Source: an optimization exercise on an open RTL-to-GDS flow (aim: small area and a short achievable clock period). Production flows keep margins and buffers that such runs may drop. At most, simulation tests tie the RTL to the original design; equivalence was not proved. Not every run is shown, and edits may drop behaviour that the tests do not exercise. For runs 1 to 3, only the layout was checked, not whether the RTL still works.

Figure 1. Cell placement (run 1).
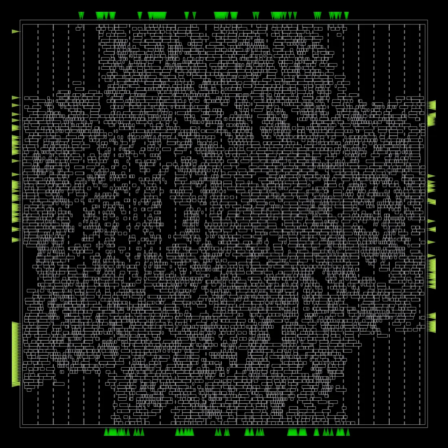
Figure 2. Sequential cells colored by netlist name (run 1).
(1 px per um)
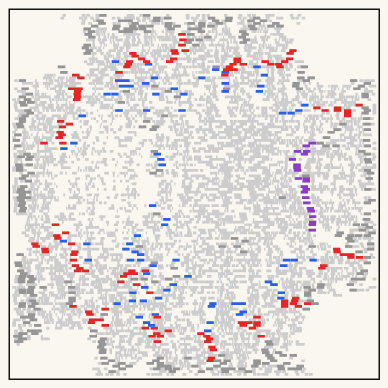
Figure 3. The clock network (run 1).
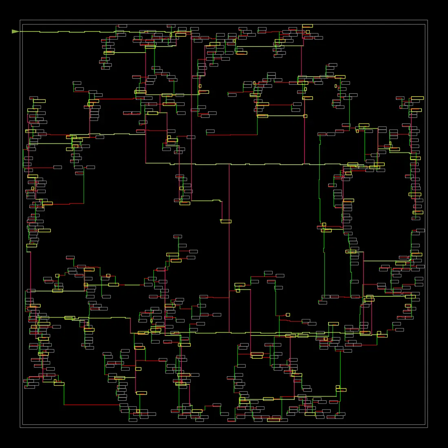
Figure 4. Signal wires on met1 (run 1).
(2 px per um) Supply wires on this layer in gray.
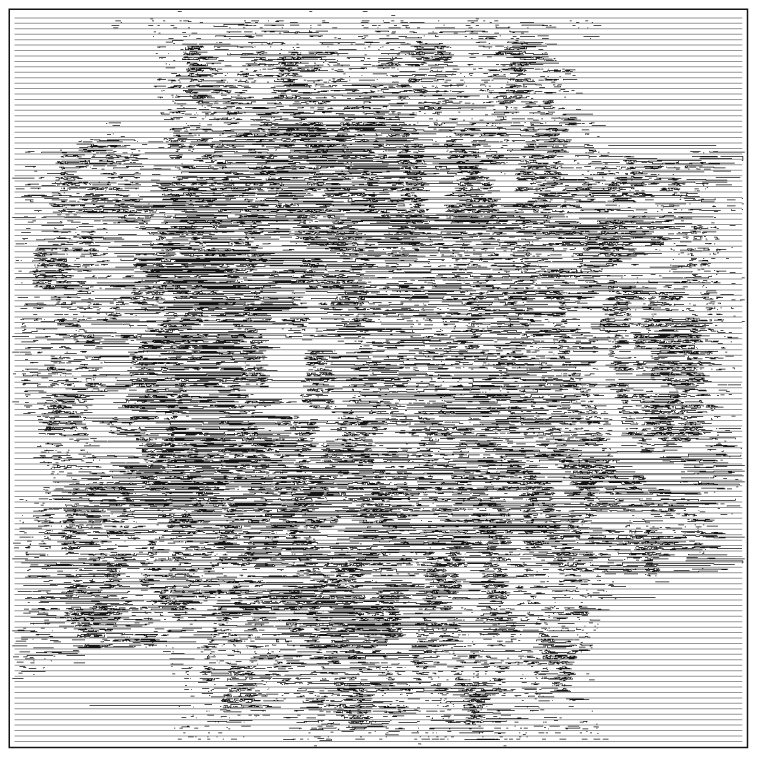
==> flow/design.v <==
module Float8Mac16_3stage #(
    parameter int unsigned N_WAY  = 16,
    parameter int unsigned PADBIT = 10
)(
    input  logic               clk,
    input  logic               rst_n,
    input  logic [8*N_WAY-1:0] din_X,
    input  logic [8*N_WAY-1:0] din_W,
    input  logic               din_valid,
    output logic [15:0]        dout,
    output logic               dout_valid
);
    logic [3:0] vld;
    always_ff @(posedge clk or negedge rst_n) begin
        if (!rst_n) vld <= 4'd0;
        else        vld <= {vld[2:0], din_valid};
    end
    assign dout_valid = vld[3];
    logic [8*N_WAY-1:0] xq, wq;
    always_ff @(posedge clk) begin
        xq <= din_X;
        wq <= din_W;
    end
    logic [7:0] pa [N_WAY-1:0];
    logic [4:0] ea [N_WAY-1:0];
    logic [5:0] ga [N_WAY-1:0];
    logic [N_WAY-1:0] sa;
    genvar K;
    generate
        for (K = 0; K < N_WAY; K = K + 1) begin : gen_front
            wire [3:0] ex = xq[8*K+6:8*K+3];
            wire [3:0] ew = wq[8*K+6:8*K+3];
            wire [2:0] fx = xq[8*K+2:8*K];
            wire [2:0] fw = wq[8*K+2:8*K];
            wire       hx = |ex;
            wire       hw = |ew;
            assign pa[K] = {hx, fx} * {hw, fw};
            assign ea[K] = {1'b0, ex[3:1], ex[0] | ~hx} + {1'b0, ew[3:1], ew[0] | ~hw};
            assign sa[K] = xq[8*K+7] ^ wq[8*K+7];
            logic [1:0] lx, lw;
            logic [2:0] ax, aw;
            always_comb begin
                if (hx)         begin lx = 2'd3; ax = fx;              end
                else if (fx[2]) begin lx = 2'd2; ax = {fx[1:0], 1'b0}; end
                else if (fx[1]) begin lx = 2'd1; ax = {fx[0], 2'b00};  end
                else            begin lx = 2'd0; ax = 3'b000;          end
                if (hw)         begin lw = 2'd3; aw = fw;              end
                else if (fw[2]) begin lw = 2'd2; aw = {fw[1:0], 1'b0}; end
                else if (fw[1]) begin lw = 2'd1; aw = {fw[0], 2'b00};  end
                else            begin lw = 2'd0; aw = 3'b000;          end
            end
            localparam logic [63:0] CARRY = 64'hfefcfcf8f0e08000;
            wire       c  = CARRY[{ax, aw}];
            wire [2:0] f  = {1'b0, lx} + {1'b0, lw} + {2'b0, c};
            wire       nz = (hx | (|fx)) & (hw | (|fw));
            assign ga[K] = nz ? ({1'b0, ea[K]} + {3'b0, f}) : 6'd0;
        end
    endgenerate
    logic [5:0] mx;
    always_comb begin
        logic [N_WAY-1:0] cand;
        cand = '1;
        for (int b = 5; b >= 0; b = b - 1) begin
            mx[b] = 1'b0;
            for (int k = 0; k < N_WAY; k = k + 1) mx[b] = mx[b] | (cand[k] & ga[k][b]);
            for (int k = 0; k < N_WAY; k = k + 1) cand[k] = cand[k] & (ga[k][b] | ~mx[b]);
        end
    end
    logic [6:0] cm;
    assign cm = 7'd24 - {1'b0, mx};
    logic [6:0] ta [N_WAY-1:0];
    always_comb for (int i = 0; i < N_WAY; i = i + 1) ta[i] = {2'b0, ea[i]} + cm;
    logic [7:0] pb [N_WAY-1:0];
    logic [4:0] tb [N_WAY-1:0];
    logic [N_WAY-1:0] kb, sb;
    logic [5:0] mb;
    always_ff @(posedge clk) begin
        for (int i = 0; i < N_WAY; i = i + 1) begin
            pb[i] <= pa[i];
            tb[i] <= ta[i][4:0];
            kb[i] <= ta[i][6];
        end
        sb <= sa;
        mb <= mx;
    end
    logic [17:0] r [N_WAY-1:0];
    generate
        for (K = 0; K < N_WAY; K = K + 1) begin : gen_align
            wire [4:0]  t  = tb[K];
            wire [7:0]  q  = kb[K] ? 8'd0 : pb[K];
            wire [8:0]  s0 = t[0] ? {q, 1'b0}   : {1'b0, q};
            wire [10:0] s1 = t[1] ? {s0, 2'b0}  : {2'b0, s0};
            wire [14:0] s2 = t[2] ? {s1, 4'b0}  : {4'b0, s1};
            wire [22:0] s3 = t[3] ? {s2, 8'b0}  : {8'b0, s2};
            wire [38:0] s4 = t[4] ? {s3, 16'b0} : {16'b0, s3};
            assign r[K] = s4[24:7] ^ {18{sb[K]}};
        end
    endgenerate
    logic [4:0] nneg, nneg_m;
    always_comb begin
        nneg = 5'd0;
        for (int k = 0; k < N_WAY; k = k + 1) nneg = nneg + {4'd0, sb[k]};
        nneg_m = -nneg;
    end
    wire tss1;
    wire tsc2;
    wire tss3;
    wire tsc4;
    wire tss5;
    wire tsc6;
    wire tss7;
    wire tsc8;
    wire tss9;
    wire tsc10;
    wire tss11;
    wire tsc12;
    wire tss13;
    wire tsc14;
    wire tss15;
    wire tsc16;
    wire tss17;
    wire tsc18;
    wire tss19;
    wire tsc20;
    wire tss21;
    wire tsc22;
    wire tss23;
    wire tsc24;
    wire tss25;
    wire tsc26;
    wire tss27;
    wire tsc28;
    wire tss29;
    wire tsc30;
    wire tss31;
    wire tsc32;
    wire tss33;
    wire tsc34;
    wire tss35;
    wire tsc36;
    wire tss37;
    wire tsc38;
    wire tss39;
    wire tsc40;
    wire tss41;
    wire tsc42;
    wire tss43;
    wire tsc44;
    wire tss45;
    wire tsc46;
    wire tss47;
    wire tsc48;
    wire tss49;
    wire tsc50;
    wire tss51;
    wire tsc52;
    wire tss53;
    wire tsc54;
    wire tss55;
    wire tsc56;
    wire tss57;
    wire tsc58;
    wire tss59;
    wire tsc60;
    wire tss61;
    wire tsc62;
    wire tss63;
    wire tsc64;
    wire tss65;
    wire tsc66;
    wire tss67;
    wire tsc68;
    wire tss69;
    wire tsc70;
    wire tss71;
    wire tsc72;
    wire tss73;
    wire tsc74;
    wire tss75;
    wire tsc76;
    wire tss77;
    wire tsc78;
    wire tss79;
    wire tsc80;
    wire tss81;
    wire tsc82;
    wire tss83;
    wire tsc84;
    wire tss85;
    wire tsc86;
    wire tss87;
    wire tsc88;
    wire tss89;
    wire tsc90;
    wire tss91;
    wire tsc92;
    wire tss93;
    wire tsc94;
    wire tss95;
    wire tsc96;
    wire tss97;
    wire tsc98;
    wire tss99;
    wire tsc100;
    wire tss101;
    wire tsc102;
    wire tss103;
    wire tsc104;
    wire tss105;
    wire tsc106;
    wire tss107;
    wire tsc108;
    wire tss109;
    wire tsc110;
    wire tss111;
    wire tsc112;
    wire tss113;
    wire tsc114;
    wire tss115;
    wire tsc116;
    wire tss117;
    wire tsc118;
    wire tss119;
    wire tsc120;
    wire tss121;
    wire tsc122;
    wire tss123;
    wire tsc124;
    wire tss125;
    wire tsc126;
    wire tss127;
    wire tsc128;
    wire tss129;
    wire tsc130;
    wire tss131;
    wire tsc132;
    wire tss133;
    wire tsc134;
    wire tss135;
    wire tsc136;
    wire tss137;
    wire tsc138;
    wire tss139;
    wire tsc140;
    wire tss141;
    wire tsc142;
    wire tss143;
    wire tsc144;
    wire tss145;
    wire tsc146;
    wire tss147;
    wire tsc148;
    wire tss149;
    wire tsc150;
    wire tss151;
    wire tsc152;
    wire tss153;
    wire tsc154;
    wire tss155;
    wire tsc156;
    wire tss157;
    wire tsc158;
    wire tss159;
    wire tsc160;
    wire tss161;
    wire tsc162;
    wire tss163;
    wire tsc164;
    wire tss165;
    wire tsc166;
    wire tss167;
    wire tsc168;
    wire tss169;
    wire tsc170;
    wire tss171;
    wire tsc172;
    wire tss173;
    wire tsc174;
    wire tss175;
    wire tsc176;
    wire tss177;
    wire tsc178;
    wire tss179;
    wire tsc180;
    wire tss181;
    wire tsc182;
    wire tss183;
    wire tsc184;
    wire tss185;
    wire tsc186;
    wire tss187;
    wire tsc188;
    wire tss189;
    wire tsc190;
    wire tss191;
    wire tsc192;
    wire tss193;
    wire tsc194;
    wire tss195;
    wire tsc196;
    wire tss197;
    wire tsc198;
    wire tss199;
    wire tsc200;
    wire tss201;
    wire tsc202;
    wire tss203;
    wire tsc204;
    wire tss205;
    wire tsc206;
    wire tss207;
    wire tsc208;
    wire tss209;
    wire tsc210;
    wire tss211;
    wire tsc212;
    wire tss213;
    wire tsc214;
    wire tss215;
    wire tsc216;
    wire tss217;
    wire tsc218;
    wire tss219;
    wire tsc220;
    wire tss221;
    wire tsc222;
    wire tss223;
    wire tsc224;
    wire tss225;
    wire tsc226;
    wire tss227;
    wire tsc228;
    wire tss229;
    wire tsc230;
    wire tss231;
    wire tsc232;
    wire tss233;
    wire tsc234;
    wire tss235;
    wire tsc236;
    wire tss237;
    wire tsc238;
    wire tss239;
    wire tsc240;
    wire tss241;
    wire tsc242;
    wire tss243;
    wire tsc244;
    wire tss245;
    wire tsc246;
    wire tss247;
    wire tsc248;
    wire tss249;
    wire tsc250;
    wire tss251;
    wire tsc252;
    wire tss253;
    wire tsc254;
    wire tss255;
    wire tsc256;
    wire tss257;
    wire tsc258;
    wire tss259;
    wire tsc260;
    wire tss261;
    wire tsc262;
    wire tss263;
    wire tsc264;
    wire tss265;
    wire tsc266;
    wire tss267;
    wire tsc268;
    wire tss269;
    wire tsc270;
    wire tss271;
    wire tsc272;
    wire tss273;
    wire tsc274;
    wire tss275;
    wire tsc276;
    wire tss277;
    wire tsc278;
    wire tss279;
    wire tsc280;
    wire tss281;
    wire tsc282;
    wire tss283;
    wire tsc284;
    wire tss285;
    wire tsc286;
    wire tss287;
    wire tsc288;
    wire tss289;
    wire tsc290;
    wire tss291;
    wire tsc292;
    wire tss293;
    wire tsc294;
    wire tss295;
    wire tsc296;
    wire tss297;
    wire tsc298;
    wire tss299;
    wire tsc300;
    wire tss301;
    wire tsc302;
    wire tss303;
    wire tsc304;
    wire tss305;
    wire tsc306;
    wire tss307;
    wire tsc308;
    wire tss309;
    wire tsc310;
    wire tss311;
    wire tsc312;
    wire tss313;
    wire tsc314;
    wire tss315;
    wire tsc316;
    wire tss317;
    wire tsc318;
    wire tss319;
    wire tsc320;
    wire tss321;
    wire tsc322;
    wire tss323;
    wire tsc324;
    wire tss325;
    wire tsc326;
    wire tss327;
    wire tsc328;
    wire tss329;
    wire tsc330;
    wire tss331;
    wire tsc332;
    wire tss333;
    wire tsc334;
    wire tss335;
    wire tsc336;
    wire tss337;
    wire tsc338;
    wire tss339;
    wire tsc340;
    wire tss341;
    wire tsc342;
    wire tss343;
    wire tsc344;
    wire tss345;
    wire tsc346;
    wire tss347;
    wire tsc348;
    wire tss349;
    wire tsc350;
    wire tss351;
    wire tsc352;
    wire tss353;
    wire tsc354;
    wire tss355;
    wire tsc356;
    wire tss357;
    wire tsc358;
    wire tss359;
    wire tsc360;
    wire tss361;
    wire tsc362;
    wire tss363;
    wire tsc364;
    wire tss365;
    wire tsc366;
    wire tss367;
    wire tsc368;
    wire tss369;
    wire tsc370;
    wire tss371;
    wire tsc372;
    wire tss373;
    wire tsc374;
    wire tss375;
    wire tsc376;
    wire tss377;
    wire tsc378;
    wire tss379;
    wire tsc380;
    wire tss381;
    wire tsc382;
    wire tss383;
    wire tsc384;
    wire tss385;
    wire tsc386;
    wire tss387;
    wire tsc388;
    wire tss389;
    wire tsc390;
    wire tss391;
    wire tsc392;
    wire tss393;
    wire tsc394;
    wire tss395;
    wire tsc396;
    wire tss397;
    wire tsc398;
    wire tss399;
    wire tsc400;
    wire tss401;
    wire tsc402;
    wire tss403;
    wire tsc404;
    wire tss405;
    wire tsc406;
    wire tss407;
    wire tsc408;
    wire tss409;
    wire tsc410;
    wire tss411;
    wire tsc412;
    wire tss413;
    wire tsc414;
    wire tss415;
    wire tsc416;
    wire tss417;
    wire tsc418;
    wire tss419;
    wire tsc420;
    wire tss421;
    wire tsc422;
    wire tss423;
    wire tsc424;
    wire tss425;
    wire tsc426;
    wire tss427;
    wire tsc428;
    wire tss429;
    wire tsc430;
    wire tss431;
    wire tsc432;
    wire tss433;
    wire tsc434;
    wire tss435;
    wire tsc436;
    wire tss437;
    wire tsc438;
    wire tss439;
    wire tsc440;
    wire tss441;
    wire tsc442;
    wire tss443;
    wire tsc444;
    wire tss445;
    wire tsc446;
    wire tss447;
    wire tsc448;
    wire tss449;
    wire tsc450;
    wire tss451;
    wire tsc452;
    wire tss453;
    wire tsc454;
    wire tss455;
    wire tsc456;
    wire tss457;
    wire tsc458;
    wire tss459;
    wire tsc460;
    wire tss461;
    wire tsc462;
    wire tss463;
    wire tsc464;
    wire tss465;
    wire tsc466;
    wire tss467;
    wire tsc468;
    wire tss469;
    wire tsc470;
    wire tss471;
    wire tsc472;
    wire tss473;
    wire tsc474;
    wire tss475;
    wire tsc476;
    wire tss477;
    wire tsc478;
    wire tss479;
    wire tsc480;
    wire tss481;
    wire tsc482;
    wire tss483;
    wire tsc484;
    wire tss485;
    wire tsc486;
    wire tss487;
    wire tsc488;
    wire tss489;
    wire tsc490;
    wire tss491;
    wire tsc492;
    wire tss493;
    wire tsc494;
    wire tss495;
    wire tsc496;
    wire tss497;
    wire tsc498;
    wire tss499;
    wire tsc500;
    wire tss501;
    wire tsc502;
    wire tss503;
    wire tsc504;
    wire tss505;
    wire tsc506;
    wire tss507;
    wire tsc508;
    wire tss509;
    wire tsc510;
    wire tss511;
    wire tsc512;
    wire tss513;
    wire tsc514;
    wire tss515;
    wire tsc516;
    wire tss517;
    wire tsc518;
    wire tss519;
    wire tsc520;
    wire tss521;
    wire tsc522;
    wire tss523;
    wire tsc524;
    wire tss525;
    wire tsc526;
    wire tss527;
    wire tsc528;
    wire tss529;
    wire tsc530;
    wire tss531;
    wire tsc532;
    wire tss533;
    wire tsc534;
    wire tss535;
    wire tsc536;
    wire tss537;
    wire tsc538;
    wire tss539;
    wire tsc540;
    wire tss541;
    wire tsc542;
    wire tss543;
    wire tsc544;
    wire tss545;
    wire tsc546;
    assign tss1 = r[0][0] ^ r[1][0] ^ r[2][0];
    assign tsc2 = (r[0][0] & r[1][0]) | (r[2][0] & (r[0][0] ^ r[1][0]));
    assign tss3 = r[3][0] ^ r[4][0] ^ r[5][0];
    assign tsc4 = (r[3][0] & r[4][0]) | (r[5][0] & (r[3][0] ^ r[4][0]));
    assign tss5 = r[0][1] ^ r[1][1] ^ r[2][1];
    assign tsc6 = (r[0][1] & r[1][1]) | (r[2][1] & (r[0][1] ^ r[1][1]));
    assign tss7 = r[3][1] ^ r[4][1] ^ r[5][1];
    assign tsc8 = (r[3][1] & r[4][1]) | (r[5][1] & (r[3][1] ^ r[4][1]));
    assign tss9 = r[6][1] ^ r[7][1] ^ r[8][1];
    assign tsc10 = (r[6][1] & r[7][1]) | (r[8][1] & (r[6][1] ^ r[7][1]));
    assign tss11 = r[0][2] ^ r[1][2] ^ r[2][2];
    assign tsc12 = (r[0][2] & r[1][2]) | (r[2][2] & (r[0][2] ^ r[1][2]));
    assign tss13 = r[3][2] ^ r[4][2] ^ r[5][2];
    assign tsc14 = (r[3][2] & r[4][2]) | (r[5][2] & (r[3][2] ^ r[4][2]));
    assign tss15 = r[6][2] ^ r[7][2] ^ r[8][2];
    assign tsc16 = (r[6][2] & r[7][2]) | (r[8][2] & (r[6][2] ^ r[7][2]));
    assign tss17 = r[9][2] ^ r[10][2];
    assign tsc18 = r[9][2] & r[10][2];
    assign tss19 = r[0][3] ^ r[1][3] ^ r[2][3];
    assign tsc20 = (r[0][3] & r[1][3]) | (r[2][3] & (r[0][3] ^ r[1][3]));
    assign tss21 = r[3][3] ^ r[4][3] ^ r[5][3];
    assign tsc22 = (r[3][3] & r[4][3]) | (r[5][3] & (r[3][3] ^ r[4][3]));
    assign tss23 = r[6][3] ^ r[7][3] ^ r[8][3];
    assign tsc24 = (r[6][3] & r[7][3]) | (r[8][3] & (r[6][3] ^ r[7][3]));
    assign tss25 = r[9][3] ^ r[10][3] ^ r[11][3];
    assign tsc26 = (r[9][3] & r[10][3]) | (r[11][3] & (r[9][3] ^ r[10][3]));
    assign tss27 = r[0][4] ^ r[1][4] ^ r[2][4];
    assign tsc28 = (r[0][4] & r[1][4]) | (r[2][4] & (r[0][4] ^ r[1][4]));
    assign tss29 = r[3][4] ^ r[4][4] ^ r[5][4];
    assign tsc30 = (r[3][4] & r[4][4]) | (r[5][4] & (r[3][4] ^ r[4][4]));
    assign tss31 = r[6][4] ^ r[7][4] ^ r[8][4];
    assign tsc32 = (r[6][4] & r[7][4]) | (r[8][4] & (r[6][4] ^ r[7][4]));
    assign tss33 = r[9][4] ^ r[10][4] ^ r[11][4];
    assign tsc34 = (r[9][4] & r[10][4]) | (r[11][4] & (r[9][4] ^ r[10][4]));
    assign tss35 = r[0][5] ^ r[1][5] ^ r[2][5];
    assign tsc36 = (r[0][5] & r[1][5]) | (r[2][5] & (r[0][5] ^ r[1][5]));
    assign tss37 = r[3][5] ^ r[4][5] ^ r[5][5];
    assign tsc38 = (r[3][5] & r[4][5]) | (r[5][5] & (r[3][5] ^ r[4][5]));
    assign tss39 = r[6][5] ^ r[7][5] ^ r[8][5];
    assign tsc40 = (r[6][5] & r[7][5]) | (r[8][5] & (r[6][5] ^ r[7][5]));
    assign tss41 = r[9][5] ^ r[10][5];
    assign tsc42 = r[9][5] & r[10][5];
    assign tss43 = r[0][6] ^ r[1][6] ^ r[2][6];
    assign tsc44 = (r[0][6] & r[1][6]) | (r[2][6] & (r[0][6] ^ r[1][6]));
    assign tss45 = r[3][6] ^ r[4][6] ^ r[5][6];
    assign tsc46 = (r[3][6] & r[4][6]) | (r[5][6] & (r[3][6] ^ r[4][6]));
    assign tss47 = r[6][6] ^ r[7][6] ^ r[8][6];
    assign tsc48 = (r[6][6] & r[7][6]) | (r[8][6] & (r[6][6] ^ r[7][6]));
    assign tss49 = r[9][6] ^ r[10][6];
    assign tsc50 = r[9][6] & r[10][6];
    assign tss51 = r[0][7] ^ r[1][7] ^ r[2][7];
    assign tsc52 = (r[0][7] & r[1][7]) | (r[2][7] & (r[0][7] ^ r[1][7]));
    assign tss53 = r[3][7] ^ r[4][7] ^ r[5][7];
    assign tsc54 = (r[3][7] & r[4][7]) | (r[5][7] & (r[3][7] ^ r[4][7]));
    assign tss55 = r[6][7] ^ r[7][7] ^ r[8][7];
    assign tsc56 = (r[6][7] & r[7][7]) | (r[8][7] & (r[6][7] ^ r[7][7]));
    assign tss57 = r[9][7] ^ r[10][7];
    assign tsc58 = r[9][7] & r[10][7];
    assign tss59 = r[0][8] ^ r[1][8] ^ r[2][8];
    assign tsc60 = (r[0][8] & r[1][8]) | (r[2][8] & (r[0][8] ^ r[1][8]));
    assign tss61 = r[3][8] ^ r[4][8] ^ r[5][8];
    assign tsc62 = (r[3][8] & r[4][8]) | (r[5][8] & (r[3][8] ^ r[4][8]));
    assign tss63 = r[6][8] ^ r[7][8] ^ r[8][8];
    assign tsc64 = (r[6][8] & r[7][8]) | (r[8][8] & (r[6][8] ^ r[7][8]));
    assign tss65 = r[9][8] ^ r[10][8];
    assign tsc66 = r[9][8] & r[10][8];
    assign tss67 = r[0][9] ^ r[1][9] ^ r[2][9];
    assign tsc68 = (r[0][9] & r[1][9]) | (r[2][9] & (r[0][9] ^ r[1][9]));
    assign tss69 = r[3][9] ^ r[4][9] ^ r[5][9];
    assign tsc70 = (r[3][9] & r[4][9]) | (r[5][9] & (r[3][9] ^ r[4][9]));
    assign tss71 = r[6][9] ^ r[7][9] ^ r[8][9];
    assign tsc72 = (r[6][9] & r[7][9]) | (r[8][9] & (r[6][9] ^ r[7][9]));
    assign tss73 = r[9][9] ^ r[10][9];
    assign tsc74 = r[9][9] & r[10][9];
    assign tss75 = r[0][10] ^ r[1][10] ^ r[2][10];
    assign tsc76 = (r[0][10] & r[1][10]) | (r[2][10] & (r[0][10] ^ r[1][10]));
    assign tss77 = r[3][10] ^ r[4][10] ^ r[5][10];
    assign tsc78 = (r[3][10] & r[4][10]) | (r[5][10] & (r[3][10] ^ r[4][10]));
    assign tss79 = r[6][10] ^ r[7][10] ^ r[8][10];
    assign tsc80 = (r[6][10] & r[7][10]) | (r[8][10] & (r[6][10] ^ r[7][10]));
    assign tss81 = r[9][10] ^ r[10][10];
    assign tsc82 = r[9][10] & r[10][10];
    assign tss83 = r[0][11] ^ r[1][11] ^ r[2][11];
    assign tsc84 = (r[0][11] & r[1][11]) | (r[2][11] & (r[0][11] ^ r[1][11]));
    assign tss85 = r[3][11] ^ r[4][11] ^ r[5][11];
    assign tsc86 = (r[3][11] & r[4][11]) | (r[5][11] & (r[3][11] ^ r[4][11]));
    assign tss87 = r[6][11] ^ r[7][11] ^ r[8][11];
    assign tsc88 = (r[6][11] & r[7][11]) | (r[8][11] & (r[6][11] ^ r[7][11]));
    assign tss89 = r[9][11] ^ r[10][11];
    assign tsc90 = r[9][11] & r[10][11];
    assign tss91 = r[0][12] ^ r[1][12] ^ r[2][12];
    assign tsc92 = (r[0][12] & r[1][12]) | (r[2][12] & (r[0][12] ^ r[1][12]));
    assign tss93 = r[3][12] ^ r[4][12] ^ r[5][12];
    assign tsc94 = (r[3][12] & r[4][12]) | (r[5][12] & (r[3][12] ^ r[4][12]));
    assign tss95 = r[6][12] ^ r[7][12] ^ r[8][12];
    assign tsc96 = (r[6][12] & r[7][12]) | (r[8][12] & (r[6][12] ^ r[7][12]));
    assign tss97 = r[9][12] ^ r[10][12];
    assign tsc98 = r[9][12] & r[10][12];
    assign tss99 = r[0][13] ^ r[1][13] ^ r[2][13];
    assign tsc100 = (r[0][13] & r[1][13]) | (r[2][13] & (r[0][13] ^ r[1][13]));
    assign tss101 = r[3][13] ^ r[4][13] ^ r[5][13];
    assign tsc102 = (r[3][13] & r[4][13]) | (r[5][13] & (r[3][13] ^ r[4][13]));
    assign tss103 = r[6][13] ^ r[7][13] ^ r[8][13];
    assign tsc104 = (r[6][13] & r[7][13]) | (r[8][13] & (r[6][13] ^ r[7][13]));
    assign tss105 = r[9][13] ^ r[10][13];
    assign tsc106 = r[9][13] & r[10][13];
    assign tss107 = r[0][14] ^ r[1][14] ^ r[2][14];
    assign tsc108 = (r[0][14] & r[1][14]) | (r[2][14] & (r[0][14] ^ r[1][14]));
    assign tss109 = r[3][14] ^ r[4][14] ^ r[5][14];
    assign tsc110 = (r[3][14] & r[4][14]) | (r[5][14] & (r[3][14] ^ r[4][14]));
    assign tss111 = r[6][14] ^ r[7][14] ^ r[8][14];
    assign tsc112 = (r[6][14] & r[7][14]) | (r[8][14] & (r[6][14] ^ r[7][14]));
    assign tss113 = r[9][14] ^ r[10][14];
    assign tsc114 = r[9][14] & r[10][14];
    assign tss115 = r[0][15] ^ r[1][15] ^ r[2][15];
    assign tsc116 = (r[0][15] & r[1][15]) | (r[2][15] & (r[0][15] ^ r[1][15]));
    assign tss117 = r[3][15] ^ r[4][15] ^ r[5][15];
    assign tsc118 = (r[3][15] & r[4][15]) | (r[5][15] & (r[3][15] ^ r[4][15]));
    assign tss119 = r[6][15] ^ r[7][15] ^ r[8][15];
    assign tsc120 = (r[6][15] & r[7][15]) | (r[8][15] & (r[6][15] ^ r[7][15]));
    assign tss121 = r[9][15] ^ r[10][15];
    assign tsc122 = r[9][15] & r[10][15];
    assign tss123 = r[0][16] ^ r[1][16] ^ r[2][16];
    assign tsc124 = (r[0][16] & r[1][16]) | (r[2][16] & (r[0][16] ^ r[1][16]));
    assign tss125 = r[3][16] ^ r[4][16] ^ r[5][16];
    assign tsc126 = (r[3][16] & r[4][16]) | (r[5][16] & (r[3][16] ^ r[4][16]));
    assign tss127 = r[6][16] ^ r[7][16] ^ r[8][16];
    assign tsc128 = (r[6][16] & r[7][16]) | (r[8][16] & (r[6][16] ^ r[7][16]));
    assign tss129 = r[9][16] ^ r[10][16];
    assign tsc130 = r[9][16] & r[10][16];
    assign tss131 = r[0][17] ^ r[1][17] ^ r[2][17];
    assign tsc132 = (r[0][17] & r[1][17]) | (r[2][17] & (r[0][17] ^ r[1][17]));
    assign tss133 = r[3][17] ^ r[4][17] ^ r[5][17];
    assign tsc134 = (r[3][17] & r[4][17]) | (r[5][17] & (r[3][17] ^ r[4][17]));
    assign tss135 = r[6][17] ^ r[7][17] ^ r[8][17];
    assign tsc136 = (r[6][17] & r[7][17]) | (r[8][17] & (r[6][17] ^ r[7][17]));
    assign tss137 = r[9][17] ^ r[10][17];
    assign tsc138 = r[9][17] & r[10][17];
    assign tss139 = r[6][0] ^ r[7][0] ^ r[8][0];
    assign tsc140 = (r[6][0] & r[7][0]) | (r[8][0] & (r[6][0] ^ r[7][0]));
    assign tss141 = r[9][0] ^ r[10][0] ^ r[11][0];
    assign tsc142 = (r[9][0] & r[10][0]) | (r[11][0] & (r[9][0] ^ r[10][0]));
    assign tss143 = r[9][1] ^ r[10][1] ^ r[11][1];
    assign tsc144 = (r[9][1] & r[10][1]) | (r[11][1] & (r[9][1] ^ r[10][1]));
    assign tss145 = r[12][1] ^ r[13][1] ^ r[14][1];
    assign tsc146 = (r[12][1] & r[13][1]) | (r[14][1] & (r[12][1] ^ r[13][1]));
    assign tss147 = r[15][1] ^ nneg[1] ^ tss5;
    assign tsc148 = (r[15][1] & nneg[1]) | (tss5 & (r[15][1] ^ nneg[1]));
    assign tss149 = r[11][2] ^ r[12][2] ^ r[13][2];
    assign tsc150 = (r[11][2] & r[12][2]) | (r[13][2] & (r[11][2] ^ r[12][2]));
    assign tss151 = r[14][2] ^ r[15][2] ^ nneg[2];
    assign tsc152 = (r[14][2] & r[15][2]) | (nneg[2] & (r[14][2] ^ r[15][2]));
    assign tss153 = tss11 ^ tss13 ^ tss15;
    assign tsc154 = (tss11 & tss13) | (tss15 & (tss11 ^ tss13));
    assign tss155 = tss17 ^ tsc6;
    assign tsc156 = tss17 & tsc6;
    assign tss157 = r[12][3] ^ r[13][3] ^ r[14][3];
    assign tsc158 = (r[12][3] & r[13][3]) | (r[14][3] & (r[12][3] ^ r[13][3]));
    assign tss159 = r[15][3] ^ nneg[3] ^ tss19;
    assign tsc160 = (r[15][3] & nneg[3]) | (tss19 & (r[15][3] ^ nneg[3]));
    assign tss161 = tss21 ^ tss23 ^ tss25;
    assign tsc162 = (tss21 & tss23) | (tss25 & (tss21 ^ tss23));
    assign tss163 = tsc12 ^ tsc14 ^ tsc16;
    assign tsc164 = (tsc12 & tsc14) | (tsc16 & (tsc12 ^ tsc14));
    assign tss165 = r[12][4] ^ r[13][4] ^ r[14][4];
    assign tsc166 = (r[12][4] & r[13][4]) | (r[14][4] & (r[12][4] ^ r[13][4]));
    assign tss167 = r[15][4] ^ nneg[4] ^ tss27;
    assign tsc168 = (r[15][4] & nneg[4]) | (tss27 & (r[15][4] ^ nneg[4]));
    assign tss169 = tss29 ^ tss31 ^ tss33;
    assign tsc170 = (tss29 & tss31) | (tss33 & (tss29 ^ tss31));
    assign tss171 = tsc20 ^ tsc22 ^ tsc24;
    assign tsc172 = (tsc20 & tsc22) | (tsc24 & (tsc20 ^ tsc22));
    assign tss173 = r[11][5] ^ r[12][5] ^ r[13][5];
    assign tsc174 = (r[11][5] & r[12][5]) | (r[13][5] & (r[11][5] ^ r[12][5]));
    assign tss175 = r[14][5] ^ r[15][5] ^ tss35;
    assign tsc176 = (r[14][5] & r[15][5]) | (tss35 & (r[14][5] ^ r[15][5]));
    assign tss177 = tss37 ^ tss39 ^ tss41;
    assign tsc178 = (tss37 & tss39) | (tss41 & (tss37 ^ tss39));
    assign tss179 = tsc28 ^ tsc30 ^ tsc32;
    assign tsc180 = (tsc28 & tsc30) | (tsc32 & (tsc28 ^ tsc30));
    assign tss181 = r[11][6] ^ r[12][6] ^ r[13][6];
    assign tsc182 = (r[11][6] & r[12][6]) | (r[13][6] & (r[11][6] ^ r[12][6]));
    assign tss183 = r[14][6] ^ r[15][6] ^ tss43;
    assign tsc184 = (r[14][6] & r[15][6]) | (tss43 & (r[14][6] ^ r[15][6]));
    assign tss185 = tss45 ^ tss47 ^ tss49;
    assign tsc186 = (tss45 & tss47) | (tss49 & (tss45 ^ tss47));
    assign tss187 = tsc36 ^ tsc38 ^ tsc40;
    assign tsc188 = (tsc36 & tsc38) | (tsc40 & (tsc36 ^ tsc38));
    assign tss189 = r[11][7] ^ r[12][7] ^ r[13][7];
    assign tsc190 = (r[11][7] & r[12][7]) | (r[13][7] & (r[11][7] ^ r[12][7]));
    assign tss191 = r[14][7] ^ r[15][7] ^ tss51;
    assign tsc192 = (r[14][7] & r[15][7]) | (tss51 & (r[14][7] ^ r[15][7]));
    assign tss193 = tss53 ^ tss55 ^ tss57;
    assign tsc194 = (tss53 & tss55) | (tss57 & (tss53 ^ tss55));
    assign tss195 = tsc44 ^ tsc46 ^ tsc48;
    assign tsc196 = (tsc44 & tsc46) | (tsc48 & (tsc44 ^ tsc46));
    assign tss197 = r[11][8] ^ r[12][8] ^ r[13][8];
    assign tsc198 = (r[11][8] & r[12][8]) | (r[13][8] & (r[11][8] ^ r[12][8]));
    assign tss199 = r[14][8] ^ r[15][8] ^ tss59;
    assign tsc200 = (r[14][8] & r[15][8]) | (tss59 & (r[14][8] ^ r[15][8]));
    assign tss201 = tss61 ^ tss63 ^ tss65;
    assign tsc202 = (tss61 & tss63) | (tss65 & (tss61 ^ tss63));
    assign tss203 = tsc52 ^ tsc54 ^ tsc56;
    assign tsc204 = (tsc52 & tsc54) | (tsc56 & (tsc52 ^ tsc54));
    assign tss205 = r[11][9] ^ r[12][9] ^ r[13][9];
    assign tsc206 = (r[11][9] & r[12][9]) | (r[13][9] & (r[11][9] ^ r[12][9]));
    assign tss207 = r[14][9] ^ r[15][9] ^ tss67;
    assign tsc208 = (r[14][9] & r[15][9]) | (tss67 & (r[14][9] ^ r[15][9]));
    assign tss209 = tss69 ^ tss71 ^ tss73;
    assign tsc210 = (tss69 & tss71) | (tss73 & (tss69 ^ tss71));
    assign tss211 = tsc60 ^ tsc62 ^ tsc64;
    assign tsc212 = (tsc60 & tsc62) | (tsc64 & (tsc60 ^ tsc62));
    assign tss213 = r[11][10] ^ r[12][10] ^ r[13][10];
    assign tsc214 = (r[11][10] & r[12][10]) | (r[13][10] & (r[11][10] ^ r[12][10]));
    assign tss215 = r[14][10] ^ r[15][10] ^ tss75;
    assign tsc216 = (r[14][10] & r[15][10]) | (tss75 & (r[14][10] ^ r[15][10]));
    assign tss217 = tss77 ^ tss79 ^ tss81;
    assign tsc218 = (tss77 & tss79) | (tss81 & (tss77 ^ tss79));
    assign tss219 = tsc68 ^ tsc70 ^ tsc72;
    assign tsc220 = (tsc68 & tsc70) | (tsc72 & (tsc68 ^ tsc70));
    assign tss221 = r[11][11] ^ r[12][11] ^ r[13][11];
    assign tsc222 = (r[11][11] & r[12][11]) | (r[13][11] & (r[11][11] ^ r[12][11]));
    assign tss223 = r[14][11] ^ r[15][11] ^ tss83;
    assign tsc224 = (r[14][11] & r[15][11]) | (tss83 & (r[14][11] ^ r[15][11]));
    assign tss225 = tss85 ^ tss87 ^ tss89;
    assign tsc226 = (tss85 & tss87) | (tss89 & (tss85 ^ tss87));
    assign tss227 = tsc76 ^ tsc78 ^ tsc80;
    assign tsc228 = (tsc76 & tsc78) | (tsc80 & (tsc76 ^ tsc78));
    assign tss229 = r[11][12] ^ r[12][12] ^ r[13][12];
    assign tsc230 = (r[11][12] & r[12][12]) | (r[13][12] & (r[11][12] ^ r[12][12]));
    assign tss231 = r[14][12] ^ r[15][12] ^ tss91;
    assign tsc232 = (r[14][12] & r[15][12]) | (tss91 & (r[14][12] ^ r[15][12]));
    assign tss233 = tss93 ^ tss95 ^ tss97;
    assign tsc234 = (tss93 & tss95) | (tss97 & (tss93 ^ tss95));
    assign tss235 = tsc84 ^ tsc86 ^ tsc88;
    assign tsc236 = (tsc84 & tsc86) | (tsc88 & (tsc84 ^ tsc86));
    assign tss237 = r[11][13] ^ r[12][13] ^ r[13][13];
    assign tsc238 = (r[11][13] & r[12][13]) | (r[13][13] & (r[11][13] ^ r[12][13]));
    assign tss239 = r[14][13] ^ r[15][13] ^ tss99;
    assign tsc240 = (r[14][13] & r[15][13]) | (tss99 & (r[14][13] ^ r[15][13]));
    assign tss241 = tss101 ^ tss103 ^ tss105;
    assign tsc242 = (tss101 & tss103) | (tss105 & (tss101 ^ tss103));
    assign tss243 = tsc92 ^ tsc94 ^ tsc96;
    assign tsc244 = (tsc92 & tsc94) | (tsc96 & (tsc92 ^ tsc94));
    assign tss245 = r[11][14] ^ r[12][14] ^ r[13][14];
    assign tsc246 = (r[11][14] & r[12][14]) | (r[13][14] & (r[11][14] ^ r[12][14]));
    assign tss247 = r[14][14] ^ r[15][14] ^ tss107;
    assign tsc248 = (r[14][14] & r[15][14]) | (tss107 & (r[14][14] ^ r[15][14]));
    assign tss249 = tss109 ^ tss111 ^ tss113;
    assign tsc250 = (tss109 & tss111) | (tss113 & (tss109 ^ tss111));
    assign tss251 = tsc100 ^ tsc102 ^ tsc104;
    assign tsc252 = (tsc100 & tsc102) | (tsc104 & (tsc100 ^ tsc102));
    assign tss253 = r[11][15] ^ r[12][15] ^ r[13][15];
    assign tsc254 = (r[11][15] & r[12][15]) | (r[13][15] & (r[11][15] ^ r[12][15]));
    assign tss255 = r[14][15] ^ r[15][15] ^ tss115;
    assign tsc256 = (r[14][15] & r[15][15]) | (tss115 & (r[14][15] ^ r[15][15]));
    assign tss257 = tss117 ^ tss119 ^ tss121;
    assign tsc258 = (tss117 & tss119) | (tss121 & (tss117 ^ tss119));
    assign tss259 = tsc108 ^ tsc110 ^ tsc112;
    assign tsc260 = (tsc108 & tsc110) | (tsc112 & (tsc108 ^ tsc110));
    assign tss261 = r[11][16] ^ r[12][16] ^ r[13][16];
    assign tsc262 = (r[11][16] & r[12][16]) | (r[13][16] & (r[11][16] ^ r[12][16]));
    assign tss263 = r[14][16] ^ r[15][16] ^ tss123;
    assign tsc264 = (r[14][16] & r[15][16]) | (tss123 & (r[14][16] ^ r[15][16]));
    assign tss265 = tss125 ^ tss127 ^ tss129;
    assign tsc266 = (tss125 & tss127) | (tss129 & (tss125 ^ tss127));
    assign tss267 = tsc116 ^ tsc118 ^ tsc120;
    assign tsc268 = (tsc116 & tsc118) | (tsc120 & (tsc116 ^ tsc118));
    assign tss269 = r[11][17] ^ r[12][17] ^ r[13][17];
    assign tsc270 = (r[11][17] & r[12][17]) | (r[13][17] & (r[11][17] ^ r[12][17]));
    assign tss271 = r[14][17] ^ r[15][17] ^ tss131;
    assign tsc272 = (r[14][17] & r[15][17]) | (tss131 & (r[14][17] ^ r[15][17]));
    assign tss273 = tss133 ^ tss135 ^ tss137;
    assign tsc274 = (tss133 & tss135) | (tss137 & (tss133 ^ tss135));
    assign tss275 = tsc124 ^ tsc126 ^ tsc128;
    assign tsc276 = (tsc124 & tsc126) | (tsc128 & (tsc124 ^ tsc126));
    assign tss277 = r[12][0] ^ r[13][0] ^ r[14][0];
    assign tsc278 = (r[12][0] & r[13][0]) | (r[14][0] & (r[12][0] ^ r[13][0]));
    assign tss279 = r[15][0] ^ nneg[0];
    assign tsc280 = r[15][0] & nneg[0];
    assign tss281 = tss7 ^ tss9 ^ tsc2;
    assign tsc282 = (tss7 & tss9) | (tsc2 & (tss7 ^ tss9));
    assign tss283 = tsc4 ^ tss143 ^ tss145;
    assign tsc284 = (tsc4 & tss143) | (tss145 & (tsc4 ^ tss143));
    assign tss285 = tss147 ^ tsc140;
    assign tsc286 = tss147 & tsc140;
    assign tss287 = tsc8 ^ tsc10 ^ tss149;
    assign tsc288 = (tsc8 & tsc10) | (tss149 & (tsc8 ^ tsc10));
    assign tss289 = tss151 ^ tss153 ^ tss155;
    assign tsc290 = (tss151 & tss153) | (tss155 & (tss151 ^ tss153));
    assign tss291 = tsc144 ^ tsc146 ^ tsc148;
    assign tsc292 = (tsc144 & tsc146) | (tsc148 & (tsc144 ^ tsc146));
    assign tss293 = tsc18 ^ tss157 ^ tss159;
    assign tsc294 = (tsc18 & tss157) | (tss159 & (tsc18 ^ tss157));
    assign tss295 = tss161 ^ tss163 ^ tsc150;
    assign tsc296 = (tss161 & tss163) | (tsc150 & (tss161 ^ tss163));
    assign tss297 = tsc152 ^ tsc154 ^ tsc156;
    assign tsc298 = (tsc152 & tsc154) | (tsc156 & (tsc152 ^ tsc154));
    assign tss299 = tsc26 ^ tss165 ^ tss167;
    assign tsc300 = (tsc26 & tss165) | (tss167 & (tsc26 ^ tss165));
    assign tss301 = tss169 ^ tss171 ^ tsc158;
    assign tsc302 = (tss169 & tss171) | (tsc158 & (tss169 ^ tss171));
    assign tss303 = tsc160 ^ tsc162 ^ tsc164;
    assign tsc304 = (tsc160 & tsc162) | (tsc164 & (tsc160 ^ tsc162));
    assign tss305 = tsc34 ^ tss173 ^ tss175;
    assign tsc306 = (tsc34 & tss173) | (tss175 & (tsc34 ^ tss173));
    assign tss307 = tss177 ^ tss179 ^ tsc166;
    assign tsc308 = (tss177 & tss179) | (tsc166 & (tss177 ^ tss179));
    assign tss309 = tsc168 ^ tsc170 ^ tsc172;
    assign tsc310 = (tsc168 & tsc170) | (tsc172 & (tsc168 ^ tsc170));
    assign tss311 = tsc42 ^ tss181 ^ tss183;
    assign tsc312 = (tsc42 & tss181) | (tss183 & (tsc42 ^ tss181));
    assign tss313 = tss185 ^ tss187 ^ tsc174;
    assign tsc314 = (tss185 & tss187) | (tsc174 & (tss185 ^ tss187));
    assign tss315 = tsc176 ^ tsc178 ^ tsc180;
    assign tsc316 = (tsc176 & tsc178) | (tsc180 & (tsc176 ^ tsc178));
    assign tss317 = tsc50 ^ tss189 ^ tss191;
    assign tsc318 = (tsc50 & tss189) | (tss191 & (tsc50 ^ tss189));
    assign tss319 = tss193 ^ tss195 ^ tsc182;
    assign tsc320 = (tss193 & tss195) | (tsc182 & (tss193 ^ tss195));
    assign tss321 = tsc184 ^ tsc186 ^ tsc188;
    assign tsc322 = (tsc184 & tsc186) | (tsc188 & (tsc184 ^ tsc186));
    assign tss323 = tsc58 ^ tss197 ^ tss199;
    assign tsc324 = (tsc58 & tss197) | (tss199 & (tsc58 ^ tss197));
    assign tss325 = tss201 ^ tss203 ^ tsc190;
    assign tsc326 = (tss201 & tss203) | (tsc190 & (tss201 ^ tss203));
    assign tss327 = tsc192 ^ tsc194 ^ tsc196;
    assign tsc328 = (tsc192 & tsc194) | (tsc196 & (tsc192 ^ tsc194));
    assign tss329 = tsc66 ^ tss205 ^ tss207;
    assign tsc330 = (tsc66 & tss205) | (tss207 & (tsc66 ^ tss205));
    assign tss331 = tss209 ^ tss211 ^ tsc198;
    assign tsc332 = (tss209 & tss211) | (tsc198 & (tss209 ^ tss211));
    assign tss333 = tsc200 ^ tsc202 ^ tsc204;
    assign tsc334 = (tsc200 & tsc202) | (tsc204 & (tsc200 ^ tsc202));
    assign tss335 = tsc74 ^ tss213 ^ tss215;
    assign tsc336 = (tsc74 & tss213) | (tss215 & (tsc74 ^ tss213));
    assign tss337 = tss217 ^ tss219 ^ tsc206;
    assign tsc338 = (tss217 & tss219) | (tsc206 & (tss217 ^ tss219));
    assign tss339 = tsc208 ^ tsc210 ^ tsc212;
    assign tsc340 = (tsc208 & tsc210) | (tsc212 & (tsc208 ^ tsc210));
    assign tss341 = tsc82 ^ tss221 ^ tss223;
    assign tsc342 = (tsc82 & tss221) | (tss223 & (tsc82 ^ tss221));
    assign tss343 = tss225 ^ tss227 ^ tsc214;
    assign tsc344 = (tss225 & tss227) | (tsc214 & (tss225 ^ tss227));
    assign tss345 = tsc216 ^ tsc218 ^ tsc220;
    assign tsc346 = (tsc216 & tsc218) | (tsc220 & (tsc216 ^ tsc218));
    assign tss347 = tsc90 ^ tss229 ^ tss231;
    assign tsc348 = (tsc90 & tss229) | (tss231 & (tsc90 ^ tss229));
    assign tss349 = tss233 ^ tss235 ^ tsc222;
    assign tsc350 = (tss233 & tss235) | (tsc222 & (tss233 ^ tss235));
    assign tss351 = tsc224 ^ tsc226 ^ tsc228;
    assign tsc352 = (tsc224 & tsc226) | (tsc228 & (tsc224 ^ tsc226));
    assign tss353 = tsc98 ^ tss237 ^ tss239;
    assign tsc354 = (tsc98 & tss237) | (tss239 & (tsc98 ^ tss237));
    assign tss355 = tss241 ^ tss243 ^ tsc230;
    assign tsc356 = (tss241 & tss243) | (tsc230 & (tss241 ^ tss243));
    assign tss357 = tsc232 ^ tsc234 ^ tsc236;
    assign tsc358 = (tsc232 & tsc234) | (tsc236 & (tsc232 ^ tsc234));
    assign tss359 = tsc106 ^ tss245 ^ tss247;
    assign tsc360 = (tsc106 & tss245) | (tss247 & (tsc106 ^ tss245));
    assign tss361 = tss249 ^ tss251 ^ tsc238;
    assign tsc362 = (tss249 & tss251) | (tsc238 & (tss249 ^ tss251));
    assign tss363 = tsc240 ^ tsc242 ^ tsc244;
    assign tsc364 = (tsc240 & tsc242) | (tsc244 & (tsc240 ^ tsc242));
    assign tss365 = tsc114 ^ tss253 ^ tss255;
    assign tsc366 = (tsc114 & tss253) | (tss255 & (tsc114 ^ tss253));
    assign tss367 = tss257 ^ tss259 ^ tsc246;
    assign tsc368 = (tss257 & tss259) | (tsc246 & (tss257 ^ tss259));
    assign tss369 = tsc248 ^ tsc250 ^ tsc252;
    assign tsc370 = (tsc248 & tsc250) | (tsc252 & (tsc248 ^ tsc250));
    assign tss371 = tsc122 ^ tss261 ^ tss263;
    assign tsc372 = (tsc122 & tss261) | (tss263 & (tsc122 ^ tss261));
    assign tss373 = tss265 ^ tss267 ^ tsc254;
    assign tsc374 = (tss265 & tss267) | (tsc254 & (tss265 ^ tss267));
    assign tss375 = tsc256 ^ tsc258 ^ tsc260;
    assign tsc376 = (tsc256 & tsc258) | (tsc260 & (tsc256 ^ tsc258));
    assign tss377 = tsc130 ^ tss269 ^ tss271;
    assign tsc378 = (tsc130 & tss269) | (tss271 & (tsc130 ^ tss269));
    assign tss379 = tss273 ^ tss275 ^ tsc262;
    assign tsc380 = (tss273 & tss275) | (tsc262 & (tss273 ^ tss275));
    assign tss381 = tsc264 ^ tsc266 ^ tsc268;
    assign tsc382 = (tsc264 & tsc266) | (tsc268 & (tsc264 ^ tsc266));
    assign tss383 = nneg_m[0] ^ tsc132 ^ tsc134;
    assign tsc384 = (nneg_m[0] & tsc132) | (tsc134 & (nneg_m[0] ^ tsc132));
    assign tss385 = tsc136 ^ tsc138 ^ tsc270;
    assign tsc386 = (tsc136 & tsc138) | (tsc270 & (tsc136 ^ tsc138));
    assign tss387 = tsc272 ^ tsc274 ^ tsc276;
    assign tsc388 = (tsc272 & tsc274) | (tsc276 & (tsc272 ^ tsc274));
    assign tss389 = tss1 ^ tss3 ^ tss139;
    assign tsc390 = (tss1 & tss3) | (tss139 & (tss1 ^ tss3));
    assign tss391 = tsc142 ^ tss281 ^ tss283;
    assign tsc392 = (tsc142 & tss281) | (tss283 & (tsc142 ^ tss281));
    assign tss393 = tss285 ^ tsc278;
    assign tsc394 = tss285 & tsc278;
    assign tss395 = tss287 ^ tss289 ^ tss291;
    assign tsc396 = (tss287 & tss289) | (tss291 & (tss287 ^ tss289));
    assign tss397 = tsc282 ^ tsc284 ^ tsc286;
    assign tsc398 = (tsc282 & tsc284) | (tsc286 & (tsc282 ^ tsc284));
    assign tss399 = tss293 ^ tss295 ^ tss297;
    assign tsc400 = (tss293 & tss295) | (tss297 & (tss293 ^ tss295));
    assign tss401 = tsc288 ^ tsc290 ^ tsc292;
    assign tsc402 = (tsc288 & tsc290) | (tsc292 & (tsc288 ^ tsc290));
    assign tss403 = tss299 ^ tss301 ^ tss303;
    assign tsc404 = (tss299 & tss301) | (tss303 & (tss299 ^ tss301));
    assign tss405 = tsc294 ^ tsc296 ^ tsc298;
    assign tsc406 = (tsc294 & tsc296) | (tsc298 & (tsc294 ^ tsc296));
    assign tss407 = tss305 ^ tss307 ^ tss309;
    assign tsc408 = (tss305 & tss307) | (tss309 & (tss305 ^ tss307));
    assign tss409 = tsc300 ^ tsc302 ^ tsc304;
    assign tsc410 = (tsc300 & tsc302) | (tsc304 & (tsc300 ^ tsc302));
    assign tss411 = tss311 ^ tss313 ^ tss315;
    assign tsc412 = (tss311 & tss313) | (tss315 & (tss311 ^ tss313));
    assign tss413 = tsc306 ^ tsc308 ^ tsc310;
    assign tsc414 = (tsc306 & tsc308) | (tsc310 & (tsc306 ^ tsc308));
    assign tss415 = tss317 ^ tss319 ^ tss321;
    assign tsc416 = (tss317 & tss319) | (tss321 & (tss317 ^ tss319));
    assign tss417 = tsc312 ^ tsc314 ^ tsc316;
    assign tsc418 = (tsc312 & tsc314) | (tsc316 & (tsc312 ^ tsc314));
    assign tss419 = tss323 ^ tss325 ^ tss327;
    assign tsc420 = (tss323 & tss325) | (tss327 & (tss323 ^ tss325));
    assign tss421 = tsc318 ^ tsc320 ^ tsc322;
    assign tsc422 = (tsc318 & tsc320) | (tsc322 & (tsc318 ^ tsc320));
    assign tss423 = tss329 ^ tss331 ^ tss333;
    assign tsc424 = (tss329 & tss331) | (tss333 & (tss329 ^ tss331));
    assign tss425 = tsc324 ^ tsc326 ^ tsc328;
    assign tsc426 = (tsc324 & tsc326) | (tsc328 & (tsc324 ^ tsc326));
    assign tss427 = tss335 ^ tss337 ^ tss339;
    assign tsc428 = (tss335 & tss337) | (tss339 & (tss335 ^ tss337));
    assign tss429 = tsc330 ^ tsc332 ^ tsc334;
    assign tsc430 = (tsc330 & tsc332) | (tsc334 & (tsc330 ^ tsc332));
    assign tss431 = tss341 ^ tss343 ^ tss345;
    assign tsc432 = (tss341 & tss343) | (tss345 & (tss341 ^ tss343));
    assign tss433 = tsc336 ^ tsc338 ^ tsc340;
    assign tsc434 = (tsc336 & tsc338) | (tsc340 & (tsc336 ^ tsc338));
    assign tss435 = tss347 ^ tss349 ^ tss351;
    assign tsc436 = (tss347 & tss349) | (tss351 & (tss347 ^ tss349));
    assign tss437 = tsc342 ^ tsc344 ^ tsc346;
    assign tsc438 = (tsc342 & tsc344) | (tsc346 & (tsc342 ^ tsc344));
    assign tss439 = tss353 ^ tss355 ^ tss357;
    assign tsc440 = (tss353 & tss355) | (tss357 & (tss353 ^ tss355));
    assign tss441 = tsc348 ^ tsc350 ^ tsc352;
    assign tsc442 = (tsc348 & tsc350) | (tsc352 & (tsc348 ^ tsc350));
    assign tss443 = tss359 ^ tss361 ^ tss363;
    assign tsc444 = (tss359 & tss361) | (tss363 & (tss359 ^ tss361));
    assign tss445 = tsc354 ^ tsc356 ^ tsc358;
    assign tsc446 = (tsc354 & tsc356) | (tsc358 & (tsc354 ^ tsc356));
    assign tss447 = tss365 ^ tss367 ^ tss369;
    assign tsc448 = (tss365 & tss367) | (tss369 & (tss365 ^ tss367));
    assign tss449 = tsc360 ^ tsc362 ^ tsc364;
    assign tsc450 = (tsc360 & tsc362) | (tsc364 & (tsc360 ^ tsc362));
    assign tss451 = tss371 ^ tss373 ^ tss375;
    assign tsc452 = (tss371 & tss373) | (tss375 & (tss371 ^ tss373));
    assign tss453 = tsc366 ^ tsc368 ^ tsc370;
    assign tsc454 = (tsc366 & tsc368) | (tsc370 & (tsc366 ^ tsc368));
    assign tss455 = tss377 ^ tss379 ^ tss381;
    assign tsc456 = (tss377 & tss379) | (tss381 & (tss377 ^ tss379));
    assign tss457 = tsc372 ^ tsc374 ^ tsc376;
    assign tsc458 = (tsc372 & tsc374) | (tsc376 & (tsc372 ^ tsc374));
    assign tss459 = tss383 ^ tss385 ^ tss387;
    assign tsc460 = (tss383 & tss385) | (tss387 & (tss383 ^ tss385));
    assign tss461 = tsc378 ^ tsc380 ^ tsc382;
    assign tsc462 = (tsc378 & tsc380) | (tsc382 & (tsc378 ^ tsc380));
    assign tss463 = nneg_m[1] ^ tsc384 ^ tsc386;
    assign tsc464 = (nneg_m[1] & tsc384) | (tsc386 & (nneg_m[1] ^ tsc384));
    assign tss465 = tss141 ^ tss277;
    assign tsc466 = tss141 & tss277;
    assign tss467 = tsc280 ^ tss391 ^ tss393;
    assign tsc468 = (tsc280 & tss391) | (tss393 & (tsc280 ^ tss391));
    assign tss469 = tss395 ^ tss397 ^ tsc392;
    assign tsc470 = (tss395 & tss397) | (tsc392 & (tss395 ^ tss397));
    assign tss471 = tss399 ^ tss401 ^ tsc396;
    assign tsc472 = (tss399 & tss401) | (tsc396 & (tss399 ^ tss401));
    assign tss473 = tss403 ^ tss405 ^ tsc400;
    assign tsc474 = (tss403 & tss405) | (tsc400 & (tss403 ^ tss405));
    assign tss475 = tss407 ^ tss409 ^ tsc404;
    assign tsc476 = (tss407 & tss409) | (tsc404 & (tss407 ^ tss409));
    assign tss477 = tss411 ^ tss413 ^ tsc408;
    assign tsc478 = (tss411 & tss413) | (tsc408 & (tss411 ^ tss413));
    assign tss479 = tss415 ^ tss417 ^ tsc412;
    assign tsc480 = (tss415 & tss417) | (tsc412 & (tss415 ^ tss417));
    assign tss481 = tss419 ^ tss421 ^ tsc416;
    assign tsc482 = (tss419 & tss421) | (tsc416 & (tss419 ^ tss421));
    assign tss483 = tss423 ^ tss425 ^ tsc420;
    assign tsc484 = (tss423 & tss425) | (tsc420 & (tss423 ^ tss425));
    assign tss485 = tss427 ^ tss429 ^ tsc424;
    assign tsc486 = (tss427 & tss429) | (tsc424 & (tss427 ^ tss429));
    assign tss487 = tss431 ^ tss433 ^ tsc428;
    assign tsc488 = (tss431 & tss433) | (tsc428 & (tss431 ^ tss433));
    assign tss489 = tss435 ^ tss437 ^ tsc432;
    assign tsc490 = (tss435 & tss437) | (tsc432 & (tss435 ^ tss437));
    assign tss491 = tss439 ^ tss441 ^ tsc436;
    assign tsc492 = (tss439 & tss441) | (tsc436 & (tss439 ^ tss441));
    assign tss493 = tss443 ^ tss445 ^ tsc440;
    assign tsc494 = (tss443 & tss445) | (tsc440 & (tss443 ^ tss445));
    assign tss495 = tss447 ^ tss449 ^ tsc444;
    assign tsc496 = (tss447 & tss449) | (tsc444 & (tss447 ^ tss449));
    assign tss497 = tss451 ^ tss453 ^ tsc448;
    assign tsc498 = (tss451 & tss453) | (tsc448 & (tss451 ^ tss453));
    assign tss499 = tss455 ^ tss457 ^ tsc452;
    assign tsc500 = (tss455 & tss457) | (tsc452 & (tss455 ^ tss457));
    assign tss501 = tss459 ^ tss461 ^ tsc456;
    assign tsc502 = (tss459 & tss461) | (tsc456 & (tss459 ^ tss461));
    assign tss503 = tsc388 ^ tss463 ^ tsc460;
    assign tsc504 = (tsc388 & tss463) | (tsc460 & (tsc388 ^ tss463));
    assign tss505 = tss279 ^ tss389;
    assign tsc506 = tss279 & tss389;
    assign tss507 = tsc390 ^ tss467 ^ tsc466;
    assign tsc508 = (tsc390 & tss467) | (tsc466 & (tsc390 ^ tss467));
    assign tss509 = tsc394 ^ tss469 ^ tsc468;
    assign tsc510 = (tsc394 & tss469) | (tsc468 & (tsc394 ^ tss469));
    assign tss511 = tsc398 ^ tss471 ^ tsc470;
    assign tsc512 = (tsc398 & tss471) | (tsc470 & (tsc398 ^ tss471));
    assign tss513 = tsc402 ^ tss473 ^ tsc472;
    assign tsc514 = (tsc402 & tss473) | (tsc472 & (tsc402 ^ tss473));
    assign tss515 = tsc406 ^ tss475 ^ tsc474;
    assign tsc516 = (tsc406 & tss475) | (tsc474 & (tsc406 ^ tss475));
    assign tss517 = tsc410 ^ tss477 ^ tsc476;
    assign tsc518 = (tsc410 & tss477) | (tsc476 & (tsc410 ^ tss477));
    assign tss519 = tsc414 ^ tss479 ^ tsc478;
    assign tsc520 = (tsc414 & tss479) | (tsc478 & (tsc414 ^ tss479));
    assign tss521 = tsc418 ^ tss481 ^ tsc480;
    assign tsc522 = (tsc418 & tss481) | (tsc480 & (tsc418 ^ tss481));
    assign tss523 = tsc422 ^ tss483 ^ tsc482;
    assign tsc524 = (tsc422 & tss483) | (tsc482 & (tsc422 ^ tss483));
    assign tss525 = tsc426 ^ tss485 ^ tsc484;
    assign tsc526 = (tsc426 & tss485) | (tsc484 & (tsc426 ^ tss485));
    assign tss527 = tsc430 ^ tss487 ^ tsc486;
    assign tsc528 = (tsc430 & tss487) | (tsc486 & (tsc430 ^ tss487));
    assign tss529 = tsc434 ^ tss489 ^ tsc488;
    assign tsc530 = (tsc434 & tss489) | (tsc488 & (tsc434 ^ tss489));
    assign tss531 = tsc438 ^ tss491 ^ tsc490;
    assign tsc532 = (tsc438 & tss491) | (tsc490 & (tsc438 ^ tss491));
    assign tss533 = tsc442 ^ tss493 ^ tsc492;
    assign tsc534 = (tsc442 & tss493) | (tsc492 & (tsc442 ^ tss493));
    assign tss535 = tsc446 ^ tss495 ^ tsc494;
    assign tsc536 = (tsc446 & tss495) | (tsc494 & (tsc446 ^ tss495));
    assign tss537 = tsc450 ^ tss497 ^ tsc496;
    assign tsc538 = (tsc450 & tss497) | (tsc496 & (tsc450 ^ tss497));
    assign tss539 = tsc454 ^ tss499 ^ tsc498;
    assign tsc540 = (tsc454 & tss499) | (tsc498 & (tsc454 ^ tss499));
    assign tss541 = tsc458 ^ tss501 ^ tsc500;
    assign tsc542 = (tsc458 & tss501) | (tsc500 & (tsc458 ^ tss501));
    assign tss543 = tsc462 ^ tss503 ^ tsc502;
    assign tsc544 = (tsc462 & tss503) | (tsc502 & (tsc462 ^ tss503));
    assign tss545 = nneg_m[2] ^ tsc464 ^ tsc504;
    assign tsc546 = (nneg_m[2] & tsc464) | (tsc504 & (nneg_m[2] ^ tsc464));
    wire [22:0] ua = {nneg_m[4], nneg_m[3], tss545, tss543, tss541, tss539, tss537, tss535, tss533, tss531, tss529, tss527, tss525, tss523, tss521, tss519, tss517, tss515, tss513, tss511, tss509, tss507, tss465};
    wire [22:0] va = {1'b0, tsc546, tsc544, tsc542, tsc540, tsc538, tsc536, tsc534, tsc532, tsc530, tsc528, tsc526, tsc524, tsc522, tsc520, tsc518, tsc516, tsc514, tsc512, tsc510, tsc508, tsc506, tss505};
    logic [22:0] sum_c;
    logic [5:0]  mc;
    always_ff @(posedge clk) begin
        sum_c <= ua + va;
        mc    <= mb;
    end
    logic        sgn;
    logic [21:0] mag, nrm;
    logic [4:0]  lead;
    logic [14:0] em;
    logic [15:0] res;
    always_comb begin
        sgn  = sum_c[22];
        mag  = sgn ? -sum_c[21:0] : sum_c[21:0];
        lead = 5'd0;
        for (int i = 0; i < 22; i = i + 1)
            if (mag[i]) lead = i[4:0];
        nrm  = mag << (5'd21 - lead);
        em   = {({2'b0, mc} + 8'd90 + {3'b0, lead}), nrm[20:14]}
             + {14'd0, nrm[13] & ((|nrm[12:0]) | nrm[14])};
        res  = (|mag) ? {sgn, em} : 16'd0;
    end
    always_ff @(posedge clk) dout <= res;
endmodule
==> flow/run.sh <==
#!/bin/bash
# synth_recipe.tcl (not shown) runs the flow's synth.tcl, then flattens the netlist and writes it again
# the make line also repeats each setting of config.mk as NAME=value (left out here)
make -C /OpenROAD-flow-scripts/flow DESIGN_CONFIG=/design/flow/config.mk WORK_HOME=/design/flow/orfs CLKGATE_MAP_FILE= SYNTH_SCRIPT=/design/flow/synth_recipe.tcl finish
==> flow/config.mk <==
export PLATFORM = sky130hd
export DESIGN_NAME = Float8Mac16_3stage
export DESIGN_NICKNAME = Float8Mac16_3stage
export VERILOG_FILES = /design/flow/design.v
export SDC_FILE = /design/flow/constraint.sdc
export NUM_CORES = 4
export LEC_CHECK = 0
export CAP_MARGIN = 20
export CORE_MARGIN = 2
export CORE_UTILIZATION = 40
export PLACE_DENSITY = 0.6
export SLEW_MARGIN = 20
==> flow/constraint.sdc <==
create_clock -name core_clock -period 44.0 [get_ports {clk}]
set_input_delay 8.8000 -clock core_clock [delete_from_list [all_inputs] [get_ports {clk}]]
set_output_delay 8.8000 -clock core_clock [all_outputs]
set_load 0.01 [all_outputs]
==> Flow_metrics.wiki, run 1 <==
{| class="wikitable"
! Metric !! Value
|-
| Commonest non-fill, non-tap cell in the layout || sky130_fd_sc_hd__dfxtp_1
|-
| Smallest hold slack || 0.325 ns
|-
| Measured slew at the worst slew-check pin || 1.11 ns
|-
| Share of the clock period used by the worst path after layout || 27.1%
|-
| Slew Limit Fails || 0
|-
| Filler Cell Count || 12,900
|-
| GRT met1 Usage || 34.5%
|-
| Sum of overflow across all layers after global routing || 0
|-
| Post-Synthesis Cell Area || 53,100 um2
|-
| Multi-input logic area || 38,800 um2
|-
| Largest cells by area after synthesis || sky130_fd_sc_hd__dfxtp_1, sky130_fd_sc_hd__fa_1, sky130_fd_sc_hd__ha_1
|-
| Number of resized instances in the post-cts repair step || 0
|-
| Total number of nets in the final design || 7,387
|-
| Via count normalized by instance count || 5.61
|-
| CTS clk-pin slew, worst paths || 0.06 ns
|-
| RSZ-0062 raised after global routing || no
|-
| Tmin final || 11.91 ns
|-
| Number of primary I/O pins || 276
|-
| Max stage delay cell, worst path || sky130_fd_sc_hd__nor4b_1
|-
| Worst hold path depth || 0
|-
| Depth of the CTS H-tree || 3
|-
| Dominant combinational cell family by area after synthesis || adder cells
|-
| Sequential area share after synthesis || 20.8%
|-
| Share of cells above drive strength 1 || 4.30%
|-
| Max-capacitance violation count || 0
|-
| Clock Sinks || 551
|-
| Portion of synthesized cell area occupied by the leading cell type || 20.6%
|-
| Prevailing post-synth register cell || sky130_fd_sc_hd__dfxtp_1
|-
| Arrival time at the worst endpoint || 12.44 ns
|-
| Total number of vias || 45,300
|-
| Fraction of synthesized cell area in xor and xnor cells || 9.15%
|-
| Initial core utilization || 40.4%
|-
| Worst Setup Start Kind || flip-flop
|-
| Wire length of the first global-routing pass || 274 mm
|-
| CTS Root Cell || sky130_fd_sc_hd__clkbuf_16
|-
| Iteration-0 DRC Markers || 3,858
|-
| Width of the die || 368 um
|-
| Leading post-synthesis cells by instance count || sky130_fd_sc_hd__dfxtp_1, sky130_fd_sc_hd__inv_1, sky130_fd_sc_hd__nor2_1
|-
| Status || timing/DRC/antenna clean
|-
| Distinct cells, synth || 110
|-
| Critical register-to-register path startpoint || xq[76]
|-
| Largest net degree at the start of global routing || 53
|-
| Worst EP required || 44.53 ns
|-
| Post-synth net total || 7,302
|-
| Buffer levels on the longest clock path || 3
|-
| Max frequency || 0.0840 GHz
|-
| Non-clock inverters || 557
|-
| CP max stage delay || 0.95 ns
|-
| Die Outline Area || 136,000 um2
|-
| Layout clock area frac || 4.14%
|-
| Count of buffer and inverter cells on the critical path || 9
|-
| Post-Synthesis Cells || 6,187
|-
| Most used cells in the layout excluding fill and tap cells || sky130_fd_sc_hd__dfxtp_1, sky130_fd_sc_hd__inv_1, sky130_fd_sc_hd__nor2_1
|-
| Endpoint of the lowest-slack register-to-register path || kb[6]
|-
| WL met3 || 11.9 mm
|-
| Depth of the most critical reg-to-reg path || 38
|-
| Area fraction in compound gates after synthesis || 17.0%
|-
| Slew margin rel. || 25.7%
|-
| DRC errors left || 0
|-
| Number of enable-type register cells in the synthesized netlist || 0
|-
| Hold Vio Cnt, Final || 0
|-
| Destination of the worst hold path || mc[0]
|-
| Finish-stage setup viols || 0
|-
| Crit-path leading delay family || simple AND/OR/NAND/NOR gates
|-
| Worst setup slack for register-to-register paths || 32.09 ns
|-
| Final Worst Setup Slack || 32.09 ns
|-
| Syn Area/Cell || 8.59 um2
|-
| Detailed placement HPWL || 152 mm
|-
| Total number of multi-input combinational cells || 4,765
|-
| Instance area at placement || 57,200 um2
|-
| Vertical die dimension || 368 um
|-
| Dpl ws || 32.39 ns
|-
| Met2 WL || 84.0 mm
|-
| Layout Area Growth over Synthesis || 12.5%
|-
| Setup Buffers After CTS || 0
|-
| Repair and plain buffers || 325
|-
| Multi-input gate share of total cell area || 64.9%
|-
| Post-Place Cells || 7,953
|-
| Input/output buffers || 275
|-
| Fraction of the mapped netlist area in simple logic gates || 17.4%
|-
| Finished Cell Area || 59,700 um2
|-
| TritonCTS clock tree || built
|-
| Top routing layer in use || met4
|-
| Start point of the critical path || xq[76]
|-
| Aggregate global-route resource usage || 26.5%
|-
| Mux share of post-synthesis cell area || 3.40%
|-
| Antenna-violating nets left || 0
|-
| Share of synthesized registers carrying an async set or reset || 0.726%
|-
| Largest registers ranked by flip-flop count || pb: 128 flops, wq: 128 flops, xq: 128 flops
|-
| Total of flip-flops plus latches after synthesis || 551
|-
| Cell accounting for the most synthesized area || sky130_fd_sc_hd__dfxtp_1
|-
| Top Usage Layer GRT || met2
|-
| Post-cts hold buffer count || 0
|-
| Met3 Use GR || 4.15%
|-
| Hold path startpoint || mb[0]
|-
| Crit-path max FO || 52
|-
| Final sum of negative setup slack || 0 ns
|-
| WL final || 183 mm
|-
| Initial antenna violation count || 7
|-
| Hold Crit Class || reg -> reg
|-
| Met1 WL || 78.1 mm
|}
Notes on Figure 1 above:
Tap Cells: 1,755
utilization after layout: 45.4%
area of the core: 132,000 um2
count of standard-cell rows: 133

Notes on Figure 2 above:
pb: shown in red, placed flops 128, where widely spread. tb: shown in blue, placed flops 80. sum_c: shown in purple, placed flops 23, where east.
Another 320 sequential cells are not colored.
area used by sequential logic in the layout: 11,100 um2
sequential portion of the cell area: 18.5%

Notes on Figure 3 above:
flip-flop and latch count: 551
TritonCTS Buffers: 72
maximum clock skew at final layout: 0.0489 ns
clock tree buffer count of the final layout: 89
Clk Latency, worst-skew pair: 0.70 ns

Notes on Figure 4 above:
The wires run mostly horizontal. 7,021 nets have wire on it. The layer carries 78.1 mm of wire.

Figure 5. Metal 2 (run 1).
(2 px per um)
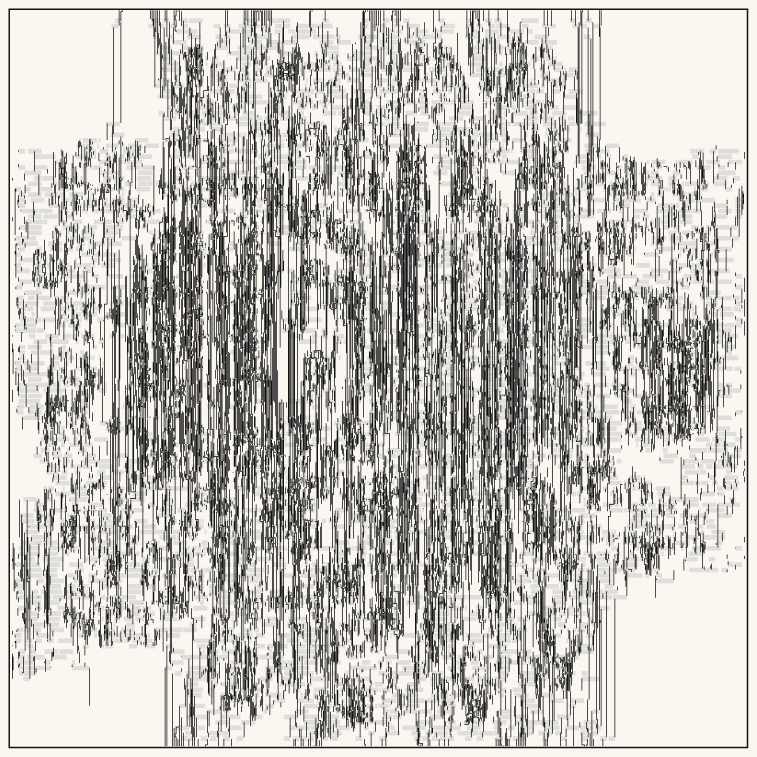

--- run 2 (diff from run 1) ---
--- a/flow/design.v
+++ b/flow/design.v
@@ -70,8 +70,15 @@
     assign cm = 7'd24 - {1'b0, mx};
     logic [6:0] ta [N_WAY-1:0];
     always_comb for (int i = 0; i < N_WAY; i = i + 1) ta[i] = {2'b0, ea[i]} + cm;
+    logic [4:0] na, na_m;
+    always_comb begin
+        na = 5'd0;
+        for (int k = 0; k < N_WAY; k = k + 1) na = na + {4'd0, sa[k]};
+        na_m = -na;
+    end
     logic [7:0] pb [N_WAY-1:0];
     logic [4:0] tb [N_WAY-1:0];
+    logic [4:0] nneg, nneg_m;
     logic [N_WAY-1:0] kb, sb;
     logic [5:0] mb;
     always_ff @(posedge clk) begin
@@ -82,6 +89,8 @@
         end
         sb <= sa;
         mb <= mx;
+        nneg   <= na;
+        nneg_m <= na_m;
     end
     logic [17:0] r [N_WAY-1:0];
     generate
@@ -96,12 +105,6 @@
             assign r[K] = s4[24:7] ^ {18{sb[K]}};
         end
     endgenerate
-    logic [4:0] nneg, nneg_m;
-    always_comb begin
-        nneg = 5'd0;
-        for (int k = 0; k < N_WAY; k = k + 1) nneg = nneg + {4'd0, sb[k]};
-        nneg_m = -nneg;
-    end
     wire tss1;
     wire tsc2;
     wire tss3;
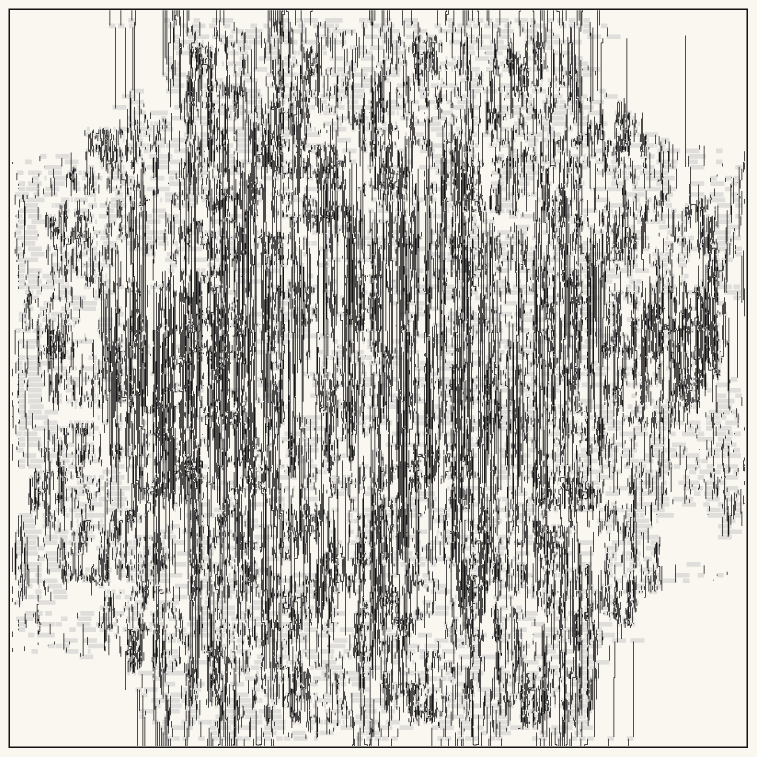
Figure 6: run 2, metal 2.
(2 px per um)
The wires run mostly vertical. The layer carries 84.0 mm of wire. The longest straight run is 127 um. The layer holds 46% of the routed length. 6,319 nets have wire on it.

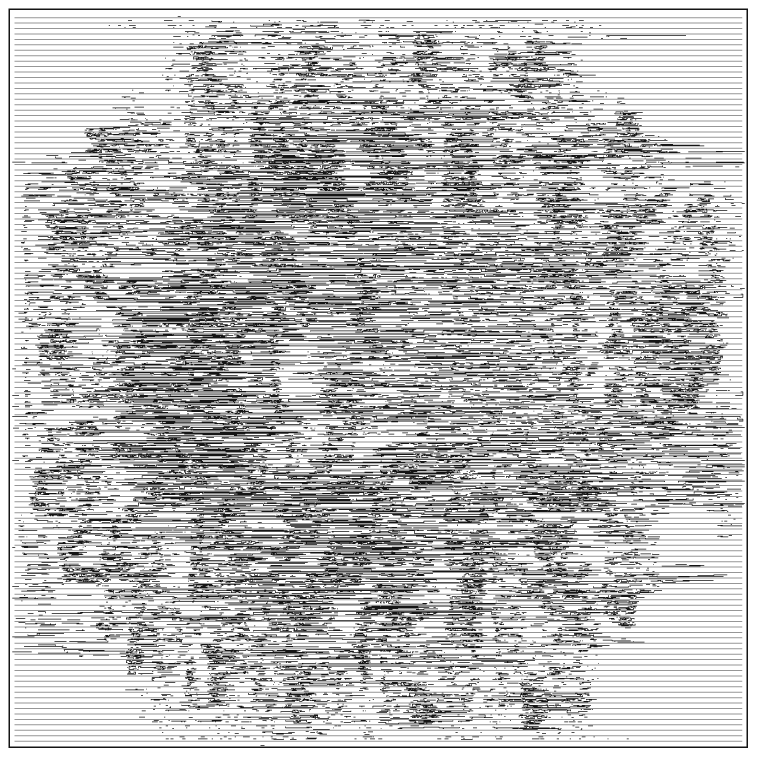
Figure 7: run 2, signal wires on met1.
(2 px per um) Supply wires on this layer in gray.
7,014 nets have wire on it. The longest straight run is 123 um. The layer holds 44% of the routed length. The wires run mostly horizontal. The layer carries 80.1 mm of wire.

==> Flow_metrics.wiki, run 2 <==
{| class="wikitable"
! Metric !! Value
|-
| Post-Place Cells || 7,948
|-
| Arrival time at the worst endpoint || 12.40 ns
|-
| Finished Cell Area || 59,800 um2
|-
| Met2 WL || 84.0 mm
|-
| Start point of the critical path || xq[124]
|-
| Largest cells by area after synthesis || sky130_fd_sc_hd__dfxtp_1, sky130_fd_sc_hd__fa_1, sky130_fd_sc_hd__ha_1
|-
| Hold path startpoint || mb[3]
|-
| Critical register-to-register path startpoint || xq[124]
|-
| Slew Limit Fails || 0
|-
| Max stage delay cell, worst path || sky130_fd_sc_hd__xnor2_4
|-
| Width of the die || 368 um
|-
| Share of cells above drive strength 1 || 4.62%
|-
| Area of the core || 132,000 um2
|-
| Input/output buffers || 275
|-
| Repair and plain buffers || 328
|-
| Leading post-synthesis cells by instance count || sky130_fd_sc_hd__inv_1, sky130_fd_sc_hd__dfxtp_1, sky130_fd_sc_hd__nor2_1
|-
| Initial core utilization || 40.3%
|-
| Distinct cells, synth || 98
|-
| Top Usage Layer GRT || met2
|-
| Setup Buffers After CTS || 0
|-
| Clk Latency, worst-skew pair || 0.71 ns
|-
| Number of primary I/O pins || 276
|-
| Depth of the CTS H-tree || 3
|-
| Met1 WL || 80.1 mm
|-
| Crit-path leading delay family || simple AND/OR/NAND/NOR gates
|-
| Post-synth net total || 7,276
|-
| Layout Area Growth over Synthesis || 12.6%
|-
| Top routing layer in use || met5
|-
| Vertical die dimension || 368 um
|-
| Flip-flop and latch count || 560
|-
| Finish-stage setup viols || 0
|-
| Detailed placement HPWL || 151 mm
|-
| Syn Area/Cell || 8.62 um2
|-
| TritonCTS clock tree || built
|-
| Area fraction in compound gates after synthesis || 17.0%
|-
| Sum of overflow across all layers after global routing || 0
|-
| Via count normalized by instance count || 5.59
|-
| Filler Cell Count || 12,900
|-
| Status || timing/DRC/antenna clean
|-
| Share of synthesized registers carrying an async set or reset || 0.714%
|-
| Measured slew at the worst slew-check pin || 1.17 ns
|-
| Post-cts hold buffer count || 0
|-
| Utilization after layout || 45.4%
|-
| CP max stage delay || 1.00 ns
|-
| Dominant combinational cell family by area after synthesis || adder cells
|-
| Prevailing post-synth register cell || sky130_fd_sc_hd__dfxtp_1
|-
| RSZ-0062 raised after global routing || no
|-
| Total number of vias || 45,200
|-
| Hold Crit Class || reg -> reg
|-
| Wire length of the first global-routing pass || 273 mm
|-
| Fraction of the mapped netlist area in simple logic gates || 17.2%
|-
| Portion of synthesized cell area occupied by the leading cell type || 21.0%
|-
| Post-Synthesis Cell Area || 53,100 um2
|-
| Met3 Use GR || 3.54%
|-
| Cell accounting for the most synthesized area || sky130_fd_sc_hd__dfxtp_1
|-
| Iteration-0 DRC Markers || 3,468
|-
| Mux share of post-synthesis cell area || 3.67%
|-
| Final Worst Setup Slack || 32.22 ns
|-
| Buffer levels on the longest clock path || 3
|-
| Slew margin rel. || 22.2%
|-
| Count of standard-cell rows || 133
|-
| GRT met1 Usage || 35.1%
|-
| Count of buffer and inverter cells on the critical path || 7
|-
| Dpl ws || 32.11 ns
|-
| Depth of the most critical reg-to-reg path || 34
|-
| Multi-input gate share of total cell area || 64.7%
|-
| CTS Root Cell || sky130_fd_sc_hd__clkbuf_16
|-
| Final sum of negative setup slack || 0 ns
|-
| Post-Synthesis Cells || 6,161
|-
| Endpoint of the lowest-slack register-to-register path || kb[0]
|-
| Number of enable-type register cells in the synthesized netlist || 0
|-
| WL met3 || 9.88 mm
|-
| Tap Cells || 1,755
|-
| Total number of multi-input combinational cells || 4,736
|-
| Largest net degree at the start of global routing || 28
|}
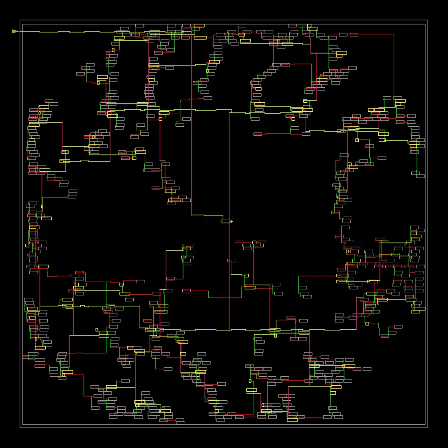
Figure 8: run 2, the clock network.
clock tree buffer count of the final layout: 94
Clock Sinks: 560

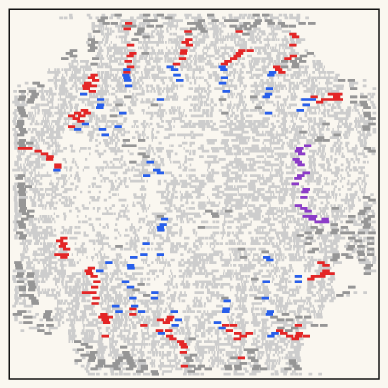
Figure 9: run 2, sequential cells colored by netlist name.
(1 px per um)
sum_c: shown in purple, placed flops 23, where east. tb: shown in blue, placed flops 80. pb: shown in red, placed flops 128, where widely spread.
Another 329 sequential cells are not colored.
area used by sequential logic in the layout: 11,200 um2
sequential portion of the cell area: 18.8%

Figure 10. Cell placement (run 2).
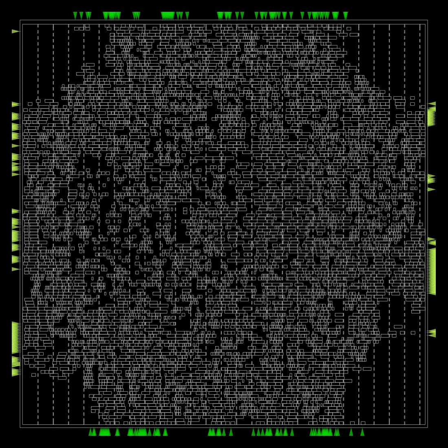

--- run 3 (diff from run 2) ---
--- a/flow/design.v
+++ b/flow/design.v
@@ -66,10 +66,8 @@
             for (int k = 0; k < N_WAY; k = k + 1) cand[k] = cand[k] & (ga[k][b] | ~mx[b]);
         end
     end
-    logic [6:0] cm;
-    assign cm = 7'd24 - {1'b0, mx};
-    logic [6:0] ta [N_WAY-1:0];
-    always_comb for (int i = 0; i < N_WAY; i = i + 1) ta[i] = {2'b0, ea[i]} + cm;
+    logic [6:0] cma;
+    assign cma = 7'd24 - {1'b0, mx};
     logic [4:0] na, na_m;
     always_comb begin
         na = 5'd0;
@@ -77,26 +75,27 @@
         na_m = -na;
     end
     logic [7:0] pb [N_WAY-1:0];
-    logic [4:0] tb [N_WAY-1:0];
+    logic [4:0] eb [N_WAY-1:0];
     logic [4:0] nneg, nneg_m;
-    logic [N_WAY-1:0] kb, sb;
+    logic [6:0] cm;
+    logic [N_WAY-1:0] sb;
     logic [5:0] mb;
     always_ff @(posedge clk) begin
         for (int i = 0; i < N_WAY; i = i + 1) begin
             pb[i] <= pa[i];
-            tb[i] <= ta[i][4:0];
-            kb[i] <= ta[i][6];
+            eb[i] <= ea[i];
         end
         sb <= sa;
         mb <= mx;
+        cm <= cma;
         nneg   <= na;
         nneg_m <= na_m;
     end
     logic [17:0] r [N_WAY-1:0];
     generate
         for (K = 0; K < N_WAY; K = K + 1) begin : gen_align
-            wire [4:0]  t  = tb[K];
-            wire [7:0]  q  = kb[K] ? 8'd0 : pb[K];
+            wire [6:0]  t  = {2'b0, eb[K]} + cm;
+            wire [7:0]  q  = t[6] ? 8'd0 : pb[K];
             wire [8:0]  s0 = t[0] ? {q, 1'b0}   : {1'b0, q};
             wire [10:0] s1 = t[1] ? {s0, 2'b0}  : {2'b0, s0};
             wire [14:0] s2 = t[2] ? {s1, 4'b0}  : {4'b0, s1};
@@ -1199,18 +1198,21 @@
     assign tsc546 = (nneg_m[2] & tsc464) | (tsc504 & (nneg_m[2] ^ tsc464));
     wire [22:0] ua = {nneg_m[4], nneg_m[3], tss545, tss543, tss541, tss539, tss537, tss535, tss533, tss531, tss529, tss527, tss525, tss523, tss521, tss519, tss517, tss515, tss513, tss511, tss509, tss507, tss465};
     wire [22:0] va = {1'b0, tsc546, tsc544, tsc542, tsc540, tsc538, tsc536, tsc534, tsc532, tsc530, tsc528, tsc526, tsc524, tsc522, tsc520, tsc518, tsc516, tsc514, tsc512, tsc510, tsc508, tsc506, tss505};
-    logic [22:0] sum_c;
+    logic [22:0] uc, vc;
     logic [5:0]  mc;
     always_ff @(posedge clk) begin
-        sum_c <= ua + va;
-        mc    <= mb;
+        uc <= ua;
+        vc <= va;
+        mc <= mb;
     end
+    logic [22:0] sum_c;
     logic        sgn;
     logic [21:0] mag, nrm;
     logic [4:0]  lead;
     logic [14:0] em;
     logic [15:0] res;
     always_comb begin
+        sum_c = uc + vc;
         sgn  = sum_c[22];
         mag  = sgn ? -sum_c[21:0] : sum_c[21:0];
         lead = 5'd0;
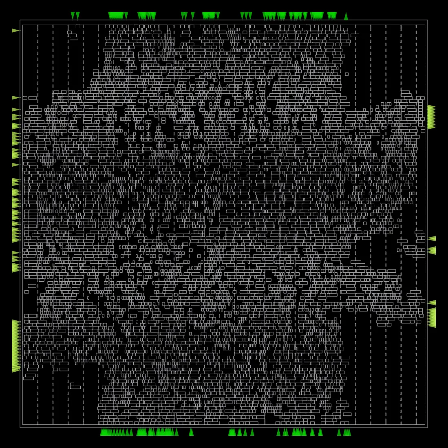
Figure 11: run 3, cell placement.
flip-flop and latch count: 572
count of non-filler cells in the finished layout: 8,257
Filler Cell Count: 13,000

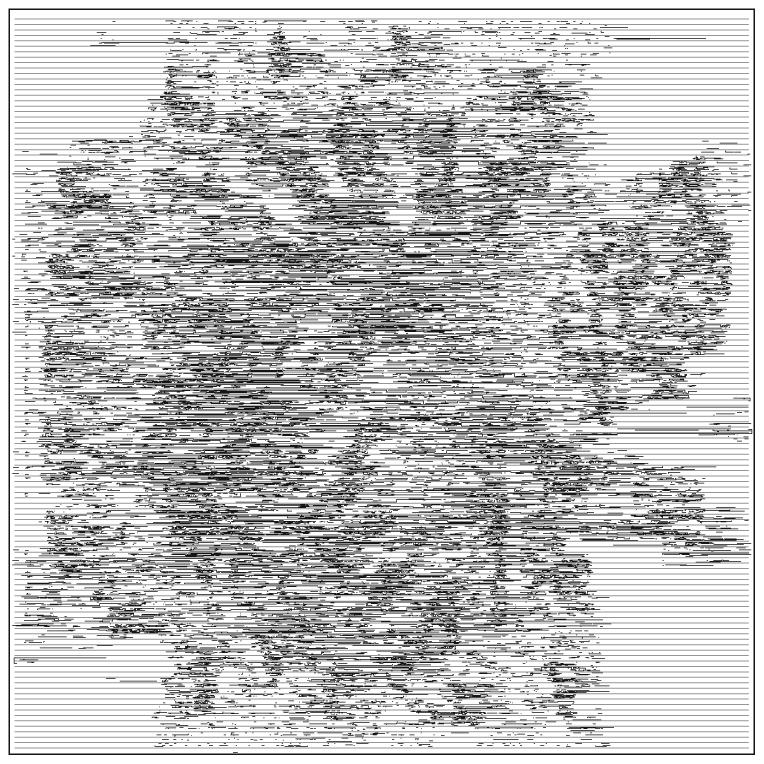
Figure 12: run 3, signal wires on met1.
(2 px per um) Supply wires on this layer in gray.
The longest straight run is 99.8 um. The layer carries 76.1 mm of wire. The wires run mostly horizontal.

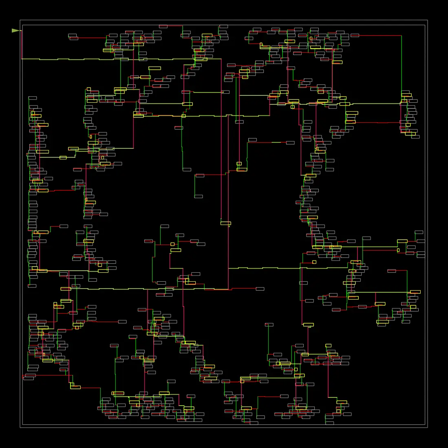
Figure 13: run 3, the clock network.
TritonCTS Buffers: 70
Clock Sinks: 572
maximum clock skew at final layout: 0.0405 ns

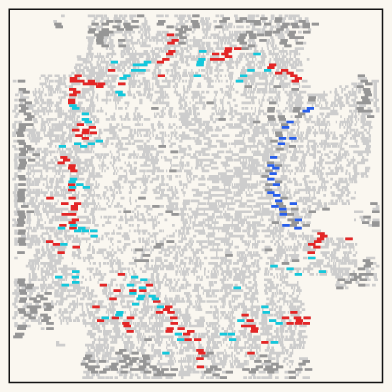
Figure 14: run 3, sequential cells colored by netlist name.
(1 px per um)
pb: shown in red, placed flops 128, where widely spread. eb: shown in cyan, placed flops 80. uc: shown in blue, placed flops 23, where east.
Another 341 sequential cells are not colored.
area used by sequential logic in the layout: 11,500 um2
sequential portion of the cell area: 18.9%
utilization after layout: 45.4%

==> Flow_metrics.wiki, run 3 <==
{| class="wikitable"
! Metric !! Value
|-
| Status || timing/DRC/antenna clean
|-
| Sum of overflow across all layers after global routing || 0
|-
| Worst Setup Start Kind || flip-flop
|-
| Worst hold path depth || 0
|-
| Setup Buffers After CTS || 0
|-
| Fraction of synthesized cell area in xor and xnor cells || 10.1%
|-
| TritonCTS clock tree || built
|-
| Measured slew at the worst slew-check pin || 1.18 ns
|-
| Levels on crit path || 1
|-
| Non-clock inverters || 506
|-
| Max frequency || 0.0967 GHz
|-
| Die Outline Area || 138,000 um2
|-
| Initial antenna violation count || 4
|-
| First-pass DRT Iterations || 8
|-
| Number of primary I/O pins || 276
|-
| DRC errors left || 0
|-
| Initial core utilization || 40.4%
|-
| Crit-path leading delay family || buffers and inverters
|-
| Post-synth net total || 7,455
|-
| Antenna-violating nets left || 0
|-
| Syn Area/Cell || 8.53 um2
|-
| Mean routed wirelength per cell || 21.2 um
|-
| WL met3 || 10.0 mm
|-
| Repair and plain buffers || 296
|-
| Final Worst Setup Slack || 33.66 ns
|-
| Area fraction in compound gates after synthesis || 15.9%
|-
| Area of the core || 134,000 um2
|-
| Number of inserted diodes || 1
|-
| Total of flip-flops plus latches after synthesis || 572
|-
| Largest net degree at the start of global routing || 28
|-
| Aggregate global-route resource usage || 25.0%
|-
| Crit-path max FO || 1
|-
| Commonest non-fill, non-tap cell in the layout || sky130_fd_sc_hd__dfxtp_1
|-
| Post-cts hold buffer count || 0
|-
| Top routing layer in use || met5
|-
| Max stage delay cell, worst path || sky130_fd_sc_hd__clkdlybuf4s50_1
|-
| Depth of the most critical reg-to-reg path || 31
|-
| Largest registers ranked by flip-flop count || pb: 128 flops, wq: 128 flops, xq: 128 flops
|-
| Depth of the CTS H-tree || 3
|-
| Critical register-to-register path startpoint || wq[92]
|-
| Post-Synthesis Cells || 6,341
|-
| Met2 WL || 79.6 mm
|-
| Width of the die || 372 um
|-
| Arithmetic-cell share of the synthesized area counting full adders, half adders and majority gates || 25.5%
|-
| Most used cells in the layout excluding fill and tap cells || sky130_fd_sc_hd__dfxtp_1, sky130_fd_sc_hd__nand2_1, sky130_fd_sc_hd__nor2_1
|-
| Yosys warns || 7
|-
| Finish-stage setup viols || 0
|-
| Layout Area Growth over Synthesis || 12.2%
|-
| Type of the setup path with the least slack || reg -> out
|-
| CTS Root Cell || sky130_fd_sc_hd__clkbuf_16
|-
| Mux share of post-synthesis cell area || 4.49%
|-
| Arrival time at the worst endpoint || 1.54 ns
|-
| Cell accounting for the most synthesized area || sky130_fd_sc_hd__dfxtp_1
|-
| Leading post-synthesis cells by instance count || sky130_fd_sc_hd__dfxtp_1, sky130_fd_sc_hd__nand2_1, sky130_fd_sc_hd__nor2_1
|-
| Buffer levels on the longest clock path || 3
|-
| Max-capacitance violation count || 0
|-
| Tap Cells || 1,768
|-
| GRT met1 Usage || 32.5%
|-
| Total number of multi-input combinational cells || 4,987
|-
| Top Usage Layer GRT || met2
|-
| M2 GR Usage || 40.4%
|-
| Hold Crit Class || reg -> reg
|-
| Wire length of the first global-routing pass || 265 mm
|-
| Total number of nets in the final design || 7,547
|-
| Largest cells by area after synthesis || sky130_fd_sc_hd__dfxtp_1, sky130_fd_sc_hd__fa_1, sky130_fd_sc_hd__ha_1
|-
| Post-Place Cells || 8,129
|-
| Dominant combinational cell family by area after synthesis || adder cells
|-
| Clock tree buffer count of the final layout || 86
|-
| Hold path startpoint || nneg_m[3]
|-
| Multi-input logic area || 39,700 um2
|-
| Final sum of negative setup slack || 0 ns
|-
| Share of the clock period used by the worst path after layout || 23.5%
|-
| Number of global-route vias before repair || 44,400
|-
| RSZ-0062 raised after global routing || no
|-
| Share of cells above drive strength 1 || 4.62%
|-
| Slew margin rel. || 19.2%
|-
| Smallest hold slack || 0.331 ns
|-
| Share of synthesized registers carrying an async set or reset || 0.699%
|-
| Cells traversed along the worst timing path || clkdlybuf4s50_1
|-
| Count of standard-cell rows || 134
|-
| Dpl ws || 34.36 ns
|-
| Via count normalized by instance count || 5.53
|-
| Layout clock area frac || 4.06%
|-
| Clk Latency, worst-skew pair || 0.70 ns
|-
| Input/output buffers || 275
|-
| Vertical die dimension || 372 um
|-
| CP max stage delay || 0.54 ns
|-
| Worst EP required || 35.20 ns
|-
| Weighted congestion at the end of routability-driven global placement || 1.03
|-
| Post-Synthesis Cell Area || 54,100 um2
|-
| Detailed placement HPWL || 145 mm
|-
| Number of resized instances in the post-cts repair step || 0
|-
| Worst setup slack for register-to-register paths || 34.31 ns
|-
| Destination of the worst hold path || uc[21]
|-
| Hold Vio Cnt, Final || 0
|-
| Count of buffer and inverter cells on the critical path || 1
|-
| Sequential area share after synthesis || 21.2%
|-
| Met3 Use GR || 3.94%
|-
| Portion of synthesized cell area occupied by the leading cell type || 21.0%
|-
| Most frequently used cell type in the post-synthesis netlist || sky130_fd_sc_hd__dfxtp_1
|-
| Distinct cells, synth || 109
|-
| Multi-input gate share of total cell area || 65.5%
|-
| CTS clk-pin slew, worst paths || 0.06 ns
|-
| Total number of vias || 45,600
|-
| Start point of the critical path || vld[3]
|-
| Most area-hungry cell class in the final design || multi-input gates
|-
| Iteration-0 DRC Markers || 3,852
|-
| Slew Limit Fails || 0
|-
| Fraction of the mapped netlist area in simple logic gates || 17.3%
|-
| Endpoint of the lowest-slack register-to-register path || cm[6]
|-
| Instance area at placement || 58,100 um2
|-
| Tmin final || 10.34 ns
|-
| Finished Cell Area || 60,700 um2
|-
| WL final || 175 mm
|-
| Prevailing post-synth register cell || sky130_fd_sc_hd__dfxtp_1
|-
| Met1 WL || 76.1 mm
|-
| Number of enable-type register cells in the synthesized netlist || 0
|}
Figure 15. Metal 2 (run 3).
(2 px per um)
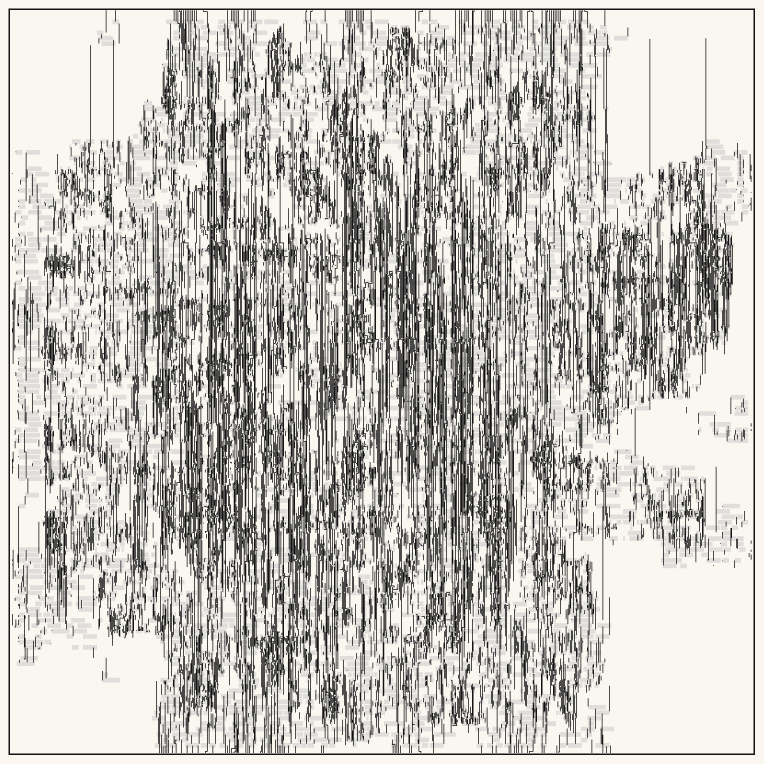

--- run 4 (diff from run 3) ---
--- a/flow/design.v
+++ b/flow/design.v
@@ -34,7 +34,22 @@
             wire [2:0] fw = wq[8*K+2:8*K];
             wire       hx = |ex;
             wire       hw = |ew;
-            assign pa[K] = {hx, fx} * {hw, fw};
+            wire [3:0] ma = {hx, fx}, mb = {hw, fw};
+            wire [3:0] pp0 = ma & {4{mb[0]}}, pp1 = ma & {4{mb[1]}};
+            wire [3:0] pp2 = ma & {4{mb[2]}}, pp3 = ma & {4{mb[3]}};
+            wire s10 = pp0[1] ^ pp1[0], c10 = pp0[1] & pp1[0];
+            wire s11 = pp0[2] ^ pp1[1] ^ c10, c11 = (pp0[2] & pp1[1]) | (c10 & (pp0[2] ^ pp1[1]));
+            wire s12 = pp0[3] ^ pp1[2] ^ c11, c12 = (pp0[3] & pp1[2]) | (c11 & (pp0[3] ^ pp1[2]));
+            wire s13 = pp1[3] ^ c12,          c13 = pp1[3] & c12;
+            wire s20 = s11 ^ pp2[0],          c20 = s11 & pp2[0];
+            wire s21 = s12 ^ pp2[1] ^ c20,    c21 = (s12 & pp2[1]) | (c20 & (s12 ^ pp2[1]));
+            wire s22 = s13 ^ pp2[2] ^ c21,    c22 = (s13 & pp2[2]) | (c21 & (s13 ^ pp2[2]));
+            wire s23 = c13 ^ pp2[3] ^ c22,    c23 = (c13 & pp2[3]) | (c22 & (c13 ^ pp2[3]));
+            wire s30 = s21 ^ pp3[0],          c30 = s21 & pp3[0];
+            wire s31 = s22 ^ pp3[1] ^ c30,    c31 = (s22 & pp3[1]) | (c30 & (s22 ^ pp3[1]));
+            wire s32 = s23 ^ pp3[2] ^ c31,    c32 = (s23 & pp3[2]) | (c31 & (s23 ^ pp3[2]));
+            wire s33 = c23 ^ pp3[3] ^ c32,    c33 = (c23 & pp3[3]) | (c32 & (c23 ^ pp3[3]));
+            assign pa[K] = {c33, s33, s32, s31, s30, s20, s10, pp0[0]};
             assign ea[K] = {1'b0, ex[3:1], ex[0] | ~hx} + {1'b0, ew[3:1], ew[0] | ~hw};
             assign sa[K] = xq[8*K+7] ^ wq[8*K+7];
             logic [1:0] lx, lw;
--- a/flow/config.mk
+++ b/flow/config.mk
@@ -5,6 +5,7 @@
 export SDC_FILE = /design/flow/constraint.sdc
 export NUM_CORES = 4
 export LEC_CHECK = 0
+export ABC_AREA = 1
 export CAP_MARGIN = 20
 export CORE_MARGIN = 2
 export CORE_UTILIZATION = 40
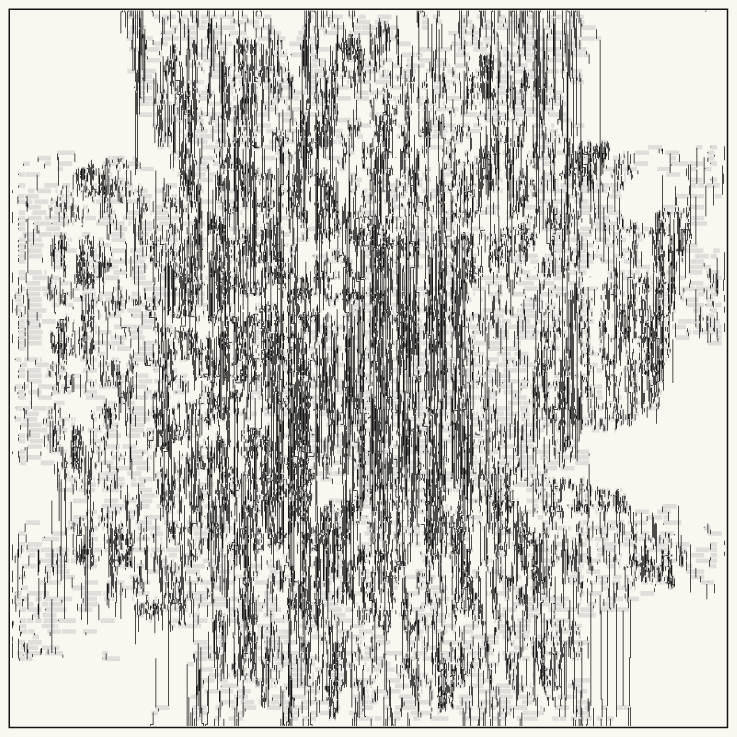
Figure 16: run 4, metal 2.
(2 px per um)
The layer carries 68.7 mm of wire. The longest straight run is 117 um. The layer holds 45% of the routed length. 6,635 nets have wire on it.
WL final: 152 mm
total number of vias: 43,600
M2 GR Usage: 38.2%

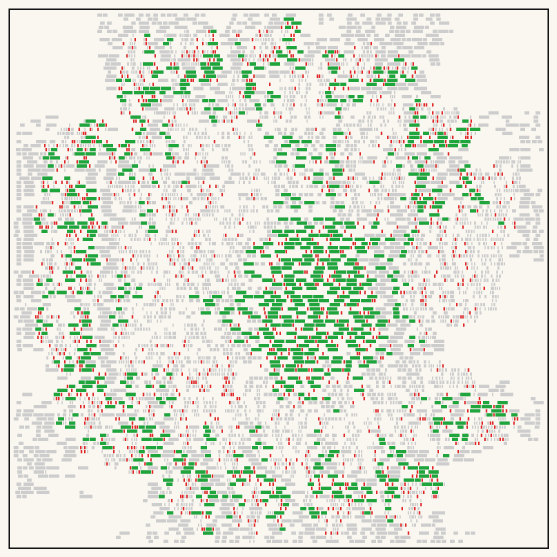
Figure 17: run 4, logic cells by family.
(1.5 px per um)
inverters: shown in red, cells 1,198, most used inv_1, where widely spread. adder and majority cells: shown in green, cells 791, most used fa_1, where widely spread.
multi-input gate share of total cell area: 59.1%
commonest non-fill, non-tap cell in the layout: sky130_fd_sc_hd__nand2_1
count of non-filler cells in the finished layout: 8,554

==> Flow_metrics.wiki, run 4 <==
{| class="wikitable"
! Metric !! Value
|-
| Max frequency || 0.0965 GHz
|-
| Met1 WL || 66.9 mm
|-
| Antenna-violating nets left || 0
|-
| Top Usage Layer GRT || met2
|-
| Levels on crit path || 1
|-
| RSZ-0062 raised after global routing || no
|-
| CTS clk-pin slew, worst paths || 0.06 ns
|-
| Crit-path leading delay family || buffers and inverters
|-
| Fraction of the mapped netlist area in simple logic gates || 20.9%
|-
| Width of the die || 358 um
|-
| Clock tree buffer count of the final layout || 92
|-
| Count of buffer and inverter cells on the critical path || 1
|-
| Filler Cell Count || 12,400
|-
| Arithmetic-cell share of the synthesized area counting full adders, half adders and majority gates || 26.8%
|-
| Number of inserted diodes || 0
|-
| Worst Setup Start Kind || flip-flop
|-
| Post-synth net total || 7,697
|-
| Number of primary I/O pins || 276
|-
| Area used by sequential logic in the layout || 11,500 um2
|-
| Instance area at placement || 54,400 um2
|-
| Hold path startpoint || mb[1]
|-
| Post-Place Cells || 8,424
|-
| Finished Cell Area || 56,800 um2
|-
| Met2 WL || 68.7 mm
|-
| CTS Root Cell || sky130_fd_sc_hd__clkbuf_16
|-
| Wire length of the first global-routing pass || 234 mm
|-
| Number of enable-type register cells in the synthesized netlist || 0
|-
| Input/output buffers || 275
|-
| Sequential portion of the cell area || 20.2%
|-
| Number of resized instances in the post-cts repair step || 0
|-
| Slew Limit Fails || 0
|-
| Largest cells by area after synthesis || sky130_fd_sc_hd__dfxtp_1, sky130_fd_sc_hd__fa_1, sky130_fd_sc_hd__nand2_1
|-
| Leading post-synthesis cells by instance count || sky130_fd_sc_hd__nand2_1, sky130_fd_sc_hd__inv_1, sky130_fd_sc_hd__dfxtp_1
|-
| Setup Buffers After CTS || 0
|-
| Measured slew at the worst slew-check pin || 1.07 ns
|-
| Portion of synthesized cell area occupied by the leading cell type || 22.6%
|-
| Sum of overflow across all layers after global routing || 0
|-
| Max stage delay cell, worst path || sky130_fd_sc_hd__clkdlybuf4s50_1
|-
| Most frequently used cell type in the post-synthesis netlist || sky130_fd_sc_hd__nand2_1
|-
| Crit-path max FO || 1
|-
| GRT met1 Usage || 31.7%
|-
| Depth of the most critical reg-to-reg path || 51
|-
| Status || timing/DRC/antenna clean
|-
| Total number of multi-input combinational cells || 4,722
|-
| Total of flip-flops plus latches after synthesis || 572
|-
| Iteration-0 DRC Markers || 3,386
|-
| Finish-stage setup viols || 0
|-
| WL met3 || 10.5 mm
|-
| Tap Cells || 1,650
|-
| Mux share of post-synthesis cell area || 0.698%
|-
| Layout Area Growth over Synthesis || 13.2%
|-
| Dpl ws || 34.34 ns
|-
| Non-clock inverters || 1,198
|-
| Initial core utilization || 40.1%
|-
| Max-capacitance violation count || 0
|-
| Largest registers ranked by flip-flop count || pb: 128 flops, wq: 128 flops, xq: 128 flops
|-
| Slew margin rel. || 28.2%
|-
| Endpoint of the lowest-slack register-to-register path || cm[4]
|-
| Final Worst Setup Slack || 33.63 ns
|-
| Flip-flop and latch count || 572
|-
| Syn Area/Cell || 7.56 um2
|-
| Hold Crit Class || reg -> reg
|-
| Most area-hungry cell class in the final design || multi-input gates
|-
| Total number of nets in the final design || 7,898
|-
| Vertical die dimension || 358 um
|-
| Smallest hold slack || 0.326 ns
|-
| Number of global-route vias before repair || 41,800
|-
| Arrival time at the worst endpoint || 1.57 ns
|-
| Post-cts hold buffer count || 0
|-
| First-pass DRT Iterations || 6
|-
| Initial antenna violation count || 2
|-
| Most used cells in the layout excluding fill and tap cells || sky130_fd_sc_hd__nand2_1, sky130_fd_sc_hd__inv_1, sky130_fd_sc_hd__dfxtp_1
|-
| Post-Synthesis Cell Area || 50,200 um2
|-
| Worst EP required || 35.20 ns
|-
| Hold Vio Cnt, Final || 0
|-
| Buffer levels on the longest clock path || 3
|-
| Worst setup slack for register-to-register paths || 34.85 ns
|-
| Final sum of negative setup slack || 0 ns
|-
| Cells traversed along the worst timing path || clkdlybuf4s50_1
|-
| Fraction of synthesized cell area in xor and xnor cells || 7.70%
|-
| Area of the core || 125,000 um2
|-
| Sequential area share after synthesis || 22.8%
|-
| Count of standard-cell rows || 130
|-
| Aggregate global-route resource usage || 23.7%
|-
| Met3 Use GR || 3.61%
|-
| Via count normalized by instance count || 5.10
|-
| Detailed placement HPWL || 129 mm
|-
| Prevailing post-synth register cell || sky130_fd_sc_hd__dfxtp_1
|-
| Top routing layer in use || met4
|-
| Worst hold path depth || 0
|-
| Area fraction in compound gates after synthesis || 10.8%
|-
| Distinct cells, synth || 59
|-
| Repair and plain buffers || 282
|-
| Clk Latency, worst-skew pair || 0.70 ns
|-
| Tmin final || 10.37 ns
|-
| Multi-input logic area || 33,600 um2
|-
| Share of synthesized registers carrying an async set or reset || 0.699%
|-
| Utilization after layout || 45.4%
|-
| Share of cells above drive strength 1 || 3.39%
|-
| DRC errors left || 0
|-
| Start point of the critical path || vld[3]
|-
| Yosys warns || 7
|-
| Mean routed wirelength per cell || 17.8 um
|-
| Type of the setup path with the least slack || reg -> out
|-
| CP max stage delay || 0.53 ns
|-
| Cell accounting for the most synthesized area || sky130_fd_sc_hd__dfxtp_1
|-
| Largest net degree at the start of global routing || 25
|-
| Dominant combinational cell family by area after synthesis || adder cells
|-
| Weighted congestion at the end of routability-driven global placement || 1.04
|-
| TritonCTS clock tree || built
|-
| Share of the clock period used by the worst path after layout || 23.6%
|-
| Destination of the worst hold path || mc[1]
|-
| Clock Sinks || 572
|-
| Post-Synthesis Cells || 6,647
|}
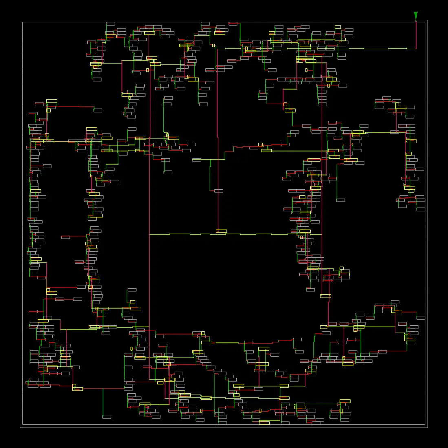
Figure 18: run 4, the clock network.
TritonCTS Buffers: 72
maximum clock skew at final layout: 0.0402 ns

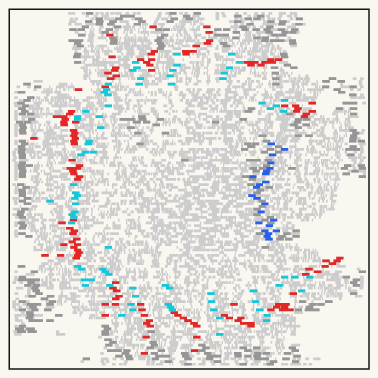
Figure 19: run 4, sequential cells colored by netlist name.
(1 px per um)
uc: shown in blue, placed flops 23. pb: shown in red, placed flops 128, where widely spread. eb: shown in cyan, placed flops 80.
Another 341 sequential cells are not colored.

Figure 20. Signal wires on met1 (run 4).
(2 px per um) Supply wires on this layer in gray.
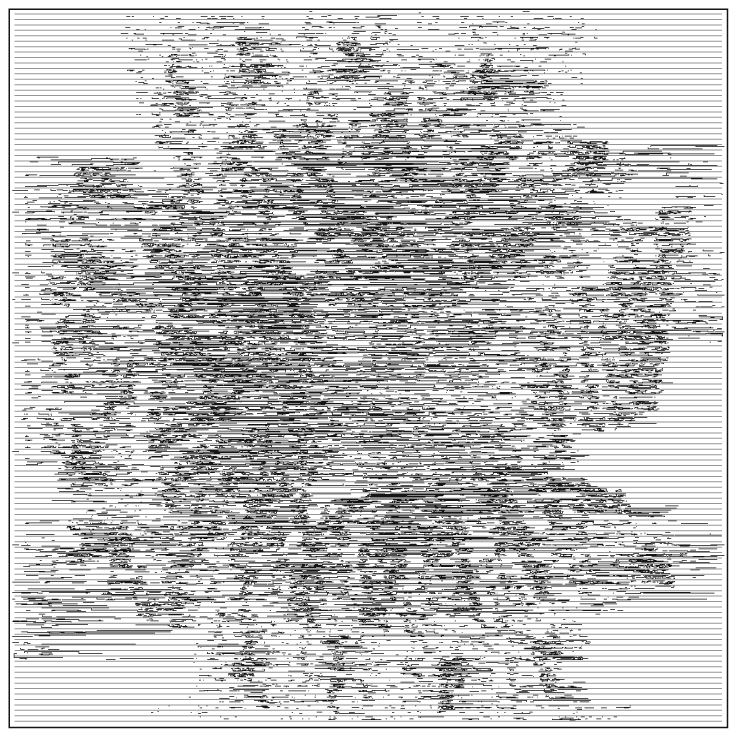

--- run 5 (diff from run 4) ---
==> flow/flow/run.sh (new file) <==
#!/bin/bash
# The standard layout, with the port buffers made of sky130_fd_sc_hd__buf_2
# instead of the cell buffer_ports picks by default (clkdlybuf4s50_1, a delay cell).
set -euo pipefail
echo 'export BUFFER_PORTS_ARGS = -buffer_cell sky130_fd_sc_hd__buf_2' >> config.mk
bash standard.sh > flow.log 2>&1
==> flow/standard.sh (new file) <==
#!/bin/bash
# synth_recipe.tcl (not shown) runs the flow's synth.tcl, then flattens the netlist and writes it again
# the make line also repeats each setting of config.mk as NAME=value (left out here)
make -C /OpenROAD-flow-scripts/flow DESIGN_CONFIG=/design/flow/config.mk WORK_HOME=/design/flow/orfs CLKGATE_MAP_FILE= SYNTH_SCRIPT=/design/flow/synth_recipe.tcl "${@:-finish}"
--- a/flow/config.mk
+++ b/flow/config.mk
@@ -11,3 +11,4 @@
 export CORE_UTILIZATION = 40
 export PLACE_DENSITY = 0.6
 export SLEW_MARGIN = 20
+export BUFFER_PORTS_ARGS = -buffer_cell sky130_fd_sc_hd__buf_2
removed: flow/run.sh
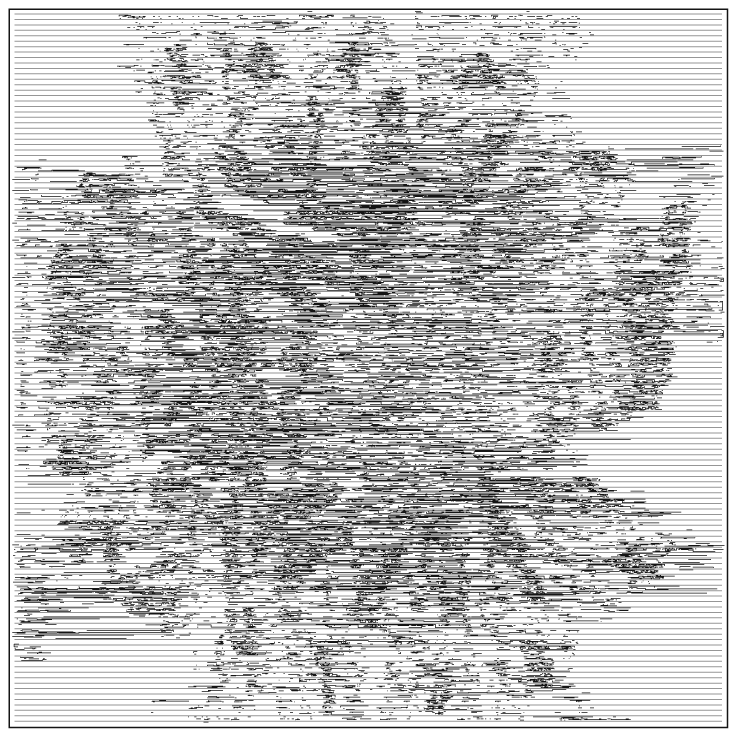
Figure 21: run 5, signal wires on met1.
(2 px per um) Supply wires on this layer in gray.
The wires run mostly horizontal. The layer carries 68.9 mm of wire. The layer holds 45% of the routed length. 7,496 nets have wire on it. The longest straight run is 134 um.

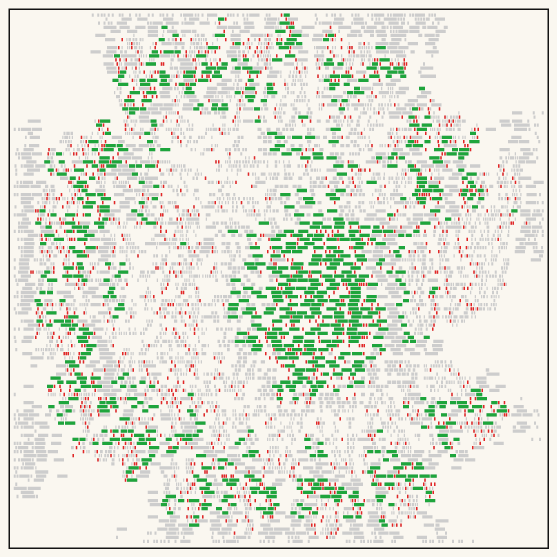
Figure 22: run 5, logic cells by family.
(1.5 px per um)
inverters: shown in red, cells 1,198, most used inv_1, where widely spread. adder and majority cells: shown in green, cells 791, most used fa_1, where widely spread.
multi-input gate share of total cell area: 60.4%
count of non-filler cells in the finished layout: 8,552

==> Flow_metrics.wiki, run 5 <==
{| class="wikitable"
! Metric !! Value
|-
| Most used cells in the layout excluding fill and tap cells || sky130_fd_sc_hd__nand2_1, sky130_fd_sc_hd__inv_1, sky130_fd_sc_hd__dfxtp_1
|-
| CTS Root Cell || sky130_fd_sc_hd__clkbuf_16
|-
| Worst Setup Start Kind || flip-flop
|-
| Worst EP required || 35.20 ns
|-
| Area used by sequential logic in the layout || 11,500 um2
|-
| Count of standard-cell rows || 130
|-
| Final Worst Setup Slack || 34.04 ns
|-
| Mean routed wirelength per cell || 17.8 um
|-
| CP max stage delay || 0.35 ns
|-
| Max frequency || 0.100 GHz
|-
| Start point of the critical path || vld[3]
|-
| Portion of synthesized cell area occupied by the leading cell type || 22.6%
|-
| Hold path startpoint || nneg_m[3]
|-
| Met2 WL || 68.8 mm
|-
| Final sum of negative setup slack || 0 ns
|-
| Width of the die || 358 um
|-
| Area of the core || 125,000 um2
|-
| Non-clock inverters || 1,198
|-
| Slew margin rel. || 13.8%
|-
| Levels on crit path || 1
|-
| First-pass DRT Iterations || 8
|-
| Layout clock area frac || 4.57%
|-
| Largest cells by area after synthesis || sky130_fd_sc_hd__dfxtp_1, sky130_fd_sc_hd__fa_1, sky130_fd_sc_hd__nand2_1
|-
| Post-synth net total || 7,697
|-
| Number of inserted diodes || 0
|-
| Status || timing/DRC/antenna clean
|-
| Sum of overflow across all layers after global routing || 0
|-
| Initial antenna violation count || 4
|-
| Share of the clock period used by the worst path after layout || 22.6%
|-
| Number of global-route vias before repair || 41,200
|-
| Total number of multi-input combinational cells || 4,722
|-
| Syn Area/Cell || 7.56 um2
|-
| Met3 Use GR || 3.02%
|-
| Most frequently used cell type in the post-synthesis netlist || sky130_fd_sc_hd__nand2_1
|-
| Crit-path leading delay family || flip-flops
|-
| Input/output buffers || 275
|-
| Sequential portion of the cell area || 20.7%
|-
| Detailed placement HPWL || 128 mm
|-
| Termination of the worst setup path || dout_valid
|-
| Depth of the most critical reg-to-reg path || 51
|-
| Hold Crit Class || reg -> reg
|-
| Total number of vias || 43,300
|-
| Top Usage Layer GRT || met2
|-
| Crit-path max FO || 1
|-
| Clock tree buffer count of the final layout || 94
|-
| Cells traversed along the worst timing path || buf_2
|-
| WL final || 152 mm
|-
| Tap Cells || 1,650
|-
| WL met3 || 9.31 mm
|-
| Fraction of synthesized cell area in xor and xnor cells || 7.70%
|-
| Area share of buffers outside the clock network || 2.56%
|-
| Layout Area Growth over Synthesis || 10.6%
|-
| Top routing layer in use || met4
|-
| Total of flip-flops plus latches after synthesis || 572
|-
| Smallest hold slack || 0.327 ns
|-
| Finished Cell Area || 55,600 um2
|-
| Tmin final || 9.96 ns
|-
| Wire length of the first global-routing pass || 234 mm
|-
| Yosys warns || 7
|-
| RSZ-0062 raised after global routing || no
|-
| Number of resized instances in the post-cts repair step || 0
|-
| M2 GR Usage || 38.1%
|-
| Repair and plain buffers || 281
|-
| Die Outline Area || 128,000 um2
|-
| Distinct cells, synth || 59
|-
| DRC errors left || 0
|-
| GRT met1 Usage || 32.5%
|-
| Post-Synthesis Cell Area || 50,200 um2
|-
| Slew Limit Fails || 0
|-
| Leading post-synthesis cells by instance count || sky130_fd_sc_hd__nand2_1, sky130_fd_sc_hd__inv_1, sky130_fd_sc_hd__dfxtp_1
|-
| Number of primary I/O pins || 276
|-
| Vertical die dimension || 358 um
|-
| TritonCTS Buffers || 71
|-
| Fraction of the mapped netlist area in simple logic gates || 20.9%
|-
| Aggregate global-route resource usage || 23.6%
|-
| Hold Vio Cnt, Final || 0
|-
| Prevailing post-synth register cell || sky130_fd_sc_hd__dfxtp_1
|-
| Largest registers ranked by flip-flop count || pb: 128 flops, wq: 128 flops, xq: 128 flops
|-
| Worst hold path depth || 0
|-
| CTS clk-pin slew, worst paths || 0.06 ns
|-
| Multi-input logic area || 33,600 um2
|-
| Critical Path End Type || primary output
|-
| Measured slew at the worst slew-check pin || 1.28 ns
|-
| Type of the setup path with the least slack || reg -> out
|-
| Post-Synthesis Cells || 6,647
|-
| Weighted congestion at the end of routability-driven global placement || 1.02
|-
| Total number of nets in the final design || 7,896
|-
| Largest net degree at the start of global routing || 25
|-
| Dpl ws || 34.74 ns
|-
| Flip-flop and latch count || 572
|-
| Buffer levels on the longest clock path || 3
|-
| Critical register-to-register path startpoint || wq[36]
|-
| Post-Place Cells || 8,423
|-
| Number of enable-type register cells in the synthesized netlist || 0
|-
| Antenna-violating nets left || 0
|-
| Dominant combinational cell family by area after synthesis || adder cells
|-
| Arithmetic-cell share of the synthesized area counting full adders, half adders and majority gates || 26.8%
|-
| Max-capacitance violation count || 0
|-
| Cell accounting for the most synthesized area || sky130_fd_sc_hd__dfxtp_1
|-
| Via count normalized by instance count || 5.07
|-
| Met1 WL || 68.9 mm
|-
| Instance area at placement || 53,000 um2
|-
| Finish-stage setup viols || 0
|-
| Arrival time at the worst endpoint || 1.16 ns
|-
| Maximum clock skew at final layout || 0.0392 ns
|-
| Depth of the CTS H-tree || 3
|-
| Endpoint of the lowest-slack register-to-register path || cm[4]
|-
| Filler Cell Count || 12,600
|-
| Commonest non-fill, non-tap cell in the layout || sky130_fd_sc_hd__nand2_1
|-
| Share of synthesized registers carrying an async set or reset || 0.699%
|-
| Sequential area share after synthesis || 22.8%
|-
| Clock Sinks || 572
|-
| Clk Latency, worst-skew pair || 0.70 ns
|-
| Utilization after layout || 44.4%
|-
| Mux share of post-synthesis cell area || 0.698%
|-
| Setup Buffers After CTS || 0
|-
| Share of cells above drive strength 1 || 7.33%
|-
| Count of buffer and inverter cells on the critical path || 1
|-
| Worst setup slack for register-to-register paths || 35.05 ns
|-
| Post-cts hold buffer count || 0
|-
| Destination of the worst hold path || uc[21]
|-
| Initial core utilization || 40.1%
|-
| Most area-hungry cell class in the final design || multi-input gates
|-
| TritonCTS clock tree || built
|-
| Area fraction in compound gates after synthesis || 10.8%
|-
| Max stage delay cell, worst path || sky130_fd_sc_hd__dfrtp_1
|-
| Iteration-0 DRC Markers || 3,529
|}
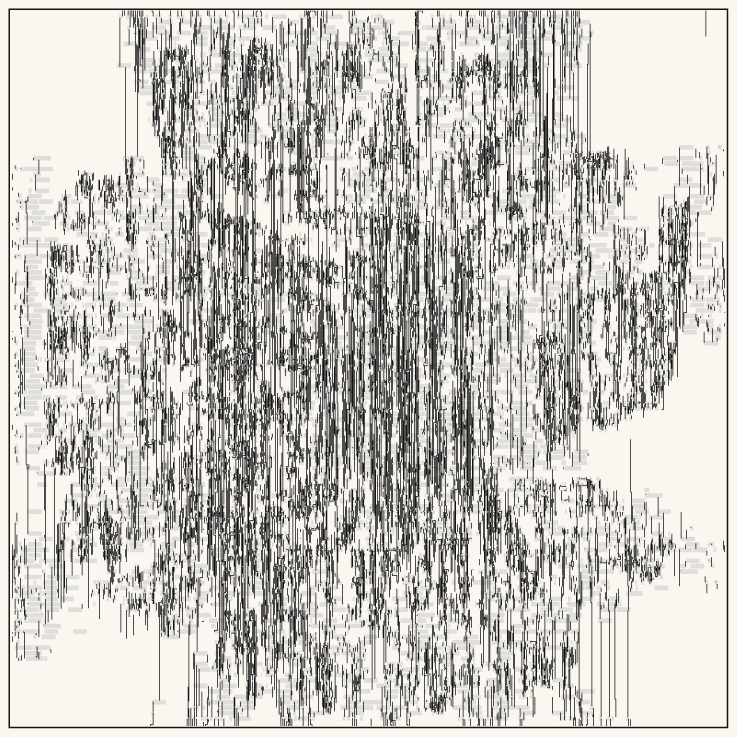
Figure 23: run 5, metal 2.
(2 px per um)
6,569 nets have wire on it. The wires run mostly vertical.

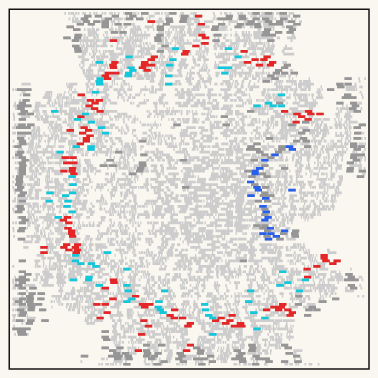
Figure 24: run 5, sequential cells colored by netlist name.
(1 px per um)
eb: shown in cyan, placed flops 80. pb: shown in red, placed flops 128, where widely spread. uc: shown in blue, placed flops 23.
Another 341 sequential cells are not colored.

Figure 25. Cell placement (run 5).
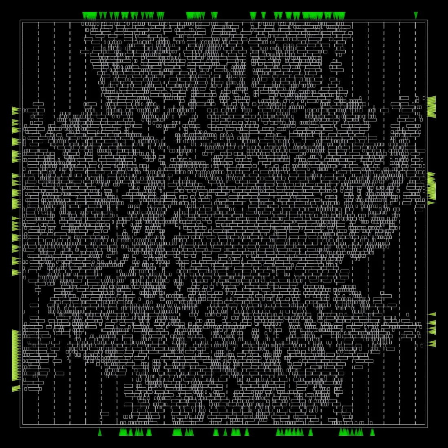

--- run 6 (diff from run 5) ---
--- a/flow/design.v
+++ b/flow/design.v
@@ -16,24 +16,39 @@
         else        vld <= {vld[2:0], din_valid};
     end
     assign dout_valid = vld[3];
-    logic [8*N_WAY-1:0] xq, wq;
+    logic [4:0] e1 [N_WAY-1:0];
+    logic [2:0] fx1 [N_WAY-1:0];
+    logic [2:0] fw1 [N_WAY-1:0];
+    logic [N_WAY-1:0] hx1, hw1, s1;
     always_ff @(posedge clk) begin
-        xq <= din_X;
-        wq <= din_W;
+        for (int i = 0; i < N_WAY; i = i + 1) begin
+            logic [3:0] ex, ew;
+            logic       hx, hw;
+            ex = din_X[8*i+3 +: 4];
+            ew = din_W[8*i+3 +: 4];
+            hx = |ex;
+            hw = |ew;
+            e1[i]  <= {1'b0, ex[3:1], ex[0] | ~hx} + {1'b0, ew[3:1], ew[0] | ~hw};
+            hx1[i] <= hx;
+            hw1[i] <= hw;
+            fx1[i] <= din_X[8*i +: 3];
+            fw1[i] <= din_W[8*i +: 3];
+            s1[i]  <= din_X[8*i+7] ^ din_W[8*i+7];
+        end
     end
     logic [7:0] pa [N_WAY-1:0];
     logic [4:0] ea [N_WAY-1:0];
     logic [5:0] ga [N_WAY-1:0];
-    logic [N_WAY-1:0] sa;
+    logic [N_WAY-1:0] sa, ca;
     genvar K;
     generate
         for (K = 0; K < N_WAY; K = K + 1) begin : gen_front
-            wire [3:0] ex = xq[8*K+6:8*K+3];
-            wire [3:0] ew = wq[8*K+6:8*K+3];
-            wire [2:0] fx = xq[8*K+2:8*K];
-            wire [2:0] fw = wq[8*K+2:8*K];
-            wire       hx = |ex;
-            wire       hw = |ew;
+            wire [2:0] fx = fx1[K];
+            wire [2:0] fw = fw1[K];
+            wire       hx = hx1[K];
+            wire       hw = hw1[K];
+            assign ea[K] = e1[K];
+            assign sa[K] = s1[K];
             wire [3:0] ma = {hx, fx}, mb = {hw, fw};
             wire [3:0] pp0 = ma & {4{mb[0]}}, pp1 = ma & {4{mb[1]}};
             wire [3:0] pp2 = ma & {4{mb[2]}}, pp3 = ma & {4{mb[3]}};
@@ -50,37 +65,28 @@
             wire s32 = s23 ^ pp3[2] ^ c31,    c32 = (s23 & pp3[2]) | (c31 & (s23 ^ pp3[2]));
             wire s33 = c23 ^ pp3[3] ^ c32,    c33 = (c23 & pp3[3]) | (c32 & (c23 ^ pp3[3]));
             assign pa[K] = {c33, s33, s32, s31, s30, s20, s10, pp0[0]};
-            assign ea[K] = {1'b0, ex[3:1], ex[0] | ~hx} + {1'b0, ew[3:1], ew[0] | ~hw};
-            assign sa[K] = xq[8*K+7] ^ wq[8*K+7];
-            logic [1:0] lx, lw;
-            logic [2:0] ax, aw;
-            always_comb begin
-                if (hx)         begin lx = 2'd3; ax = fx;              end
-                else if (fx[2]) begin lx = 2'd2; ax = {fx[1:0], 1'b0}; end
-                else if (fx[1]) begin lx = 2'd1; ax = {fx[0], 2'b00};  end
-                else            begin lx = 2'd0; ax = 3'b000;          end
-                if (hw)         begin lw = 2'd3; aw = fw;              end
-                else if (fw[2]) begin lw = 2'd2; aw = {fw[1:0], 1'b0}; end
-                else if (fw[1]) begin lw = 2'd1; aw = {fw[0], 2'b00};  end
-                else            begin lw = 2'd0; aw = 3'b000;          end
-            end
-            localparam logic [63:0] CARRY = 64'hfefcfcf8f0e08000;
-            wire       c  = CARRY[{ax, aw}];
-            wire [2:0] f  = {1'b0, lx} + {1'b0, lw} + {2'b0, c};
+            wire [1:0] lx = hx ? 2'd3 : fx[2] ? 2'd2 : fx[1] ? 2'd1 : 2'd0;
+            wire [1:0] lw = hw ? 2'd3 : fw[2] ? 2'd2 : fw[1] ? 2'd1 : 2'd0;
+            wire [2:0] l  = {1'b0, lx} + {1'b0, lw};
             wire       nz = (hx | (|fx)) & (hw | (|fw));
-            assign ga[K] = nz ? ({1'b0, ea[K]} + {3'b0, f}) : 6'd0;
+            assign ga[K] = nz ? ({1'b0, ea[K]} + {3'b0, l}) : 6'd0;
+            assign ca[K] = pa[K][l + 3'd1];
         end
     endgenerate
-    logic [5:0] mx;
+    logic [5:0] mq;
+    logic       minc;
     always_comb begin
         logic [N_WAY-1:0] cand;
         cand = '1;
         for (int b = 5; b >= 0; b = b - 1) begin
-            mx[b] = 1'b0;
-            for (int k = 0; k < N_WAY; k = k + 1) mx[b] = mx[b] | (cand[k] & ga[k][b]);
-            for (int k = 0; k < N_WAY; k = k + 1) cand[k] = cand[k] & (ga[k][b] | ~mx[b]);
+            mq[b] = 1'b0;
+            for (int k = 0; k < N_WAY; k = k + 1) mq[b] = mq[b] | (cand[k] & ga[k][b]);
+            for (int k = 0; k < N_WAY; k = k + 1) cand[k] = cand[k] & (ga[k][b] | ~mq[b]);
         end
+        minc = |(cand & ca);
     end
+    logic [5:0] mx;
+    assign mx = mq + {5'd0, minc};
     logic [6:0] cma;
     assign cma = 7'd24 - {1'b0, mx};
     logic [4:0] na, na_m;
--- a/flow/config.mk
+++ b/flow/config.mk
@@ -9,6 +9,9 @@
 export CAP_MARGIN = 20
 export CORE_MARGIN = 2
 export CORE_UTILIZATION = 40
+export CTS_BUF_LIST = sky130_fd_sc_hd__clkbuf_8
+export CTS_CLUSTER_DIAMETER = 60
+export CTS_CLUSTER_SIZE = 16
 export PLACE_DENSITY = 0.6
 export SLEW_MARGIN = 20
 export BUFFER_PORTS_ARGS = -buffer_cell sky130_fd_sc_hd__buf_2
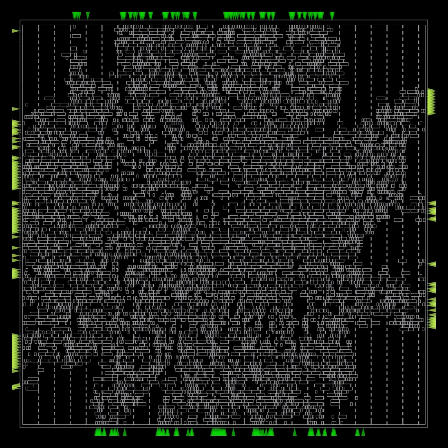
Figure 26: run 6, cell placement.
utilization after layout: 44.1%
area of the core: 122,000 um2
Filler Cell Count: 12,400
count of non-filler cells in the finished layout: 8,474

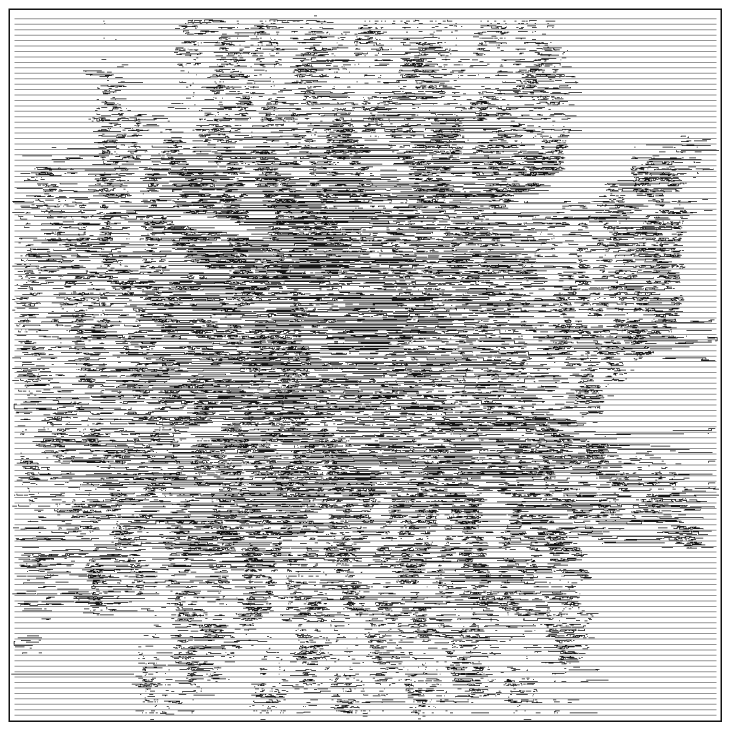
Figure 27: run 6, signal wires on met1.
(2 px per um) Supply wires on this layer in gray.
7,471 nets have wire on it. The layer holds 44% of the routed length. The layer carries 67.0 mm of wire.
total number of vias: 42,300
GRT met1 Usage: 31.6%
WL final: 153 mm

==> Flow_metrics.wiki, run 6 <==
{| class="wikitable"
! Metric !! Value
|-
| Status || timing/DRC/antenna clean
|-
| Largest cells by area after synthesis || sky130_fd_sc_hd__dfxtp_1, sky130_fd_sc_hd__fa_1, sky130_fd_sc_hd__nand2_1
|-
| Largest register FFs || 128
|-
| Max frequency || 0.0998 GHz
|-
| Largest registers ranked by flip-flop count || pb: 128 flops, e1: 80 flops, eb: 80 flops
|-
| Sequential area share after synthesis || 21.9%
|-
| Portion of synthesized cell area occupied by the leading cell type || 21.7%
|-
| Iteration-0 DRC Markers || 3,353
|-
| Arithmetic-cell share of the synthesized area counting full adders, half adders and majority gates || 27.5%
|-
| Slew Limit Fails || 0
|-
| Wire length of the first global-routing pass || 235 mm
|-
| TritonCTS Buffers || 66
|-
| Max-capacitance violation count || 0
|-
| Yosys warns || 10
|-
| Depth of the most critical reg-to-reg path || 53
|-
| Instance area at placement || 52,300 um2
|-
| Levels on crit path || 1
|-
| Fraction of synthesized cell area in xor and xnor cells || 8.35%
|-
| Syn Area/Cell || 7.52 um2
|-
| Repair and plain buffers || 277
|-
| Post-synth net total || 7,633
|-
| Max stage delay cell, worst path || sky130_fd_sc_hd__dfxtp_1
|-
| Crit-path leading delay family || flip-flops
|-
| Share of cells above drive strength 1 || 8.02%
|-
| Fraction of the mapped netlist area in simple logic gates || 20.4%
|-
| Depth of the CTS H-tree || 3
|-
| Total number of nets in the final design || 7,866
|-
| Post-cts hold buffer count || 0
|-
| Destination of the worst hold path || uc[21]
|-
| Area fraction in compound gates after synthesis || 10.4%
|-
| Final sum of negative setup slack || 0 ns
|-
| Leading post-synthesis cells by instance count || sky130_fd_sc_hd__nand2_1, sky130_fd_sc_hd__inv_1, sky130_fd_sc_hd__dfxtp_1
|-
| Flip-flop and latch count || 540
|-
| Initial antenna violation count || 3
|-
| Die Outline Area || 126,000 um2
|-
| Width of the die || 355 um
|-
| Met1 WL || 67.0 mm
|-
| Dominant combinational cell family by area after synthesis || adder cells
|-
| Number of primary I/O pins || 276
|-
| Sum of overflow across all layers after global routing || 0
|-
| Worst Setup Start Kind || flip-flop
|-
| Termination of the worst setup path || dout[12]
|-
| Endpoint of the lowest-slack register-to-register path || cm[5]
|-
| CP max stage delay || 0.36 ns
|-
| Distinct cells, synth || 54
|-
| Count of standard-cell rows || 128
|-
| Clock Sinks || 540
|-
| Area share of buffers outside the clock network || 2.58%
|-
| Vertical die dimension || 355 um
|-
| Total of flip-flops plus latches after synthesis || 540
|-
| Number of global-route vias before repair || 41,100
|-
| Top routing layer in use || met4
|-
| Share of the clock period used by the worst path after layout || 22.8%
|-
| Number of enable-type register cells in the synthesized netlist || 0
|-
| Post-Synthesis Cells || 6,562
|-
| CTS clk-pin slew, worst paths || 0.09 ns
|-
| Met2 WL || 69.6 mm
|-
| Prevailing post-synth register cell || sky130_fd_sc_hd__dfxtp_1
|-
| Count of buffer and inverter cells on the critical path || 1
|-
| Layout clock area frac || 2.91%
|-
| Antenna-violating nets left || 0
|-
| Mux share of post-synthesis cell area || 1.01%
|-
| Arrival time at the worst endpoint || 1.22 ns
|-
| Multi-input gate share of total cell area || 62.0%
|-
| Critical register-to-register path startpoint || fx1[7][1]
|-
| Most area-hungry cell class in the final design || multi-input gates
|-
| Smallest hold slack || 0.334 ns
|-
| Mean routed wirelength per cell || 18.1 um
|-
| Area used by sequential logic in the layout || 10,800 um2
|-
| Worst setup slack for register-to-register paths || 34.49 ns
|-
| Largest net degree at the start of global routing || 34
|-
| Measured slew at the worst slew-check pin || 1.05 ns
|-
| Met3 Use GR || 4.15%
|-
| Setup Buffers After CTS || 0
|-
| Start point of the critical path || dout[12]
|-
| Commonest non-fill, non-tap cell in the layout || sky130_fd_sc_hd__nand2_1
|-
| Type of the setup path with the least slack || reg -> out
|-
| Aggregate global-route resource usage || 24.1%
|-
| Post-Place Cells || 8,352
|-
| Maximum clock skew at final layout || 0.0354 ns
|-
| Input/output buffers || 275
|-
| Layout Area Growth over Synthesis || 9.16%
|-
| Crit-path max FO || 1
|-
| CTS Root Cell || sky130_fd_sc_hd__clkbuf_8
|-
| First-pass DRT Iterations || 9
|-
| Worst hold path depth || 0
|-
| Sequential portion of the cell area || 20.1%
|-
| Share of synthesized registers carrying an async set or reset || 0.741%
|-
| Final Worst Setup Slack || 33.98 ns
|-
| Total number of multi-input combinational cells || 4,671
|-
| Initial core utilization || 40.4%
|-
| Post-Synthesis Cell Area || 49,400 um2
|-
| Hold path startpoint || nneg_m[3]
|-
| Tap Cells || 1,625
|-
| Number of inserted diodes || 2
|-
| WL met3 || 9.80 mm
|-
| Top Usage Layer GRT || met2
|-
| RSZ-0062 raised after global routing || no
|-
| Multi-input logic area || 33,400 um2
|-
| Worst EP required || 35.20 ns
|-
| Number of resized instances in the post-cts repair step || 0
|-
| TritonCTS clock tree || built
|-
| Clk Latency, worst-skew pair || 0.76 ns
|-
| Cells traversed along the worst timing path || buf_2
|-
| Critical Path End Type || primary output
|-
| Finish-stage setup viols || 0
|-
| Detailed placement HPWL || 131 mm
|-
| Cell accounting for the most synthesized area || sky130_fd_sc_hd__dfxtp_1
|-
| Tmin final || 10.02 ns
|-
| Non-clock inverters || 1,239
|-
| Finished Cell Area || 53,900 um2
|-
| Slew margin rel. || 30.2%
|-
| Via count normalized by instance count || 4.99
|-
| Buffer levels on the longest clock path || 3
|-
| Most used cells in the layout excluding fill and tap cells || sky130_fd_sc_hd__nand2_1, sky130_fd_sc_hd__inv_1, sky130_fd_sc_hd__dfxtp_1
|-
| Hold Vio Cnt, Final || 0
|-
| Hold Crit Class || reg -> reg
|-
| Dpl ws || 33.82 ns
|-
| Clock tree buffer count of the final layout || 71
|-
| DRC errors left || 0
|-
| Most frequently used cell type in the post-synthesis netlist || sky130_fd_sc_hd__nand2_1
|-
| Weighted congestion at the end of routability-driven global placement || 1.07
|-
| M2 GR Usage || 39.5%
|}
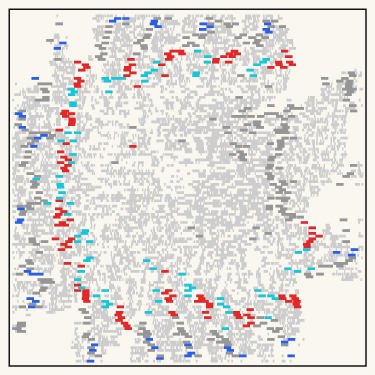
Figure 28: run 6, sequential cells colored by netlist name.
(1 px per um)
fx1: shown in blue, placed flops 48, where widely spread. eb: shown in cyan, placed flops 80. pb: shown in red, placed flops 128, where widely spread.
Another 284 sequential cells are not colored.

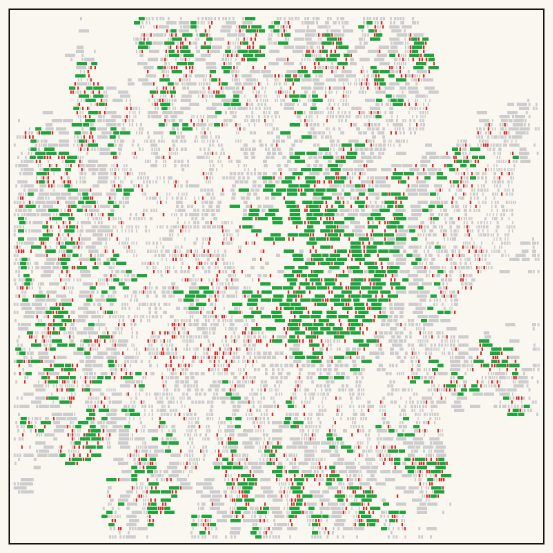
Figure 29: run 6, logic cells by family.
(1.5 px per um)
adder and majority cells: shown in green, cells 812, most used fa_1, where widely spread. inverters: shown in red, cells 1,239, most used inv_1, where widely spread.

Figure 30. Metal 2 (run 6).
(2 px per um)
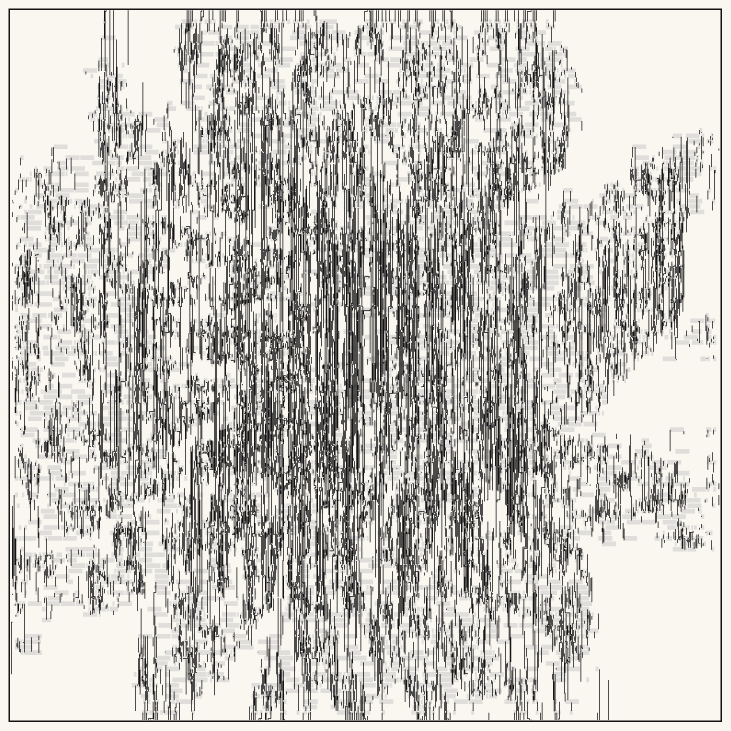

--- run 7 (diff from run 6) ---
--- a/flow/config.mk
+++ b/flow/config.mk
@@ -9,9 +9,6 @@
 export CAP_MARGIN = 20
 export CORE_MARGIN = 2
 export CORE_UTILIZATION = 40
-export CTS_BUF_LIST = sky130_fd_sc_hd__clkbuf_8
-export CTS_CLUSTER_DIAMETER = 60
-export CTS_CLUSTER_SIZE = 16
 export PLACE_DENSITY = 0.6
 export SLEW_MARGIN = 20
 export BUFFER_PORTS_ARGS = -buffer_cell sky130_fd_sc_hd__buf_2
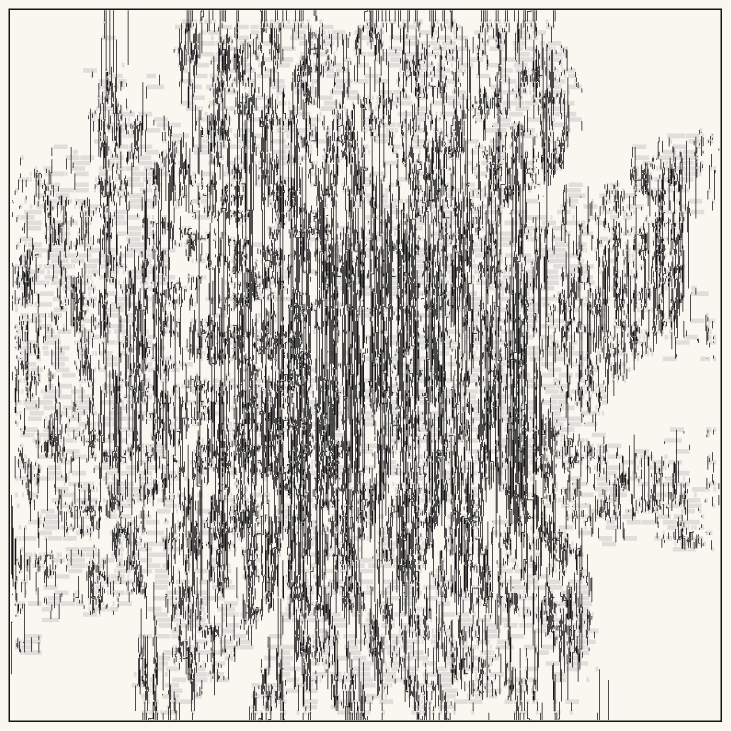
Figure 31: run 7, metal 2.
(2 px per um)
6,517 nets have wire on it. The longest straight run is 127 um.
M2 GR Usage: 40.0%
total number of vias: 42,500
WL final: 154 mm

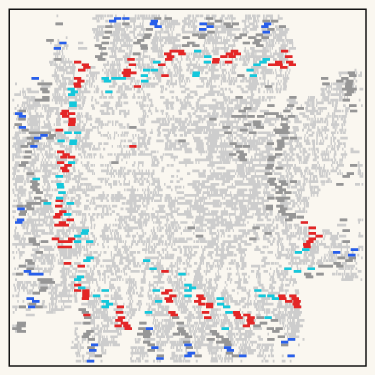
Figure 32: run 7, sequential cells colored by netlist name.
(1 px per um)
fx1: shown in blue, placed flops 48, where widely spread. eb: shown in cyan, placed flops 80. pb: shown in red, placed flops 128, where widely spread.
Another 284 sequential cells are not colored.
sequential portion of the cell area: 19.8%
area used by sequential logic in the layout: 10,800 um2

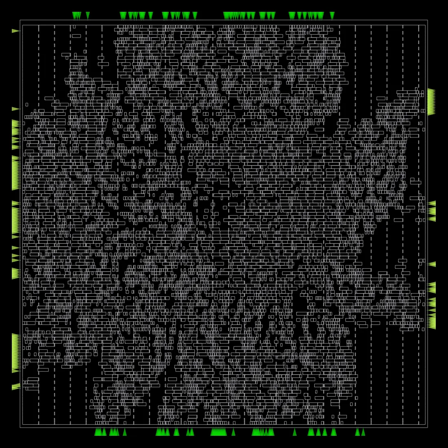
Figure 33: run 7, cell placement.
flip-flop and latch count: 540
utilization after layout: 44.8%
Tap Cells: 1,625
Filler Cell Count: 12,300

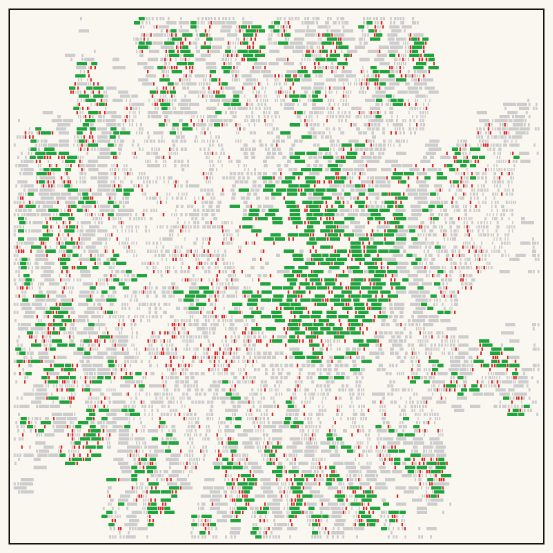
Figure 34: run 7, logic cells by family.
(1.5 px per um)
adder and majority cells: shown in green, cells 812, most used fa_1, where widely spread. inverters: shown in red, cells 1,239, most used inv_1, where widely spread.

==> Flow_metrics.wiki, run 7 <==
{| class="wikitable"
! Metric !! Value
|-
| Layout clock area frac || 4.48%
|-
| Distinct cells, synth || 54
|-
| Top routing layer in use || met4
|-
| Finished Cell Area || 54,800 um2
|-
| Hold path startpoint || nneg_m[3]
|-
| Detailed placement HPWL || 131 mm
|-
| Total number of multi-input combinational cells || 4,671
|-
| Tmin final || 9.92 ns
|-
| Final Worst Setup Slack || 34.08 ns
|-
| Smallest hold slack || 0.325 ns
|-
| Vertical die dimension || 355 um
|-
| Layout Area Growth over Synthesis || 10.9%
|-
| Prevailing post-synth register cell || sky130_fd_sc_hd__dfxtp_1
|-
| Top reg by flops || pb
|-
| Slew Limit Fails || 0
|-
| Total of flip-flops plus latches after synthesis || 540
|-
| Multi-input logic area || 33,400 um2
|-
| Met1 WL || 66.7 mm
|-
| Mux share of post-synthesis cell area || 1.01%
|-
| Count of buffer and inverter cells on the critical path || 1
|-
| Worst Setup Start Kind || flip-flop
|-
| Buffer levels on the longest clock path || 3
|-
| Post-Synthesis Cells || 6,562
|-
| Number of inserted diodes || 0
|-
| Hold Crit Class || reg -> reg
|-
| Post-cts hold buffer count || 0
|-
| CTS clk-pin slew, worst paths || 0.06 ns
|-
| Area fraction in compound gates after synthesis || 10.4%
|-
| CTS Root Cell || sky130_fd_sc_hd__clkbuf_16
|-
| Number of resized instances in the post-cts repair step || 0
|-
| Count of non-filler cells in the finished layout || 8,480
|-
| Number of enable-type register cells in the synthesized netlist || 0
|-
| CP max stage delay || 0.36 ns
|-
| Most used cells in the layout excluding fill and tap cells || sky130_fd_sc_hd__nand2_1, sky130_fd_sc_hd__inv_1, sky130_fd_sc_hd__dfxtp_1
|-
| Dpl ws || 33.82 ns
|-
| Crit-path max FO || 1
|-
| Max-capacitance violation count || 0
|-
| Levels on crit path || 1
|-
| Max stage delay cell, worst path || sky130_fd_sc_hd__dfrtp_1
|-
| First-pass DRT Iterations || 6
|-
| Fraction of synthesized cell area in xor and xnor cells || 8.35%
|-
| Most frequently used cell type in the post-synthesis netlist || sky130_fd_sc_hd__nand2_1
|-
| Antenna-violating nets left || 0
|-
| Fraction of the mapped netlist area in simple logic gates || 20.4%
|-
| Sum of overflow across all layers after global routing || 0
|-
| Status || timing/DRC/antenna clean
|-
| Finish-stage setup viols || 0
|-
| Input/output buffers || 275
|-
| Crit-path leading delay family || flip-flops
|-
| Non-clock inverters || 1,239
|-
| Hold Vio Cnt, Final || 0
|-
| Depth of the most critical reg-to-reg path || 53
|-
| WL met3 || 10.2 mm
|-
| Setup Buffers After CTS || 0
|-
| Met2 WL || 70.3 mm
|-
| Largest register FFs || 128
|-
| Instance area at placement || 52,300 um2
|-
| Sequential area share after synthesis || 21.9%
|-
| Die Outline Area || 126,000 um2
|-
| GRT met1 Usage || 31.7%
|-
| Iteration-0 DRC Markers || 3,240
|-
| Most area-hungry cell class in the final design || multi-input gates
|-
| Type of the setup path with the least slack || reg -> out
|-
| Wire length of the first global-routing pass || 236 mm
|-
| Largest cells by area after synthesis || sky130_fd_sc_hd__dfxtp_1, sky130_fd_sc_hd__fa_1, sky130_fd_sc_hd__nand2_1
|-
| Dominant combinational cell family by area after synthesis || adder cells
|-
| Worst hold path depth || 0
|-
| Top Usage Layer GRT || met2
|-
| Critical register-to-register path startpoint || fx1[7][1]
|-
| Aggregate global-route resource usage || 24.3%
|-
| Worst EP required || 35.20 ns
|-
| Area of the core || 122,000 um2
|-
| Via count normalized by instance count || 5.01
|-
| RSZ-0062 raised after global routing || no
|-
| Destination of the worst hold path || uc[21]
|-
| Initial antenna violation count || 2
|-
| Worst setup slack for register-to-register paths || 34.43 ns
|-
| Clock tree buffer count of the final layout || 87
|-
| Cells traversed along the worst timing path || buf_2
|-
| Multi-input gate share of total cell area || 61.0%
|-
| Clock Sinks || 540
|-
| Count of standard-cell rows || 128
|-
| Final sum of negative setup slack || 0 ns
|-
| TritonCTS Buffers || 70
|-
| Start point of the critical path || vld[3]
|-
| Clk Latency, worst-skew pair || 0.66 ns
|-
| Post-Synthesis Cell Area || 49,400 um2
|-
| Mean routed wirelength per cell || 18.2 um
|-
| Area share of buffers outside the clock network || 2.54%
|-
| Share of synthesized registers carrying an async set or reset || 0.741%
|-
| Post-synth net total || 7,633
|-
| Commonest non-fill, non-tap cell in the layout || sky130_fd_sc_hd__nand2_1
|-
| Repair and plain buffers || 277
|-
| Arithmetic-cell share of the synthesized area counting full adders, half adders and majority gates || 27.5%
|-
| Arrival time at the worst endpoint || 1.12 ns
|-
| Critical Path End Type || primary output
|-
| Number of primary I/O pins || 276
|-
| TritonCTS clock tree || built
|-
| Leading post-synthesis cells by instance count || sky130_fd_sc_hd__nand2_1, sky130_fd_sc_hd__inv_1, sky130_fd_sc_hd__dfxtp_1
|-
| Width of the die || 355 um
|-
| Cell accounting for the most synthesized area || sky130_fd_sc_hd__dfxtp_1
|-
| Largest registers ranked by flip-flop count || pb: 128 flops, e1: 80 flops, eb: 80 flops
|-
| Maximum clock skew at final layout || 0.0359 ns
|-
| Portion of synthesized cell area occupied by the leading cell type || 21.7%
|-
| Depth of the CTS H-tree || 3
|-
| Syn Area/Cell || 7.52 um2
|-
| Met3 Use GR || 3.94%
|-
| Initial core utilization || 40.4%
|-
| Measured slew at the worst slew-check pin || 1.04 ns
|-
| Largest net degree at the start of global routing || 34
|-
| Max frequency || 0.101 GHz
|-
| Share of cells above drive strength 1 || 8.14%
|-
| Number of global-route vias before repair || 41,200
|-
| Weighted congestion at the end of routability-driven global placement || 1.07
|-
| Share of the clock period used by the worst path after layout || 22.6%
|-
| Termination of the worst setup path || dout_valid
|-
| DRC errors left || 0
|-
| Total number of nets in the final design || 7,870
|-
| Slew margin rel. || 30.6%
|-
| Endpoint of the lowest-slack register-to-register path || cm[5]
|-
| Post-Place Cells || 8,352
|-
| Yosys warns || 10
|}
Figure 35. The clock network (run 7).
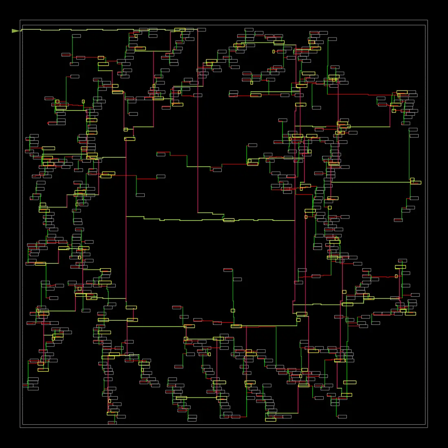

--- run 8 (diff from run 7) ---
--- a/flow/config.mk
+++ b/flow/config.mk
@@ -8,7 +8,7 @@
 export ABC_AREA = 1
 export CAP_MARGIN = 20
 export CORE_MARGIN = 2
-export CORE_UTILIZATION = 40
-export PLACE_DENSITY = 0.6
+export CORE_UTILIZATION = 60
+export PLACE_DENSITY = 0.75
 export SLEW_MARGIN = 20
 export BUFFER_PORTS_ARGS = -buffer_cell sky130_fd_sc_hd__buf_2
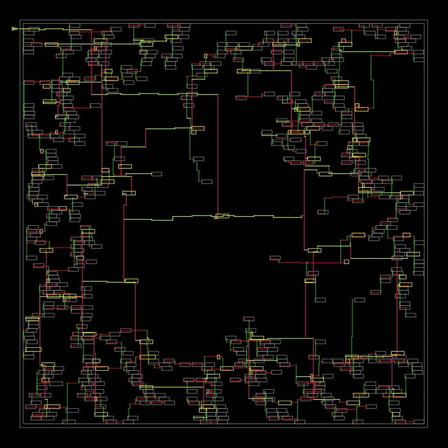
Figure 36: run 8, the clock network.
maximum clock skew at final layout: 0.0321 ns
TritonCTS Buffers: 59
Clock Sinks: 540
Clk Latency, worst-skew pair: 0.65 ns
clock tree buffer count of the final layout: 86

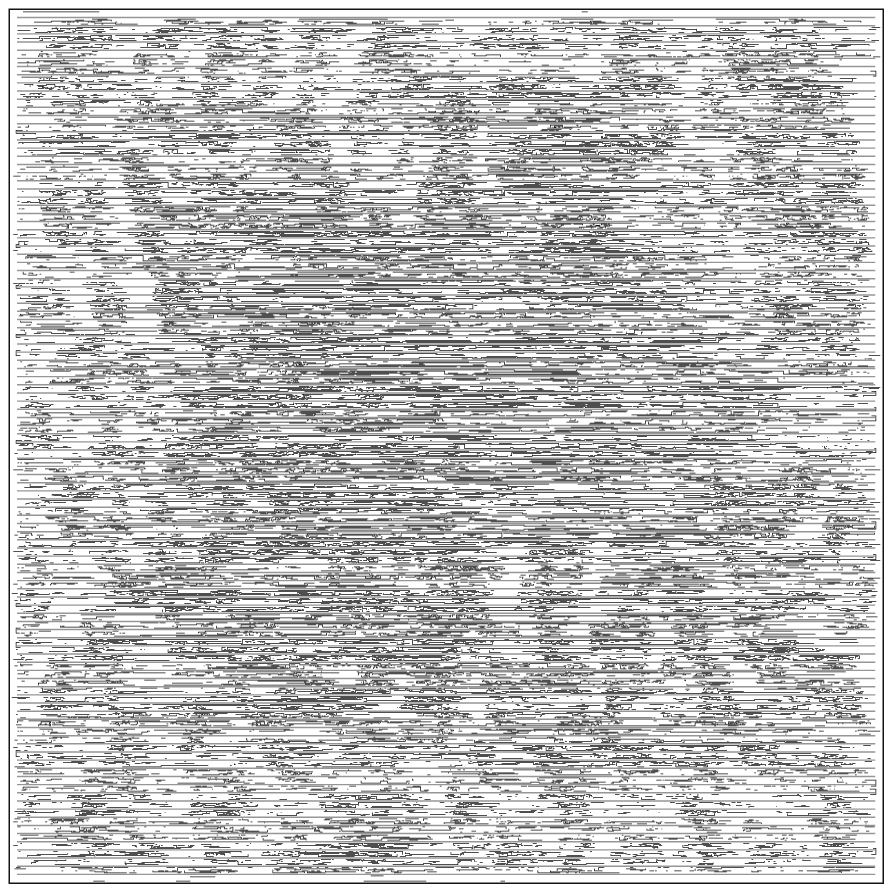
Figure 37: run 8, signal wires on met1.
(3 px per um) Supply wires on this layer in gray.
The layer carries 63.8 mm of wire. The wires run mostly horizontal. 7,473 nets have wire on it. The layer holds 43% of the routed length.
WL final: 149 mm
total number of vias: 43,300

==> Flow_metrics.wiki, run 8 <==
{| class="wikitable"
! Metric !! Value
|-
| Repair and plain buffers || 282
|-
| Aggregate global-route resource usage || 35.2%
|-
| Hold Crit Class || reg -> reg
|-
| Measured slew at the worst slew-check pin || 1.01 ns
|-
| DRC errors left || 0
|-
| Leading post-synthesis cells by instance count || sky130_fd_sc_hd__nand2_1, sky130_fd_sc_hd__inv_1, sky130_fd_sc_hd__dfxtp_1
|-
| Layout Area Growth over Synthesis || 8.75%
|-
| Layout clock area frac || 3.78%
|-
| Destination of the worst hold path || mc[3]
|-
| Utilization after layout || 65.7%
|-
| Antenna-violating nets left || 0
|-
| Width of the die || 291 um
|-
| Tap Cells || 1,070
|-
| Max-capacitance violation count || 0
|-
| Most used cells in the layout excluding fill and tap cells || sky130_fd_sc_hd__nand2_1, sky130_fd_sc_hd__inv_1, sky130_fd_sc_hd__dfxtp_1
|-
| CTS clk-pin slew, worst paths || 0.07 ns
|-
| Share of synthesized registers carrying an async set or reset || 0.741%
|-
| GRT met1 Usage || 47.0%
|-
| Finish-stage setup viols || 0
|-
| Top reg by flops || pb
|-
| Worst hold path depth || 0
|-
| First-pass DRT Iterations || 7
|-
| Die Outline Area || 84,600 um2
|-
| Non-clock inverters || 1,239
|-
| Termination of the worst setup path || dout_valid
|-
| Critical register-to-register path startpoint || fx1[3][1]
|-
| Final Worst Setup Slack || 34.07 ns
|-
| Post-Synthesis Cell Area || 49,400 um2
|-
| Critical Path End Type || primary output
|-
| Type of the setup path with the least slack || reg -> out
|-
| Hold path startpoint || mb[3]
|-
| Cell accounting for the most synthesized area || sky130_fd_sc_hd__dfxtp_1
|-
| Largest registers ranked by flip-flop count || pb: 128 flops, e1: 80 flops, eb: 80 flops
|-
| Arrival time at the worst endpoint || 1.13 ns
|-
| Tmin final || 9.93 ns
|-
| Depth of the most critical reg-to-reg path || 53
|-
| Initial core utilization || 60.4%
|-
| Post-synth net total || 7,633
|-
| Number of resized instances in the post-cts repair step || 0
|-
| Most area-hungry cell class in the final design || multi-input gates
|-
| Commonest non-fill, non-tap cell in the layout || sky130_fd_sc_hd__nand2_1
|-
| Met2 WL || 66.4 mm
|-
| Largest register FFs || 128
|-
| Area of the core || 81,700 um2
|-
| Worst setup slack for register-to-register paths || 34.35 ns
|-
| Iteration-0 DRC Markers || 3,526
|-
| CP max stage delay || 0.36 ns
|-
| TritonCTS clock tree || built
|-
| Wire length of the first global-routing pass || 231 mm
|-
| Fraction of the mapped netlist area in simple logic gates || 20.4%
|-
| Status || timing/DRC/antenna clean
|-
| Weighted congestion at the end of routability-driven global placement || 1.06
|-
| Share of cells above drive strength 1 || 7.79%
|-
| Yosys warns || 10
|-
| Endpoint of the lowest-slack register-to-register path || cm[5]
|-
| Fraction of synthesized cell area in xor and xnor cells || 8.35%
|-
| Worst Setup Start Kind || flip-flop
|-
| Largest cells by area after synthesis || sky130_fd_sc_hd__dfxtp_1, sky130_fd_sc_hd__fa_1, sky130_fd_sc_hd__nand2_1
|-
| Number of inserted diodes || 0
|-
| Setup Buffers After CTS || 0
|-
| Depth of the CTS H-tree || 2
|-
| Top Usage Layer GRT || met2
|-
| Arithmetic-cell share of the synthesized area counting full adders, half adders and majority gates || 27.5%
|-
| Syn Area/Cell || 7.52 um2
|-
| Area share of buffers outside the clock network || 2.66%
|-
| Crit-path max FO || 1
|-
| Distinct cells, synth || 54
|-
| Via count normalized by instance count || 5.47
|-
| Number of enable-type register cells in the synthesized netlist || 0
|-
| Top routing layer in use || met4
|-
| Max stage delay cell, worst path || sky130_fd_sc_hd__dfrtp_1
|-
| Flip-flop and latch count || 540
|-
| Slew Limit Fails || 0
|-
| Initial antenna violation count || 3
|-
| Total number of multi-input combinational cells || 4,671
|-
| Crit-path leading delay family || flip-flops
|-
| Total of flip-flops plus latches after synthesis || 540
|-
| Met3 Use GR || 6.25%
|-
| Slew margin rel. || 32.2%
|-
| Number of global-route vias before repair || 41,700
|-
| Smallest hold slack || 0.326 ns
|-
| Portion of synthesized cell area occupied by the leading cell type || 21.7%
|-
| Max frequency || 0.101 GHz
|-
| Worst EP required || 35.20 ns
|-
| Area fraction in compound gates after synthesis || 10.4%
|-
| Instance area at placement || 51,700 um2
|-
| Area used by sequential logic in the layout || 10,800 um2
|-
| RSZ-0062 raised after global routing || no
|-
| Number of primary I/O pins || 276
|-
| Count of standard-cell rows || 105
|-
| Detailed placement HPWL || 127 mm
|-
| Count of non-filler cells in the finished layout || 7,911
|-
| Met1 WL || 63.8 mm
|}
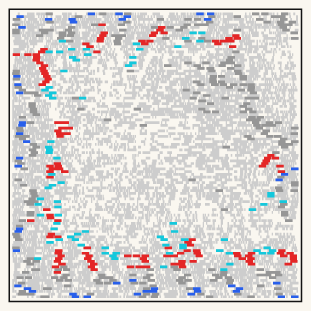
Figure 38: run 8, sequential cells colored by netlist name.
(1 px per um)
fx1: shown in blue, placed flops 48, where widely spread. pb: shown in red, placed flops 128, where widely spread. eb: shown in cyan, placed flops 80, where widely spread.

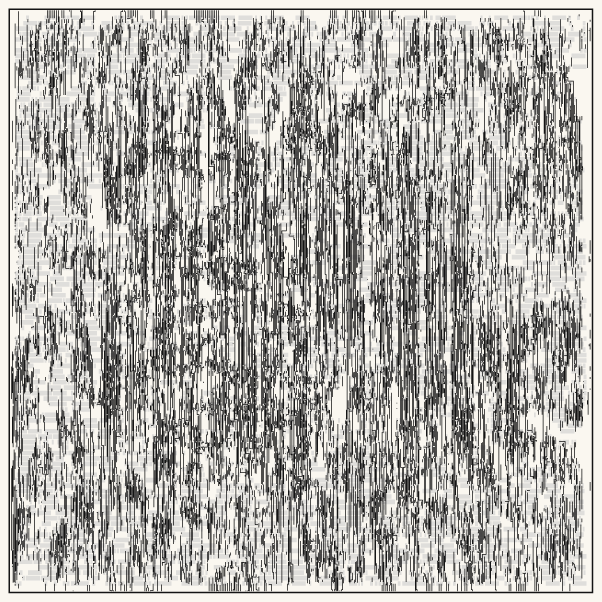
Figure 39: run 8, metal 2.
(2 px per um)
The longest straight run is 84.5 um. The layer holds 45% of the routed length. The layer carries 66.4 mm of wire. 6,588 nets have wire on it.
M2 GR Usage: 56.7%

Figure 40. Cell placement (run 8).
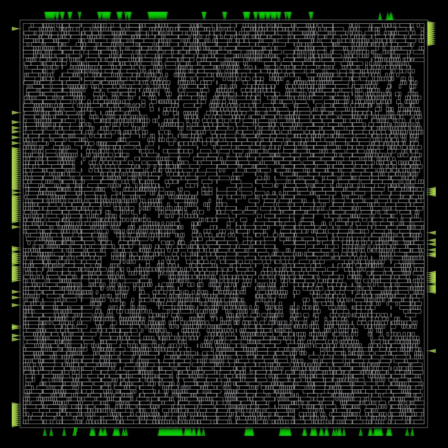

--- run 9 (diff from run 8) ---
--- a/flow/config.mk
+++ b/flow/config.mk
@@ -8,7 +8,10 @@
 export ABC_AREA = 1
 export CAP_MARGIN = 20
 export CORE_MARGIN = 2
-export CORE_UTILIZATION = 60
-export PLACE_DENSITY = 0.75
+export CORE_UTILIZATION = 40
+export CTS_BUF_LIST = sky130_fd_sc_hd__clkbuf_16
+export CTS_CLUSTER_DIAMETER = 120
+export CTS_CLUSTER_SIZE = 32
+export PLACE_DENSITY = 0.6
 export SLEW_MARGIN = 20
 export BUFFER_PORTS_ARGS = -buffer_cell sky130_fd_sc_hd__buf_2
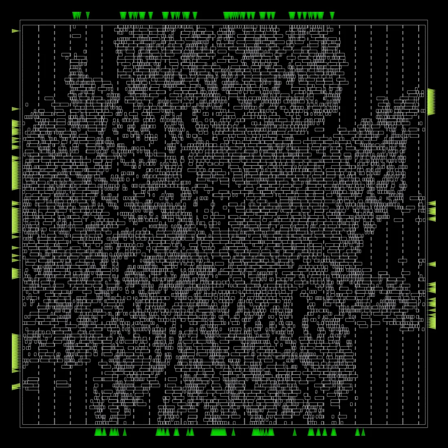
Figure 41: run 9, cell placement.
sequential portion of the cell area: 20.3%
Filler Cell Count: 12,400

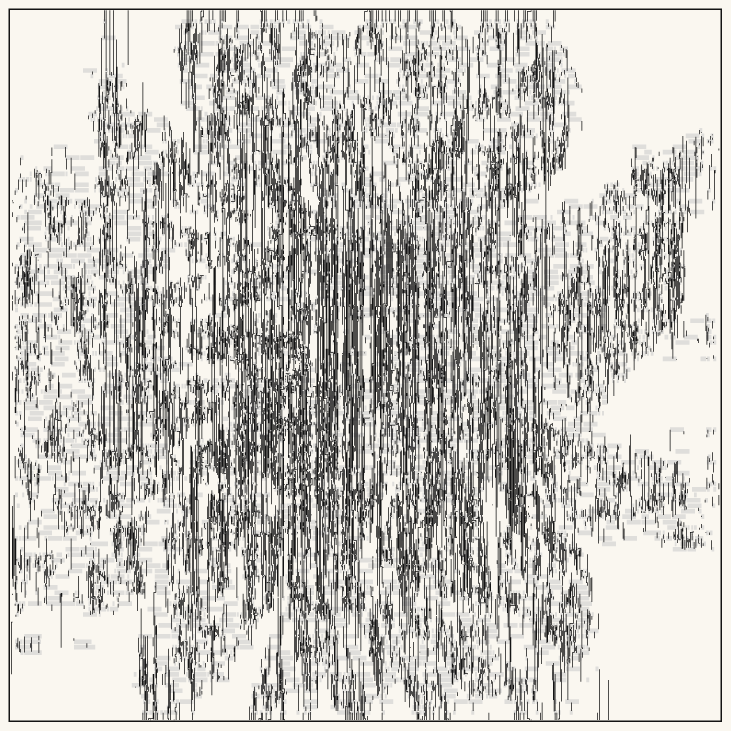
Figure 42: run 9, metal 2.
(2 px per um)
The layer holds 46% of the routed length. The layer carries 69.8 mm of wire.

==> Flow_metrics.wiki, run 9 <==
{| class="wikitable"
! Metric !! Value
|-
| Count of standard-cell rows || 128
|-
| Detailed placement HPWL || 131 mm
|-
| Via count normalized by instance count || 5.01
|-
| Syn Area/Cell || 7.52 um2
|-
| Critical Path End Type || primary output
|-
| Clk Latency, worst-skew pair || 0.66 ns
|-
| Final Worst Setup Slack || 34.06 ns
|-
| Number of enable-type register cells in the synthesized netlist || 0
|-
| Distinct cells, synth || 54
|-
| Post-cts hold buffer count || 0
|-
| Mean routed wirelength per cell || 18.1 um
|-
| Instance area at placement || 52,300 um2
|-
| DRC errors left || 0
|-
| Worst Setup Start Kind || flip-flop
|-
| Width of the die || 355 um
|-
| Repair and plain buffers || 277
|-
| Measured slew at the worst slew-check pin || 1.02 ns
|-
| Crit-path max FO || 1
|-
| Wire length of the first global-routing pass || 234 mm
|-
| Maximum clock skew at final layout || 0.0279 ns
|-
| Antenna-violating nets left || 0
|-
| Met2 WL || 69.8 mm
|-
| Met1 WL || 66.7 mm
|-
| Most area-hungry cell class in the final design || multi-input gates
|-
| Top reg by flops || pb
|-
| Largest registers ranked by flip-flop count || pb: 128 flops, e1: 80 flops, eb: 80 flops
|-
| Non-clock inverters || 1,239
|-
| Share of cells above drive strength 1 || 6.99%
|-
| Hold Vio Cnt, Final || 0
|-
| Start point of the critical path || vld[3]
|-
| Share of the clock period used by the worst path after layout || 22.6%
|-
| Cell accounting for the most synthesized area || sky130_fd_sc_hd__dfxtp_1
|-
| Largest net degree at the start of global routing || 34
|-
| Total of flip-flops plus latches after synthesis || 540
|-
| CTS clk-pin slew, worst paths || 0.12 ns
|-
| Prevailing post-synth register cell || sky130_fd_sc_hd__dfxtp_1
|-
| Max stage delay cell, worst path || sky130_fd_sc_hd__dfrtp_1
|-
| Iteration-0 DRC Markers || 3,223
|-
| Number of global-route vias before repair || 40,700
|-
| Post-Synthesis Cells || 6,562
|-
| Area used by sequential logic in the layout || 10,800 um2
|-
| Sum of overflow across all layers after global routing || 0
|-
| Post-synth net total || 7,633
|-
| Critical register-to-register path startpoint || fx1[7][1]
|-
| Largest register FFs || 128
|-
| Layout Area Growth over Synthesis || 7.90%
|-
| Total number of multi-input combinational cells || 4,671
|-
| Commonest non-fill, non-tap cell in the layout || sky130_fd_sc_hd__nand2_1
|-
| Aggregate global-route resource usage || 23.8%
|-
| Post-Synthesis Cell Area || 49,400 um2
|-
| Share of synthesized registers carrying an async set or reset || 0.741%
|-
| CP max stage delay || 0.38 ns
|-
| Status || timing/DRC/antenna clean
|-
| Input/output buffers || 275
|-
| M2 GR Usage || 39.8%
|-
| Leading post-synthesis cells by instance count || sky130_fd_sc_hd__nand2_1, sky130_fd_sc_hd__inv_1, sky130_fd_sc_hd__dfxtp_1
|-
| Most used cells in the layout excluding fill and tap cells || sky130_fd_sc_hd__nand2_1, sky130_fd_sc_hd__inv_1, sky130_fd_sc_hd__dfxtp_1
|-
| Termination of the worst setup path || dout_valid
|-
| Worst hold path depth || 0
|-
| Met3 Use GR || 3.33%
|-
| Count of buffer and inverter cells on the critical path || 1
|-
| Die Outline Area || 126,000 um2
|-
| Clock Sinks || 540
|-
| CTS Root Cell || sky130_fd_sc_hd__clkbuf_16
|-
| Initial antenna violation count || 2
|-
| Slew margin rel. || 31.9%
|-
| GRT met1 Usage || 31.6%
|-
| Finish-stage setup viols || 0
|-
| First-pass DRT Iterations || 6
|-
| Multi-input logic area || 33,400 um2
|-
| Depth of the CTS H-tree || 1
|-
| Cells traversed along the worst timing path || buf_2
|}
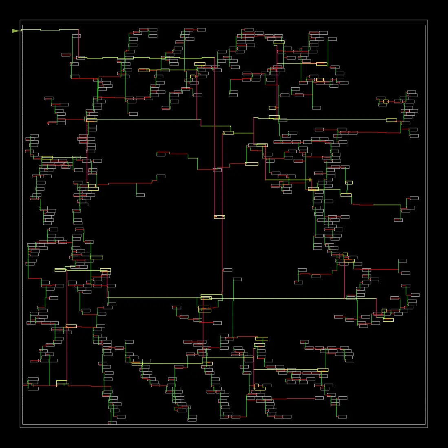
Figure 43: run 9, the clock network.
TritonCTS Buffers: 27
clock tree buffer count of the final layout: 27

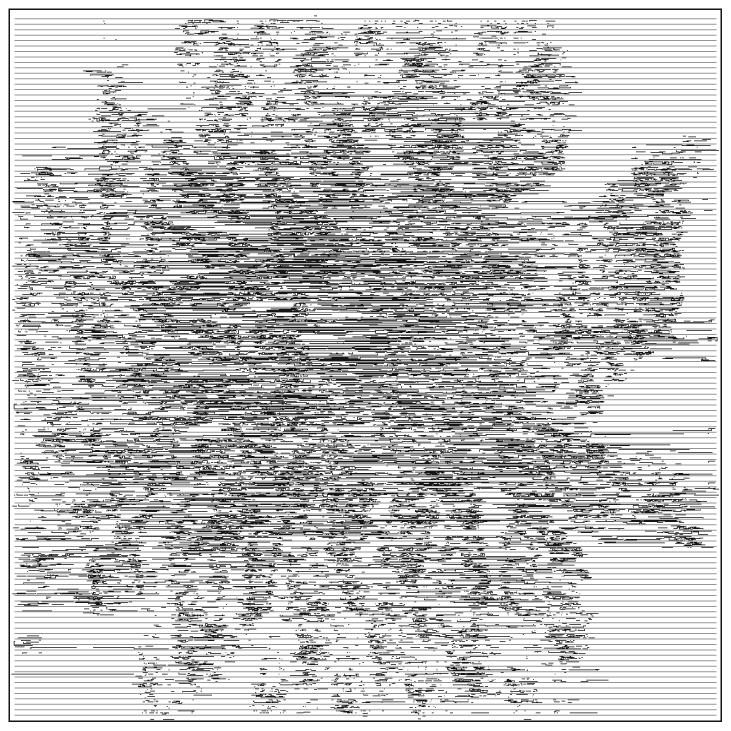
Figure 44: run 9, signal wires on met1.
(2 px per um) Supply wires on this layer in gray.
The layer carries 66.7 mm of wire. The longest straight run is 98.9 um. 7,442 nets have wire on it.
total number of vias: 42,100
WL final: 152 mm

Figure 45. Sequential cells colored by netlist name (run 9).
(1 px per um)
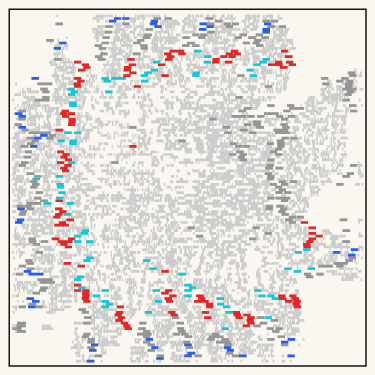

--- run 10 (diff from run 9) ---
--- a/flow/design.v
+++ b/flow/design.v
@@ -70,7 +70,7 @@
             wire [2:0] l  = {1'b0, lx} + {1'b0, lw};
             wire       nz = (hx | (|fx)) & (hw | (|fw));
             assign ga[K] = nz ? ({1'b0, ea[K]} + {3'b0, l}) : 6'd0;
-            assign ca[K] = pa[K][l + 3'd1];
+            assign ca[K] = |(pa[K][7:1] & {1'b1, l <= 3'd5, l <= 3'd4, l <= 3'd3, l <= 3'd2, l <= 3'd1, l == 3'd0});
         end
     endgenerate
     logic [5:0] mq;
@@ -85,10 +85,8 @@
         end
         minc = |(cand & ca);
     end
-    logic [5:0] mx;
-    assign mx = mq + {5'd0, minc};
     logic [6:0] cma;
-    assign cma = 7'd24 - {1'b0, mx};
+    assign cma = 7'd23 - {1'b0, mq};
     logic [4:0] na, na_m;
     always_comb begin
         na = 5'd0;
@@ -99,6 +97,7 @@
     logic [4:0] eb [N_WAY-1:0];
     logic [4:0] nneg, nneg_m;
     logic [6:0] cm;
+    logic       mi;
     logic [N_WAY-1:0] sb;
     logic [5:0] mb;
     always_ff @(posedge clk) begin
@@ -107,7 +106,8 @@
             eb[i] <= ea[i];
         end
         sb <= sa;
-        mb <= mx;
+        mb <= mq;
+        mi <= minc;
         cm <= cma;
         nneg   <= na;
         nneg_m <= na_m;
@@ -115,7 +115,7 @@
     logic [17:0] r [N_WAY-1:0];
     generate
         for (K = 0; K < N_WAY; K = K + 1) begin : gen_align
-            wire [6:0]  t  = {2'b0, eb[K]} + cm;
+            wire [6:0]  t  = {2'b0, eb[K]} + cm + {6'd0, ~mi};
             wire [7:0]  q  = t[6] ? 8'd0 : pb[K];
             wire [8:0]  s0 = t[0] ? {q, 1'b0}   : {1'b0, q};
             wire [10:0] s1 = t[1] ? {s0, 2'b0}  : {2'b0, s0};
@@ -1224,7 +1224,7 @@
     always_ff @(posedge clk) begin
         uc <= ua;
         vc <= va;
-        mc <= mb;
+        mc <= mb + {5'd0, mi};
     end
     logic [22:0] sum_c;
     logic        sgn;
--- a/flow/config.mk
+++ b/flow/config.mk
@@ -8,10 +8,7 @@
 export ABC_AREA = 1
 export CAP_MARGIN = 20
 export CORE_MARGIN = 2
-export CORE_UTILIZATION = 40
-export CTS_BUF_LIST = sky130_fd_sc_hd__clkbuf_16
-export CTS_CLUSTER_DIAMETER = 120
-export CTS_CLUSTER_SIZE = 32
-export PLACE_DENSITY = 0.6
+export CORE_UTILIZATION = 60
+export PLACE_DENSITY = 0.75
 export SLEW_MARGIN = 20
 export BUFFER_PORTS_ARGS = -buffer_cell sky130_fd_sc_hd__buf_2
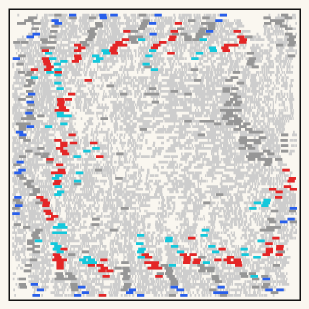
Figure 46: run 10, sequential cells colored by netlist name.
(1 px per um)
pb: shown in red, placed flops 128, where widely spread. eb: shown in cyan, placed flops 80, where widely spread. fx1: shown in blue, placed flops 48, where widely spread.
Another 285 sequential cells are not colored.
utilization after layout: 66.1%
area used by sequential logic in the layout: 10,900 um2
sequential portion of the cell area: 20.4%

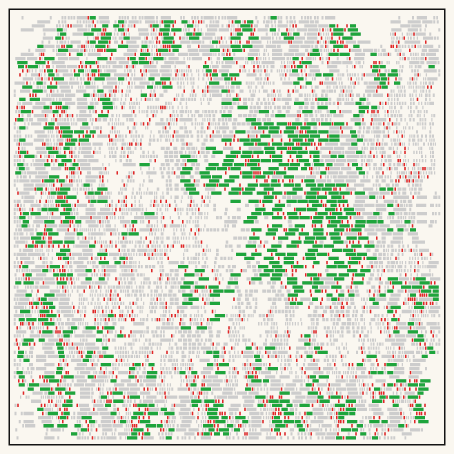
Figure 47: run 10, logic cells by family.
(1.5 px per um)
adder and majority cells: shown in green, cells 796, most used fa_1, where widely spread. inverters: shown in red, cells 1,299, most used inv_1, where widely spread.
count of non-filler cells in the finished layout: 7,873
multi-input gate share of total cell area: 61.4%

==> Flow_metrics.wiki, run 10 <==
{| class="wikitable"
! Metric !! Value
|-
| Arrival time at the worst endpoint || 1.14 ns
|-
| Largest net degree at the start of global routing || 36
|-
| Post-Place Cells || 7,759
|-
| Worst hold path depth || 0
|-
| Total number of nets in the final design || 7,817
|-
| Slew Limit Fails || 0
|-
| Mux share of post-synthesis cell area || 0.655%
|-
| Type of the setup path with the least slack || reg -> out
|-
| Multi-input logic area || 32,700 um2
|-
| M2 GR Usage || 54.9%
|-
| Detailed placement HPWL || 121 mm
|-
| Critical register-to-register path startpoint || fx1[9][1]
|-
| Most used cells in the layout excluding fill and tap cells || sky130_fd_sc_hd__nand2_1, sky130_fd_sc_hd__inv_1, sky130_fd_sc_hd__dfxtp_1
|-
| Post-Synthesis Cell Area || 48,900 um2
|-
| Final sum of negative setup slack || 0 ns
|-
| DRC errors left || 0
|-
| Area share of buffers outside the clock network || 2.71%
|-
| Area fraction in compound gates after synthesis || 10.5%
|-
| Start point of the critical path || vld[3]
|-
| Slew margin rel. || 23.6%
|-
| Die Outline Area || 83,800 um2
|-
| Most frequently used cell type in the post-synthesis netlist || sky130_fd_sc_hd__nand2_1
|-
| Number of primary I/O pins || 276
|-
| Status || timing/DRC/antenna clean
|-
| Critical Path End Type || primary output
|-
| Number of enable-type register cells in the synthesized netlist || 0
|-
| Top routing layer in use || met5
|-
| Via count normalized by instance count || 5.45
|-
| Portion of synthesized cell area occupied by the leading cell type || 22.0%
|-
| CTS clk-pin slew, worst paths || 0.07 ns
|-
| Top Usage Layer GRT || met2
|-
| Initial antenna violation count || 3
|-
| RSZ-0062 raised after global routing || no
|-
| Depth of the CTS H-tree || 2
|-
| Worst Setup Start Kind || flip-flop
|-
| WL met3 || 12.9 mm
|-
| Crit-path leading delay family || flip-flops
|-
| Hold Vio Cnt, Final || 0
|-
| Finished Cell Area || 53,300 um2
|-
| Initial core utilization || 60.7%
|-
| Hold Crit Class || reg -> reg
|-
| Non-clock inverters || 1,299
|-
| Largest registers ranked by flip-flop count || pb: 128 flops, e1: 80 flops, eb: 80 flops
|-
| Endpoint of the lowest-slack register-to-register path || mi
|-
| Sequential area share after synthesis || 22.2%
|-
| Number of inserted diodes || 0
|-
| Clock Sinks || 541
|-
| Leading post-synthesis cells by instance count || sky130_fd_sc_hd__nand2_1, sky130_fd_sc_hd__inv_1, sky130_fd_sc_hd__dfxtp_1
|-
| Yosys warns || 10
|-
| Max stage delay cell, worst path || sky130_fd_sc_hd__dfrtp_1
|-
| Share of cells above drive strength 1 || 7.18%
|-
| Cell accounting for the most synthesized area || sky130_fd_sc_hd__dfxtp_1
|-
| Antenna-violating nets left || 0
|-
| Post-Synthesis Cells || 6,521
|-
| Most area-hungry cell class in the final design || multi-input gates
|-
| Vertical die dimension || 289 um
|-
| Max frequency || 0.101 GHz
|-
| Share of synthesized registers carrying an async set or reset || 0.739%
|-
| Top reg by flops || pb
|-
| Tmin final || 9.94 ns
|-
| Syn Area/Cell || 7.49 um2
|-
| Finish-stage setup viols || 0
|-
| Fraction of the mapped netlist area in simple logic gates || 19.9%
|-
| CP max stage delay || 0.36 ns
|-
| Post-cts hold buffer count || 0
|-
| TritonCTS Buffers || 61
|-
| Largest register FFs || 128
|-
| Cells traversed along the worst timing path || buf_2
|-
| Dominant combinational cell family by area after synthesis || adder cells
|-
| CTS Root Cell || sky130_fd_sc_hd__clkbuf_16
|-
| Setup Buffers After CTS || 0
|-
| Dpl ws || 33.88 ns
|-
| Width of the die || 289 um
|-
| Fraction of synthesized cell area in xor and xnor cells || 8.19%
|-
| Worst setup slack for register-to-register paths || 35.26 ns
|-
| Smallest hold slack || 0.328 ns
|-
| Iteration-0 DRC Markers || 3,437
|-
| Clk Latency, worst-skew pair || 0.67 ns
|-
| Depth of the most critical reg-to-reg path || 51
|-
| Clock tree buffer count of the final layout || 87
|-
| WL final || 144 mm
|-
| Met2 WL || 64.0 mm
|-
| Sum of overflow across all layers after global routing || 0
|-
| Input/output buffers || 275
|-
| Levels on crit path || 1
|-
| First-pass DRT Iterations || 6
|-
| Hold path startpoint || nneg_m[3]
|-
| Aggregate global-route resource usage || 34.4%
|-
| Mean routed wirelength per cell || 18.2 um
|-
| Maximum clock skew at final layout || 0.0274 ns
|-
| Crit-path max FO || 1
|-
| Termination of the worst setup path || dout_valid
|-
| Arithmetic-cell share of the synthesized area counting full adders, half adders and majority gates || 27.6%
|-
| Commonest non-fill, non-tap cell in the layout || sky130_fd_sc_hd__nand2_1
|-
| Layout clock area frac || 3.87%
|-
| Total of flip-flops plus latches after synthesis || 541
|-
| Largest cells by area after synthesis || sky130_fd_sc_hd__dfxtp_1, sky130_fd_sc_hd__fa_1, sky130_fd_sc_hd__nand2_1
|-
| Met1 WL || 58.8 mm
|-
| Total number of multi-input combinational cells || 4,575
|-
| TritonCTS clock tree || built
|-
| Number of resized instances in the post-cts repair step || 0
|-
| Total number of vias || 42,900
|-
| Distinct cells, synth || 49
|-
| Buffer levels on the longest clock path || 3
|-
| Wire length of the first global-routing pass || 222 mm
|-
| GRT met1 Usage || 44.7%
|-
| Prevailing post-synth register cell || sky130_fd_sc_hd__dfxtp_1
|-
| Count of buffer and inverter cells on the critical path || 1
|-
| Instance area at placement || 51,200 um2
|-
| Repair and plain buffers || 284
|-
| Post-synth net total || 7,576
|-
| Measured slew at the worst slew-check pin || 1.13 ns
|}
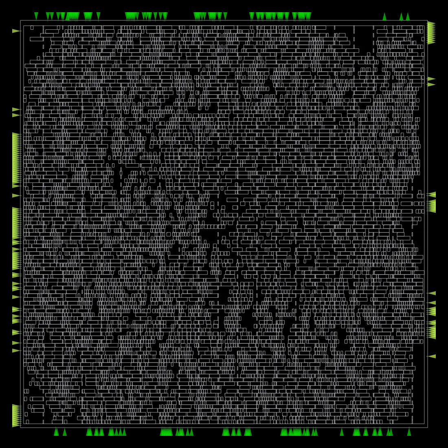
Figure 48: run 10, cell placement.
Tap Cells: 1,060
count of standard-cell rows: 104
flip-flop and latch count: 541
Filler Cell Count: 7,023
area of the core: 80,500 um2

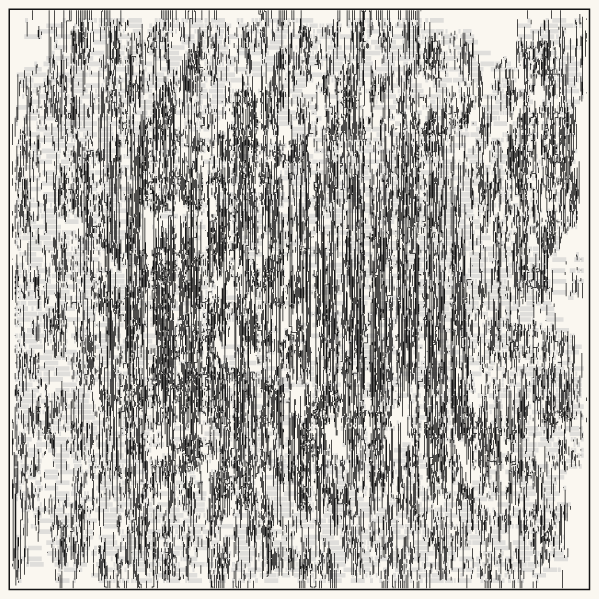
Figure 49: run 10, metal 2.
(2 px per um)
The layer holds 45% of the routed length. 6,528 nets have wire on it. The layer carries 64.0 mm of wire. The longest straight run is 90.1 um.

Figure 50. Signal wires on met1 (run 10).
(3 px per um) Supply wires on this layer in gray.
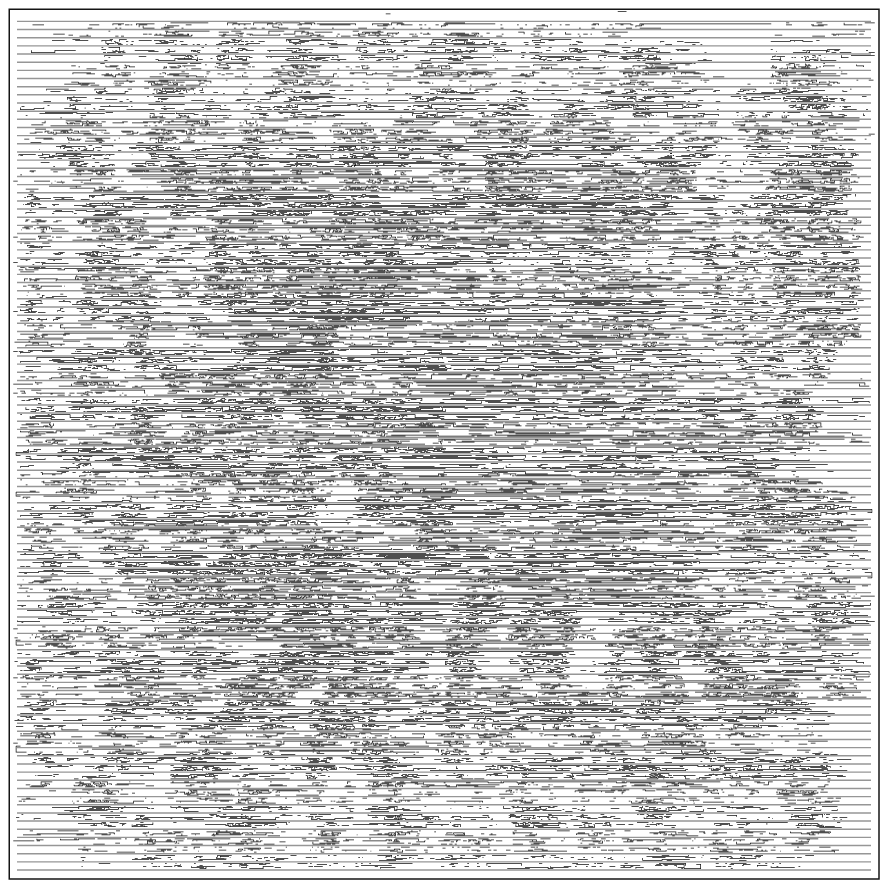

--- run 11 (diff from run 10) ---
--- a/flow/config.mk
+++ b/flow/config.mk
@@ -9,6 +9,9 @@
 export CAP_MARGIN = 20
 export CORE_MARGIN = 2
 export CORE_UTILIZATION = 60
+export CTS_BUF_LIST = sky130_fd_sc_hd__clkbuf_16
+export CTS_CLUSTER_DIAMETER = 120
+export CTS_CLUSTER_SIZE = 32
 export PLACE_DENSITY = 0.75
 export SLEW_MARGIN = 20
 export BUFFER_PORTS_ARGS = -buffer_cell sky130_fd_sc_hd__buf_2
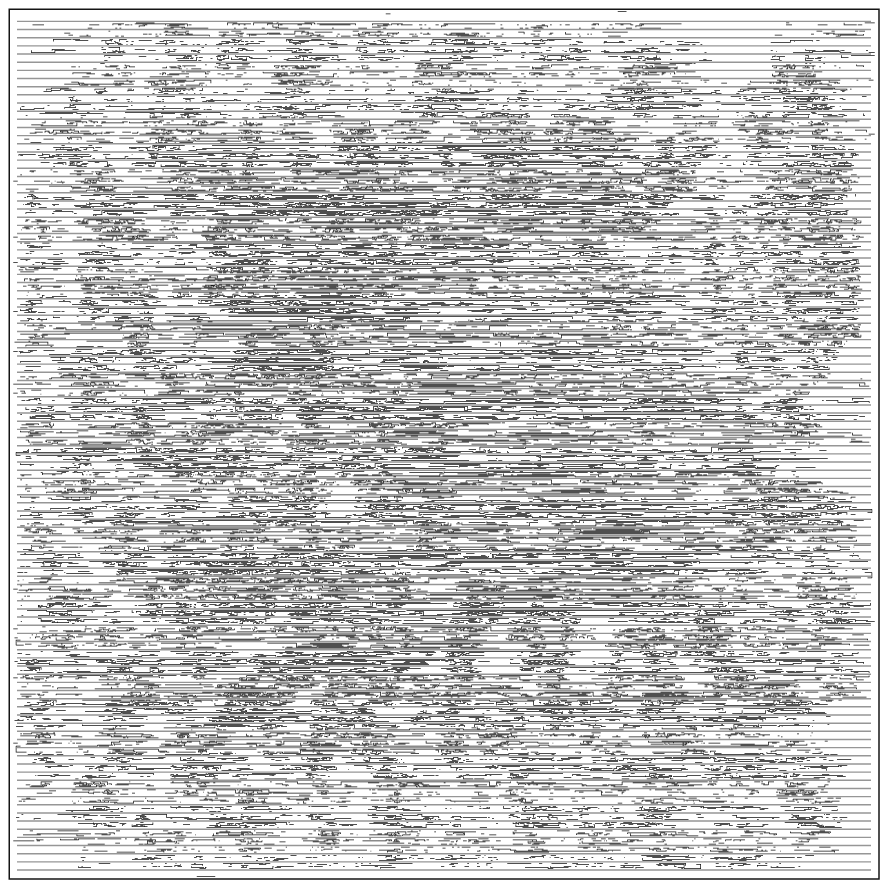
Figure 51: run 11, signal wires on met1.
(3 px per um) Supply wires on this layer in gray.
The longest straight run is 147 um. The layer carries 58.6 mm of wire. The layer holds 41% of the routed length.
total number of vias: 42,500
WL final: 141 mm
GRT met1 Usage: 45.0%

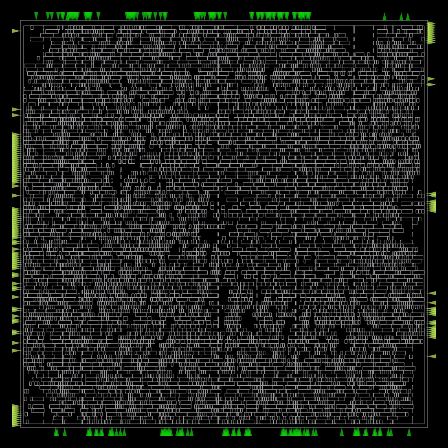
Figure 52: run 11, cell placement.
utilization after layout: 64.6%
count of non-filler cells in the finished layout: 7,796

==> Flow_metrics.wiki, run 11 <==
{| class="wikitable"
! Metric !! Value
|-
| Final Worst Setup Slack || 34.05 ns
|-
| Mux share of post-synthesis cell area || 0.655%
|-
| Met1 WL || 58.6 mm
|-
| RSZ-0062 raised after global routing || no
|-
| Mean routed wirelength per cell || 18.1 um
|-
| Tap Cells || 1,060
|-
| Initial antenna violation count || 4
|-
| Largest registers ranked by flip-flop count || pb: 128 flops, e1: 80 flops, eb: 80 flops
|-
| Detailed placement HPWL || 121 mm
|-
| Arrival time at the worst endpoint || 1.15 ns
|-
| Post-synth net total || 7,576
|-
| Top reg by flops || pb
|-
| Arithmetic-cell share of the synthesized area counting full adders, half adders and majority gates || 27.6%
|-
| Number of enable-type register cells in the synthesized netlist || 0
|-
| Dpl ws || 33.88 ns
|-
| Finish-stage setup viols || 0
|-
| CTS clk-pin slew, worst paths || 0.12 ns
|-
| Largest net degree at the start of global routing || 36
|-
| Destination of the worst hold path || uc[21]
|-
| Antenna-violating nets left || 0
|-
| Max frequency || 0.101 GHz
|-
| Setup Buffers After CTS || 0
|-
| Total of flip-flops plus latches after synthesis || 541
|-
| M2 GR Usage || 54.4%
|-
| Post-Place Cells || 7,759
|-
| Largest register FFs || 128
|-
| CTS Root Cell || sky130_fd_sc_hd__clkbuf_16
|-
| Endpoint of the lowest-slack register-to-register path || mi
|-
| Met2 WL || 62.9 mm
|-
| Hold Crit Class || reg -> reg
|-
| Top routing layer in use || met5
|-
| Slew margin rel. || 21.7%
|-
| Type of the setup path with the least slack || reg -> out
|-
| Worst hold path depth || 0
|-
| Largest cells by area after synthesis || sky130_fd_sc_hd__dfxtp_1, sky130_fd_sc_hd__fa_1, sky130_fd_sc_hd__nand2_1
|-
| Clock Sinks || 541
|-
| Syn Area/Cell || 7.49 um2
|-
| Share of synthesized registers carrying an async set or reset || 0.739%
|-
| Portion of synthesized cell area occupied by the leading cell type || 22.0%
|-
| Initial core utilization || 60.7%
|-
| Tmin final || 9.95 ns
|-
| Levels on crit path || 1
|-
| Weighted congestion at the end of routability-driven global placement || 1.09
|-
| Post-cts hold buffer count || 0
|-
| Area fraction in compound gates after synthesis || 10.5%
|-
| Filler Cell Count || 7,196
|-
| Vertical die dimension || 289 um
|-
| Commonest non-fill, non-tap cell in the layout || sky130_fd_sc_hd__nand2_1
|-
| Most area-hungry cell class in the final design || multi-input gates
|-
| Worst EP required || 35.20 ns
|-
| Sequential portion of the cell area || 20.9%
|-
| Multi-input logic area || 32,700 um2
|-
| Sequential area share after synthesis || 22.2%
|-
| Clock tree buffer count of the final layout || 25
|-
| TritonCTS clock tree || built
|-
| Hold Vio Cnt, Final || 0
|-
| Finished Cell Area || 52,000 um2
|-
| Worst Setup Start Kind || flip-flop
|-
| Number of global-route vias before repair || 40,300
|-
| Area used by sequential logic in the layout || 10,900 um2
|-
| Buffer levels on the longest clock path || 3
|-
| Crit-path max FO || 1
|-
| DRC errors left || 0
|-
| Share of cells above drive strength 1 || 6.30%
|-
| CP max stage delay || 0.38 ns
|-
| Status || timing/DRC/antenna clean
|-
| Via count normalized by instance count || 5.45
|-
| Area share of buffers outside the clock network || 2.78%
|-
| Worst setup slack for register-to-register paths || 35.25 ns
|-
| Post-Synthesis Cell Area || 48,900 um2
|-
| Termination of the worst setup path || dout_valid
|-
| Cells traversed along the worst timing path || buf_2
|-
| Start point of the critical path || vld[3]
|-
| Wire length of the first global-routing pass || 219 mm
|-
| Yosys warns || 10
|-
| Hold path startpoint || nneg_m[3]
|-
| Non-clock inverters || 1,299
|-
| Depth of the CTS H-tree || 1
|-
| Share of the clock period used by the worst path after layout || 22.6%
|-
| Most used cells in the layout excluding fill and tap cells || sky130_fd_sc_hd__nand2_1, sky130_fd_sc_hd__inv_1, sky130_fd_sc_hd__dfxtp_1
|-
| Fraction of the mapped netlist area in simple logic gates || 19.9%
|-
| WL met3 || 12.1 mm
|-
| Number of inserted diodes || 1
|-
| Max-capacitance violation count || 0
|-
| Smallest hold slack || 0.341 ns
|-
| Die Outline Area || 83,800 um2
|-
| Slew Limit Fails || 0
|-
| Prevailing post-synth register cell || sky130_fd_sc_hd__dfxtp_1
|-
| Most frequently used cell type in the post-synthesis netlist || sky130_fd_sc_hd__nand2_1
|-
| Critical Path End Type || primary output
|-
| Sum of overflow across all layers after global routing || 0
|-
| Final sum of negative setup slack || 0 ns
|-
| Measured slew at the worst slew-check pin || 1.17 ns
|-
| Aggregate global-route resource usage || 33.8%
|-
| Number of resized instances in the post-cts repair step || 0
|-
| Total number of multi-input combinational cells || 4,575
|-
| Top Usage Layer GRT || met2
|-
| First-pass DRT Iterations || 6
|-
| Depth of the most critical reg-to-reg path || 51
|-
| Distinct cells, synth || 49
|-
| Instance area at placement || 51,200 um2
|-
| Count of standard-cell rows || 104
|-
| Met3 Use GR || 5.42%
|-
| Leading post-synthesis cells by instance count || sky130_fd_sc_hd__nand2_1, sky130_fd_sc_hd__inv_1, sky130_fd_sc_hd__dfxtp_1
|-
| Layout clock area frac || 1.57%
|-
| Cell accounting for the most synthesized area || sky130_fd_sc_hd__dfxtp_1
|-
| Iteration-0 DRC Markers || 3,409
|-
| Critical register-to-register path startpoint || fx1[9][1]
|}
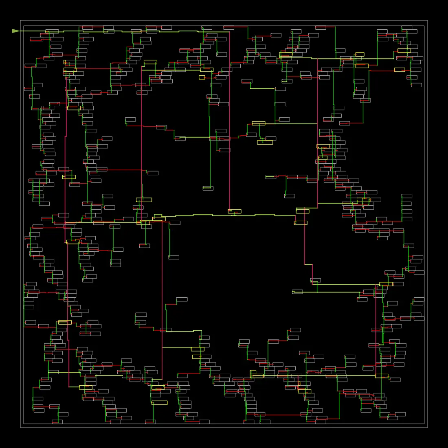
Figure 53: run 11, the clock network.
Clk Latency, worst-skew pair: 0.63 ns
maximum clock skew at final layout: 0.0288 ns

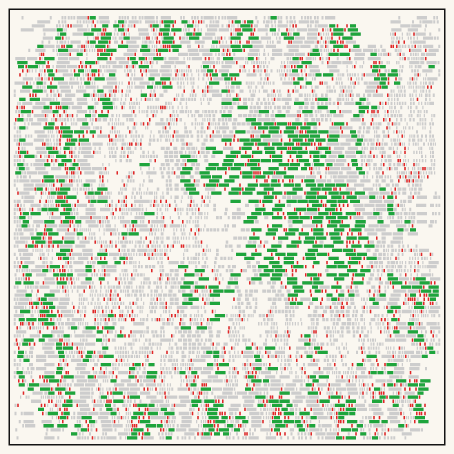
Figure 54: run 11, logic cells by family.
(1.5 px per um)
inverters: shown in red, cells 1,299, most used inv_1, where widely spread. adder and majority cells: shown in green, cells 796, most used fa_1, where widely spread.
multi-input gate share of total cell area: 62.9%

Figure 55. Sequential cells colored by netlist name (run 11).
(1 px per um)
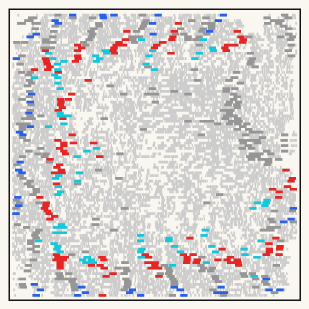

--- run 12 (diff from run 11) ---
--- a/flow/config.mk
+++ b/flow/config.mk
@@ -10,8 +10,8 @@
 export CORE_MARGIN = 2
 export CORE_UTILIZATION = 60
 export CTS_BUF_LIST = sky130_fd_sc_hd__clkbuf_16
-export CTS_CLUSTER_DIAMETER = 120
-export CTS_CLUSTER_SIZE = 32
+export CTS_CLUSTER_DIAMETER = 90
+export CTS_CLUSTER_SIZE = 22
 export PLACE_DENSITY = 0.75
 export SLEW_MARGIN = 20
 export BUFFER_PORTS_ARGS = -buffer_cell sky130_fd_sc_hd__buf_2
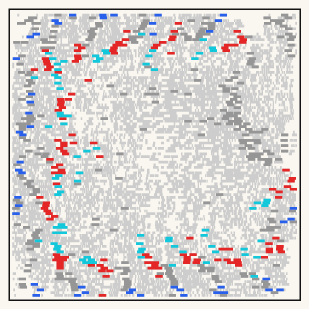
Figure 56: run 12, sequential cells colored by netlist name.
(1 px per um)
pb: shown in red, placed flops 128, where widely spread. eb: shown in cyan, placed flops 80, where widely spread. fx1: shown in blue, placed flops 48, where widely spread.
Another 285 sequential cells are not colored.
sequential portion of the cell area: 20.7%
utilization after layout: 65.1%

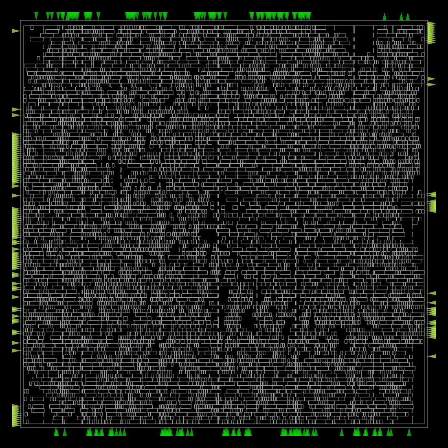
Figure 57: run 12, cell placement.
count of non-filler cells in the finished layout: 7,820
Filler Cell Count: 7,147

==> Flow_metrics.wiki, run 12 <==
{| class="wikitable"
! Metric !! Value
|-
| Status || timing/DRC/antenna clean
|-
| Area of the core || 80,500 um2
|-
| Dominant combinational cell family by area after synthesis || adder cells
|-
| Cell accounting for the most synthesized area || sky130_fd_sc_hd__dfxtp_1
|-
| Wire length of the first global-routing pass || 220 mm
|-
| Depth of the most critical reg-to-reg path || 51
|-
| Count of standard-cell rows || 104
|-
| Count of buffer and inverter cells on the critical path || 1
|-
| Dpl ws || 33.88 ns
|-
| Setup Buffers After CTS || 0
|-
| Levels on crit path || 1
|-
| Syn Area/Cell || 7.49 um2
|-
| Width of the die || 289 um
|-
| Finished Cell Area || 52,400 um2
|-
| Share of the clock period used by the worst path after layout || 22.5%
|-
| Commonest non-fill, non-tap cell in the layout || sky130_fd_sc_hd__nand2_1
|-
| DRC errors left || 0
|-
| Max stage delay cell, worst path || sky130_fd_sc_hd__dfrtp_1
|-
| Met1 WL || 58.9 mm
|-
| Depth of the CTS H-tree || 2
|-
| Detailed placement HPWL || 121 mm
|-
| Area fraction in compound gates after synthesis || 10.5%
|-
| Number of enable-type register cells in the synthesized netlist || 0
|-
| Aggregate global-route resource usage || 34.1%
|-
| Hold path startpoint || nneg_m[3]
|-
| Multi-input logic area || 32,700 um2
|-
| Prevailing post-synth register cell || sky130_fd_sc_hd__dfxtp_1
|-
| Finish-stage setup viols || 0
|-
| Yosys warns || 10
|-
| TritonCTS Buffers || 38
|-
| Most used cells in the layout excluding fill and tap cells || sky130_fd_sc_hd__nand2_1, sky130_fd_sc_hd__inv_1, sky130_fd_sc_hd__dfxtp_1
|-
| Leading post-synthesis cells by instance count || sky130_fd_sc_hd__nand2_1, sky130_fd_sc_hd__inv_1, sky130_fd_sc_hd__dfxtp_1
|-
| Measured slew at the worst slew-check pin || 1.29 ns
|-
| CTS Root Cell || sky130_fd_sc_hd__clkbuf_16
|-
| Number of global-route vias before repair || 40,500
|-
| Vertical die dimension || 289 um
|-
| Cells traversed along the worst timing path || buf_2
|-
| CP max stage delay || 0.37 ns
|-
| Fraction of the mapped netlist area in simple logic gates || 19.9%
|-
| CTS clk-pin slew, worst paths || 0.09 ns
|-
| Share of cells above drive strength 1 || 6.57%
|-
| Slew margin rel. || 13.6%
|-
| Top routing layer in use || met4
|-
| Met2 WL || 63.6 mm
|-
| Layout Area Growth over Synthesis || 7.29%
|-
| Slew Limit Fails || 0
|-
| Area share of buffers outside the clock network || 2.75%
|-
| Area used by sequential logic in the layout || 10,900 um2
|-
| Most area-hungry cell class in the final design || multi-input gates
|-
| Arrival time at the worst endpoint || 1.10 ns
|-
| Hold Crit Class || reg -> reg
|-
| Endpoint of the lowest-slack register-to-register path || mi
|-
| Total number of nets in the final design || 7,794
|-
| Largest register FFs || 128
|-
| Multi-input gate share of total cell area || 62.3%
|-
| Worst setup slack for register-to-register paths || 35.30 ns
|-
| Clk Latency, worst-skew pair || 0.61 ns
|-
| Non-clock inverters || 1,299
|-
| RSZ-0062 raised after global routing || no
|-
| Worst hold path depth || 0
|-
| Final sum of negative setup slack || 0 ns
|-
| Post-Synthesis Cell Area || 48,900 um2
|-
| Repair and plain buffers || 284
|-
| Initial antenna violation count || 0
|-
| Start point of the critical path || vld[3]
|-
| Worst EP required || 35.20 ns
|-
| Type of the setup path with the least slack || reg -> out
|-
| Die Outline Area || 83,800 um2
|-
| TritonCTS clock tree || built
|-
| Number of inserted diodes || 1
|-
| Distinct cells, synth || 49
|-
| Termination of the worst setup path || dout_valid
|-
| Crit-path max FO || 1
|-
| Flip-flop and latch count || 541
|-
| Number of resized instances in the post-cts repair step || 0
|-
| Mean routed wirelength per cell || 18.2 um
|-
| Antenna-violating nets left || 0
|-
| Largest net degree at the start of global routing || 36
|-
| Clock Sinks || 541
|-
| Max-capacitance violation count || 0
|-
| Max frequency || 0.101 GHz
|-
| Largest cells by area after synthesis || sky130_fd_sc_hd__dfxtp_1, sky130_fd_sc_hd__fa_1, sky130_fd_sc_hd__nand2_1
|}
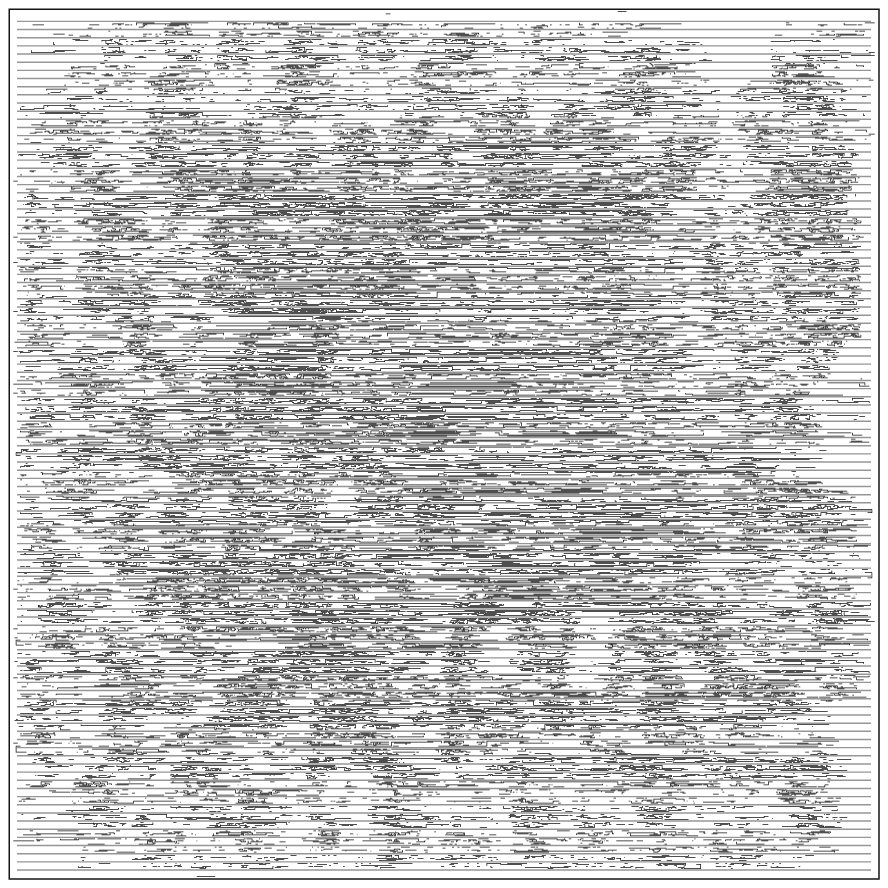
Figure 58: run 12, signal wires on met1.
(3 px per um) Supply wires on this layer in gray.
7,432 nets have wire on it. The wires run mostly horizontal. The longest straight run is 109 um. The layer holds 41% of the routed length. The layer carries 58.9 mm of wire.
WL final: 142 mm
GRT met1 Usage: 44.9%
total number of vias: 42,800

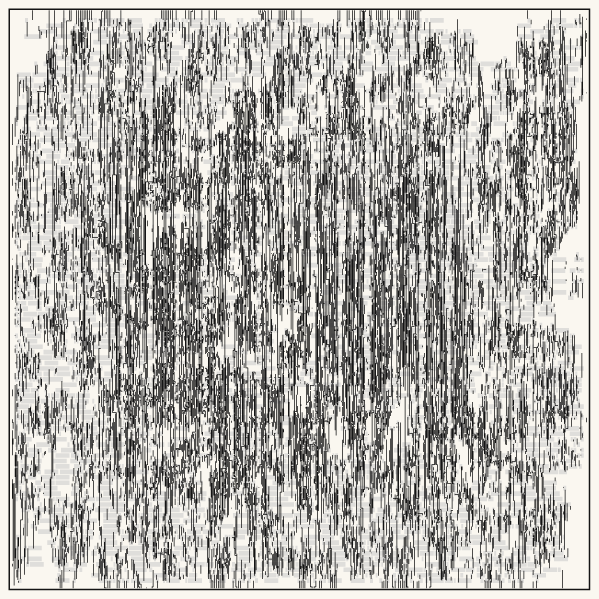
Figure 59: run 12, metal 2.
(2 px per um)
The layer holds 45% of the routed length. 6,505 nets have wire on it. The longest straight run is 90.1 um. The layer carries 63.6 mm of wire.

Figure 60. Logic cells by family (run 12).
(1.5 px per um)
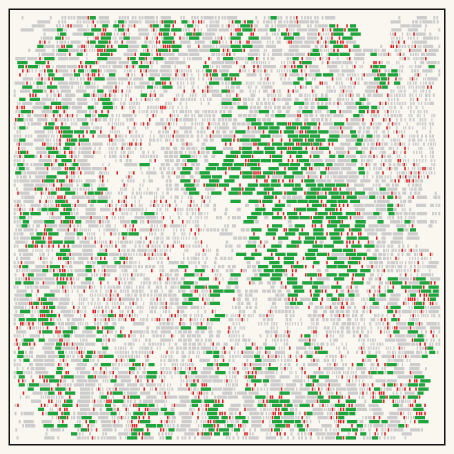

--- run 13 (diff from run 12) ---
--- a/flow/config.mk
+++ b/flow/config.mk
@@ -8,10 +8,10 @@
 export ABC_AREA = 1
 export CAP_MARGIN = 20
 export CORE_MARGIN = 2
-export CORE_UTILIZATION = 60
+export CORE_UTILIZATION = 40
 export CTS_BUF_LIST = sky130_fd_sc_hd__clkbuf_16
-export CTS_CLUSTER_DIAMETER = 90
-export CTS_CLUSTER_SIZE = 22
-export PLACE_DENSITY = 0.75
+export CTS_CLUSTER_DIAMETER = 100
+export CTS_CLUSTER_SIZE = 24
+export PLACE_DENSITY = 0.6
 export SLEW_MARGIN = 20
 export BUFFER_PORTS_ARGS = -buffer_cell sky130_fd_sc_hd__buf_2
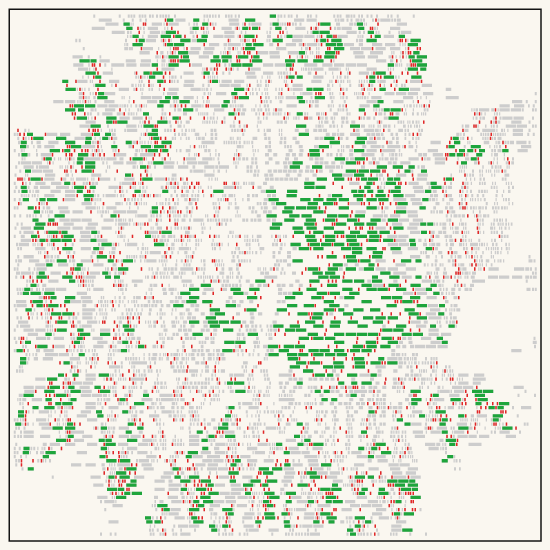
Figure 61: run 13, logic cells by family.
(1.5 px per um)
inverters: shown in red, cells 1,299, most used inv_1, where widely spread. adder and majority cells: shown in green, cells 796, most used fa_1, where widely spread.

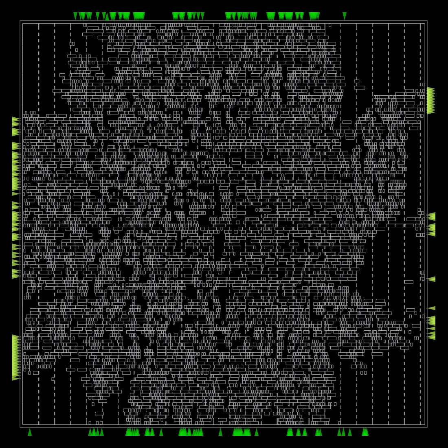
Figure 62: run 13, cell placement.
Tap Cells: 1,625
count of standard-cell rows: 128
Filler Cell Count: 12,400
area of the core: 122,000 um2

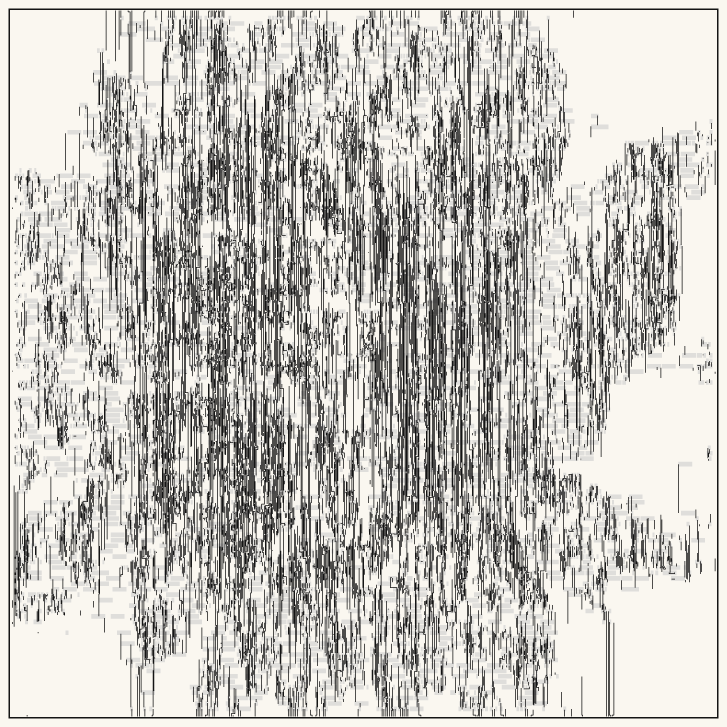
Figure 63: run 13, metal 2.
(2 px per um)
The layer holds 45% of the routed length. The wires run mostly vertical. The layer carries 70.1 mm of wire. The longest straight run is 155 um.
M2 GR Usage: 40.2%
WL final: 155 mm
total number of vias: 42,200

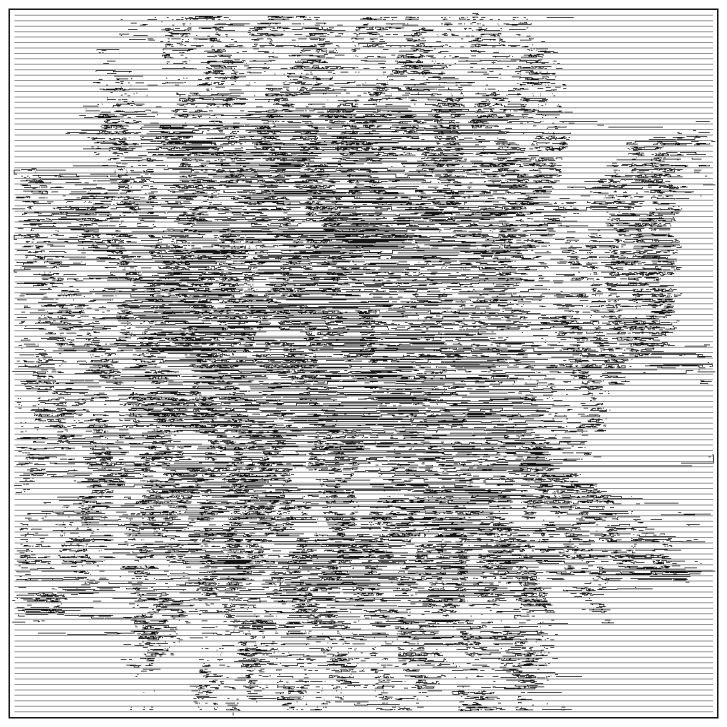
Figure 64: run 13, signal wires on met1.
(2 px per um) Supply wires on this layer in gray.
The layer holds 44% of the routed length. The longest straight run is 94.8 um. 7,400 nets have wire on it. The layer carries 68.7 mm of wire. The wires run mostly horizontal.
GRT met1 Usage: 33.0%

==> Flow_metrics.wiki, run 13 <==
{| class="wikitable"
! Metric !! Value
|-
| Destination of the worst hold path || uc[21]
|-
| Arithmetic-cell share of the synthesized area counting full adders, half adders and majority gates || 27.6%
|-
| Post-synth net total || 7,576
|-
| Largest register FFs || 128
|-
| Number of inserted diodes || 0
|-
| Termination of the worst setup path || dout_valid
|-
| Die Outline Area || 125,000 um2
|-
| Multi-input logic area || 32,700 um2
|-
| Number of primary I/O pins || 276
|-
| Via count normalized by instance count || 5.03
|-
| Utilization after layout || 43.8%
|-
| Tmin final || 9.95 ns
|-
| Hold Vio Cnt, Final || 0
|-
| Cells traversed along the worst timing path || buf_2
|-
| Post-cts hold buffer count || 0
|-
| Endpoint of the lowest-slack register-to-register path || mi
|-
| Clock Sinks || 541
|-
| Antenna-violating nets left || 0
|-
| Top routing layer in use || met5
|-
| CTS clk-pin slew, worst paths || 0.09 ns
|-
| RSZ-0062 raised after global routing || no
|-
| Type of the setup path with the least slack || reg -> out
|-
| Area used by sequential logic in the layout || 10,900 um2
|-
| Worst EP required || 35.20 ns
|-
| Worst Setup Start Kind || flip-flop
|-
| Initial core utilization || 40.2%
|-
| Count of buffer and inverter cells on the critical path || 1
|-
| Final sum of negative setup slack || 0 ns
|-
| Largest registers ranked by flip-flop count || pb: 128 flops, e1: 80 flops, eb: 80 flops
|-
| Levels on crit path || 1
|-
| Met2 WL || 70.1 mm
|-
| Mux share of post-synthesis cell area || 0.655%
|-
| Aggregate global-route resource usage || 24.6%
|-
| Number of enable-type register cells in the synthesized netlist || 0
|-
| Critical Path End Type || primary output
|-
| Finish-stage setup viols || 0
|-
| Buffer levels on the longest clock path || 3
|-
| Number of global-route vias before repair || 41,200
|-
| Max-capacitance violation count || 0
|-
| Max stage delay cell, worst path || sky130_fd_sc_hd__dfrtp_1
|-
| Most frequently used cell type in the post-synthesis netlist || sky130_fd_sc_hd__nand2_1
|-
| Instance area at placement || 51,900 um2
|-
| Most area-hungry cell class in the final design || multi-input gates
|-
| Share of synthesized registers carrying an async set or reset || 0.739%
|-
| TritonCTS Buffers || 37
|-
| Post-Place Cells || 8,325
|-
| Commonest non-fill, non-tap cell in the layout || sky130_fd_sc_hd__nand2_1
|-
| Setup Buffers After CTS || 0
|-
| Count of non-filler cells in the finished layout || 8,388
|-
| Smallest hold slack || 0.337 ns
|-
| Critical register-to-register path startpoint || fx1[11][1]
|-
| DRC errors left || 0
|-
| Prevailing post-synth register cell || sky130_fd_sc_hd__dfxtp_1
|-
| Depth of the most critical reg-to-reg path || 51
|-
| Syn Area/Cell || 7.49 um2
|-
| Largest net degree at the start of global routing || 36
|-
| Crit-path leading delay family || flip-flops
|-
| First-pass DRT Iterations || 6
|-
| Met1 WL || 68.7 mm
|-
| Vertical die dimension || 354 um
|-
| Top reg by flops || pb
|-
| Fraction of the mapped netlist area in simple logic gates || 19.9%
|-
| Fraction of synthesized cell area in xor and xnor cells || 8.19%
|-
| WL met3 || 9.04 mm
|-
| Leading post-synthesis cells by instance count || sky130_fd_sc_hd__nand2_1, sky130_fd_sc_hd__inv_1, sky130_fd_sc_hd__dfxtp_1
|-
| Post-Synthesis Cells || 6,521
|-
| Dpl ws || 33.78 ns
|-
| Crit-path max FO || 1
|-
| Max frequency || 0.101 GHz
|-
| Area fraction in compound gates after synthesis || 10.5%
|-
| Flip-flop and latch count || 541
|-
| CTS Root Cell || sky130_fd_sc_hd__clkbuf_16
|-
| Area share of buffers outside the clock network || 2.73%
|-
| Width of the die || 354 um
|-
| Maximum clock skew at final layout || 0.0389 ns
|-
| Slew Limit Fails || 0
|-
| Share of the clock period used by the worst path after layout || 22.6%
|-
| Largest cells by area after synthesis || sky130_fd_sc_hd__dfxtp_1, sky130_fd_sc_hd__fa_1, sky130_fd_sc_hd__nand2_1
|-
| Status || timing/DRC/antenna clean
|-
| Measured slew at the worst slew-check pin || 1.07 ns
|-
| Met3 Use GR || 3.10%
|-
| Finished Cell Area || 53,200 um2
|-
| Clk Latency, worst-skew pair || 0.64 ns
|-
| Depth of the CTS H-tree || 2
|-
| TritonCTS clock tree || built
|-
| Post-Synthesis Cell Area || 48,900 um2
|-
| Weighted congestion at the end of routability-driven global placement || 1.07
|-
| Share of cells above drive strength 1 || 6.67%
|-
| Distinct cells, synth || 49
|-
| Arrival time at the worst endpoint || 1.15 ns
|-
| Non-clock inverters || 1,299
|-
| Input/output buffers || 275
|-
| CP max stage delay || 0.37 ns
|-
| Mean routed wirelength per cell || 18.5 um
|-
| Repair and plain buffers || 285
|-
| Total number of nets in the final design || 7,794
|-
| Total of flip-flops plus latches after synthesis || 541
|-
| Iteration-0 DRC Markers || 2,914
|-
| Final Worst Setup Slack || 34.05 ns
|-
| Portion of synthesized cell area occupied by the leading cell type || 22.0%
|-
| Most used cells in the layout excluding fill and tap cells || sky130_fd_sc_hd__nand2_1, sky130_fd_sc_hd__inv_1, sky130_fd_sc_hd__dfxtp_1
|-
| Number of resized instances in the post-cts repair step || 0
|-
| Worst setup slack for register-to-register paths || 34.82 ns
|-
| Total number of multi-input combinational cells || 4,575
|-
| Multi-input gate share of total cell area || 61.4%
|-
| Slew margin rel. || 28.4%
|-
| Layout Area Growth over Synthesis || 8.87%
|-
| Sum of overflow across all layers after global routing || 0
|-
| Sequential area share after synthesis || 22.2%
|-
| Worst hold path depth || 0
|-
| Detailed placement HPWL || 133 mm
|-
| Clock tree buffer count of the final layout || 39
|-
| Hold Crit Class || reg -> reg
|-
| Hold path startpoint || nneg_m[3]
|-
| Cell accounting for the most synthesized area || sky130_fd_sc_hd__dfxtp_1
|-
| Initial antenna violation count || 4
|-
| Start point of the critical path || vld[3]
|-
| Wire length of the first global-routing pass || 237 mm
|-
| Yosys warns || 10
|-
| Layout clock area frac || 2.44%
|-
| Top Usage Layer GRT || met2
|-
| Sequential portion of the cell area || 20.4%
|-
| Dominant combinational cell family by area after synthesis || adder cells
|}
Figure 65. The clock network (run 13).
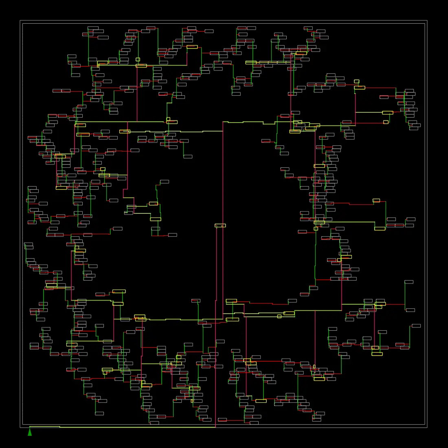

--- run 14 (diff from run 13) ---
--- a/flow/design.v
+++ b/flow/design.v
@@ -115,7 +115,14 @@
     logic [17:0] r [N_WAY-1:0];
     generate
         for (K = 0; K < N_WAY; K = K + 1) begin : gen_align
-            wire [6:0]  t  = {2'b0, eb[K]} + cm + {6'd0, ~mi};
+            wire [6:0]  t;
+            wire [7:0]  tc;
+            assign tc[0] = ~mi;
+            for (genvar j = 0; j < 7; j = j + 1) begin : gen_t
+                wire ej = (j < 5) ? eb[K][j] : 1'b0;
+                assign t[j]    = ej ^ cm[j] ^ tc[j];
+                assign tc[j+1] = (ej & cm[j]) | (tc[j] & (ej ^ cm[j]));
+            end
             wire [7:0]  q  = t[6] ? 8'd0 : pb[K];
             wire [8:0]  s0 = t[0] ? {q, 1'b0}   : {1'b0, q};
             wire [10:0] s1 = t[1] ? {s0, 2'b0}  : {2'b0, s0};
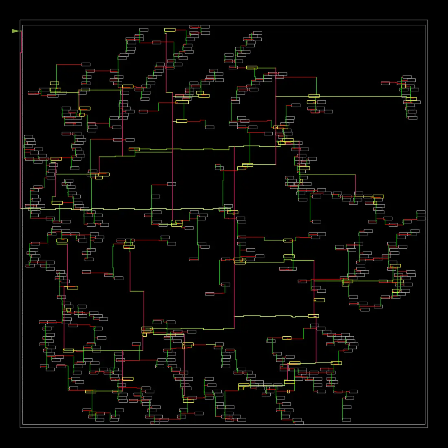
Figure 66: run 14, the clock network.
maximum clock skew at final layout: 0.0421 ns
clock tree buffer count of the final layout: 40
TritonCTS Buffers: 39
Clk Latency, worst-skew pair: 0.66 ns
Clock Sinks: 541

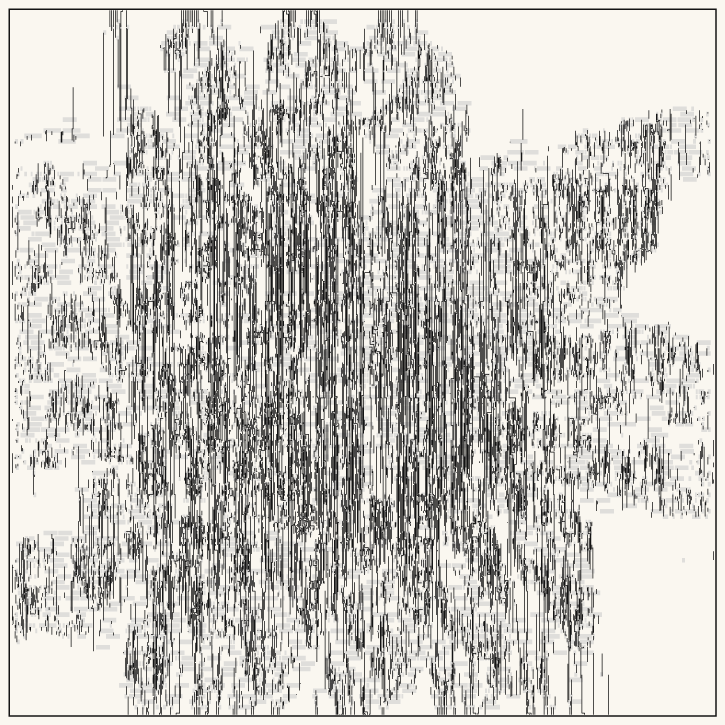
Figure 67: run 14, metal 2.
(2 px per um)
The layer carries 65.4 mm of wire. The longest straight run is 133 um. The layer holds 44% of the routed length. 6,316 nets have wire on it. The wires run mostly vertical.

==> Flow_metrics.wiki, run 14 <==
{| class="wikitable"
! Metric !! Value
|-
| Status || timing/DRC/antenna clean
|-
| Area fraction in compound gates after synthesis || 9.02%
|-
| Worst EP required || 35.20 ns
|-
| Aggregate global-route resource usage || 24.0%
|-
| Destination of the worst hold path || uc[22]
|-
| Largest register FFs || 128
|-
| Filler Cell Count || 12,200
|-
| Largest cells by area after synthesis || sky130_fd_sc_hd__dfxtp_1, sky130_fd_sc_hd__fa_1, sky130_fd_sc_hd__nand2_1
|-
| Max stage delay cell, worst path || sky130_fd_sc_hd__dfrtp_1
|-
| DRC errors left || 0
|-
| Prevailing post-synth register cell || sky130_fd_sc_hd__dfxtp_1
|-
| Fraction of synthesized cell area in xor and xnor cells || 7.42%
|-
| Tap Cells || 1,612
|-
| Area used by sequential logic in the layout || 10,900 um2
|-
| Critical Path End Type || primary output
|-
| Flip-flop and latch count || 541
|-
| Total number of vias || 41,000
|-
| Weighted congestion at the end of routability-driven global placement || 1.05
|-
| Post-synth net total || 7,532
|-
| Sum of overflow across all layers after global routing || 0
|-
| GRT met1 Usage || 32.2%
|-
| Measured slew at the worst slew-check pin || 1.07 ns
|-
| Largest net degree at the start of global routing || 26
|-
| Distinct cells, synth || 50
|-
| Layout clock area frac || 2.58%
|-
| Share of synthesized registers carrying an async set or reset || 0.739%
|-
| Depth of the CTS H-tree || 2
|-
| Width of the die || 353 um
|-
| Depth of the most critical reg-to-reg path || 28
|-
| WL met3 || 10.1 mm
|-
| Post-Synthesis Cells || 6,493
|-
| Syn Area/Cell || 7.49 um2
|-
| Number of primary I/O pins || 276
|-
| Slew margin rel. || 28.3%
|-
| Post-cts hold buffer count || 0
|-
| Levels on crit path || 1
|-
| Wire length of the first global-routing pass || 231 mm
|-
| Top routing layer in use || met5
|-
| Layout Area Growth over Synthesis || 8.58%
|-
| Start point of the critical path || vld[3]
|-
| Most frequently used cell type in the post-synthesis netlist || sky130_fd_sc_hd__nand2_1
|-
| Count of buffer and inverter cells on the critical path || 1
|-
| Smallest hold slack || 0.343 ns
|-
| Top Usage Layer GRT || met2
|-
| Portion of synthesized cell area occupied by the leading cell type || 22.1%
|-
| Commonest non-fill, non-tap cell in the layout || sky130_fd_sc_hd__nand2_1
|-
| Termination of the worst setup path || dout_valid
|-
| Via count normalized by instance count || 4.94
|-
| Initial core utilization || 40.4%
|-
| Worst hold path depth || 0
|-
| CP max stage delay || 0.39 ns
|-
| Top reg by flops || pb
|-
| Number of enable-type register cells in the synthesized netlist || 0
|-
| Crit-path max FO || 1
|-
| Max-capacitance violation count || 0
|-
| Initial antenna violation count || 4
|-
| Leading post-synthesis cells by instance count || sky130_fd_sc_hd__nand2_1, sky130_fd_sc_hd__inv_1, sky130_fd_sc_hd__dfxtp_1
|-
| Die Outline Area || 124,000 um2
|-
| TritonCTS clock tree || built
|-
| Tmin final || 9.98 ns
|-
| Detailed placement HPWL || 128 mm
|-
| WL final || 149 mm
|-
| Cell accounting for the most synthesized area || sky130_fd_sc_hd__dfxtp_1
|-
| Mean routed wirelength per cell || 18.0 um
|-
| Number of inserted diodes || 0
|-
| Mux share of post-synthesis cell area || 0.659%
|-
| Met2 WL || 65.4 mm
|-
| Critical register-to-register path startpoint || cm[0]
|-
| Sequential area share after synthesis || 22.3%
|-
| Share of the clock period used by the worst path after layout || 22.7%
|-
| Instance area at placement || 51,400 um2
|-
| Largest registers ranked by flip-flop count || pb: 128 flops, e1: 80 flops, eb: 80 flops
|-
| Finished Cell Area || 52,800 um2
|-
| Utilization after layout || 43.9%
|-
| Max frequency || 0.100 GHz
|-
| Total of flip-flops plus latches after synthesis || 541
|-
| Share of cells above drive strength 1 || 6.85%
|-
| Vertical die dimension || 353 um
|-
| Number of resized instances in the post-cts repair step || 0
|-
| Total number of nets in the final design || 7,703
|-
| M2 GR Usage || 38.3%
|-
| CTS Root Cell || sky130_fd_sc_hd__clkbuf_16
|-
| Area share of buffers outside the clock network || 2.74%
|-
| Fraction of the mapped netlist area in simple logic gates || 20.8%
|-
| Post-Place Cells || 8,235
|-
| Crit-path leading delay family || flip-flops
|-
| Area of the core || 120,000 um2
|-
| Buffer levels on the longest clock path || 3
|-
| Input/output buffers || 275
|-
| Final sum of negative setup slack || 0 ns
|-
| Multi-input logic area || 32,100 um2
|-
| Repair and plain buffers || 284
|-
| Dpl ws || 33.76 ns
|-
| Finish-stage setup viols || 0
|-
| Iteration-0 DRC Markers || 3,425
|-
| Dominant combinational cell family by area after synthesis || adder cells
|-
| Worst Setup Start Kind || flip-flop
|-
| Arithmetic-cell share of the synthesized area counting full adders, half adders and majority gates || 28.1%
|-
| Total number of multi-input combinational cells || 4,460
|-
| Endpoint of the lowest-slack register-to-register path || uc[8]
|-
| Hold Crit Class || reg -> reg
|-
| Most used cells in the layout excluding fill and tap cells || sky130_fd_sc_hd__nand2_1, sky130_fd_sc_hd__inv_1, sky130_fd_sc_hd__dfxtp_1
|-
| Setup Buffers After CTS || 0
|-
| Count of standard-cell rows || 127
|-
| Met1 WL || 66.3 mm
|-
| Type of the setup path with the least slack || reg -> out
|-
| Antenna-violating nets left || 0
|-
| Worst setup slack for register-to-register paths || 35.53 ns
|-
| Hold Vio Cnt, Final || 0
|-
| Final Worst Setup Slack || 34.02 ns
|-
| Met3 Use GR || 3.79%
|-
| CTS clk-pin slew, worst paths || 0.09 ns
|-
| Yosys warns || 10
|-
| First-pass DRT Iterations || 11
|-
| Post-Synthesis Cell Area || 48,600 um2
|-
| Slew Limit Fails || 0
|-
| Multi-input gate share of total cell area || 60.8%
|-
| RSZ-0062 raised after global routing || no
|-
| Most area-hungry cell class in the final design || multi-input gates
|-
| Hold path startpoint || nneg_m[4]
|-
| Cells traversed along the worst timing path || buf_2
|-
| Non-clock inverters || 1,338
|-
| Number of global-route vias before repair || 40,000
|-
| Arrival time at the worst endpoint || 1.18 ns
|}
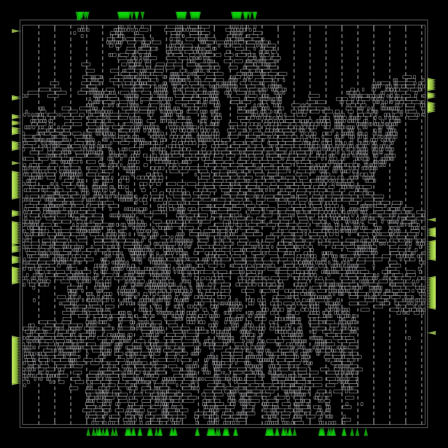
Figure 68: run 14, cell placement.
sequential portion of the cell area: 20.6%
count of non-filler cells in the finished layout: 8,300

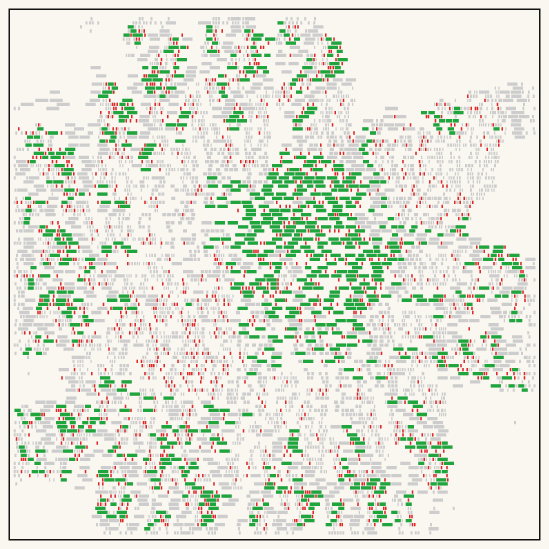
Figure 69: run 14, logic cells by family.
(1.5 px per um)
adder and majority cells: shown in green, cells 780, most used fa_1, where widely spread. inverters: shown in red, cells 1,338, most used inv_1, where widely spread.

Figure 70. Signal wires on met1 (run 14).
(2 px per um) Supply wires on this layer in gray.
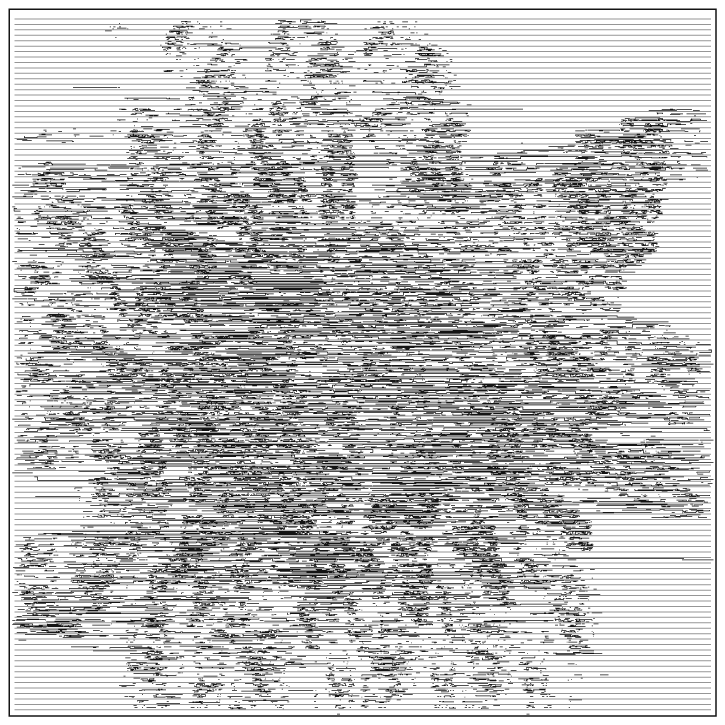

--- run 15 (diff from run 14) ---
--- a/flow/config.mk
+++ b/flow/config.mk
@@ -8,10 +8,12 @@
 export ABC_AREA = 1
 export CAP_MARGIN = 20
 export CORE_MARGIN = 2
-export CORE_UTILIZATION = 40
+export CORE_UTILIZATION = 60
 export CTS_BUF_LIST = sky130_fd_sc_hd__clkbuf_16
-export CTS_CLUSTER_DIAMETER = 100
-export CTS_CLUSTER_SIZE = 24
-export PLACE_DENSITY = 0.6
+export CTS_CLUSTER_DIAMETER = 90
+export CTS_CLUSTER_SIZE = 22
+export GPL_ROUTABILITY_DRIVEN = 0
+export GPL_TIMING_DRIVEN = 0
+export PLACE_DENSITY = 0.75
 export SLEW_MARGIN = 20
 export BUFFER_PORTS_ARGS = -buffer_cell sky130_fd_sc_hd__buf_2
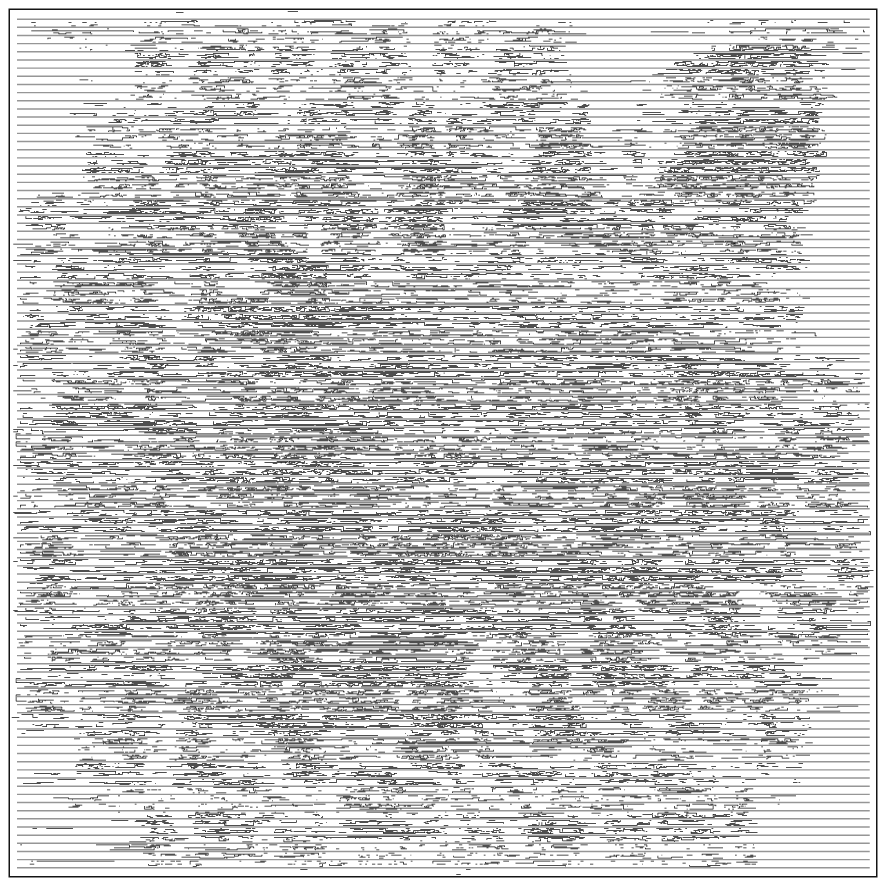
Figure 71: run 15, signal wires on met1.
(3 px per um) Supply wires on this layer in gray.
The layer holds 40% of the routed length. 7,394 nets have wire on it. The layer carries 53.9 mm of wire.
total number of vias: 42,500
GRT met1 Usage: 43.2%
WL final: 136 mm

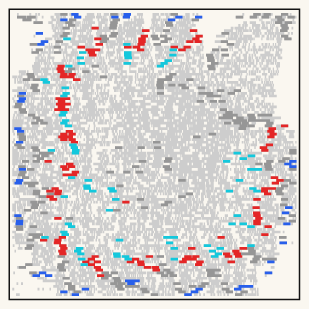
Figure 72: run 15, sequential cells colored by netlist name.
(1 px per um)
pb: shown in red, placed flops 128, where widely spread. fx1: shown in blue, placed flops 48, where widely spread. eb: shown in cyan, placed flops 80, where widely spread.
Another 285 sequential cells are not colored.
sequential portion of the cell area: 20.6%
area used by sequential logic in the layout: 10,900 um2
utilization after layout: 65.7%

==> Flow_metrics.wiki, run 15 <==
{| class="wikitable"
! Metric !! Value
|-
| Start point of the critical path || vld[3]
|-
| Initial core utilization || 60.5%
|-
| Tap Cells || 1,060
|-
| Crit-path max FO || 1
|-
| Depth of the CTS H-tree || 2
|-
| Slew margin rel. || 39.9%
|-
| Destination of the worst hold path || uc[21]
|-
| Worst EP required || 35.20 ns
|-
| Die Outline Area || 83,300 um2
|-
| Max-capacitance violation count || 0
|-
| Number of global-route vias before repair || 40,300
|-
| Sequential area share after synthesis || 22.3%
|-
| Share of the clock period used by the worst path after layout || 22.5%
|-
| Mean routed wirelength per cell || 17.2 um
|-
| Worst setup slack for register-to-register paths || 34.21 ns
|-
| Clock Sinks || 541
|-
| Clock tree buffer count of the final layout || 41
|-
| Total number of nets in the final design || 7,855
|-
| Depth of the most critical reg-to-reg path || 54
|-
| DRC errors left || 0
|-
| Initial antenna violation count || 5
|-
| Detailed placement HPWL || 113 mm
|-
| Number of primary I/O pins || 276
|-
| Buffer levels on the longest clock path || 3
|-
| CTS clk-pin slew, worst paths || 0.08 ns
|-
| Crit-path leading delay family || flip-flops
|-
| Share of cells above drive strength 1 || 6.89%
|-
| Fraction of synthesized cell area in xor and xnor cells || 7.42%
|-
| Status || timing/DRC/antenna clean
|-
| Most area-hungry cell class in the final design || multi-input gates
|-
| Levels on crit path || 1
|-
| Filler Cell Count || 6,968
|-
| Most used cells in the layout excluding fill and tap cells || sky130_fd_sc_hd__nand2_1, sky130_fd_sc_hd__inv_1, sky130_fd_sc_hd__dfxtp_1
|-
| Type of the setup path with the least slack || reg -> out
|-
| Share of synthesized registers carrying an async set or reset || 0.739%
|-
| Top reg by flops || pb
|-
| Measured slew at the worst slew-check pin || 0.896 ns
|-
| Distinct cells, synth || 50
|-
| Max frequency || 0.101 GHz
|-
| Dpl ws || 33.87 ns
|-
| Commonest non-fill, non-tap cell in the layout || sky130_fd_sc_hd__nand2_1
|-
| Slew Limit Fails || 0
|-
| Critical Path End Type || primary output
|-
| Mux share of post-synthesis cell area || 0.659%
|-
| Arithmetic-cell share of the synthesized area counting full adders, half adders and majority gates || 28.1%
|-
| TritonCTS Buffers || 40
|-
| Cell accounting for the most synthesized area || sky130_fd_sc_hd__dfxtp_1
|-
| Met3 Use GR || 7.25%
|-
| Prevailing post-synth register cell || sky130_fd_sc_hd__dfxtp_1
|-
| Wire length of the first global-routing pass || 214 mm
|-
| Dominant combinational cell family by area after synthesis || adder cells
|-
| Endpoint of the lowest-slack register-to-register path || mi
|-
| Area of the core || 80,400 um2
|-
| Hold Vio Cnt, Final || 0
|-
| Post-Synthesis Cell Area || 48,600 um2
|-
| Largest cells by area after synthesis || sky130_fd_sc_hd__dfxtp_1, sky130_fd_sc_hd__fa_1, sky130_fd_sc_hd__nand2_1
|-
| Largest register FFs || 128
|-
| CP max stage delay || 0.36 ns
|-
| Worst hold path depth || 0
|-
| M2 GR Usage || 50.6%
|-
| Smallest hold slack || 0.333 ns
|-
| Met2 WL || 57.7 mm
|-
| Termination of the worst setup path || dout_valid
|-
| Arrival time at the worst endpoint || 1.09 ns
|-
| Max stage delay cell, worst path || sky130_fd_sc_hd__dfrtp_1
|-
| Number of inserted diodes || 1
|-
| Number of resized instances in the post-cts repair step || 0
|-
| Portion of synthesized cell area occupied by the leading cell type || 22.1%
|-
| Post-Synthesis Cells || 6,493
|-
| First-pass DRT Iterations || 7
|-
| Worst Setup Start Kind || flip-flop
|-
| Sum of overflow across all layers after global routing || 0
|-
| Top routing layer in use || met5
|-
| Post-synth net total || 7,532
|-
| Non-clock inverters || 1,338
|-
| Hold path startpoint || nneg_m[3]
|-
| CTS Root Cell || sky130_fd_sc_hd__clkbuf_16
|-
| Largest net degree at the start of global routing || 23
|-
| Setup Buffers After CTS || 0
|-
| Cells traversed along the worst timing path || buf_2
|-
| Multi-input logic area || 32,100 um2
|-
| Final Worst Setup Slack || 34.11 ns
|-
| Largest registers ranked by flip-flop count || pb: 128 flops, e1: 80 flops, eb: 80 flops
|-
| Most frequently used cell type in the post-synthesis netlist || sky130_fd_sc_hd__nand2_1
|-
| Yosys warns || 10
|-
| Finished Cell Area || 52,800 um2
|}
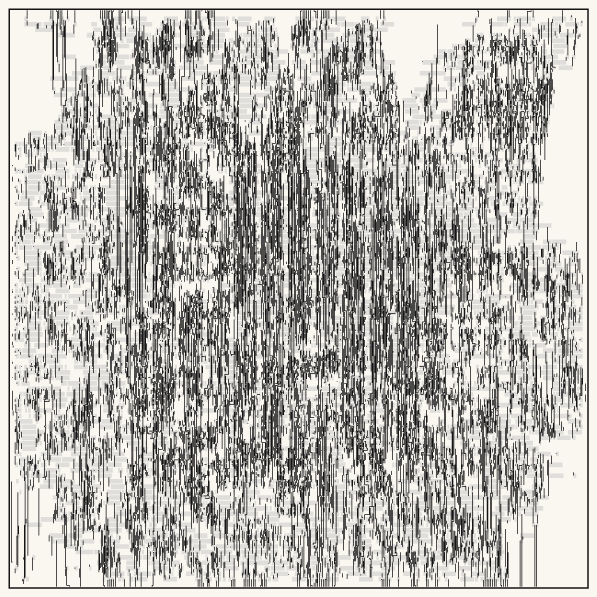
Figure 73: run 15, metal 2.
(2 px per um)
The wires run mostly vertical. The layer carries 57.7 mm of wire. The layer holds 43% of the routed length.

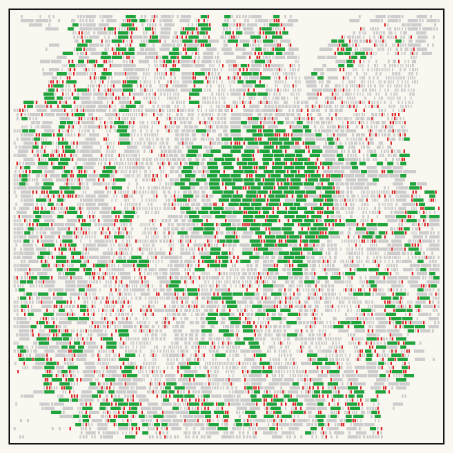
Figure 74: run 15, logic cells by family.
(1.5 px per um)
adder and majority cells: shown in green, cells 780, most used fa_1, where widely spread. inverters: shown in red, cells 1,338, most used inv_1, where widely spread.
count of non-filler cells in the finished layout: 7,899
multi-input gate share of total cell area: 60.8%

Figure 75. Cell placement (run 15).
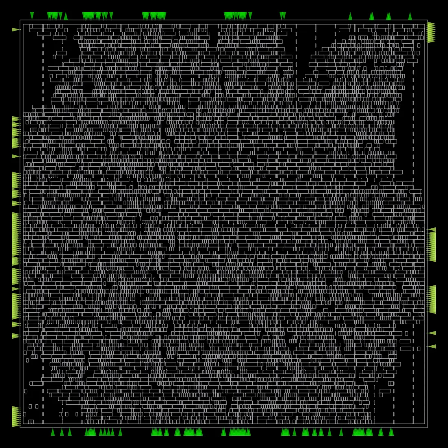

--- run 16 (diff from run 15) ---
--- a/flow/config.mk
+++ b/flow/config.mk
@@ -12,8 +12,6 @@
 export CTS_BUF_LIST = sky130_fd_sc_hd__clkbuf_16
 export CTS_CLUSTER_DIAMETER = 90
 export CTS_CLUSTER_SIZE = 22
-export GPL_ROUTABILITY_DRIVEN = 0
-export GPL_TIMING_DRIVEN = 0
 export PLACE_DENSITY = 0.75
 export SLEW_MARGIN = 20
 export BUFFER_PORTS_ARGS = -buffer_cell sky130_fd_sc_hd__buf_2
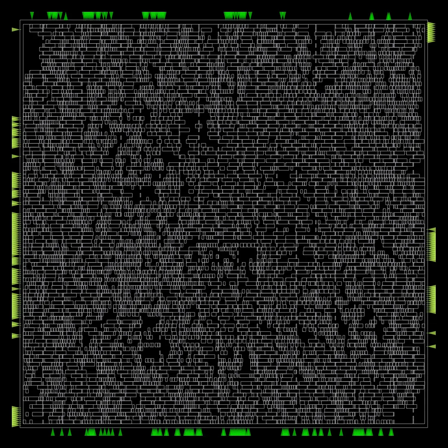
Figure 76: run 16, cell placement.
count of non-filler cells in the finished layout: 7,743
count of standard-cell rows: 104
Tap Cells: 1,060
sequential portion of the cell area: 20.9%

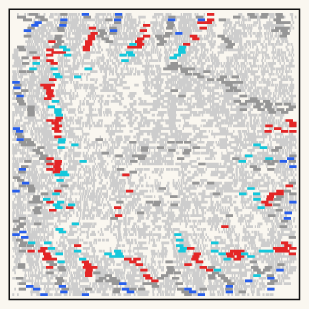
Figure 77: run 16, sequential cells colored by netlist name.
(1 px per um)
pb: shown in red, placed flops 128, where widely spread. eb: shown in cyan, placed flops 80, where widely spread. fx1: shown in blue, placed flops 48, where widely spread.

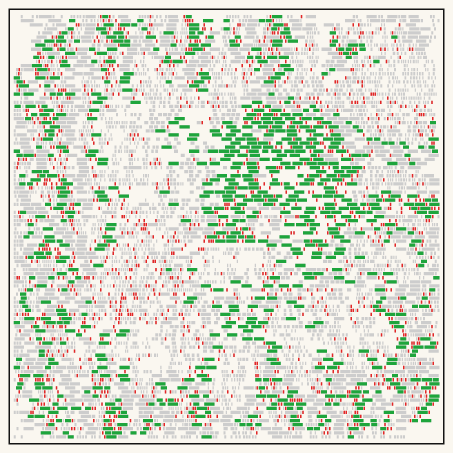
Figure 78: run 16, logic cells by family.
(1.5 px per um)
adder and majority cells: shown in green, cells 780, most used fa_1, where widely spread. inverters: shown in red, cells 1,338, most used inv_1, where widely spread.

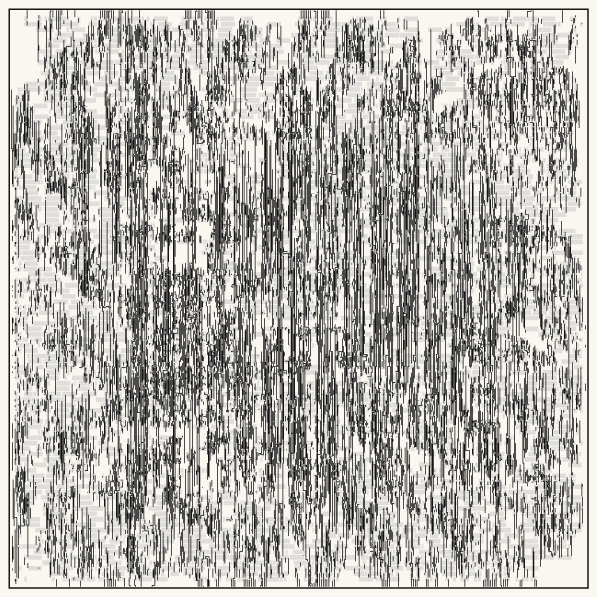
Figure 79: run 16, metal 2.
(2 px per um)
The layer holds 44% of the routed length. The longest straight run is 101 um.

==> Flow_metrics.wiki, run 16 <==
{| class="wikitable"
! Metric !! Value
|-
| Status || timing/DRC/antenna clean
|-
| Tmin final || 9.89 ns
|-
| Most used cells in the layout excluding fill and tap cells || sky130_fd_sc_hd__nand2_1, sky130_fd_sc_hd__inv_1, sky130_fd_sc_hd__dfxtp_1
|-
| Worst EP required || 35.20 ns
|-
| Post-Place Cells || 7,682
|-
| Hold path startpoint || vld[2]
|-
| Syn Area/Cell || 7.49 um2
|-
| Fraction of the mapped netlist area in simple logic gates || 20.8%
|-
| Most frequently used cell type in the post-synthesis netlist || sky130_fd_sc_hd__nand2_1
|-
| Iteration-0 DRC Markers || 3,598
|-
| Initial core utilization || 60.5%
|-
| Flip-flop and latch count || 541
|-
| Count of buffer and inverter cells on the critical path || 1
|-
| Vertical die dimension || 289 um
|-
| Most area-hungry cell class in the final design || multi-input gates
|-
| TritonCTS Buffers || 38
|-
| Crit-path leading delay family || flip-flops
|-
| Finish-stage setup viols || 0
|-
| Initial antenna violation count || 6
|-
| Distinct cells, synth || 50
|-
| Total number of multi-input combinational cells || 4,460
|-
| GRT met1 Usage || 46.6%
|-
| Clock tree buffer count of the final layout || 39
|-
| Depth of the CTS H-tree || 2
|-
| Slew margin rel. || 27.7%
|-
| Filler Cell Count || 7,128
|-
| Multi-input logic area || 32,100 um2
|-
| Number of global-route vias before repair || 39,600
|-
| Cell accounting for the most synthesized area || sky130_fd_sc_hd__dfxtp_1
|-
| Largest cells by area after synthesis || sky130_fd_sc_hd__dfxtp_1, sky130_fd_sc_hd__fa_1, sky130_fd_sc_hd__nand2_1
|-
| Utilization after layout || 64.7%
|-
| CTS Root Cell || sky130_fd_sc_hd__clkbuf_16
|-
| Depth of the most critical reg-to-reg path || 28
|-
| Endpoint of the lowest-slack register-to-register path || uc[16]
|-
| Detailed placement HPWL || 121 mm
|-
| Number of enable-type register cells in the synthesized netlist || 0
|-
| Type of the setup path with the least slack || reg -> out
|-
| Arithmetic-cell share of the synthesized area counting full adders, half adders and majority gates || 28.1%
|-
| WL met3 || 12.1 mm
|-
| TritonCTS clock tree || built
|-
| Post-synth net total || 7,532
|-
| Worst hold path depth || 0
|-
| Worst Setup Start Kind || flip-flop
|-
| Dominant combinational cell family by area after synthesis || adder cells
|-
| Final Worst Setup Slack || 34.11 ns
|-
| Cells traversed along the worst timing path || buf_2
|-
| Input/output buffers || 275
|-
| Destination of the worst hold path || vld[3]
|-
| Largest registers ranked by flip-flop count || pb: 128 flops, e1: 80 flops, eb: 80 flops
|-
| Number of primary I/O pins || 276
|-
| Termination of the worst setup path || dout_valid
|-
| Die Outline Area || 83,300 um2
|-
| Met3 Use GR || 5.43%
|-
| Met2 WL || 62.7 mm
|-
| Critical Path End Type || primary output
|-
| Wire length of the first global-routing pass || 219 mm
|-
| WL final || 142 mm
|-
| Largest register FFs || 128
|-
| Measured slew at the worst slew-check pin || 1.08 ns
|-
| Area share of buffers outside the clock network || 2.76%
|-
| Weighted congestion at the end of routability-driven global placement || 1.06
|-
| Mux share of post-synthesis cell area || 0.659%
|-
| Clock Sinks || 541
|-
| Setup Buffers After CTS || 0
|-
| Number of resized instances in the post-cts repair step || 0
|-
| Top reg by flops || pb
|-
| Leading post-synthesis cells by instance count || sky130_fd_sc_hd__nand2_1, sky130_fd_sc_hd__inv_1, sky130_fd_sc_hd__dfxtp_1
|-
| Repair and plain buffers || 283
|-
| Hold Crit Class || reg -> reg
|-
| Post-Synthesis Cells || 6,493
|-
| Maximum clock skew at final layout || 0.0294 ns
|-
| Critical register-to-register path startpoint || cm[0]
|-
| Start point of the critical path || vld[3]
|-
| Dpl ws || 33.85 ns
|-
| Top routing layer in use || met5
|-
| Total number of vias || 41,700
|-
| CTS clk-pin slew, worst paths || 0.09 ns
|-
| Instance area at placement || 50,700 um2
|}

[separate check: timing with driven ports]
The flow's constraints put no driver on any port. The routed layouts listed below were extracted and timed again, unchanged, in two steps.
Step 1 (the two cells are an assumption about what drives the block):
set clk [get_ports {clk}]
set_driving_cell -lib_cell sky130_fd_sc_hd__clkbuf_16 $clk
set_driving_cell -lib_cell sky130_fd_sc_hd__buf_2 [delete_from_list [all_inputs] $clk]
Step 2 times the ports against the registers' clock, not the clock port: input delays grow and output delays shrink by t, the midpoint of the rising clock arrivals with the driver on.
a / b / c = no drivers / after step 1 / after step 2; a / b = the first two.
run | t, ns | setup slack, ns | clock arrival spread, ns | worst register clock-pin slew, ns | worst data-port slew with drivers (ns)
run 1 | 0.752 | 32.088 / 32.088 / 32.088 | 0.049 / 0.049 | 0.07 / 0.07 | 0.07
run 2 | 0.762 | 32.220 / 32.220 / 32.220 | 0.049 / 0.049 | 0.07 / 0.07 | 0.06
run 3 | 0.760 | 33.659 / 33.580 / 34.308 | 0.041 / 0.041 | 0.07 / 0.07 | 0.06
run 4 | 0.763 | 33.633 / 33.553 / 34.316 | 0.041 / 0.040 | 0.07 / 0.07 | 0.05
run 5 | 0.752 | 34.037 / 33.962 / 34.714 | 0.042 / 0.042 | 0.07 / 0.07 | 0.07
run 6 | 0.810 | 33.976 / 33.901 / 33.843 | 0.044 / 0.044 | 0.10 / 0.10 | 0.06
run 7 | 0.725 | 34.076 / 33.996 / 33.840 | 0.039 / 0.038 | 0.08 / 0.08 | 0.06
run 8 | 0.704 | 34.071 / 33.998 / 33.717 | 0.032 / 0.032 | 0.07 / 0.07 | 0.05
run 9 | 0.724 | 34.056 / 33.977 / 33.856 | 0.033 / 0.033 | 0.12 / 0.12 | 0.06
run 10 | 0.725 | 34.056 / 33.985 / 33.875 | 0.029 / 0.028 | 0.07 / 0.07 | 0.05
run 11 | 0.689 | 34.054 / 33.986 / 33.881 | 0.031 / 0.030 | 0.13 / 0.13 | 0.05
run 12 | 0.665 | 34.099 / 34.027 / 33.866 | 0.035 / 0.035 | 0.10 / 0.10 | 0.06
run 13 | 0.695 | 34.054 / 33.984 / 33.769 | 0.039 / 0.039 | 0.10 / 0.10 | 0.08
run 14 | 0.712 | 34.023 / 33.949 / 33.659 | 0.042 / 0.042 | 0.10 / 0.10 | 0.05
run 15 | 0.676 | 34.110 / 34.040 / 33.862 | 0.034 / 0.034 | 0.09 / 0.09 | 0.04
run 16 | 0.666 | 34.113 / 34.040 / 33.846 | 0.038 / 0.038 | 0.09 / 0.09 | 0.04
After both steps every run listed still meets setup and hold. The setup slack of run 14, which loses most, moves by -0.074 ns with the drivers and by -0.364 ns with both steps.
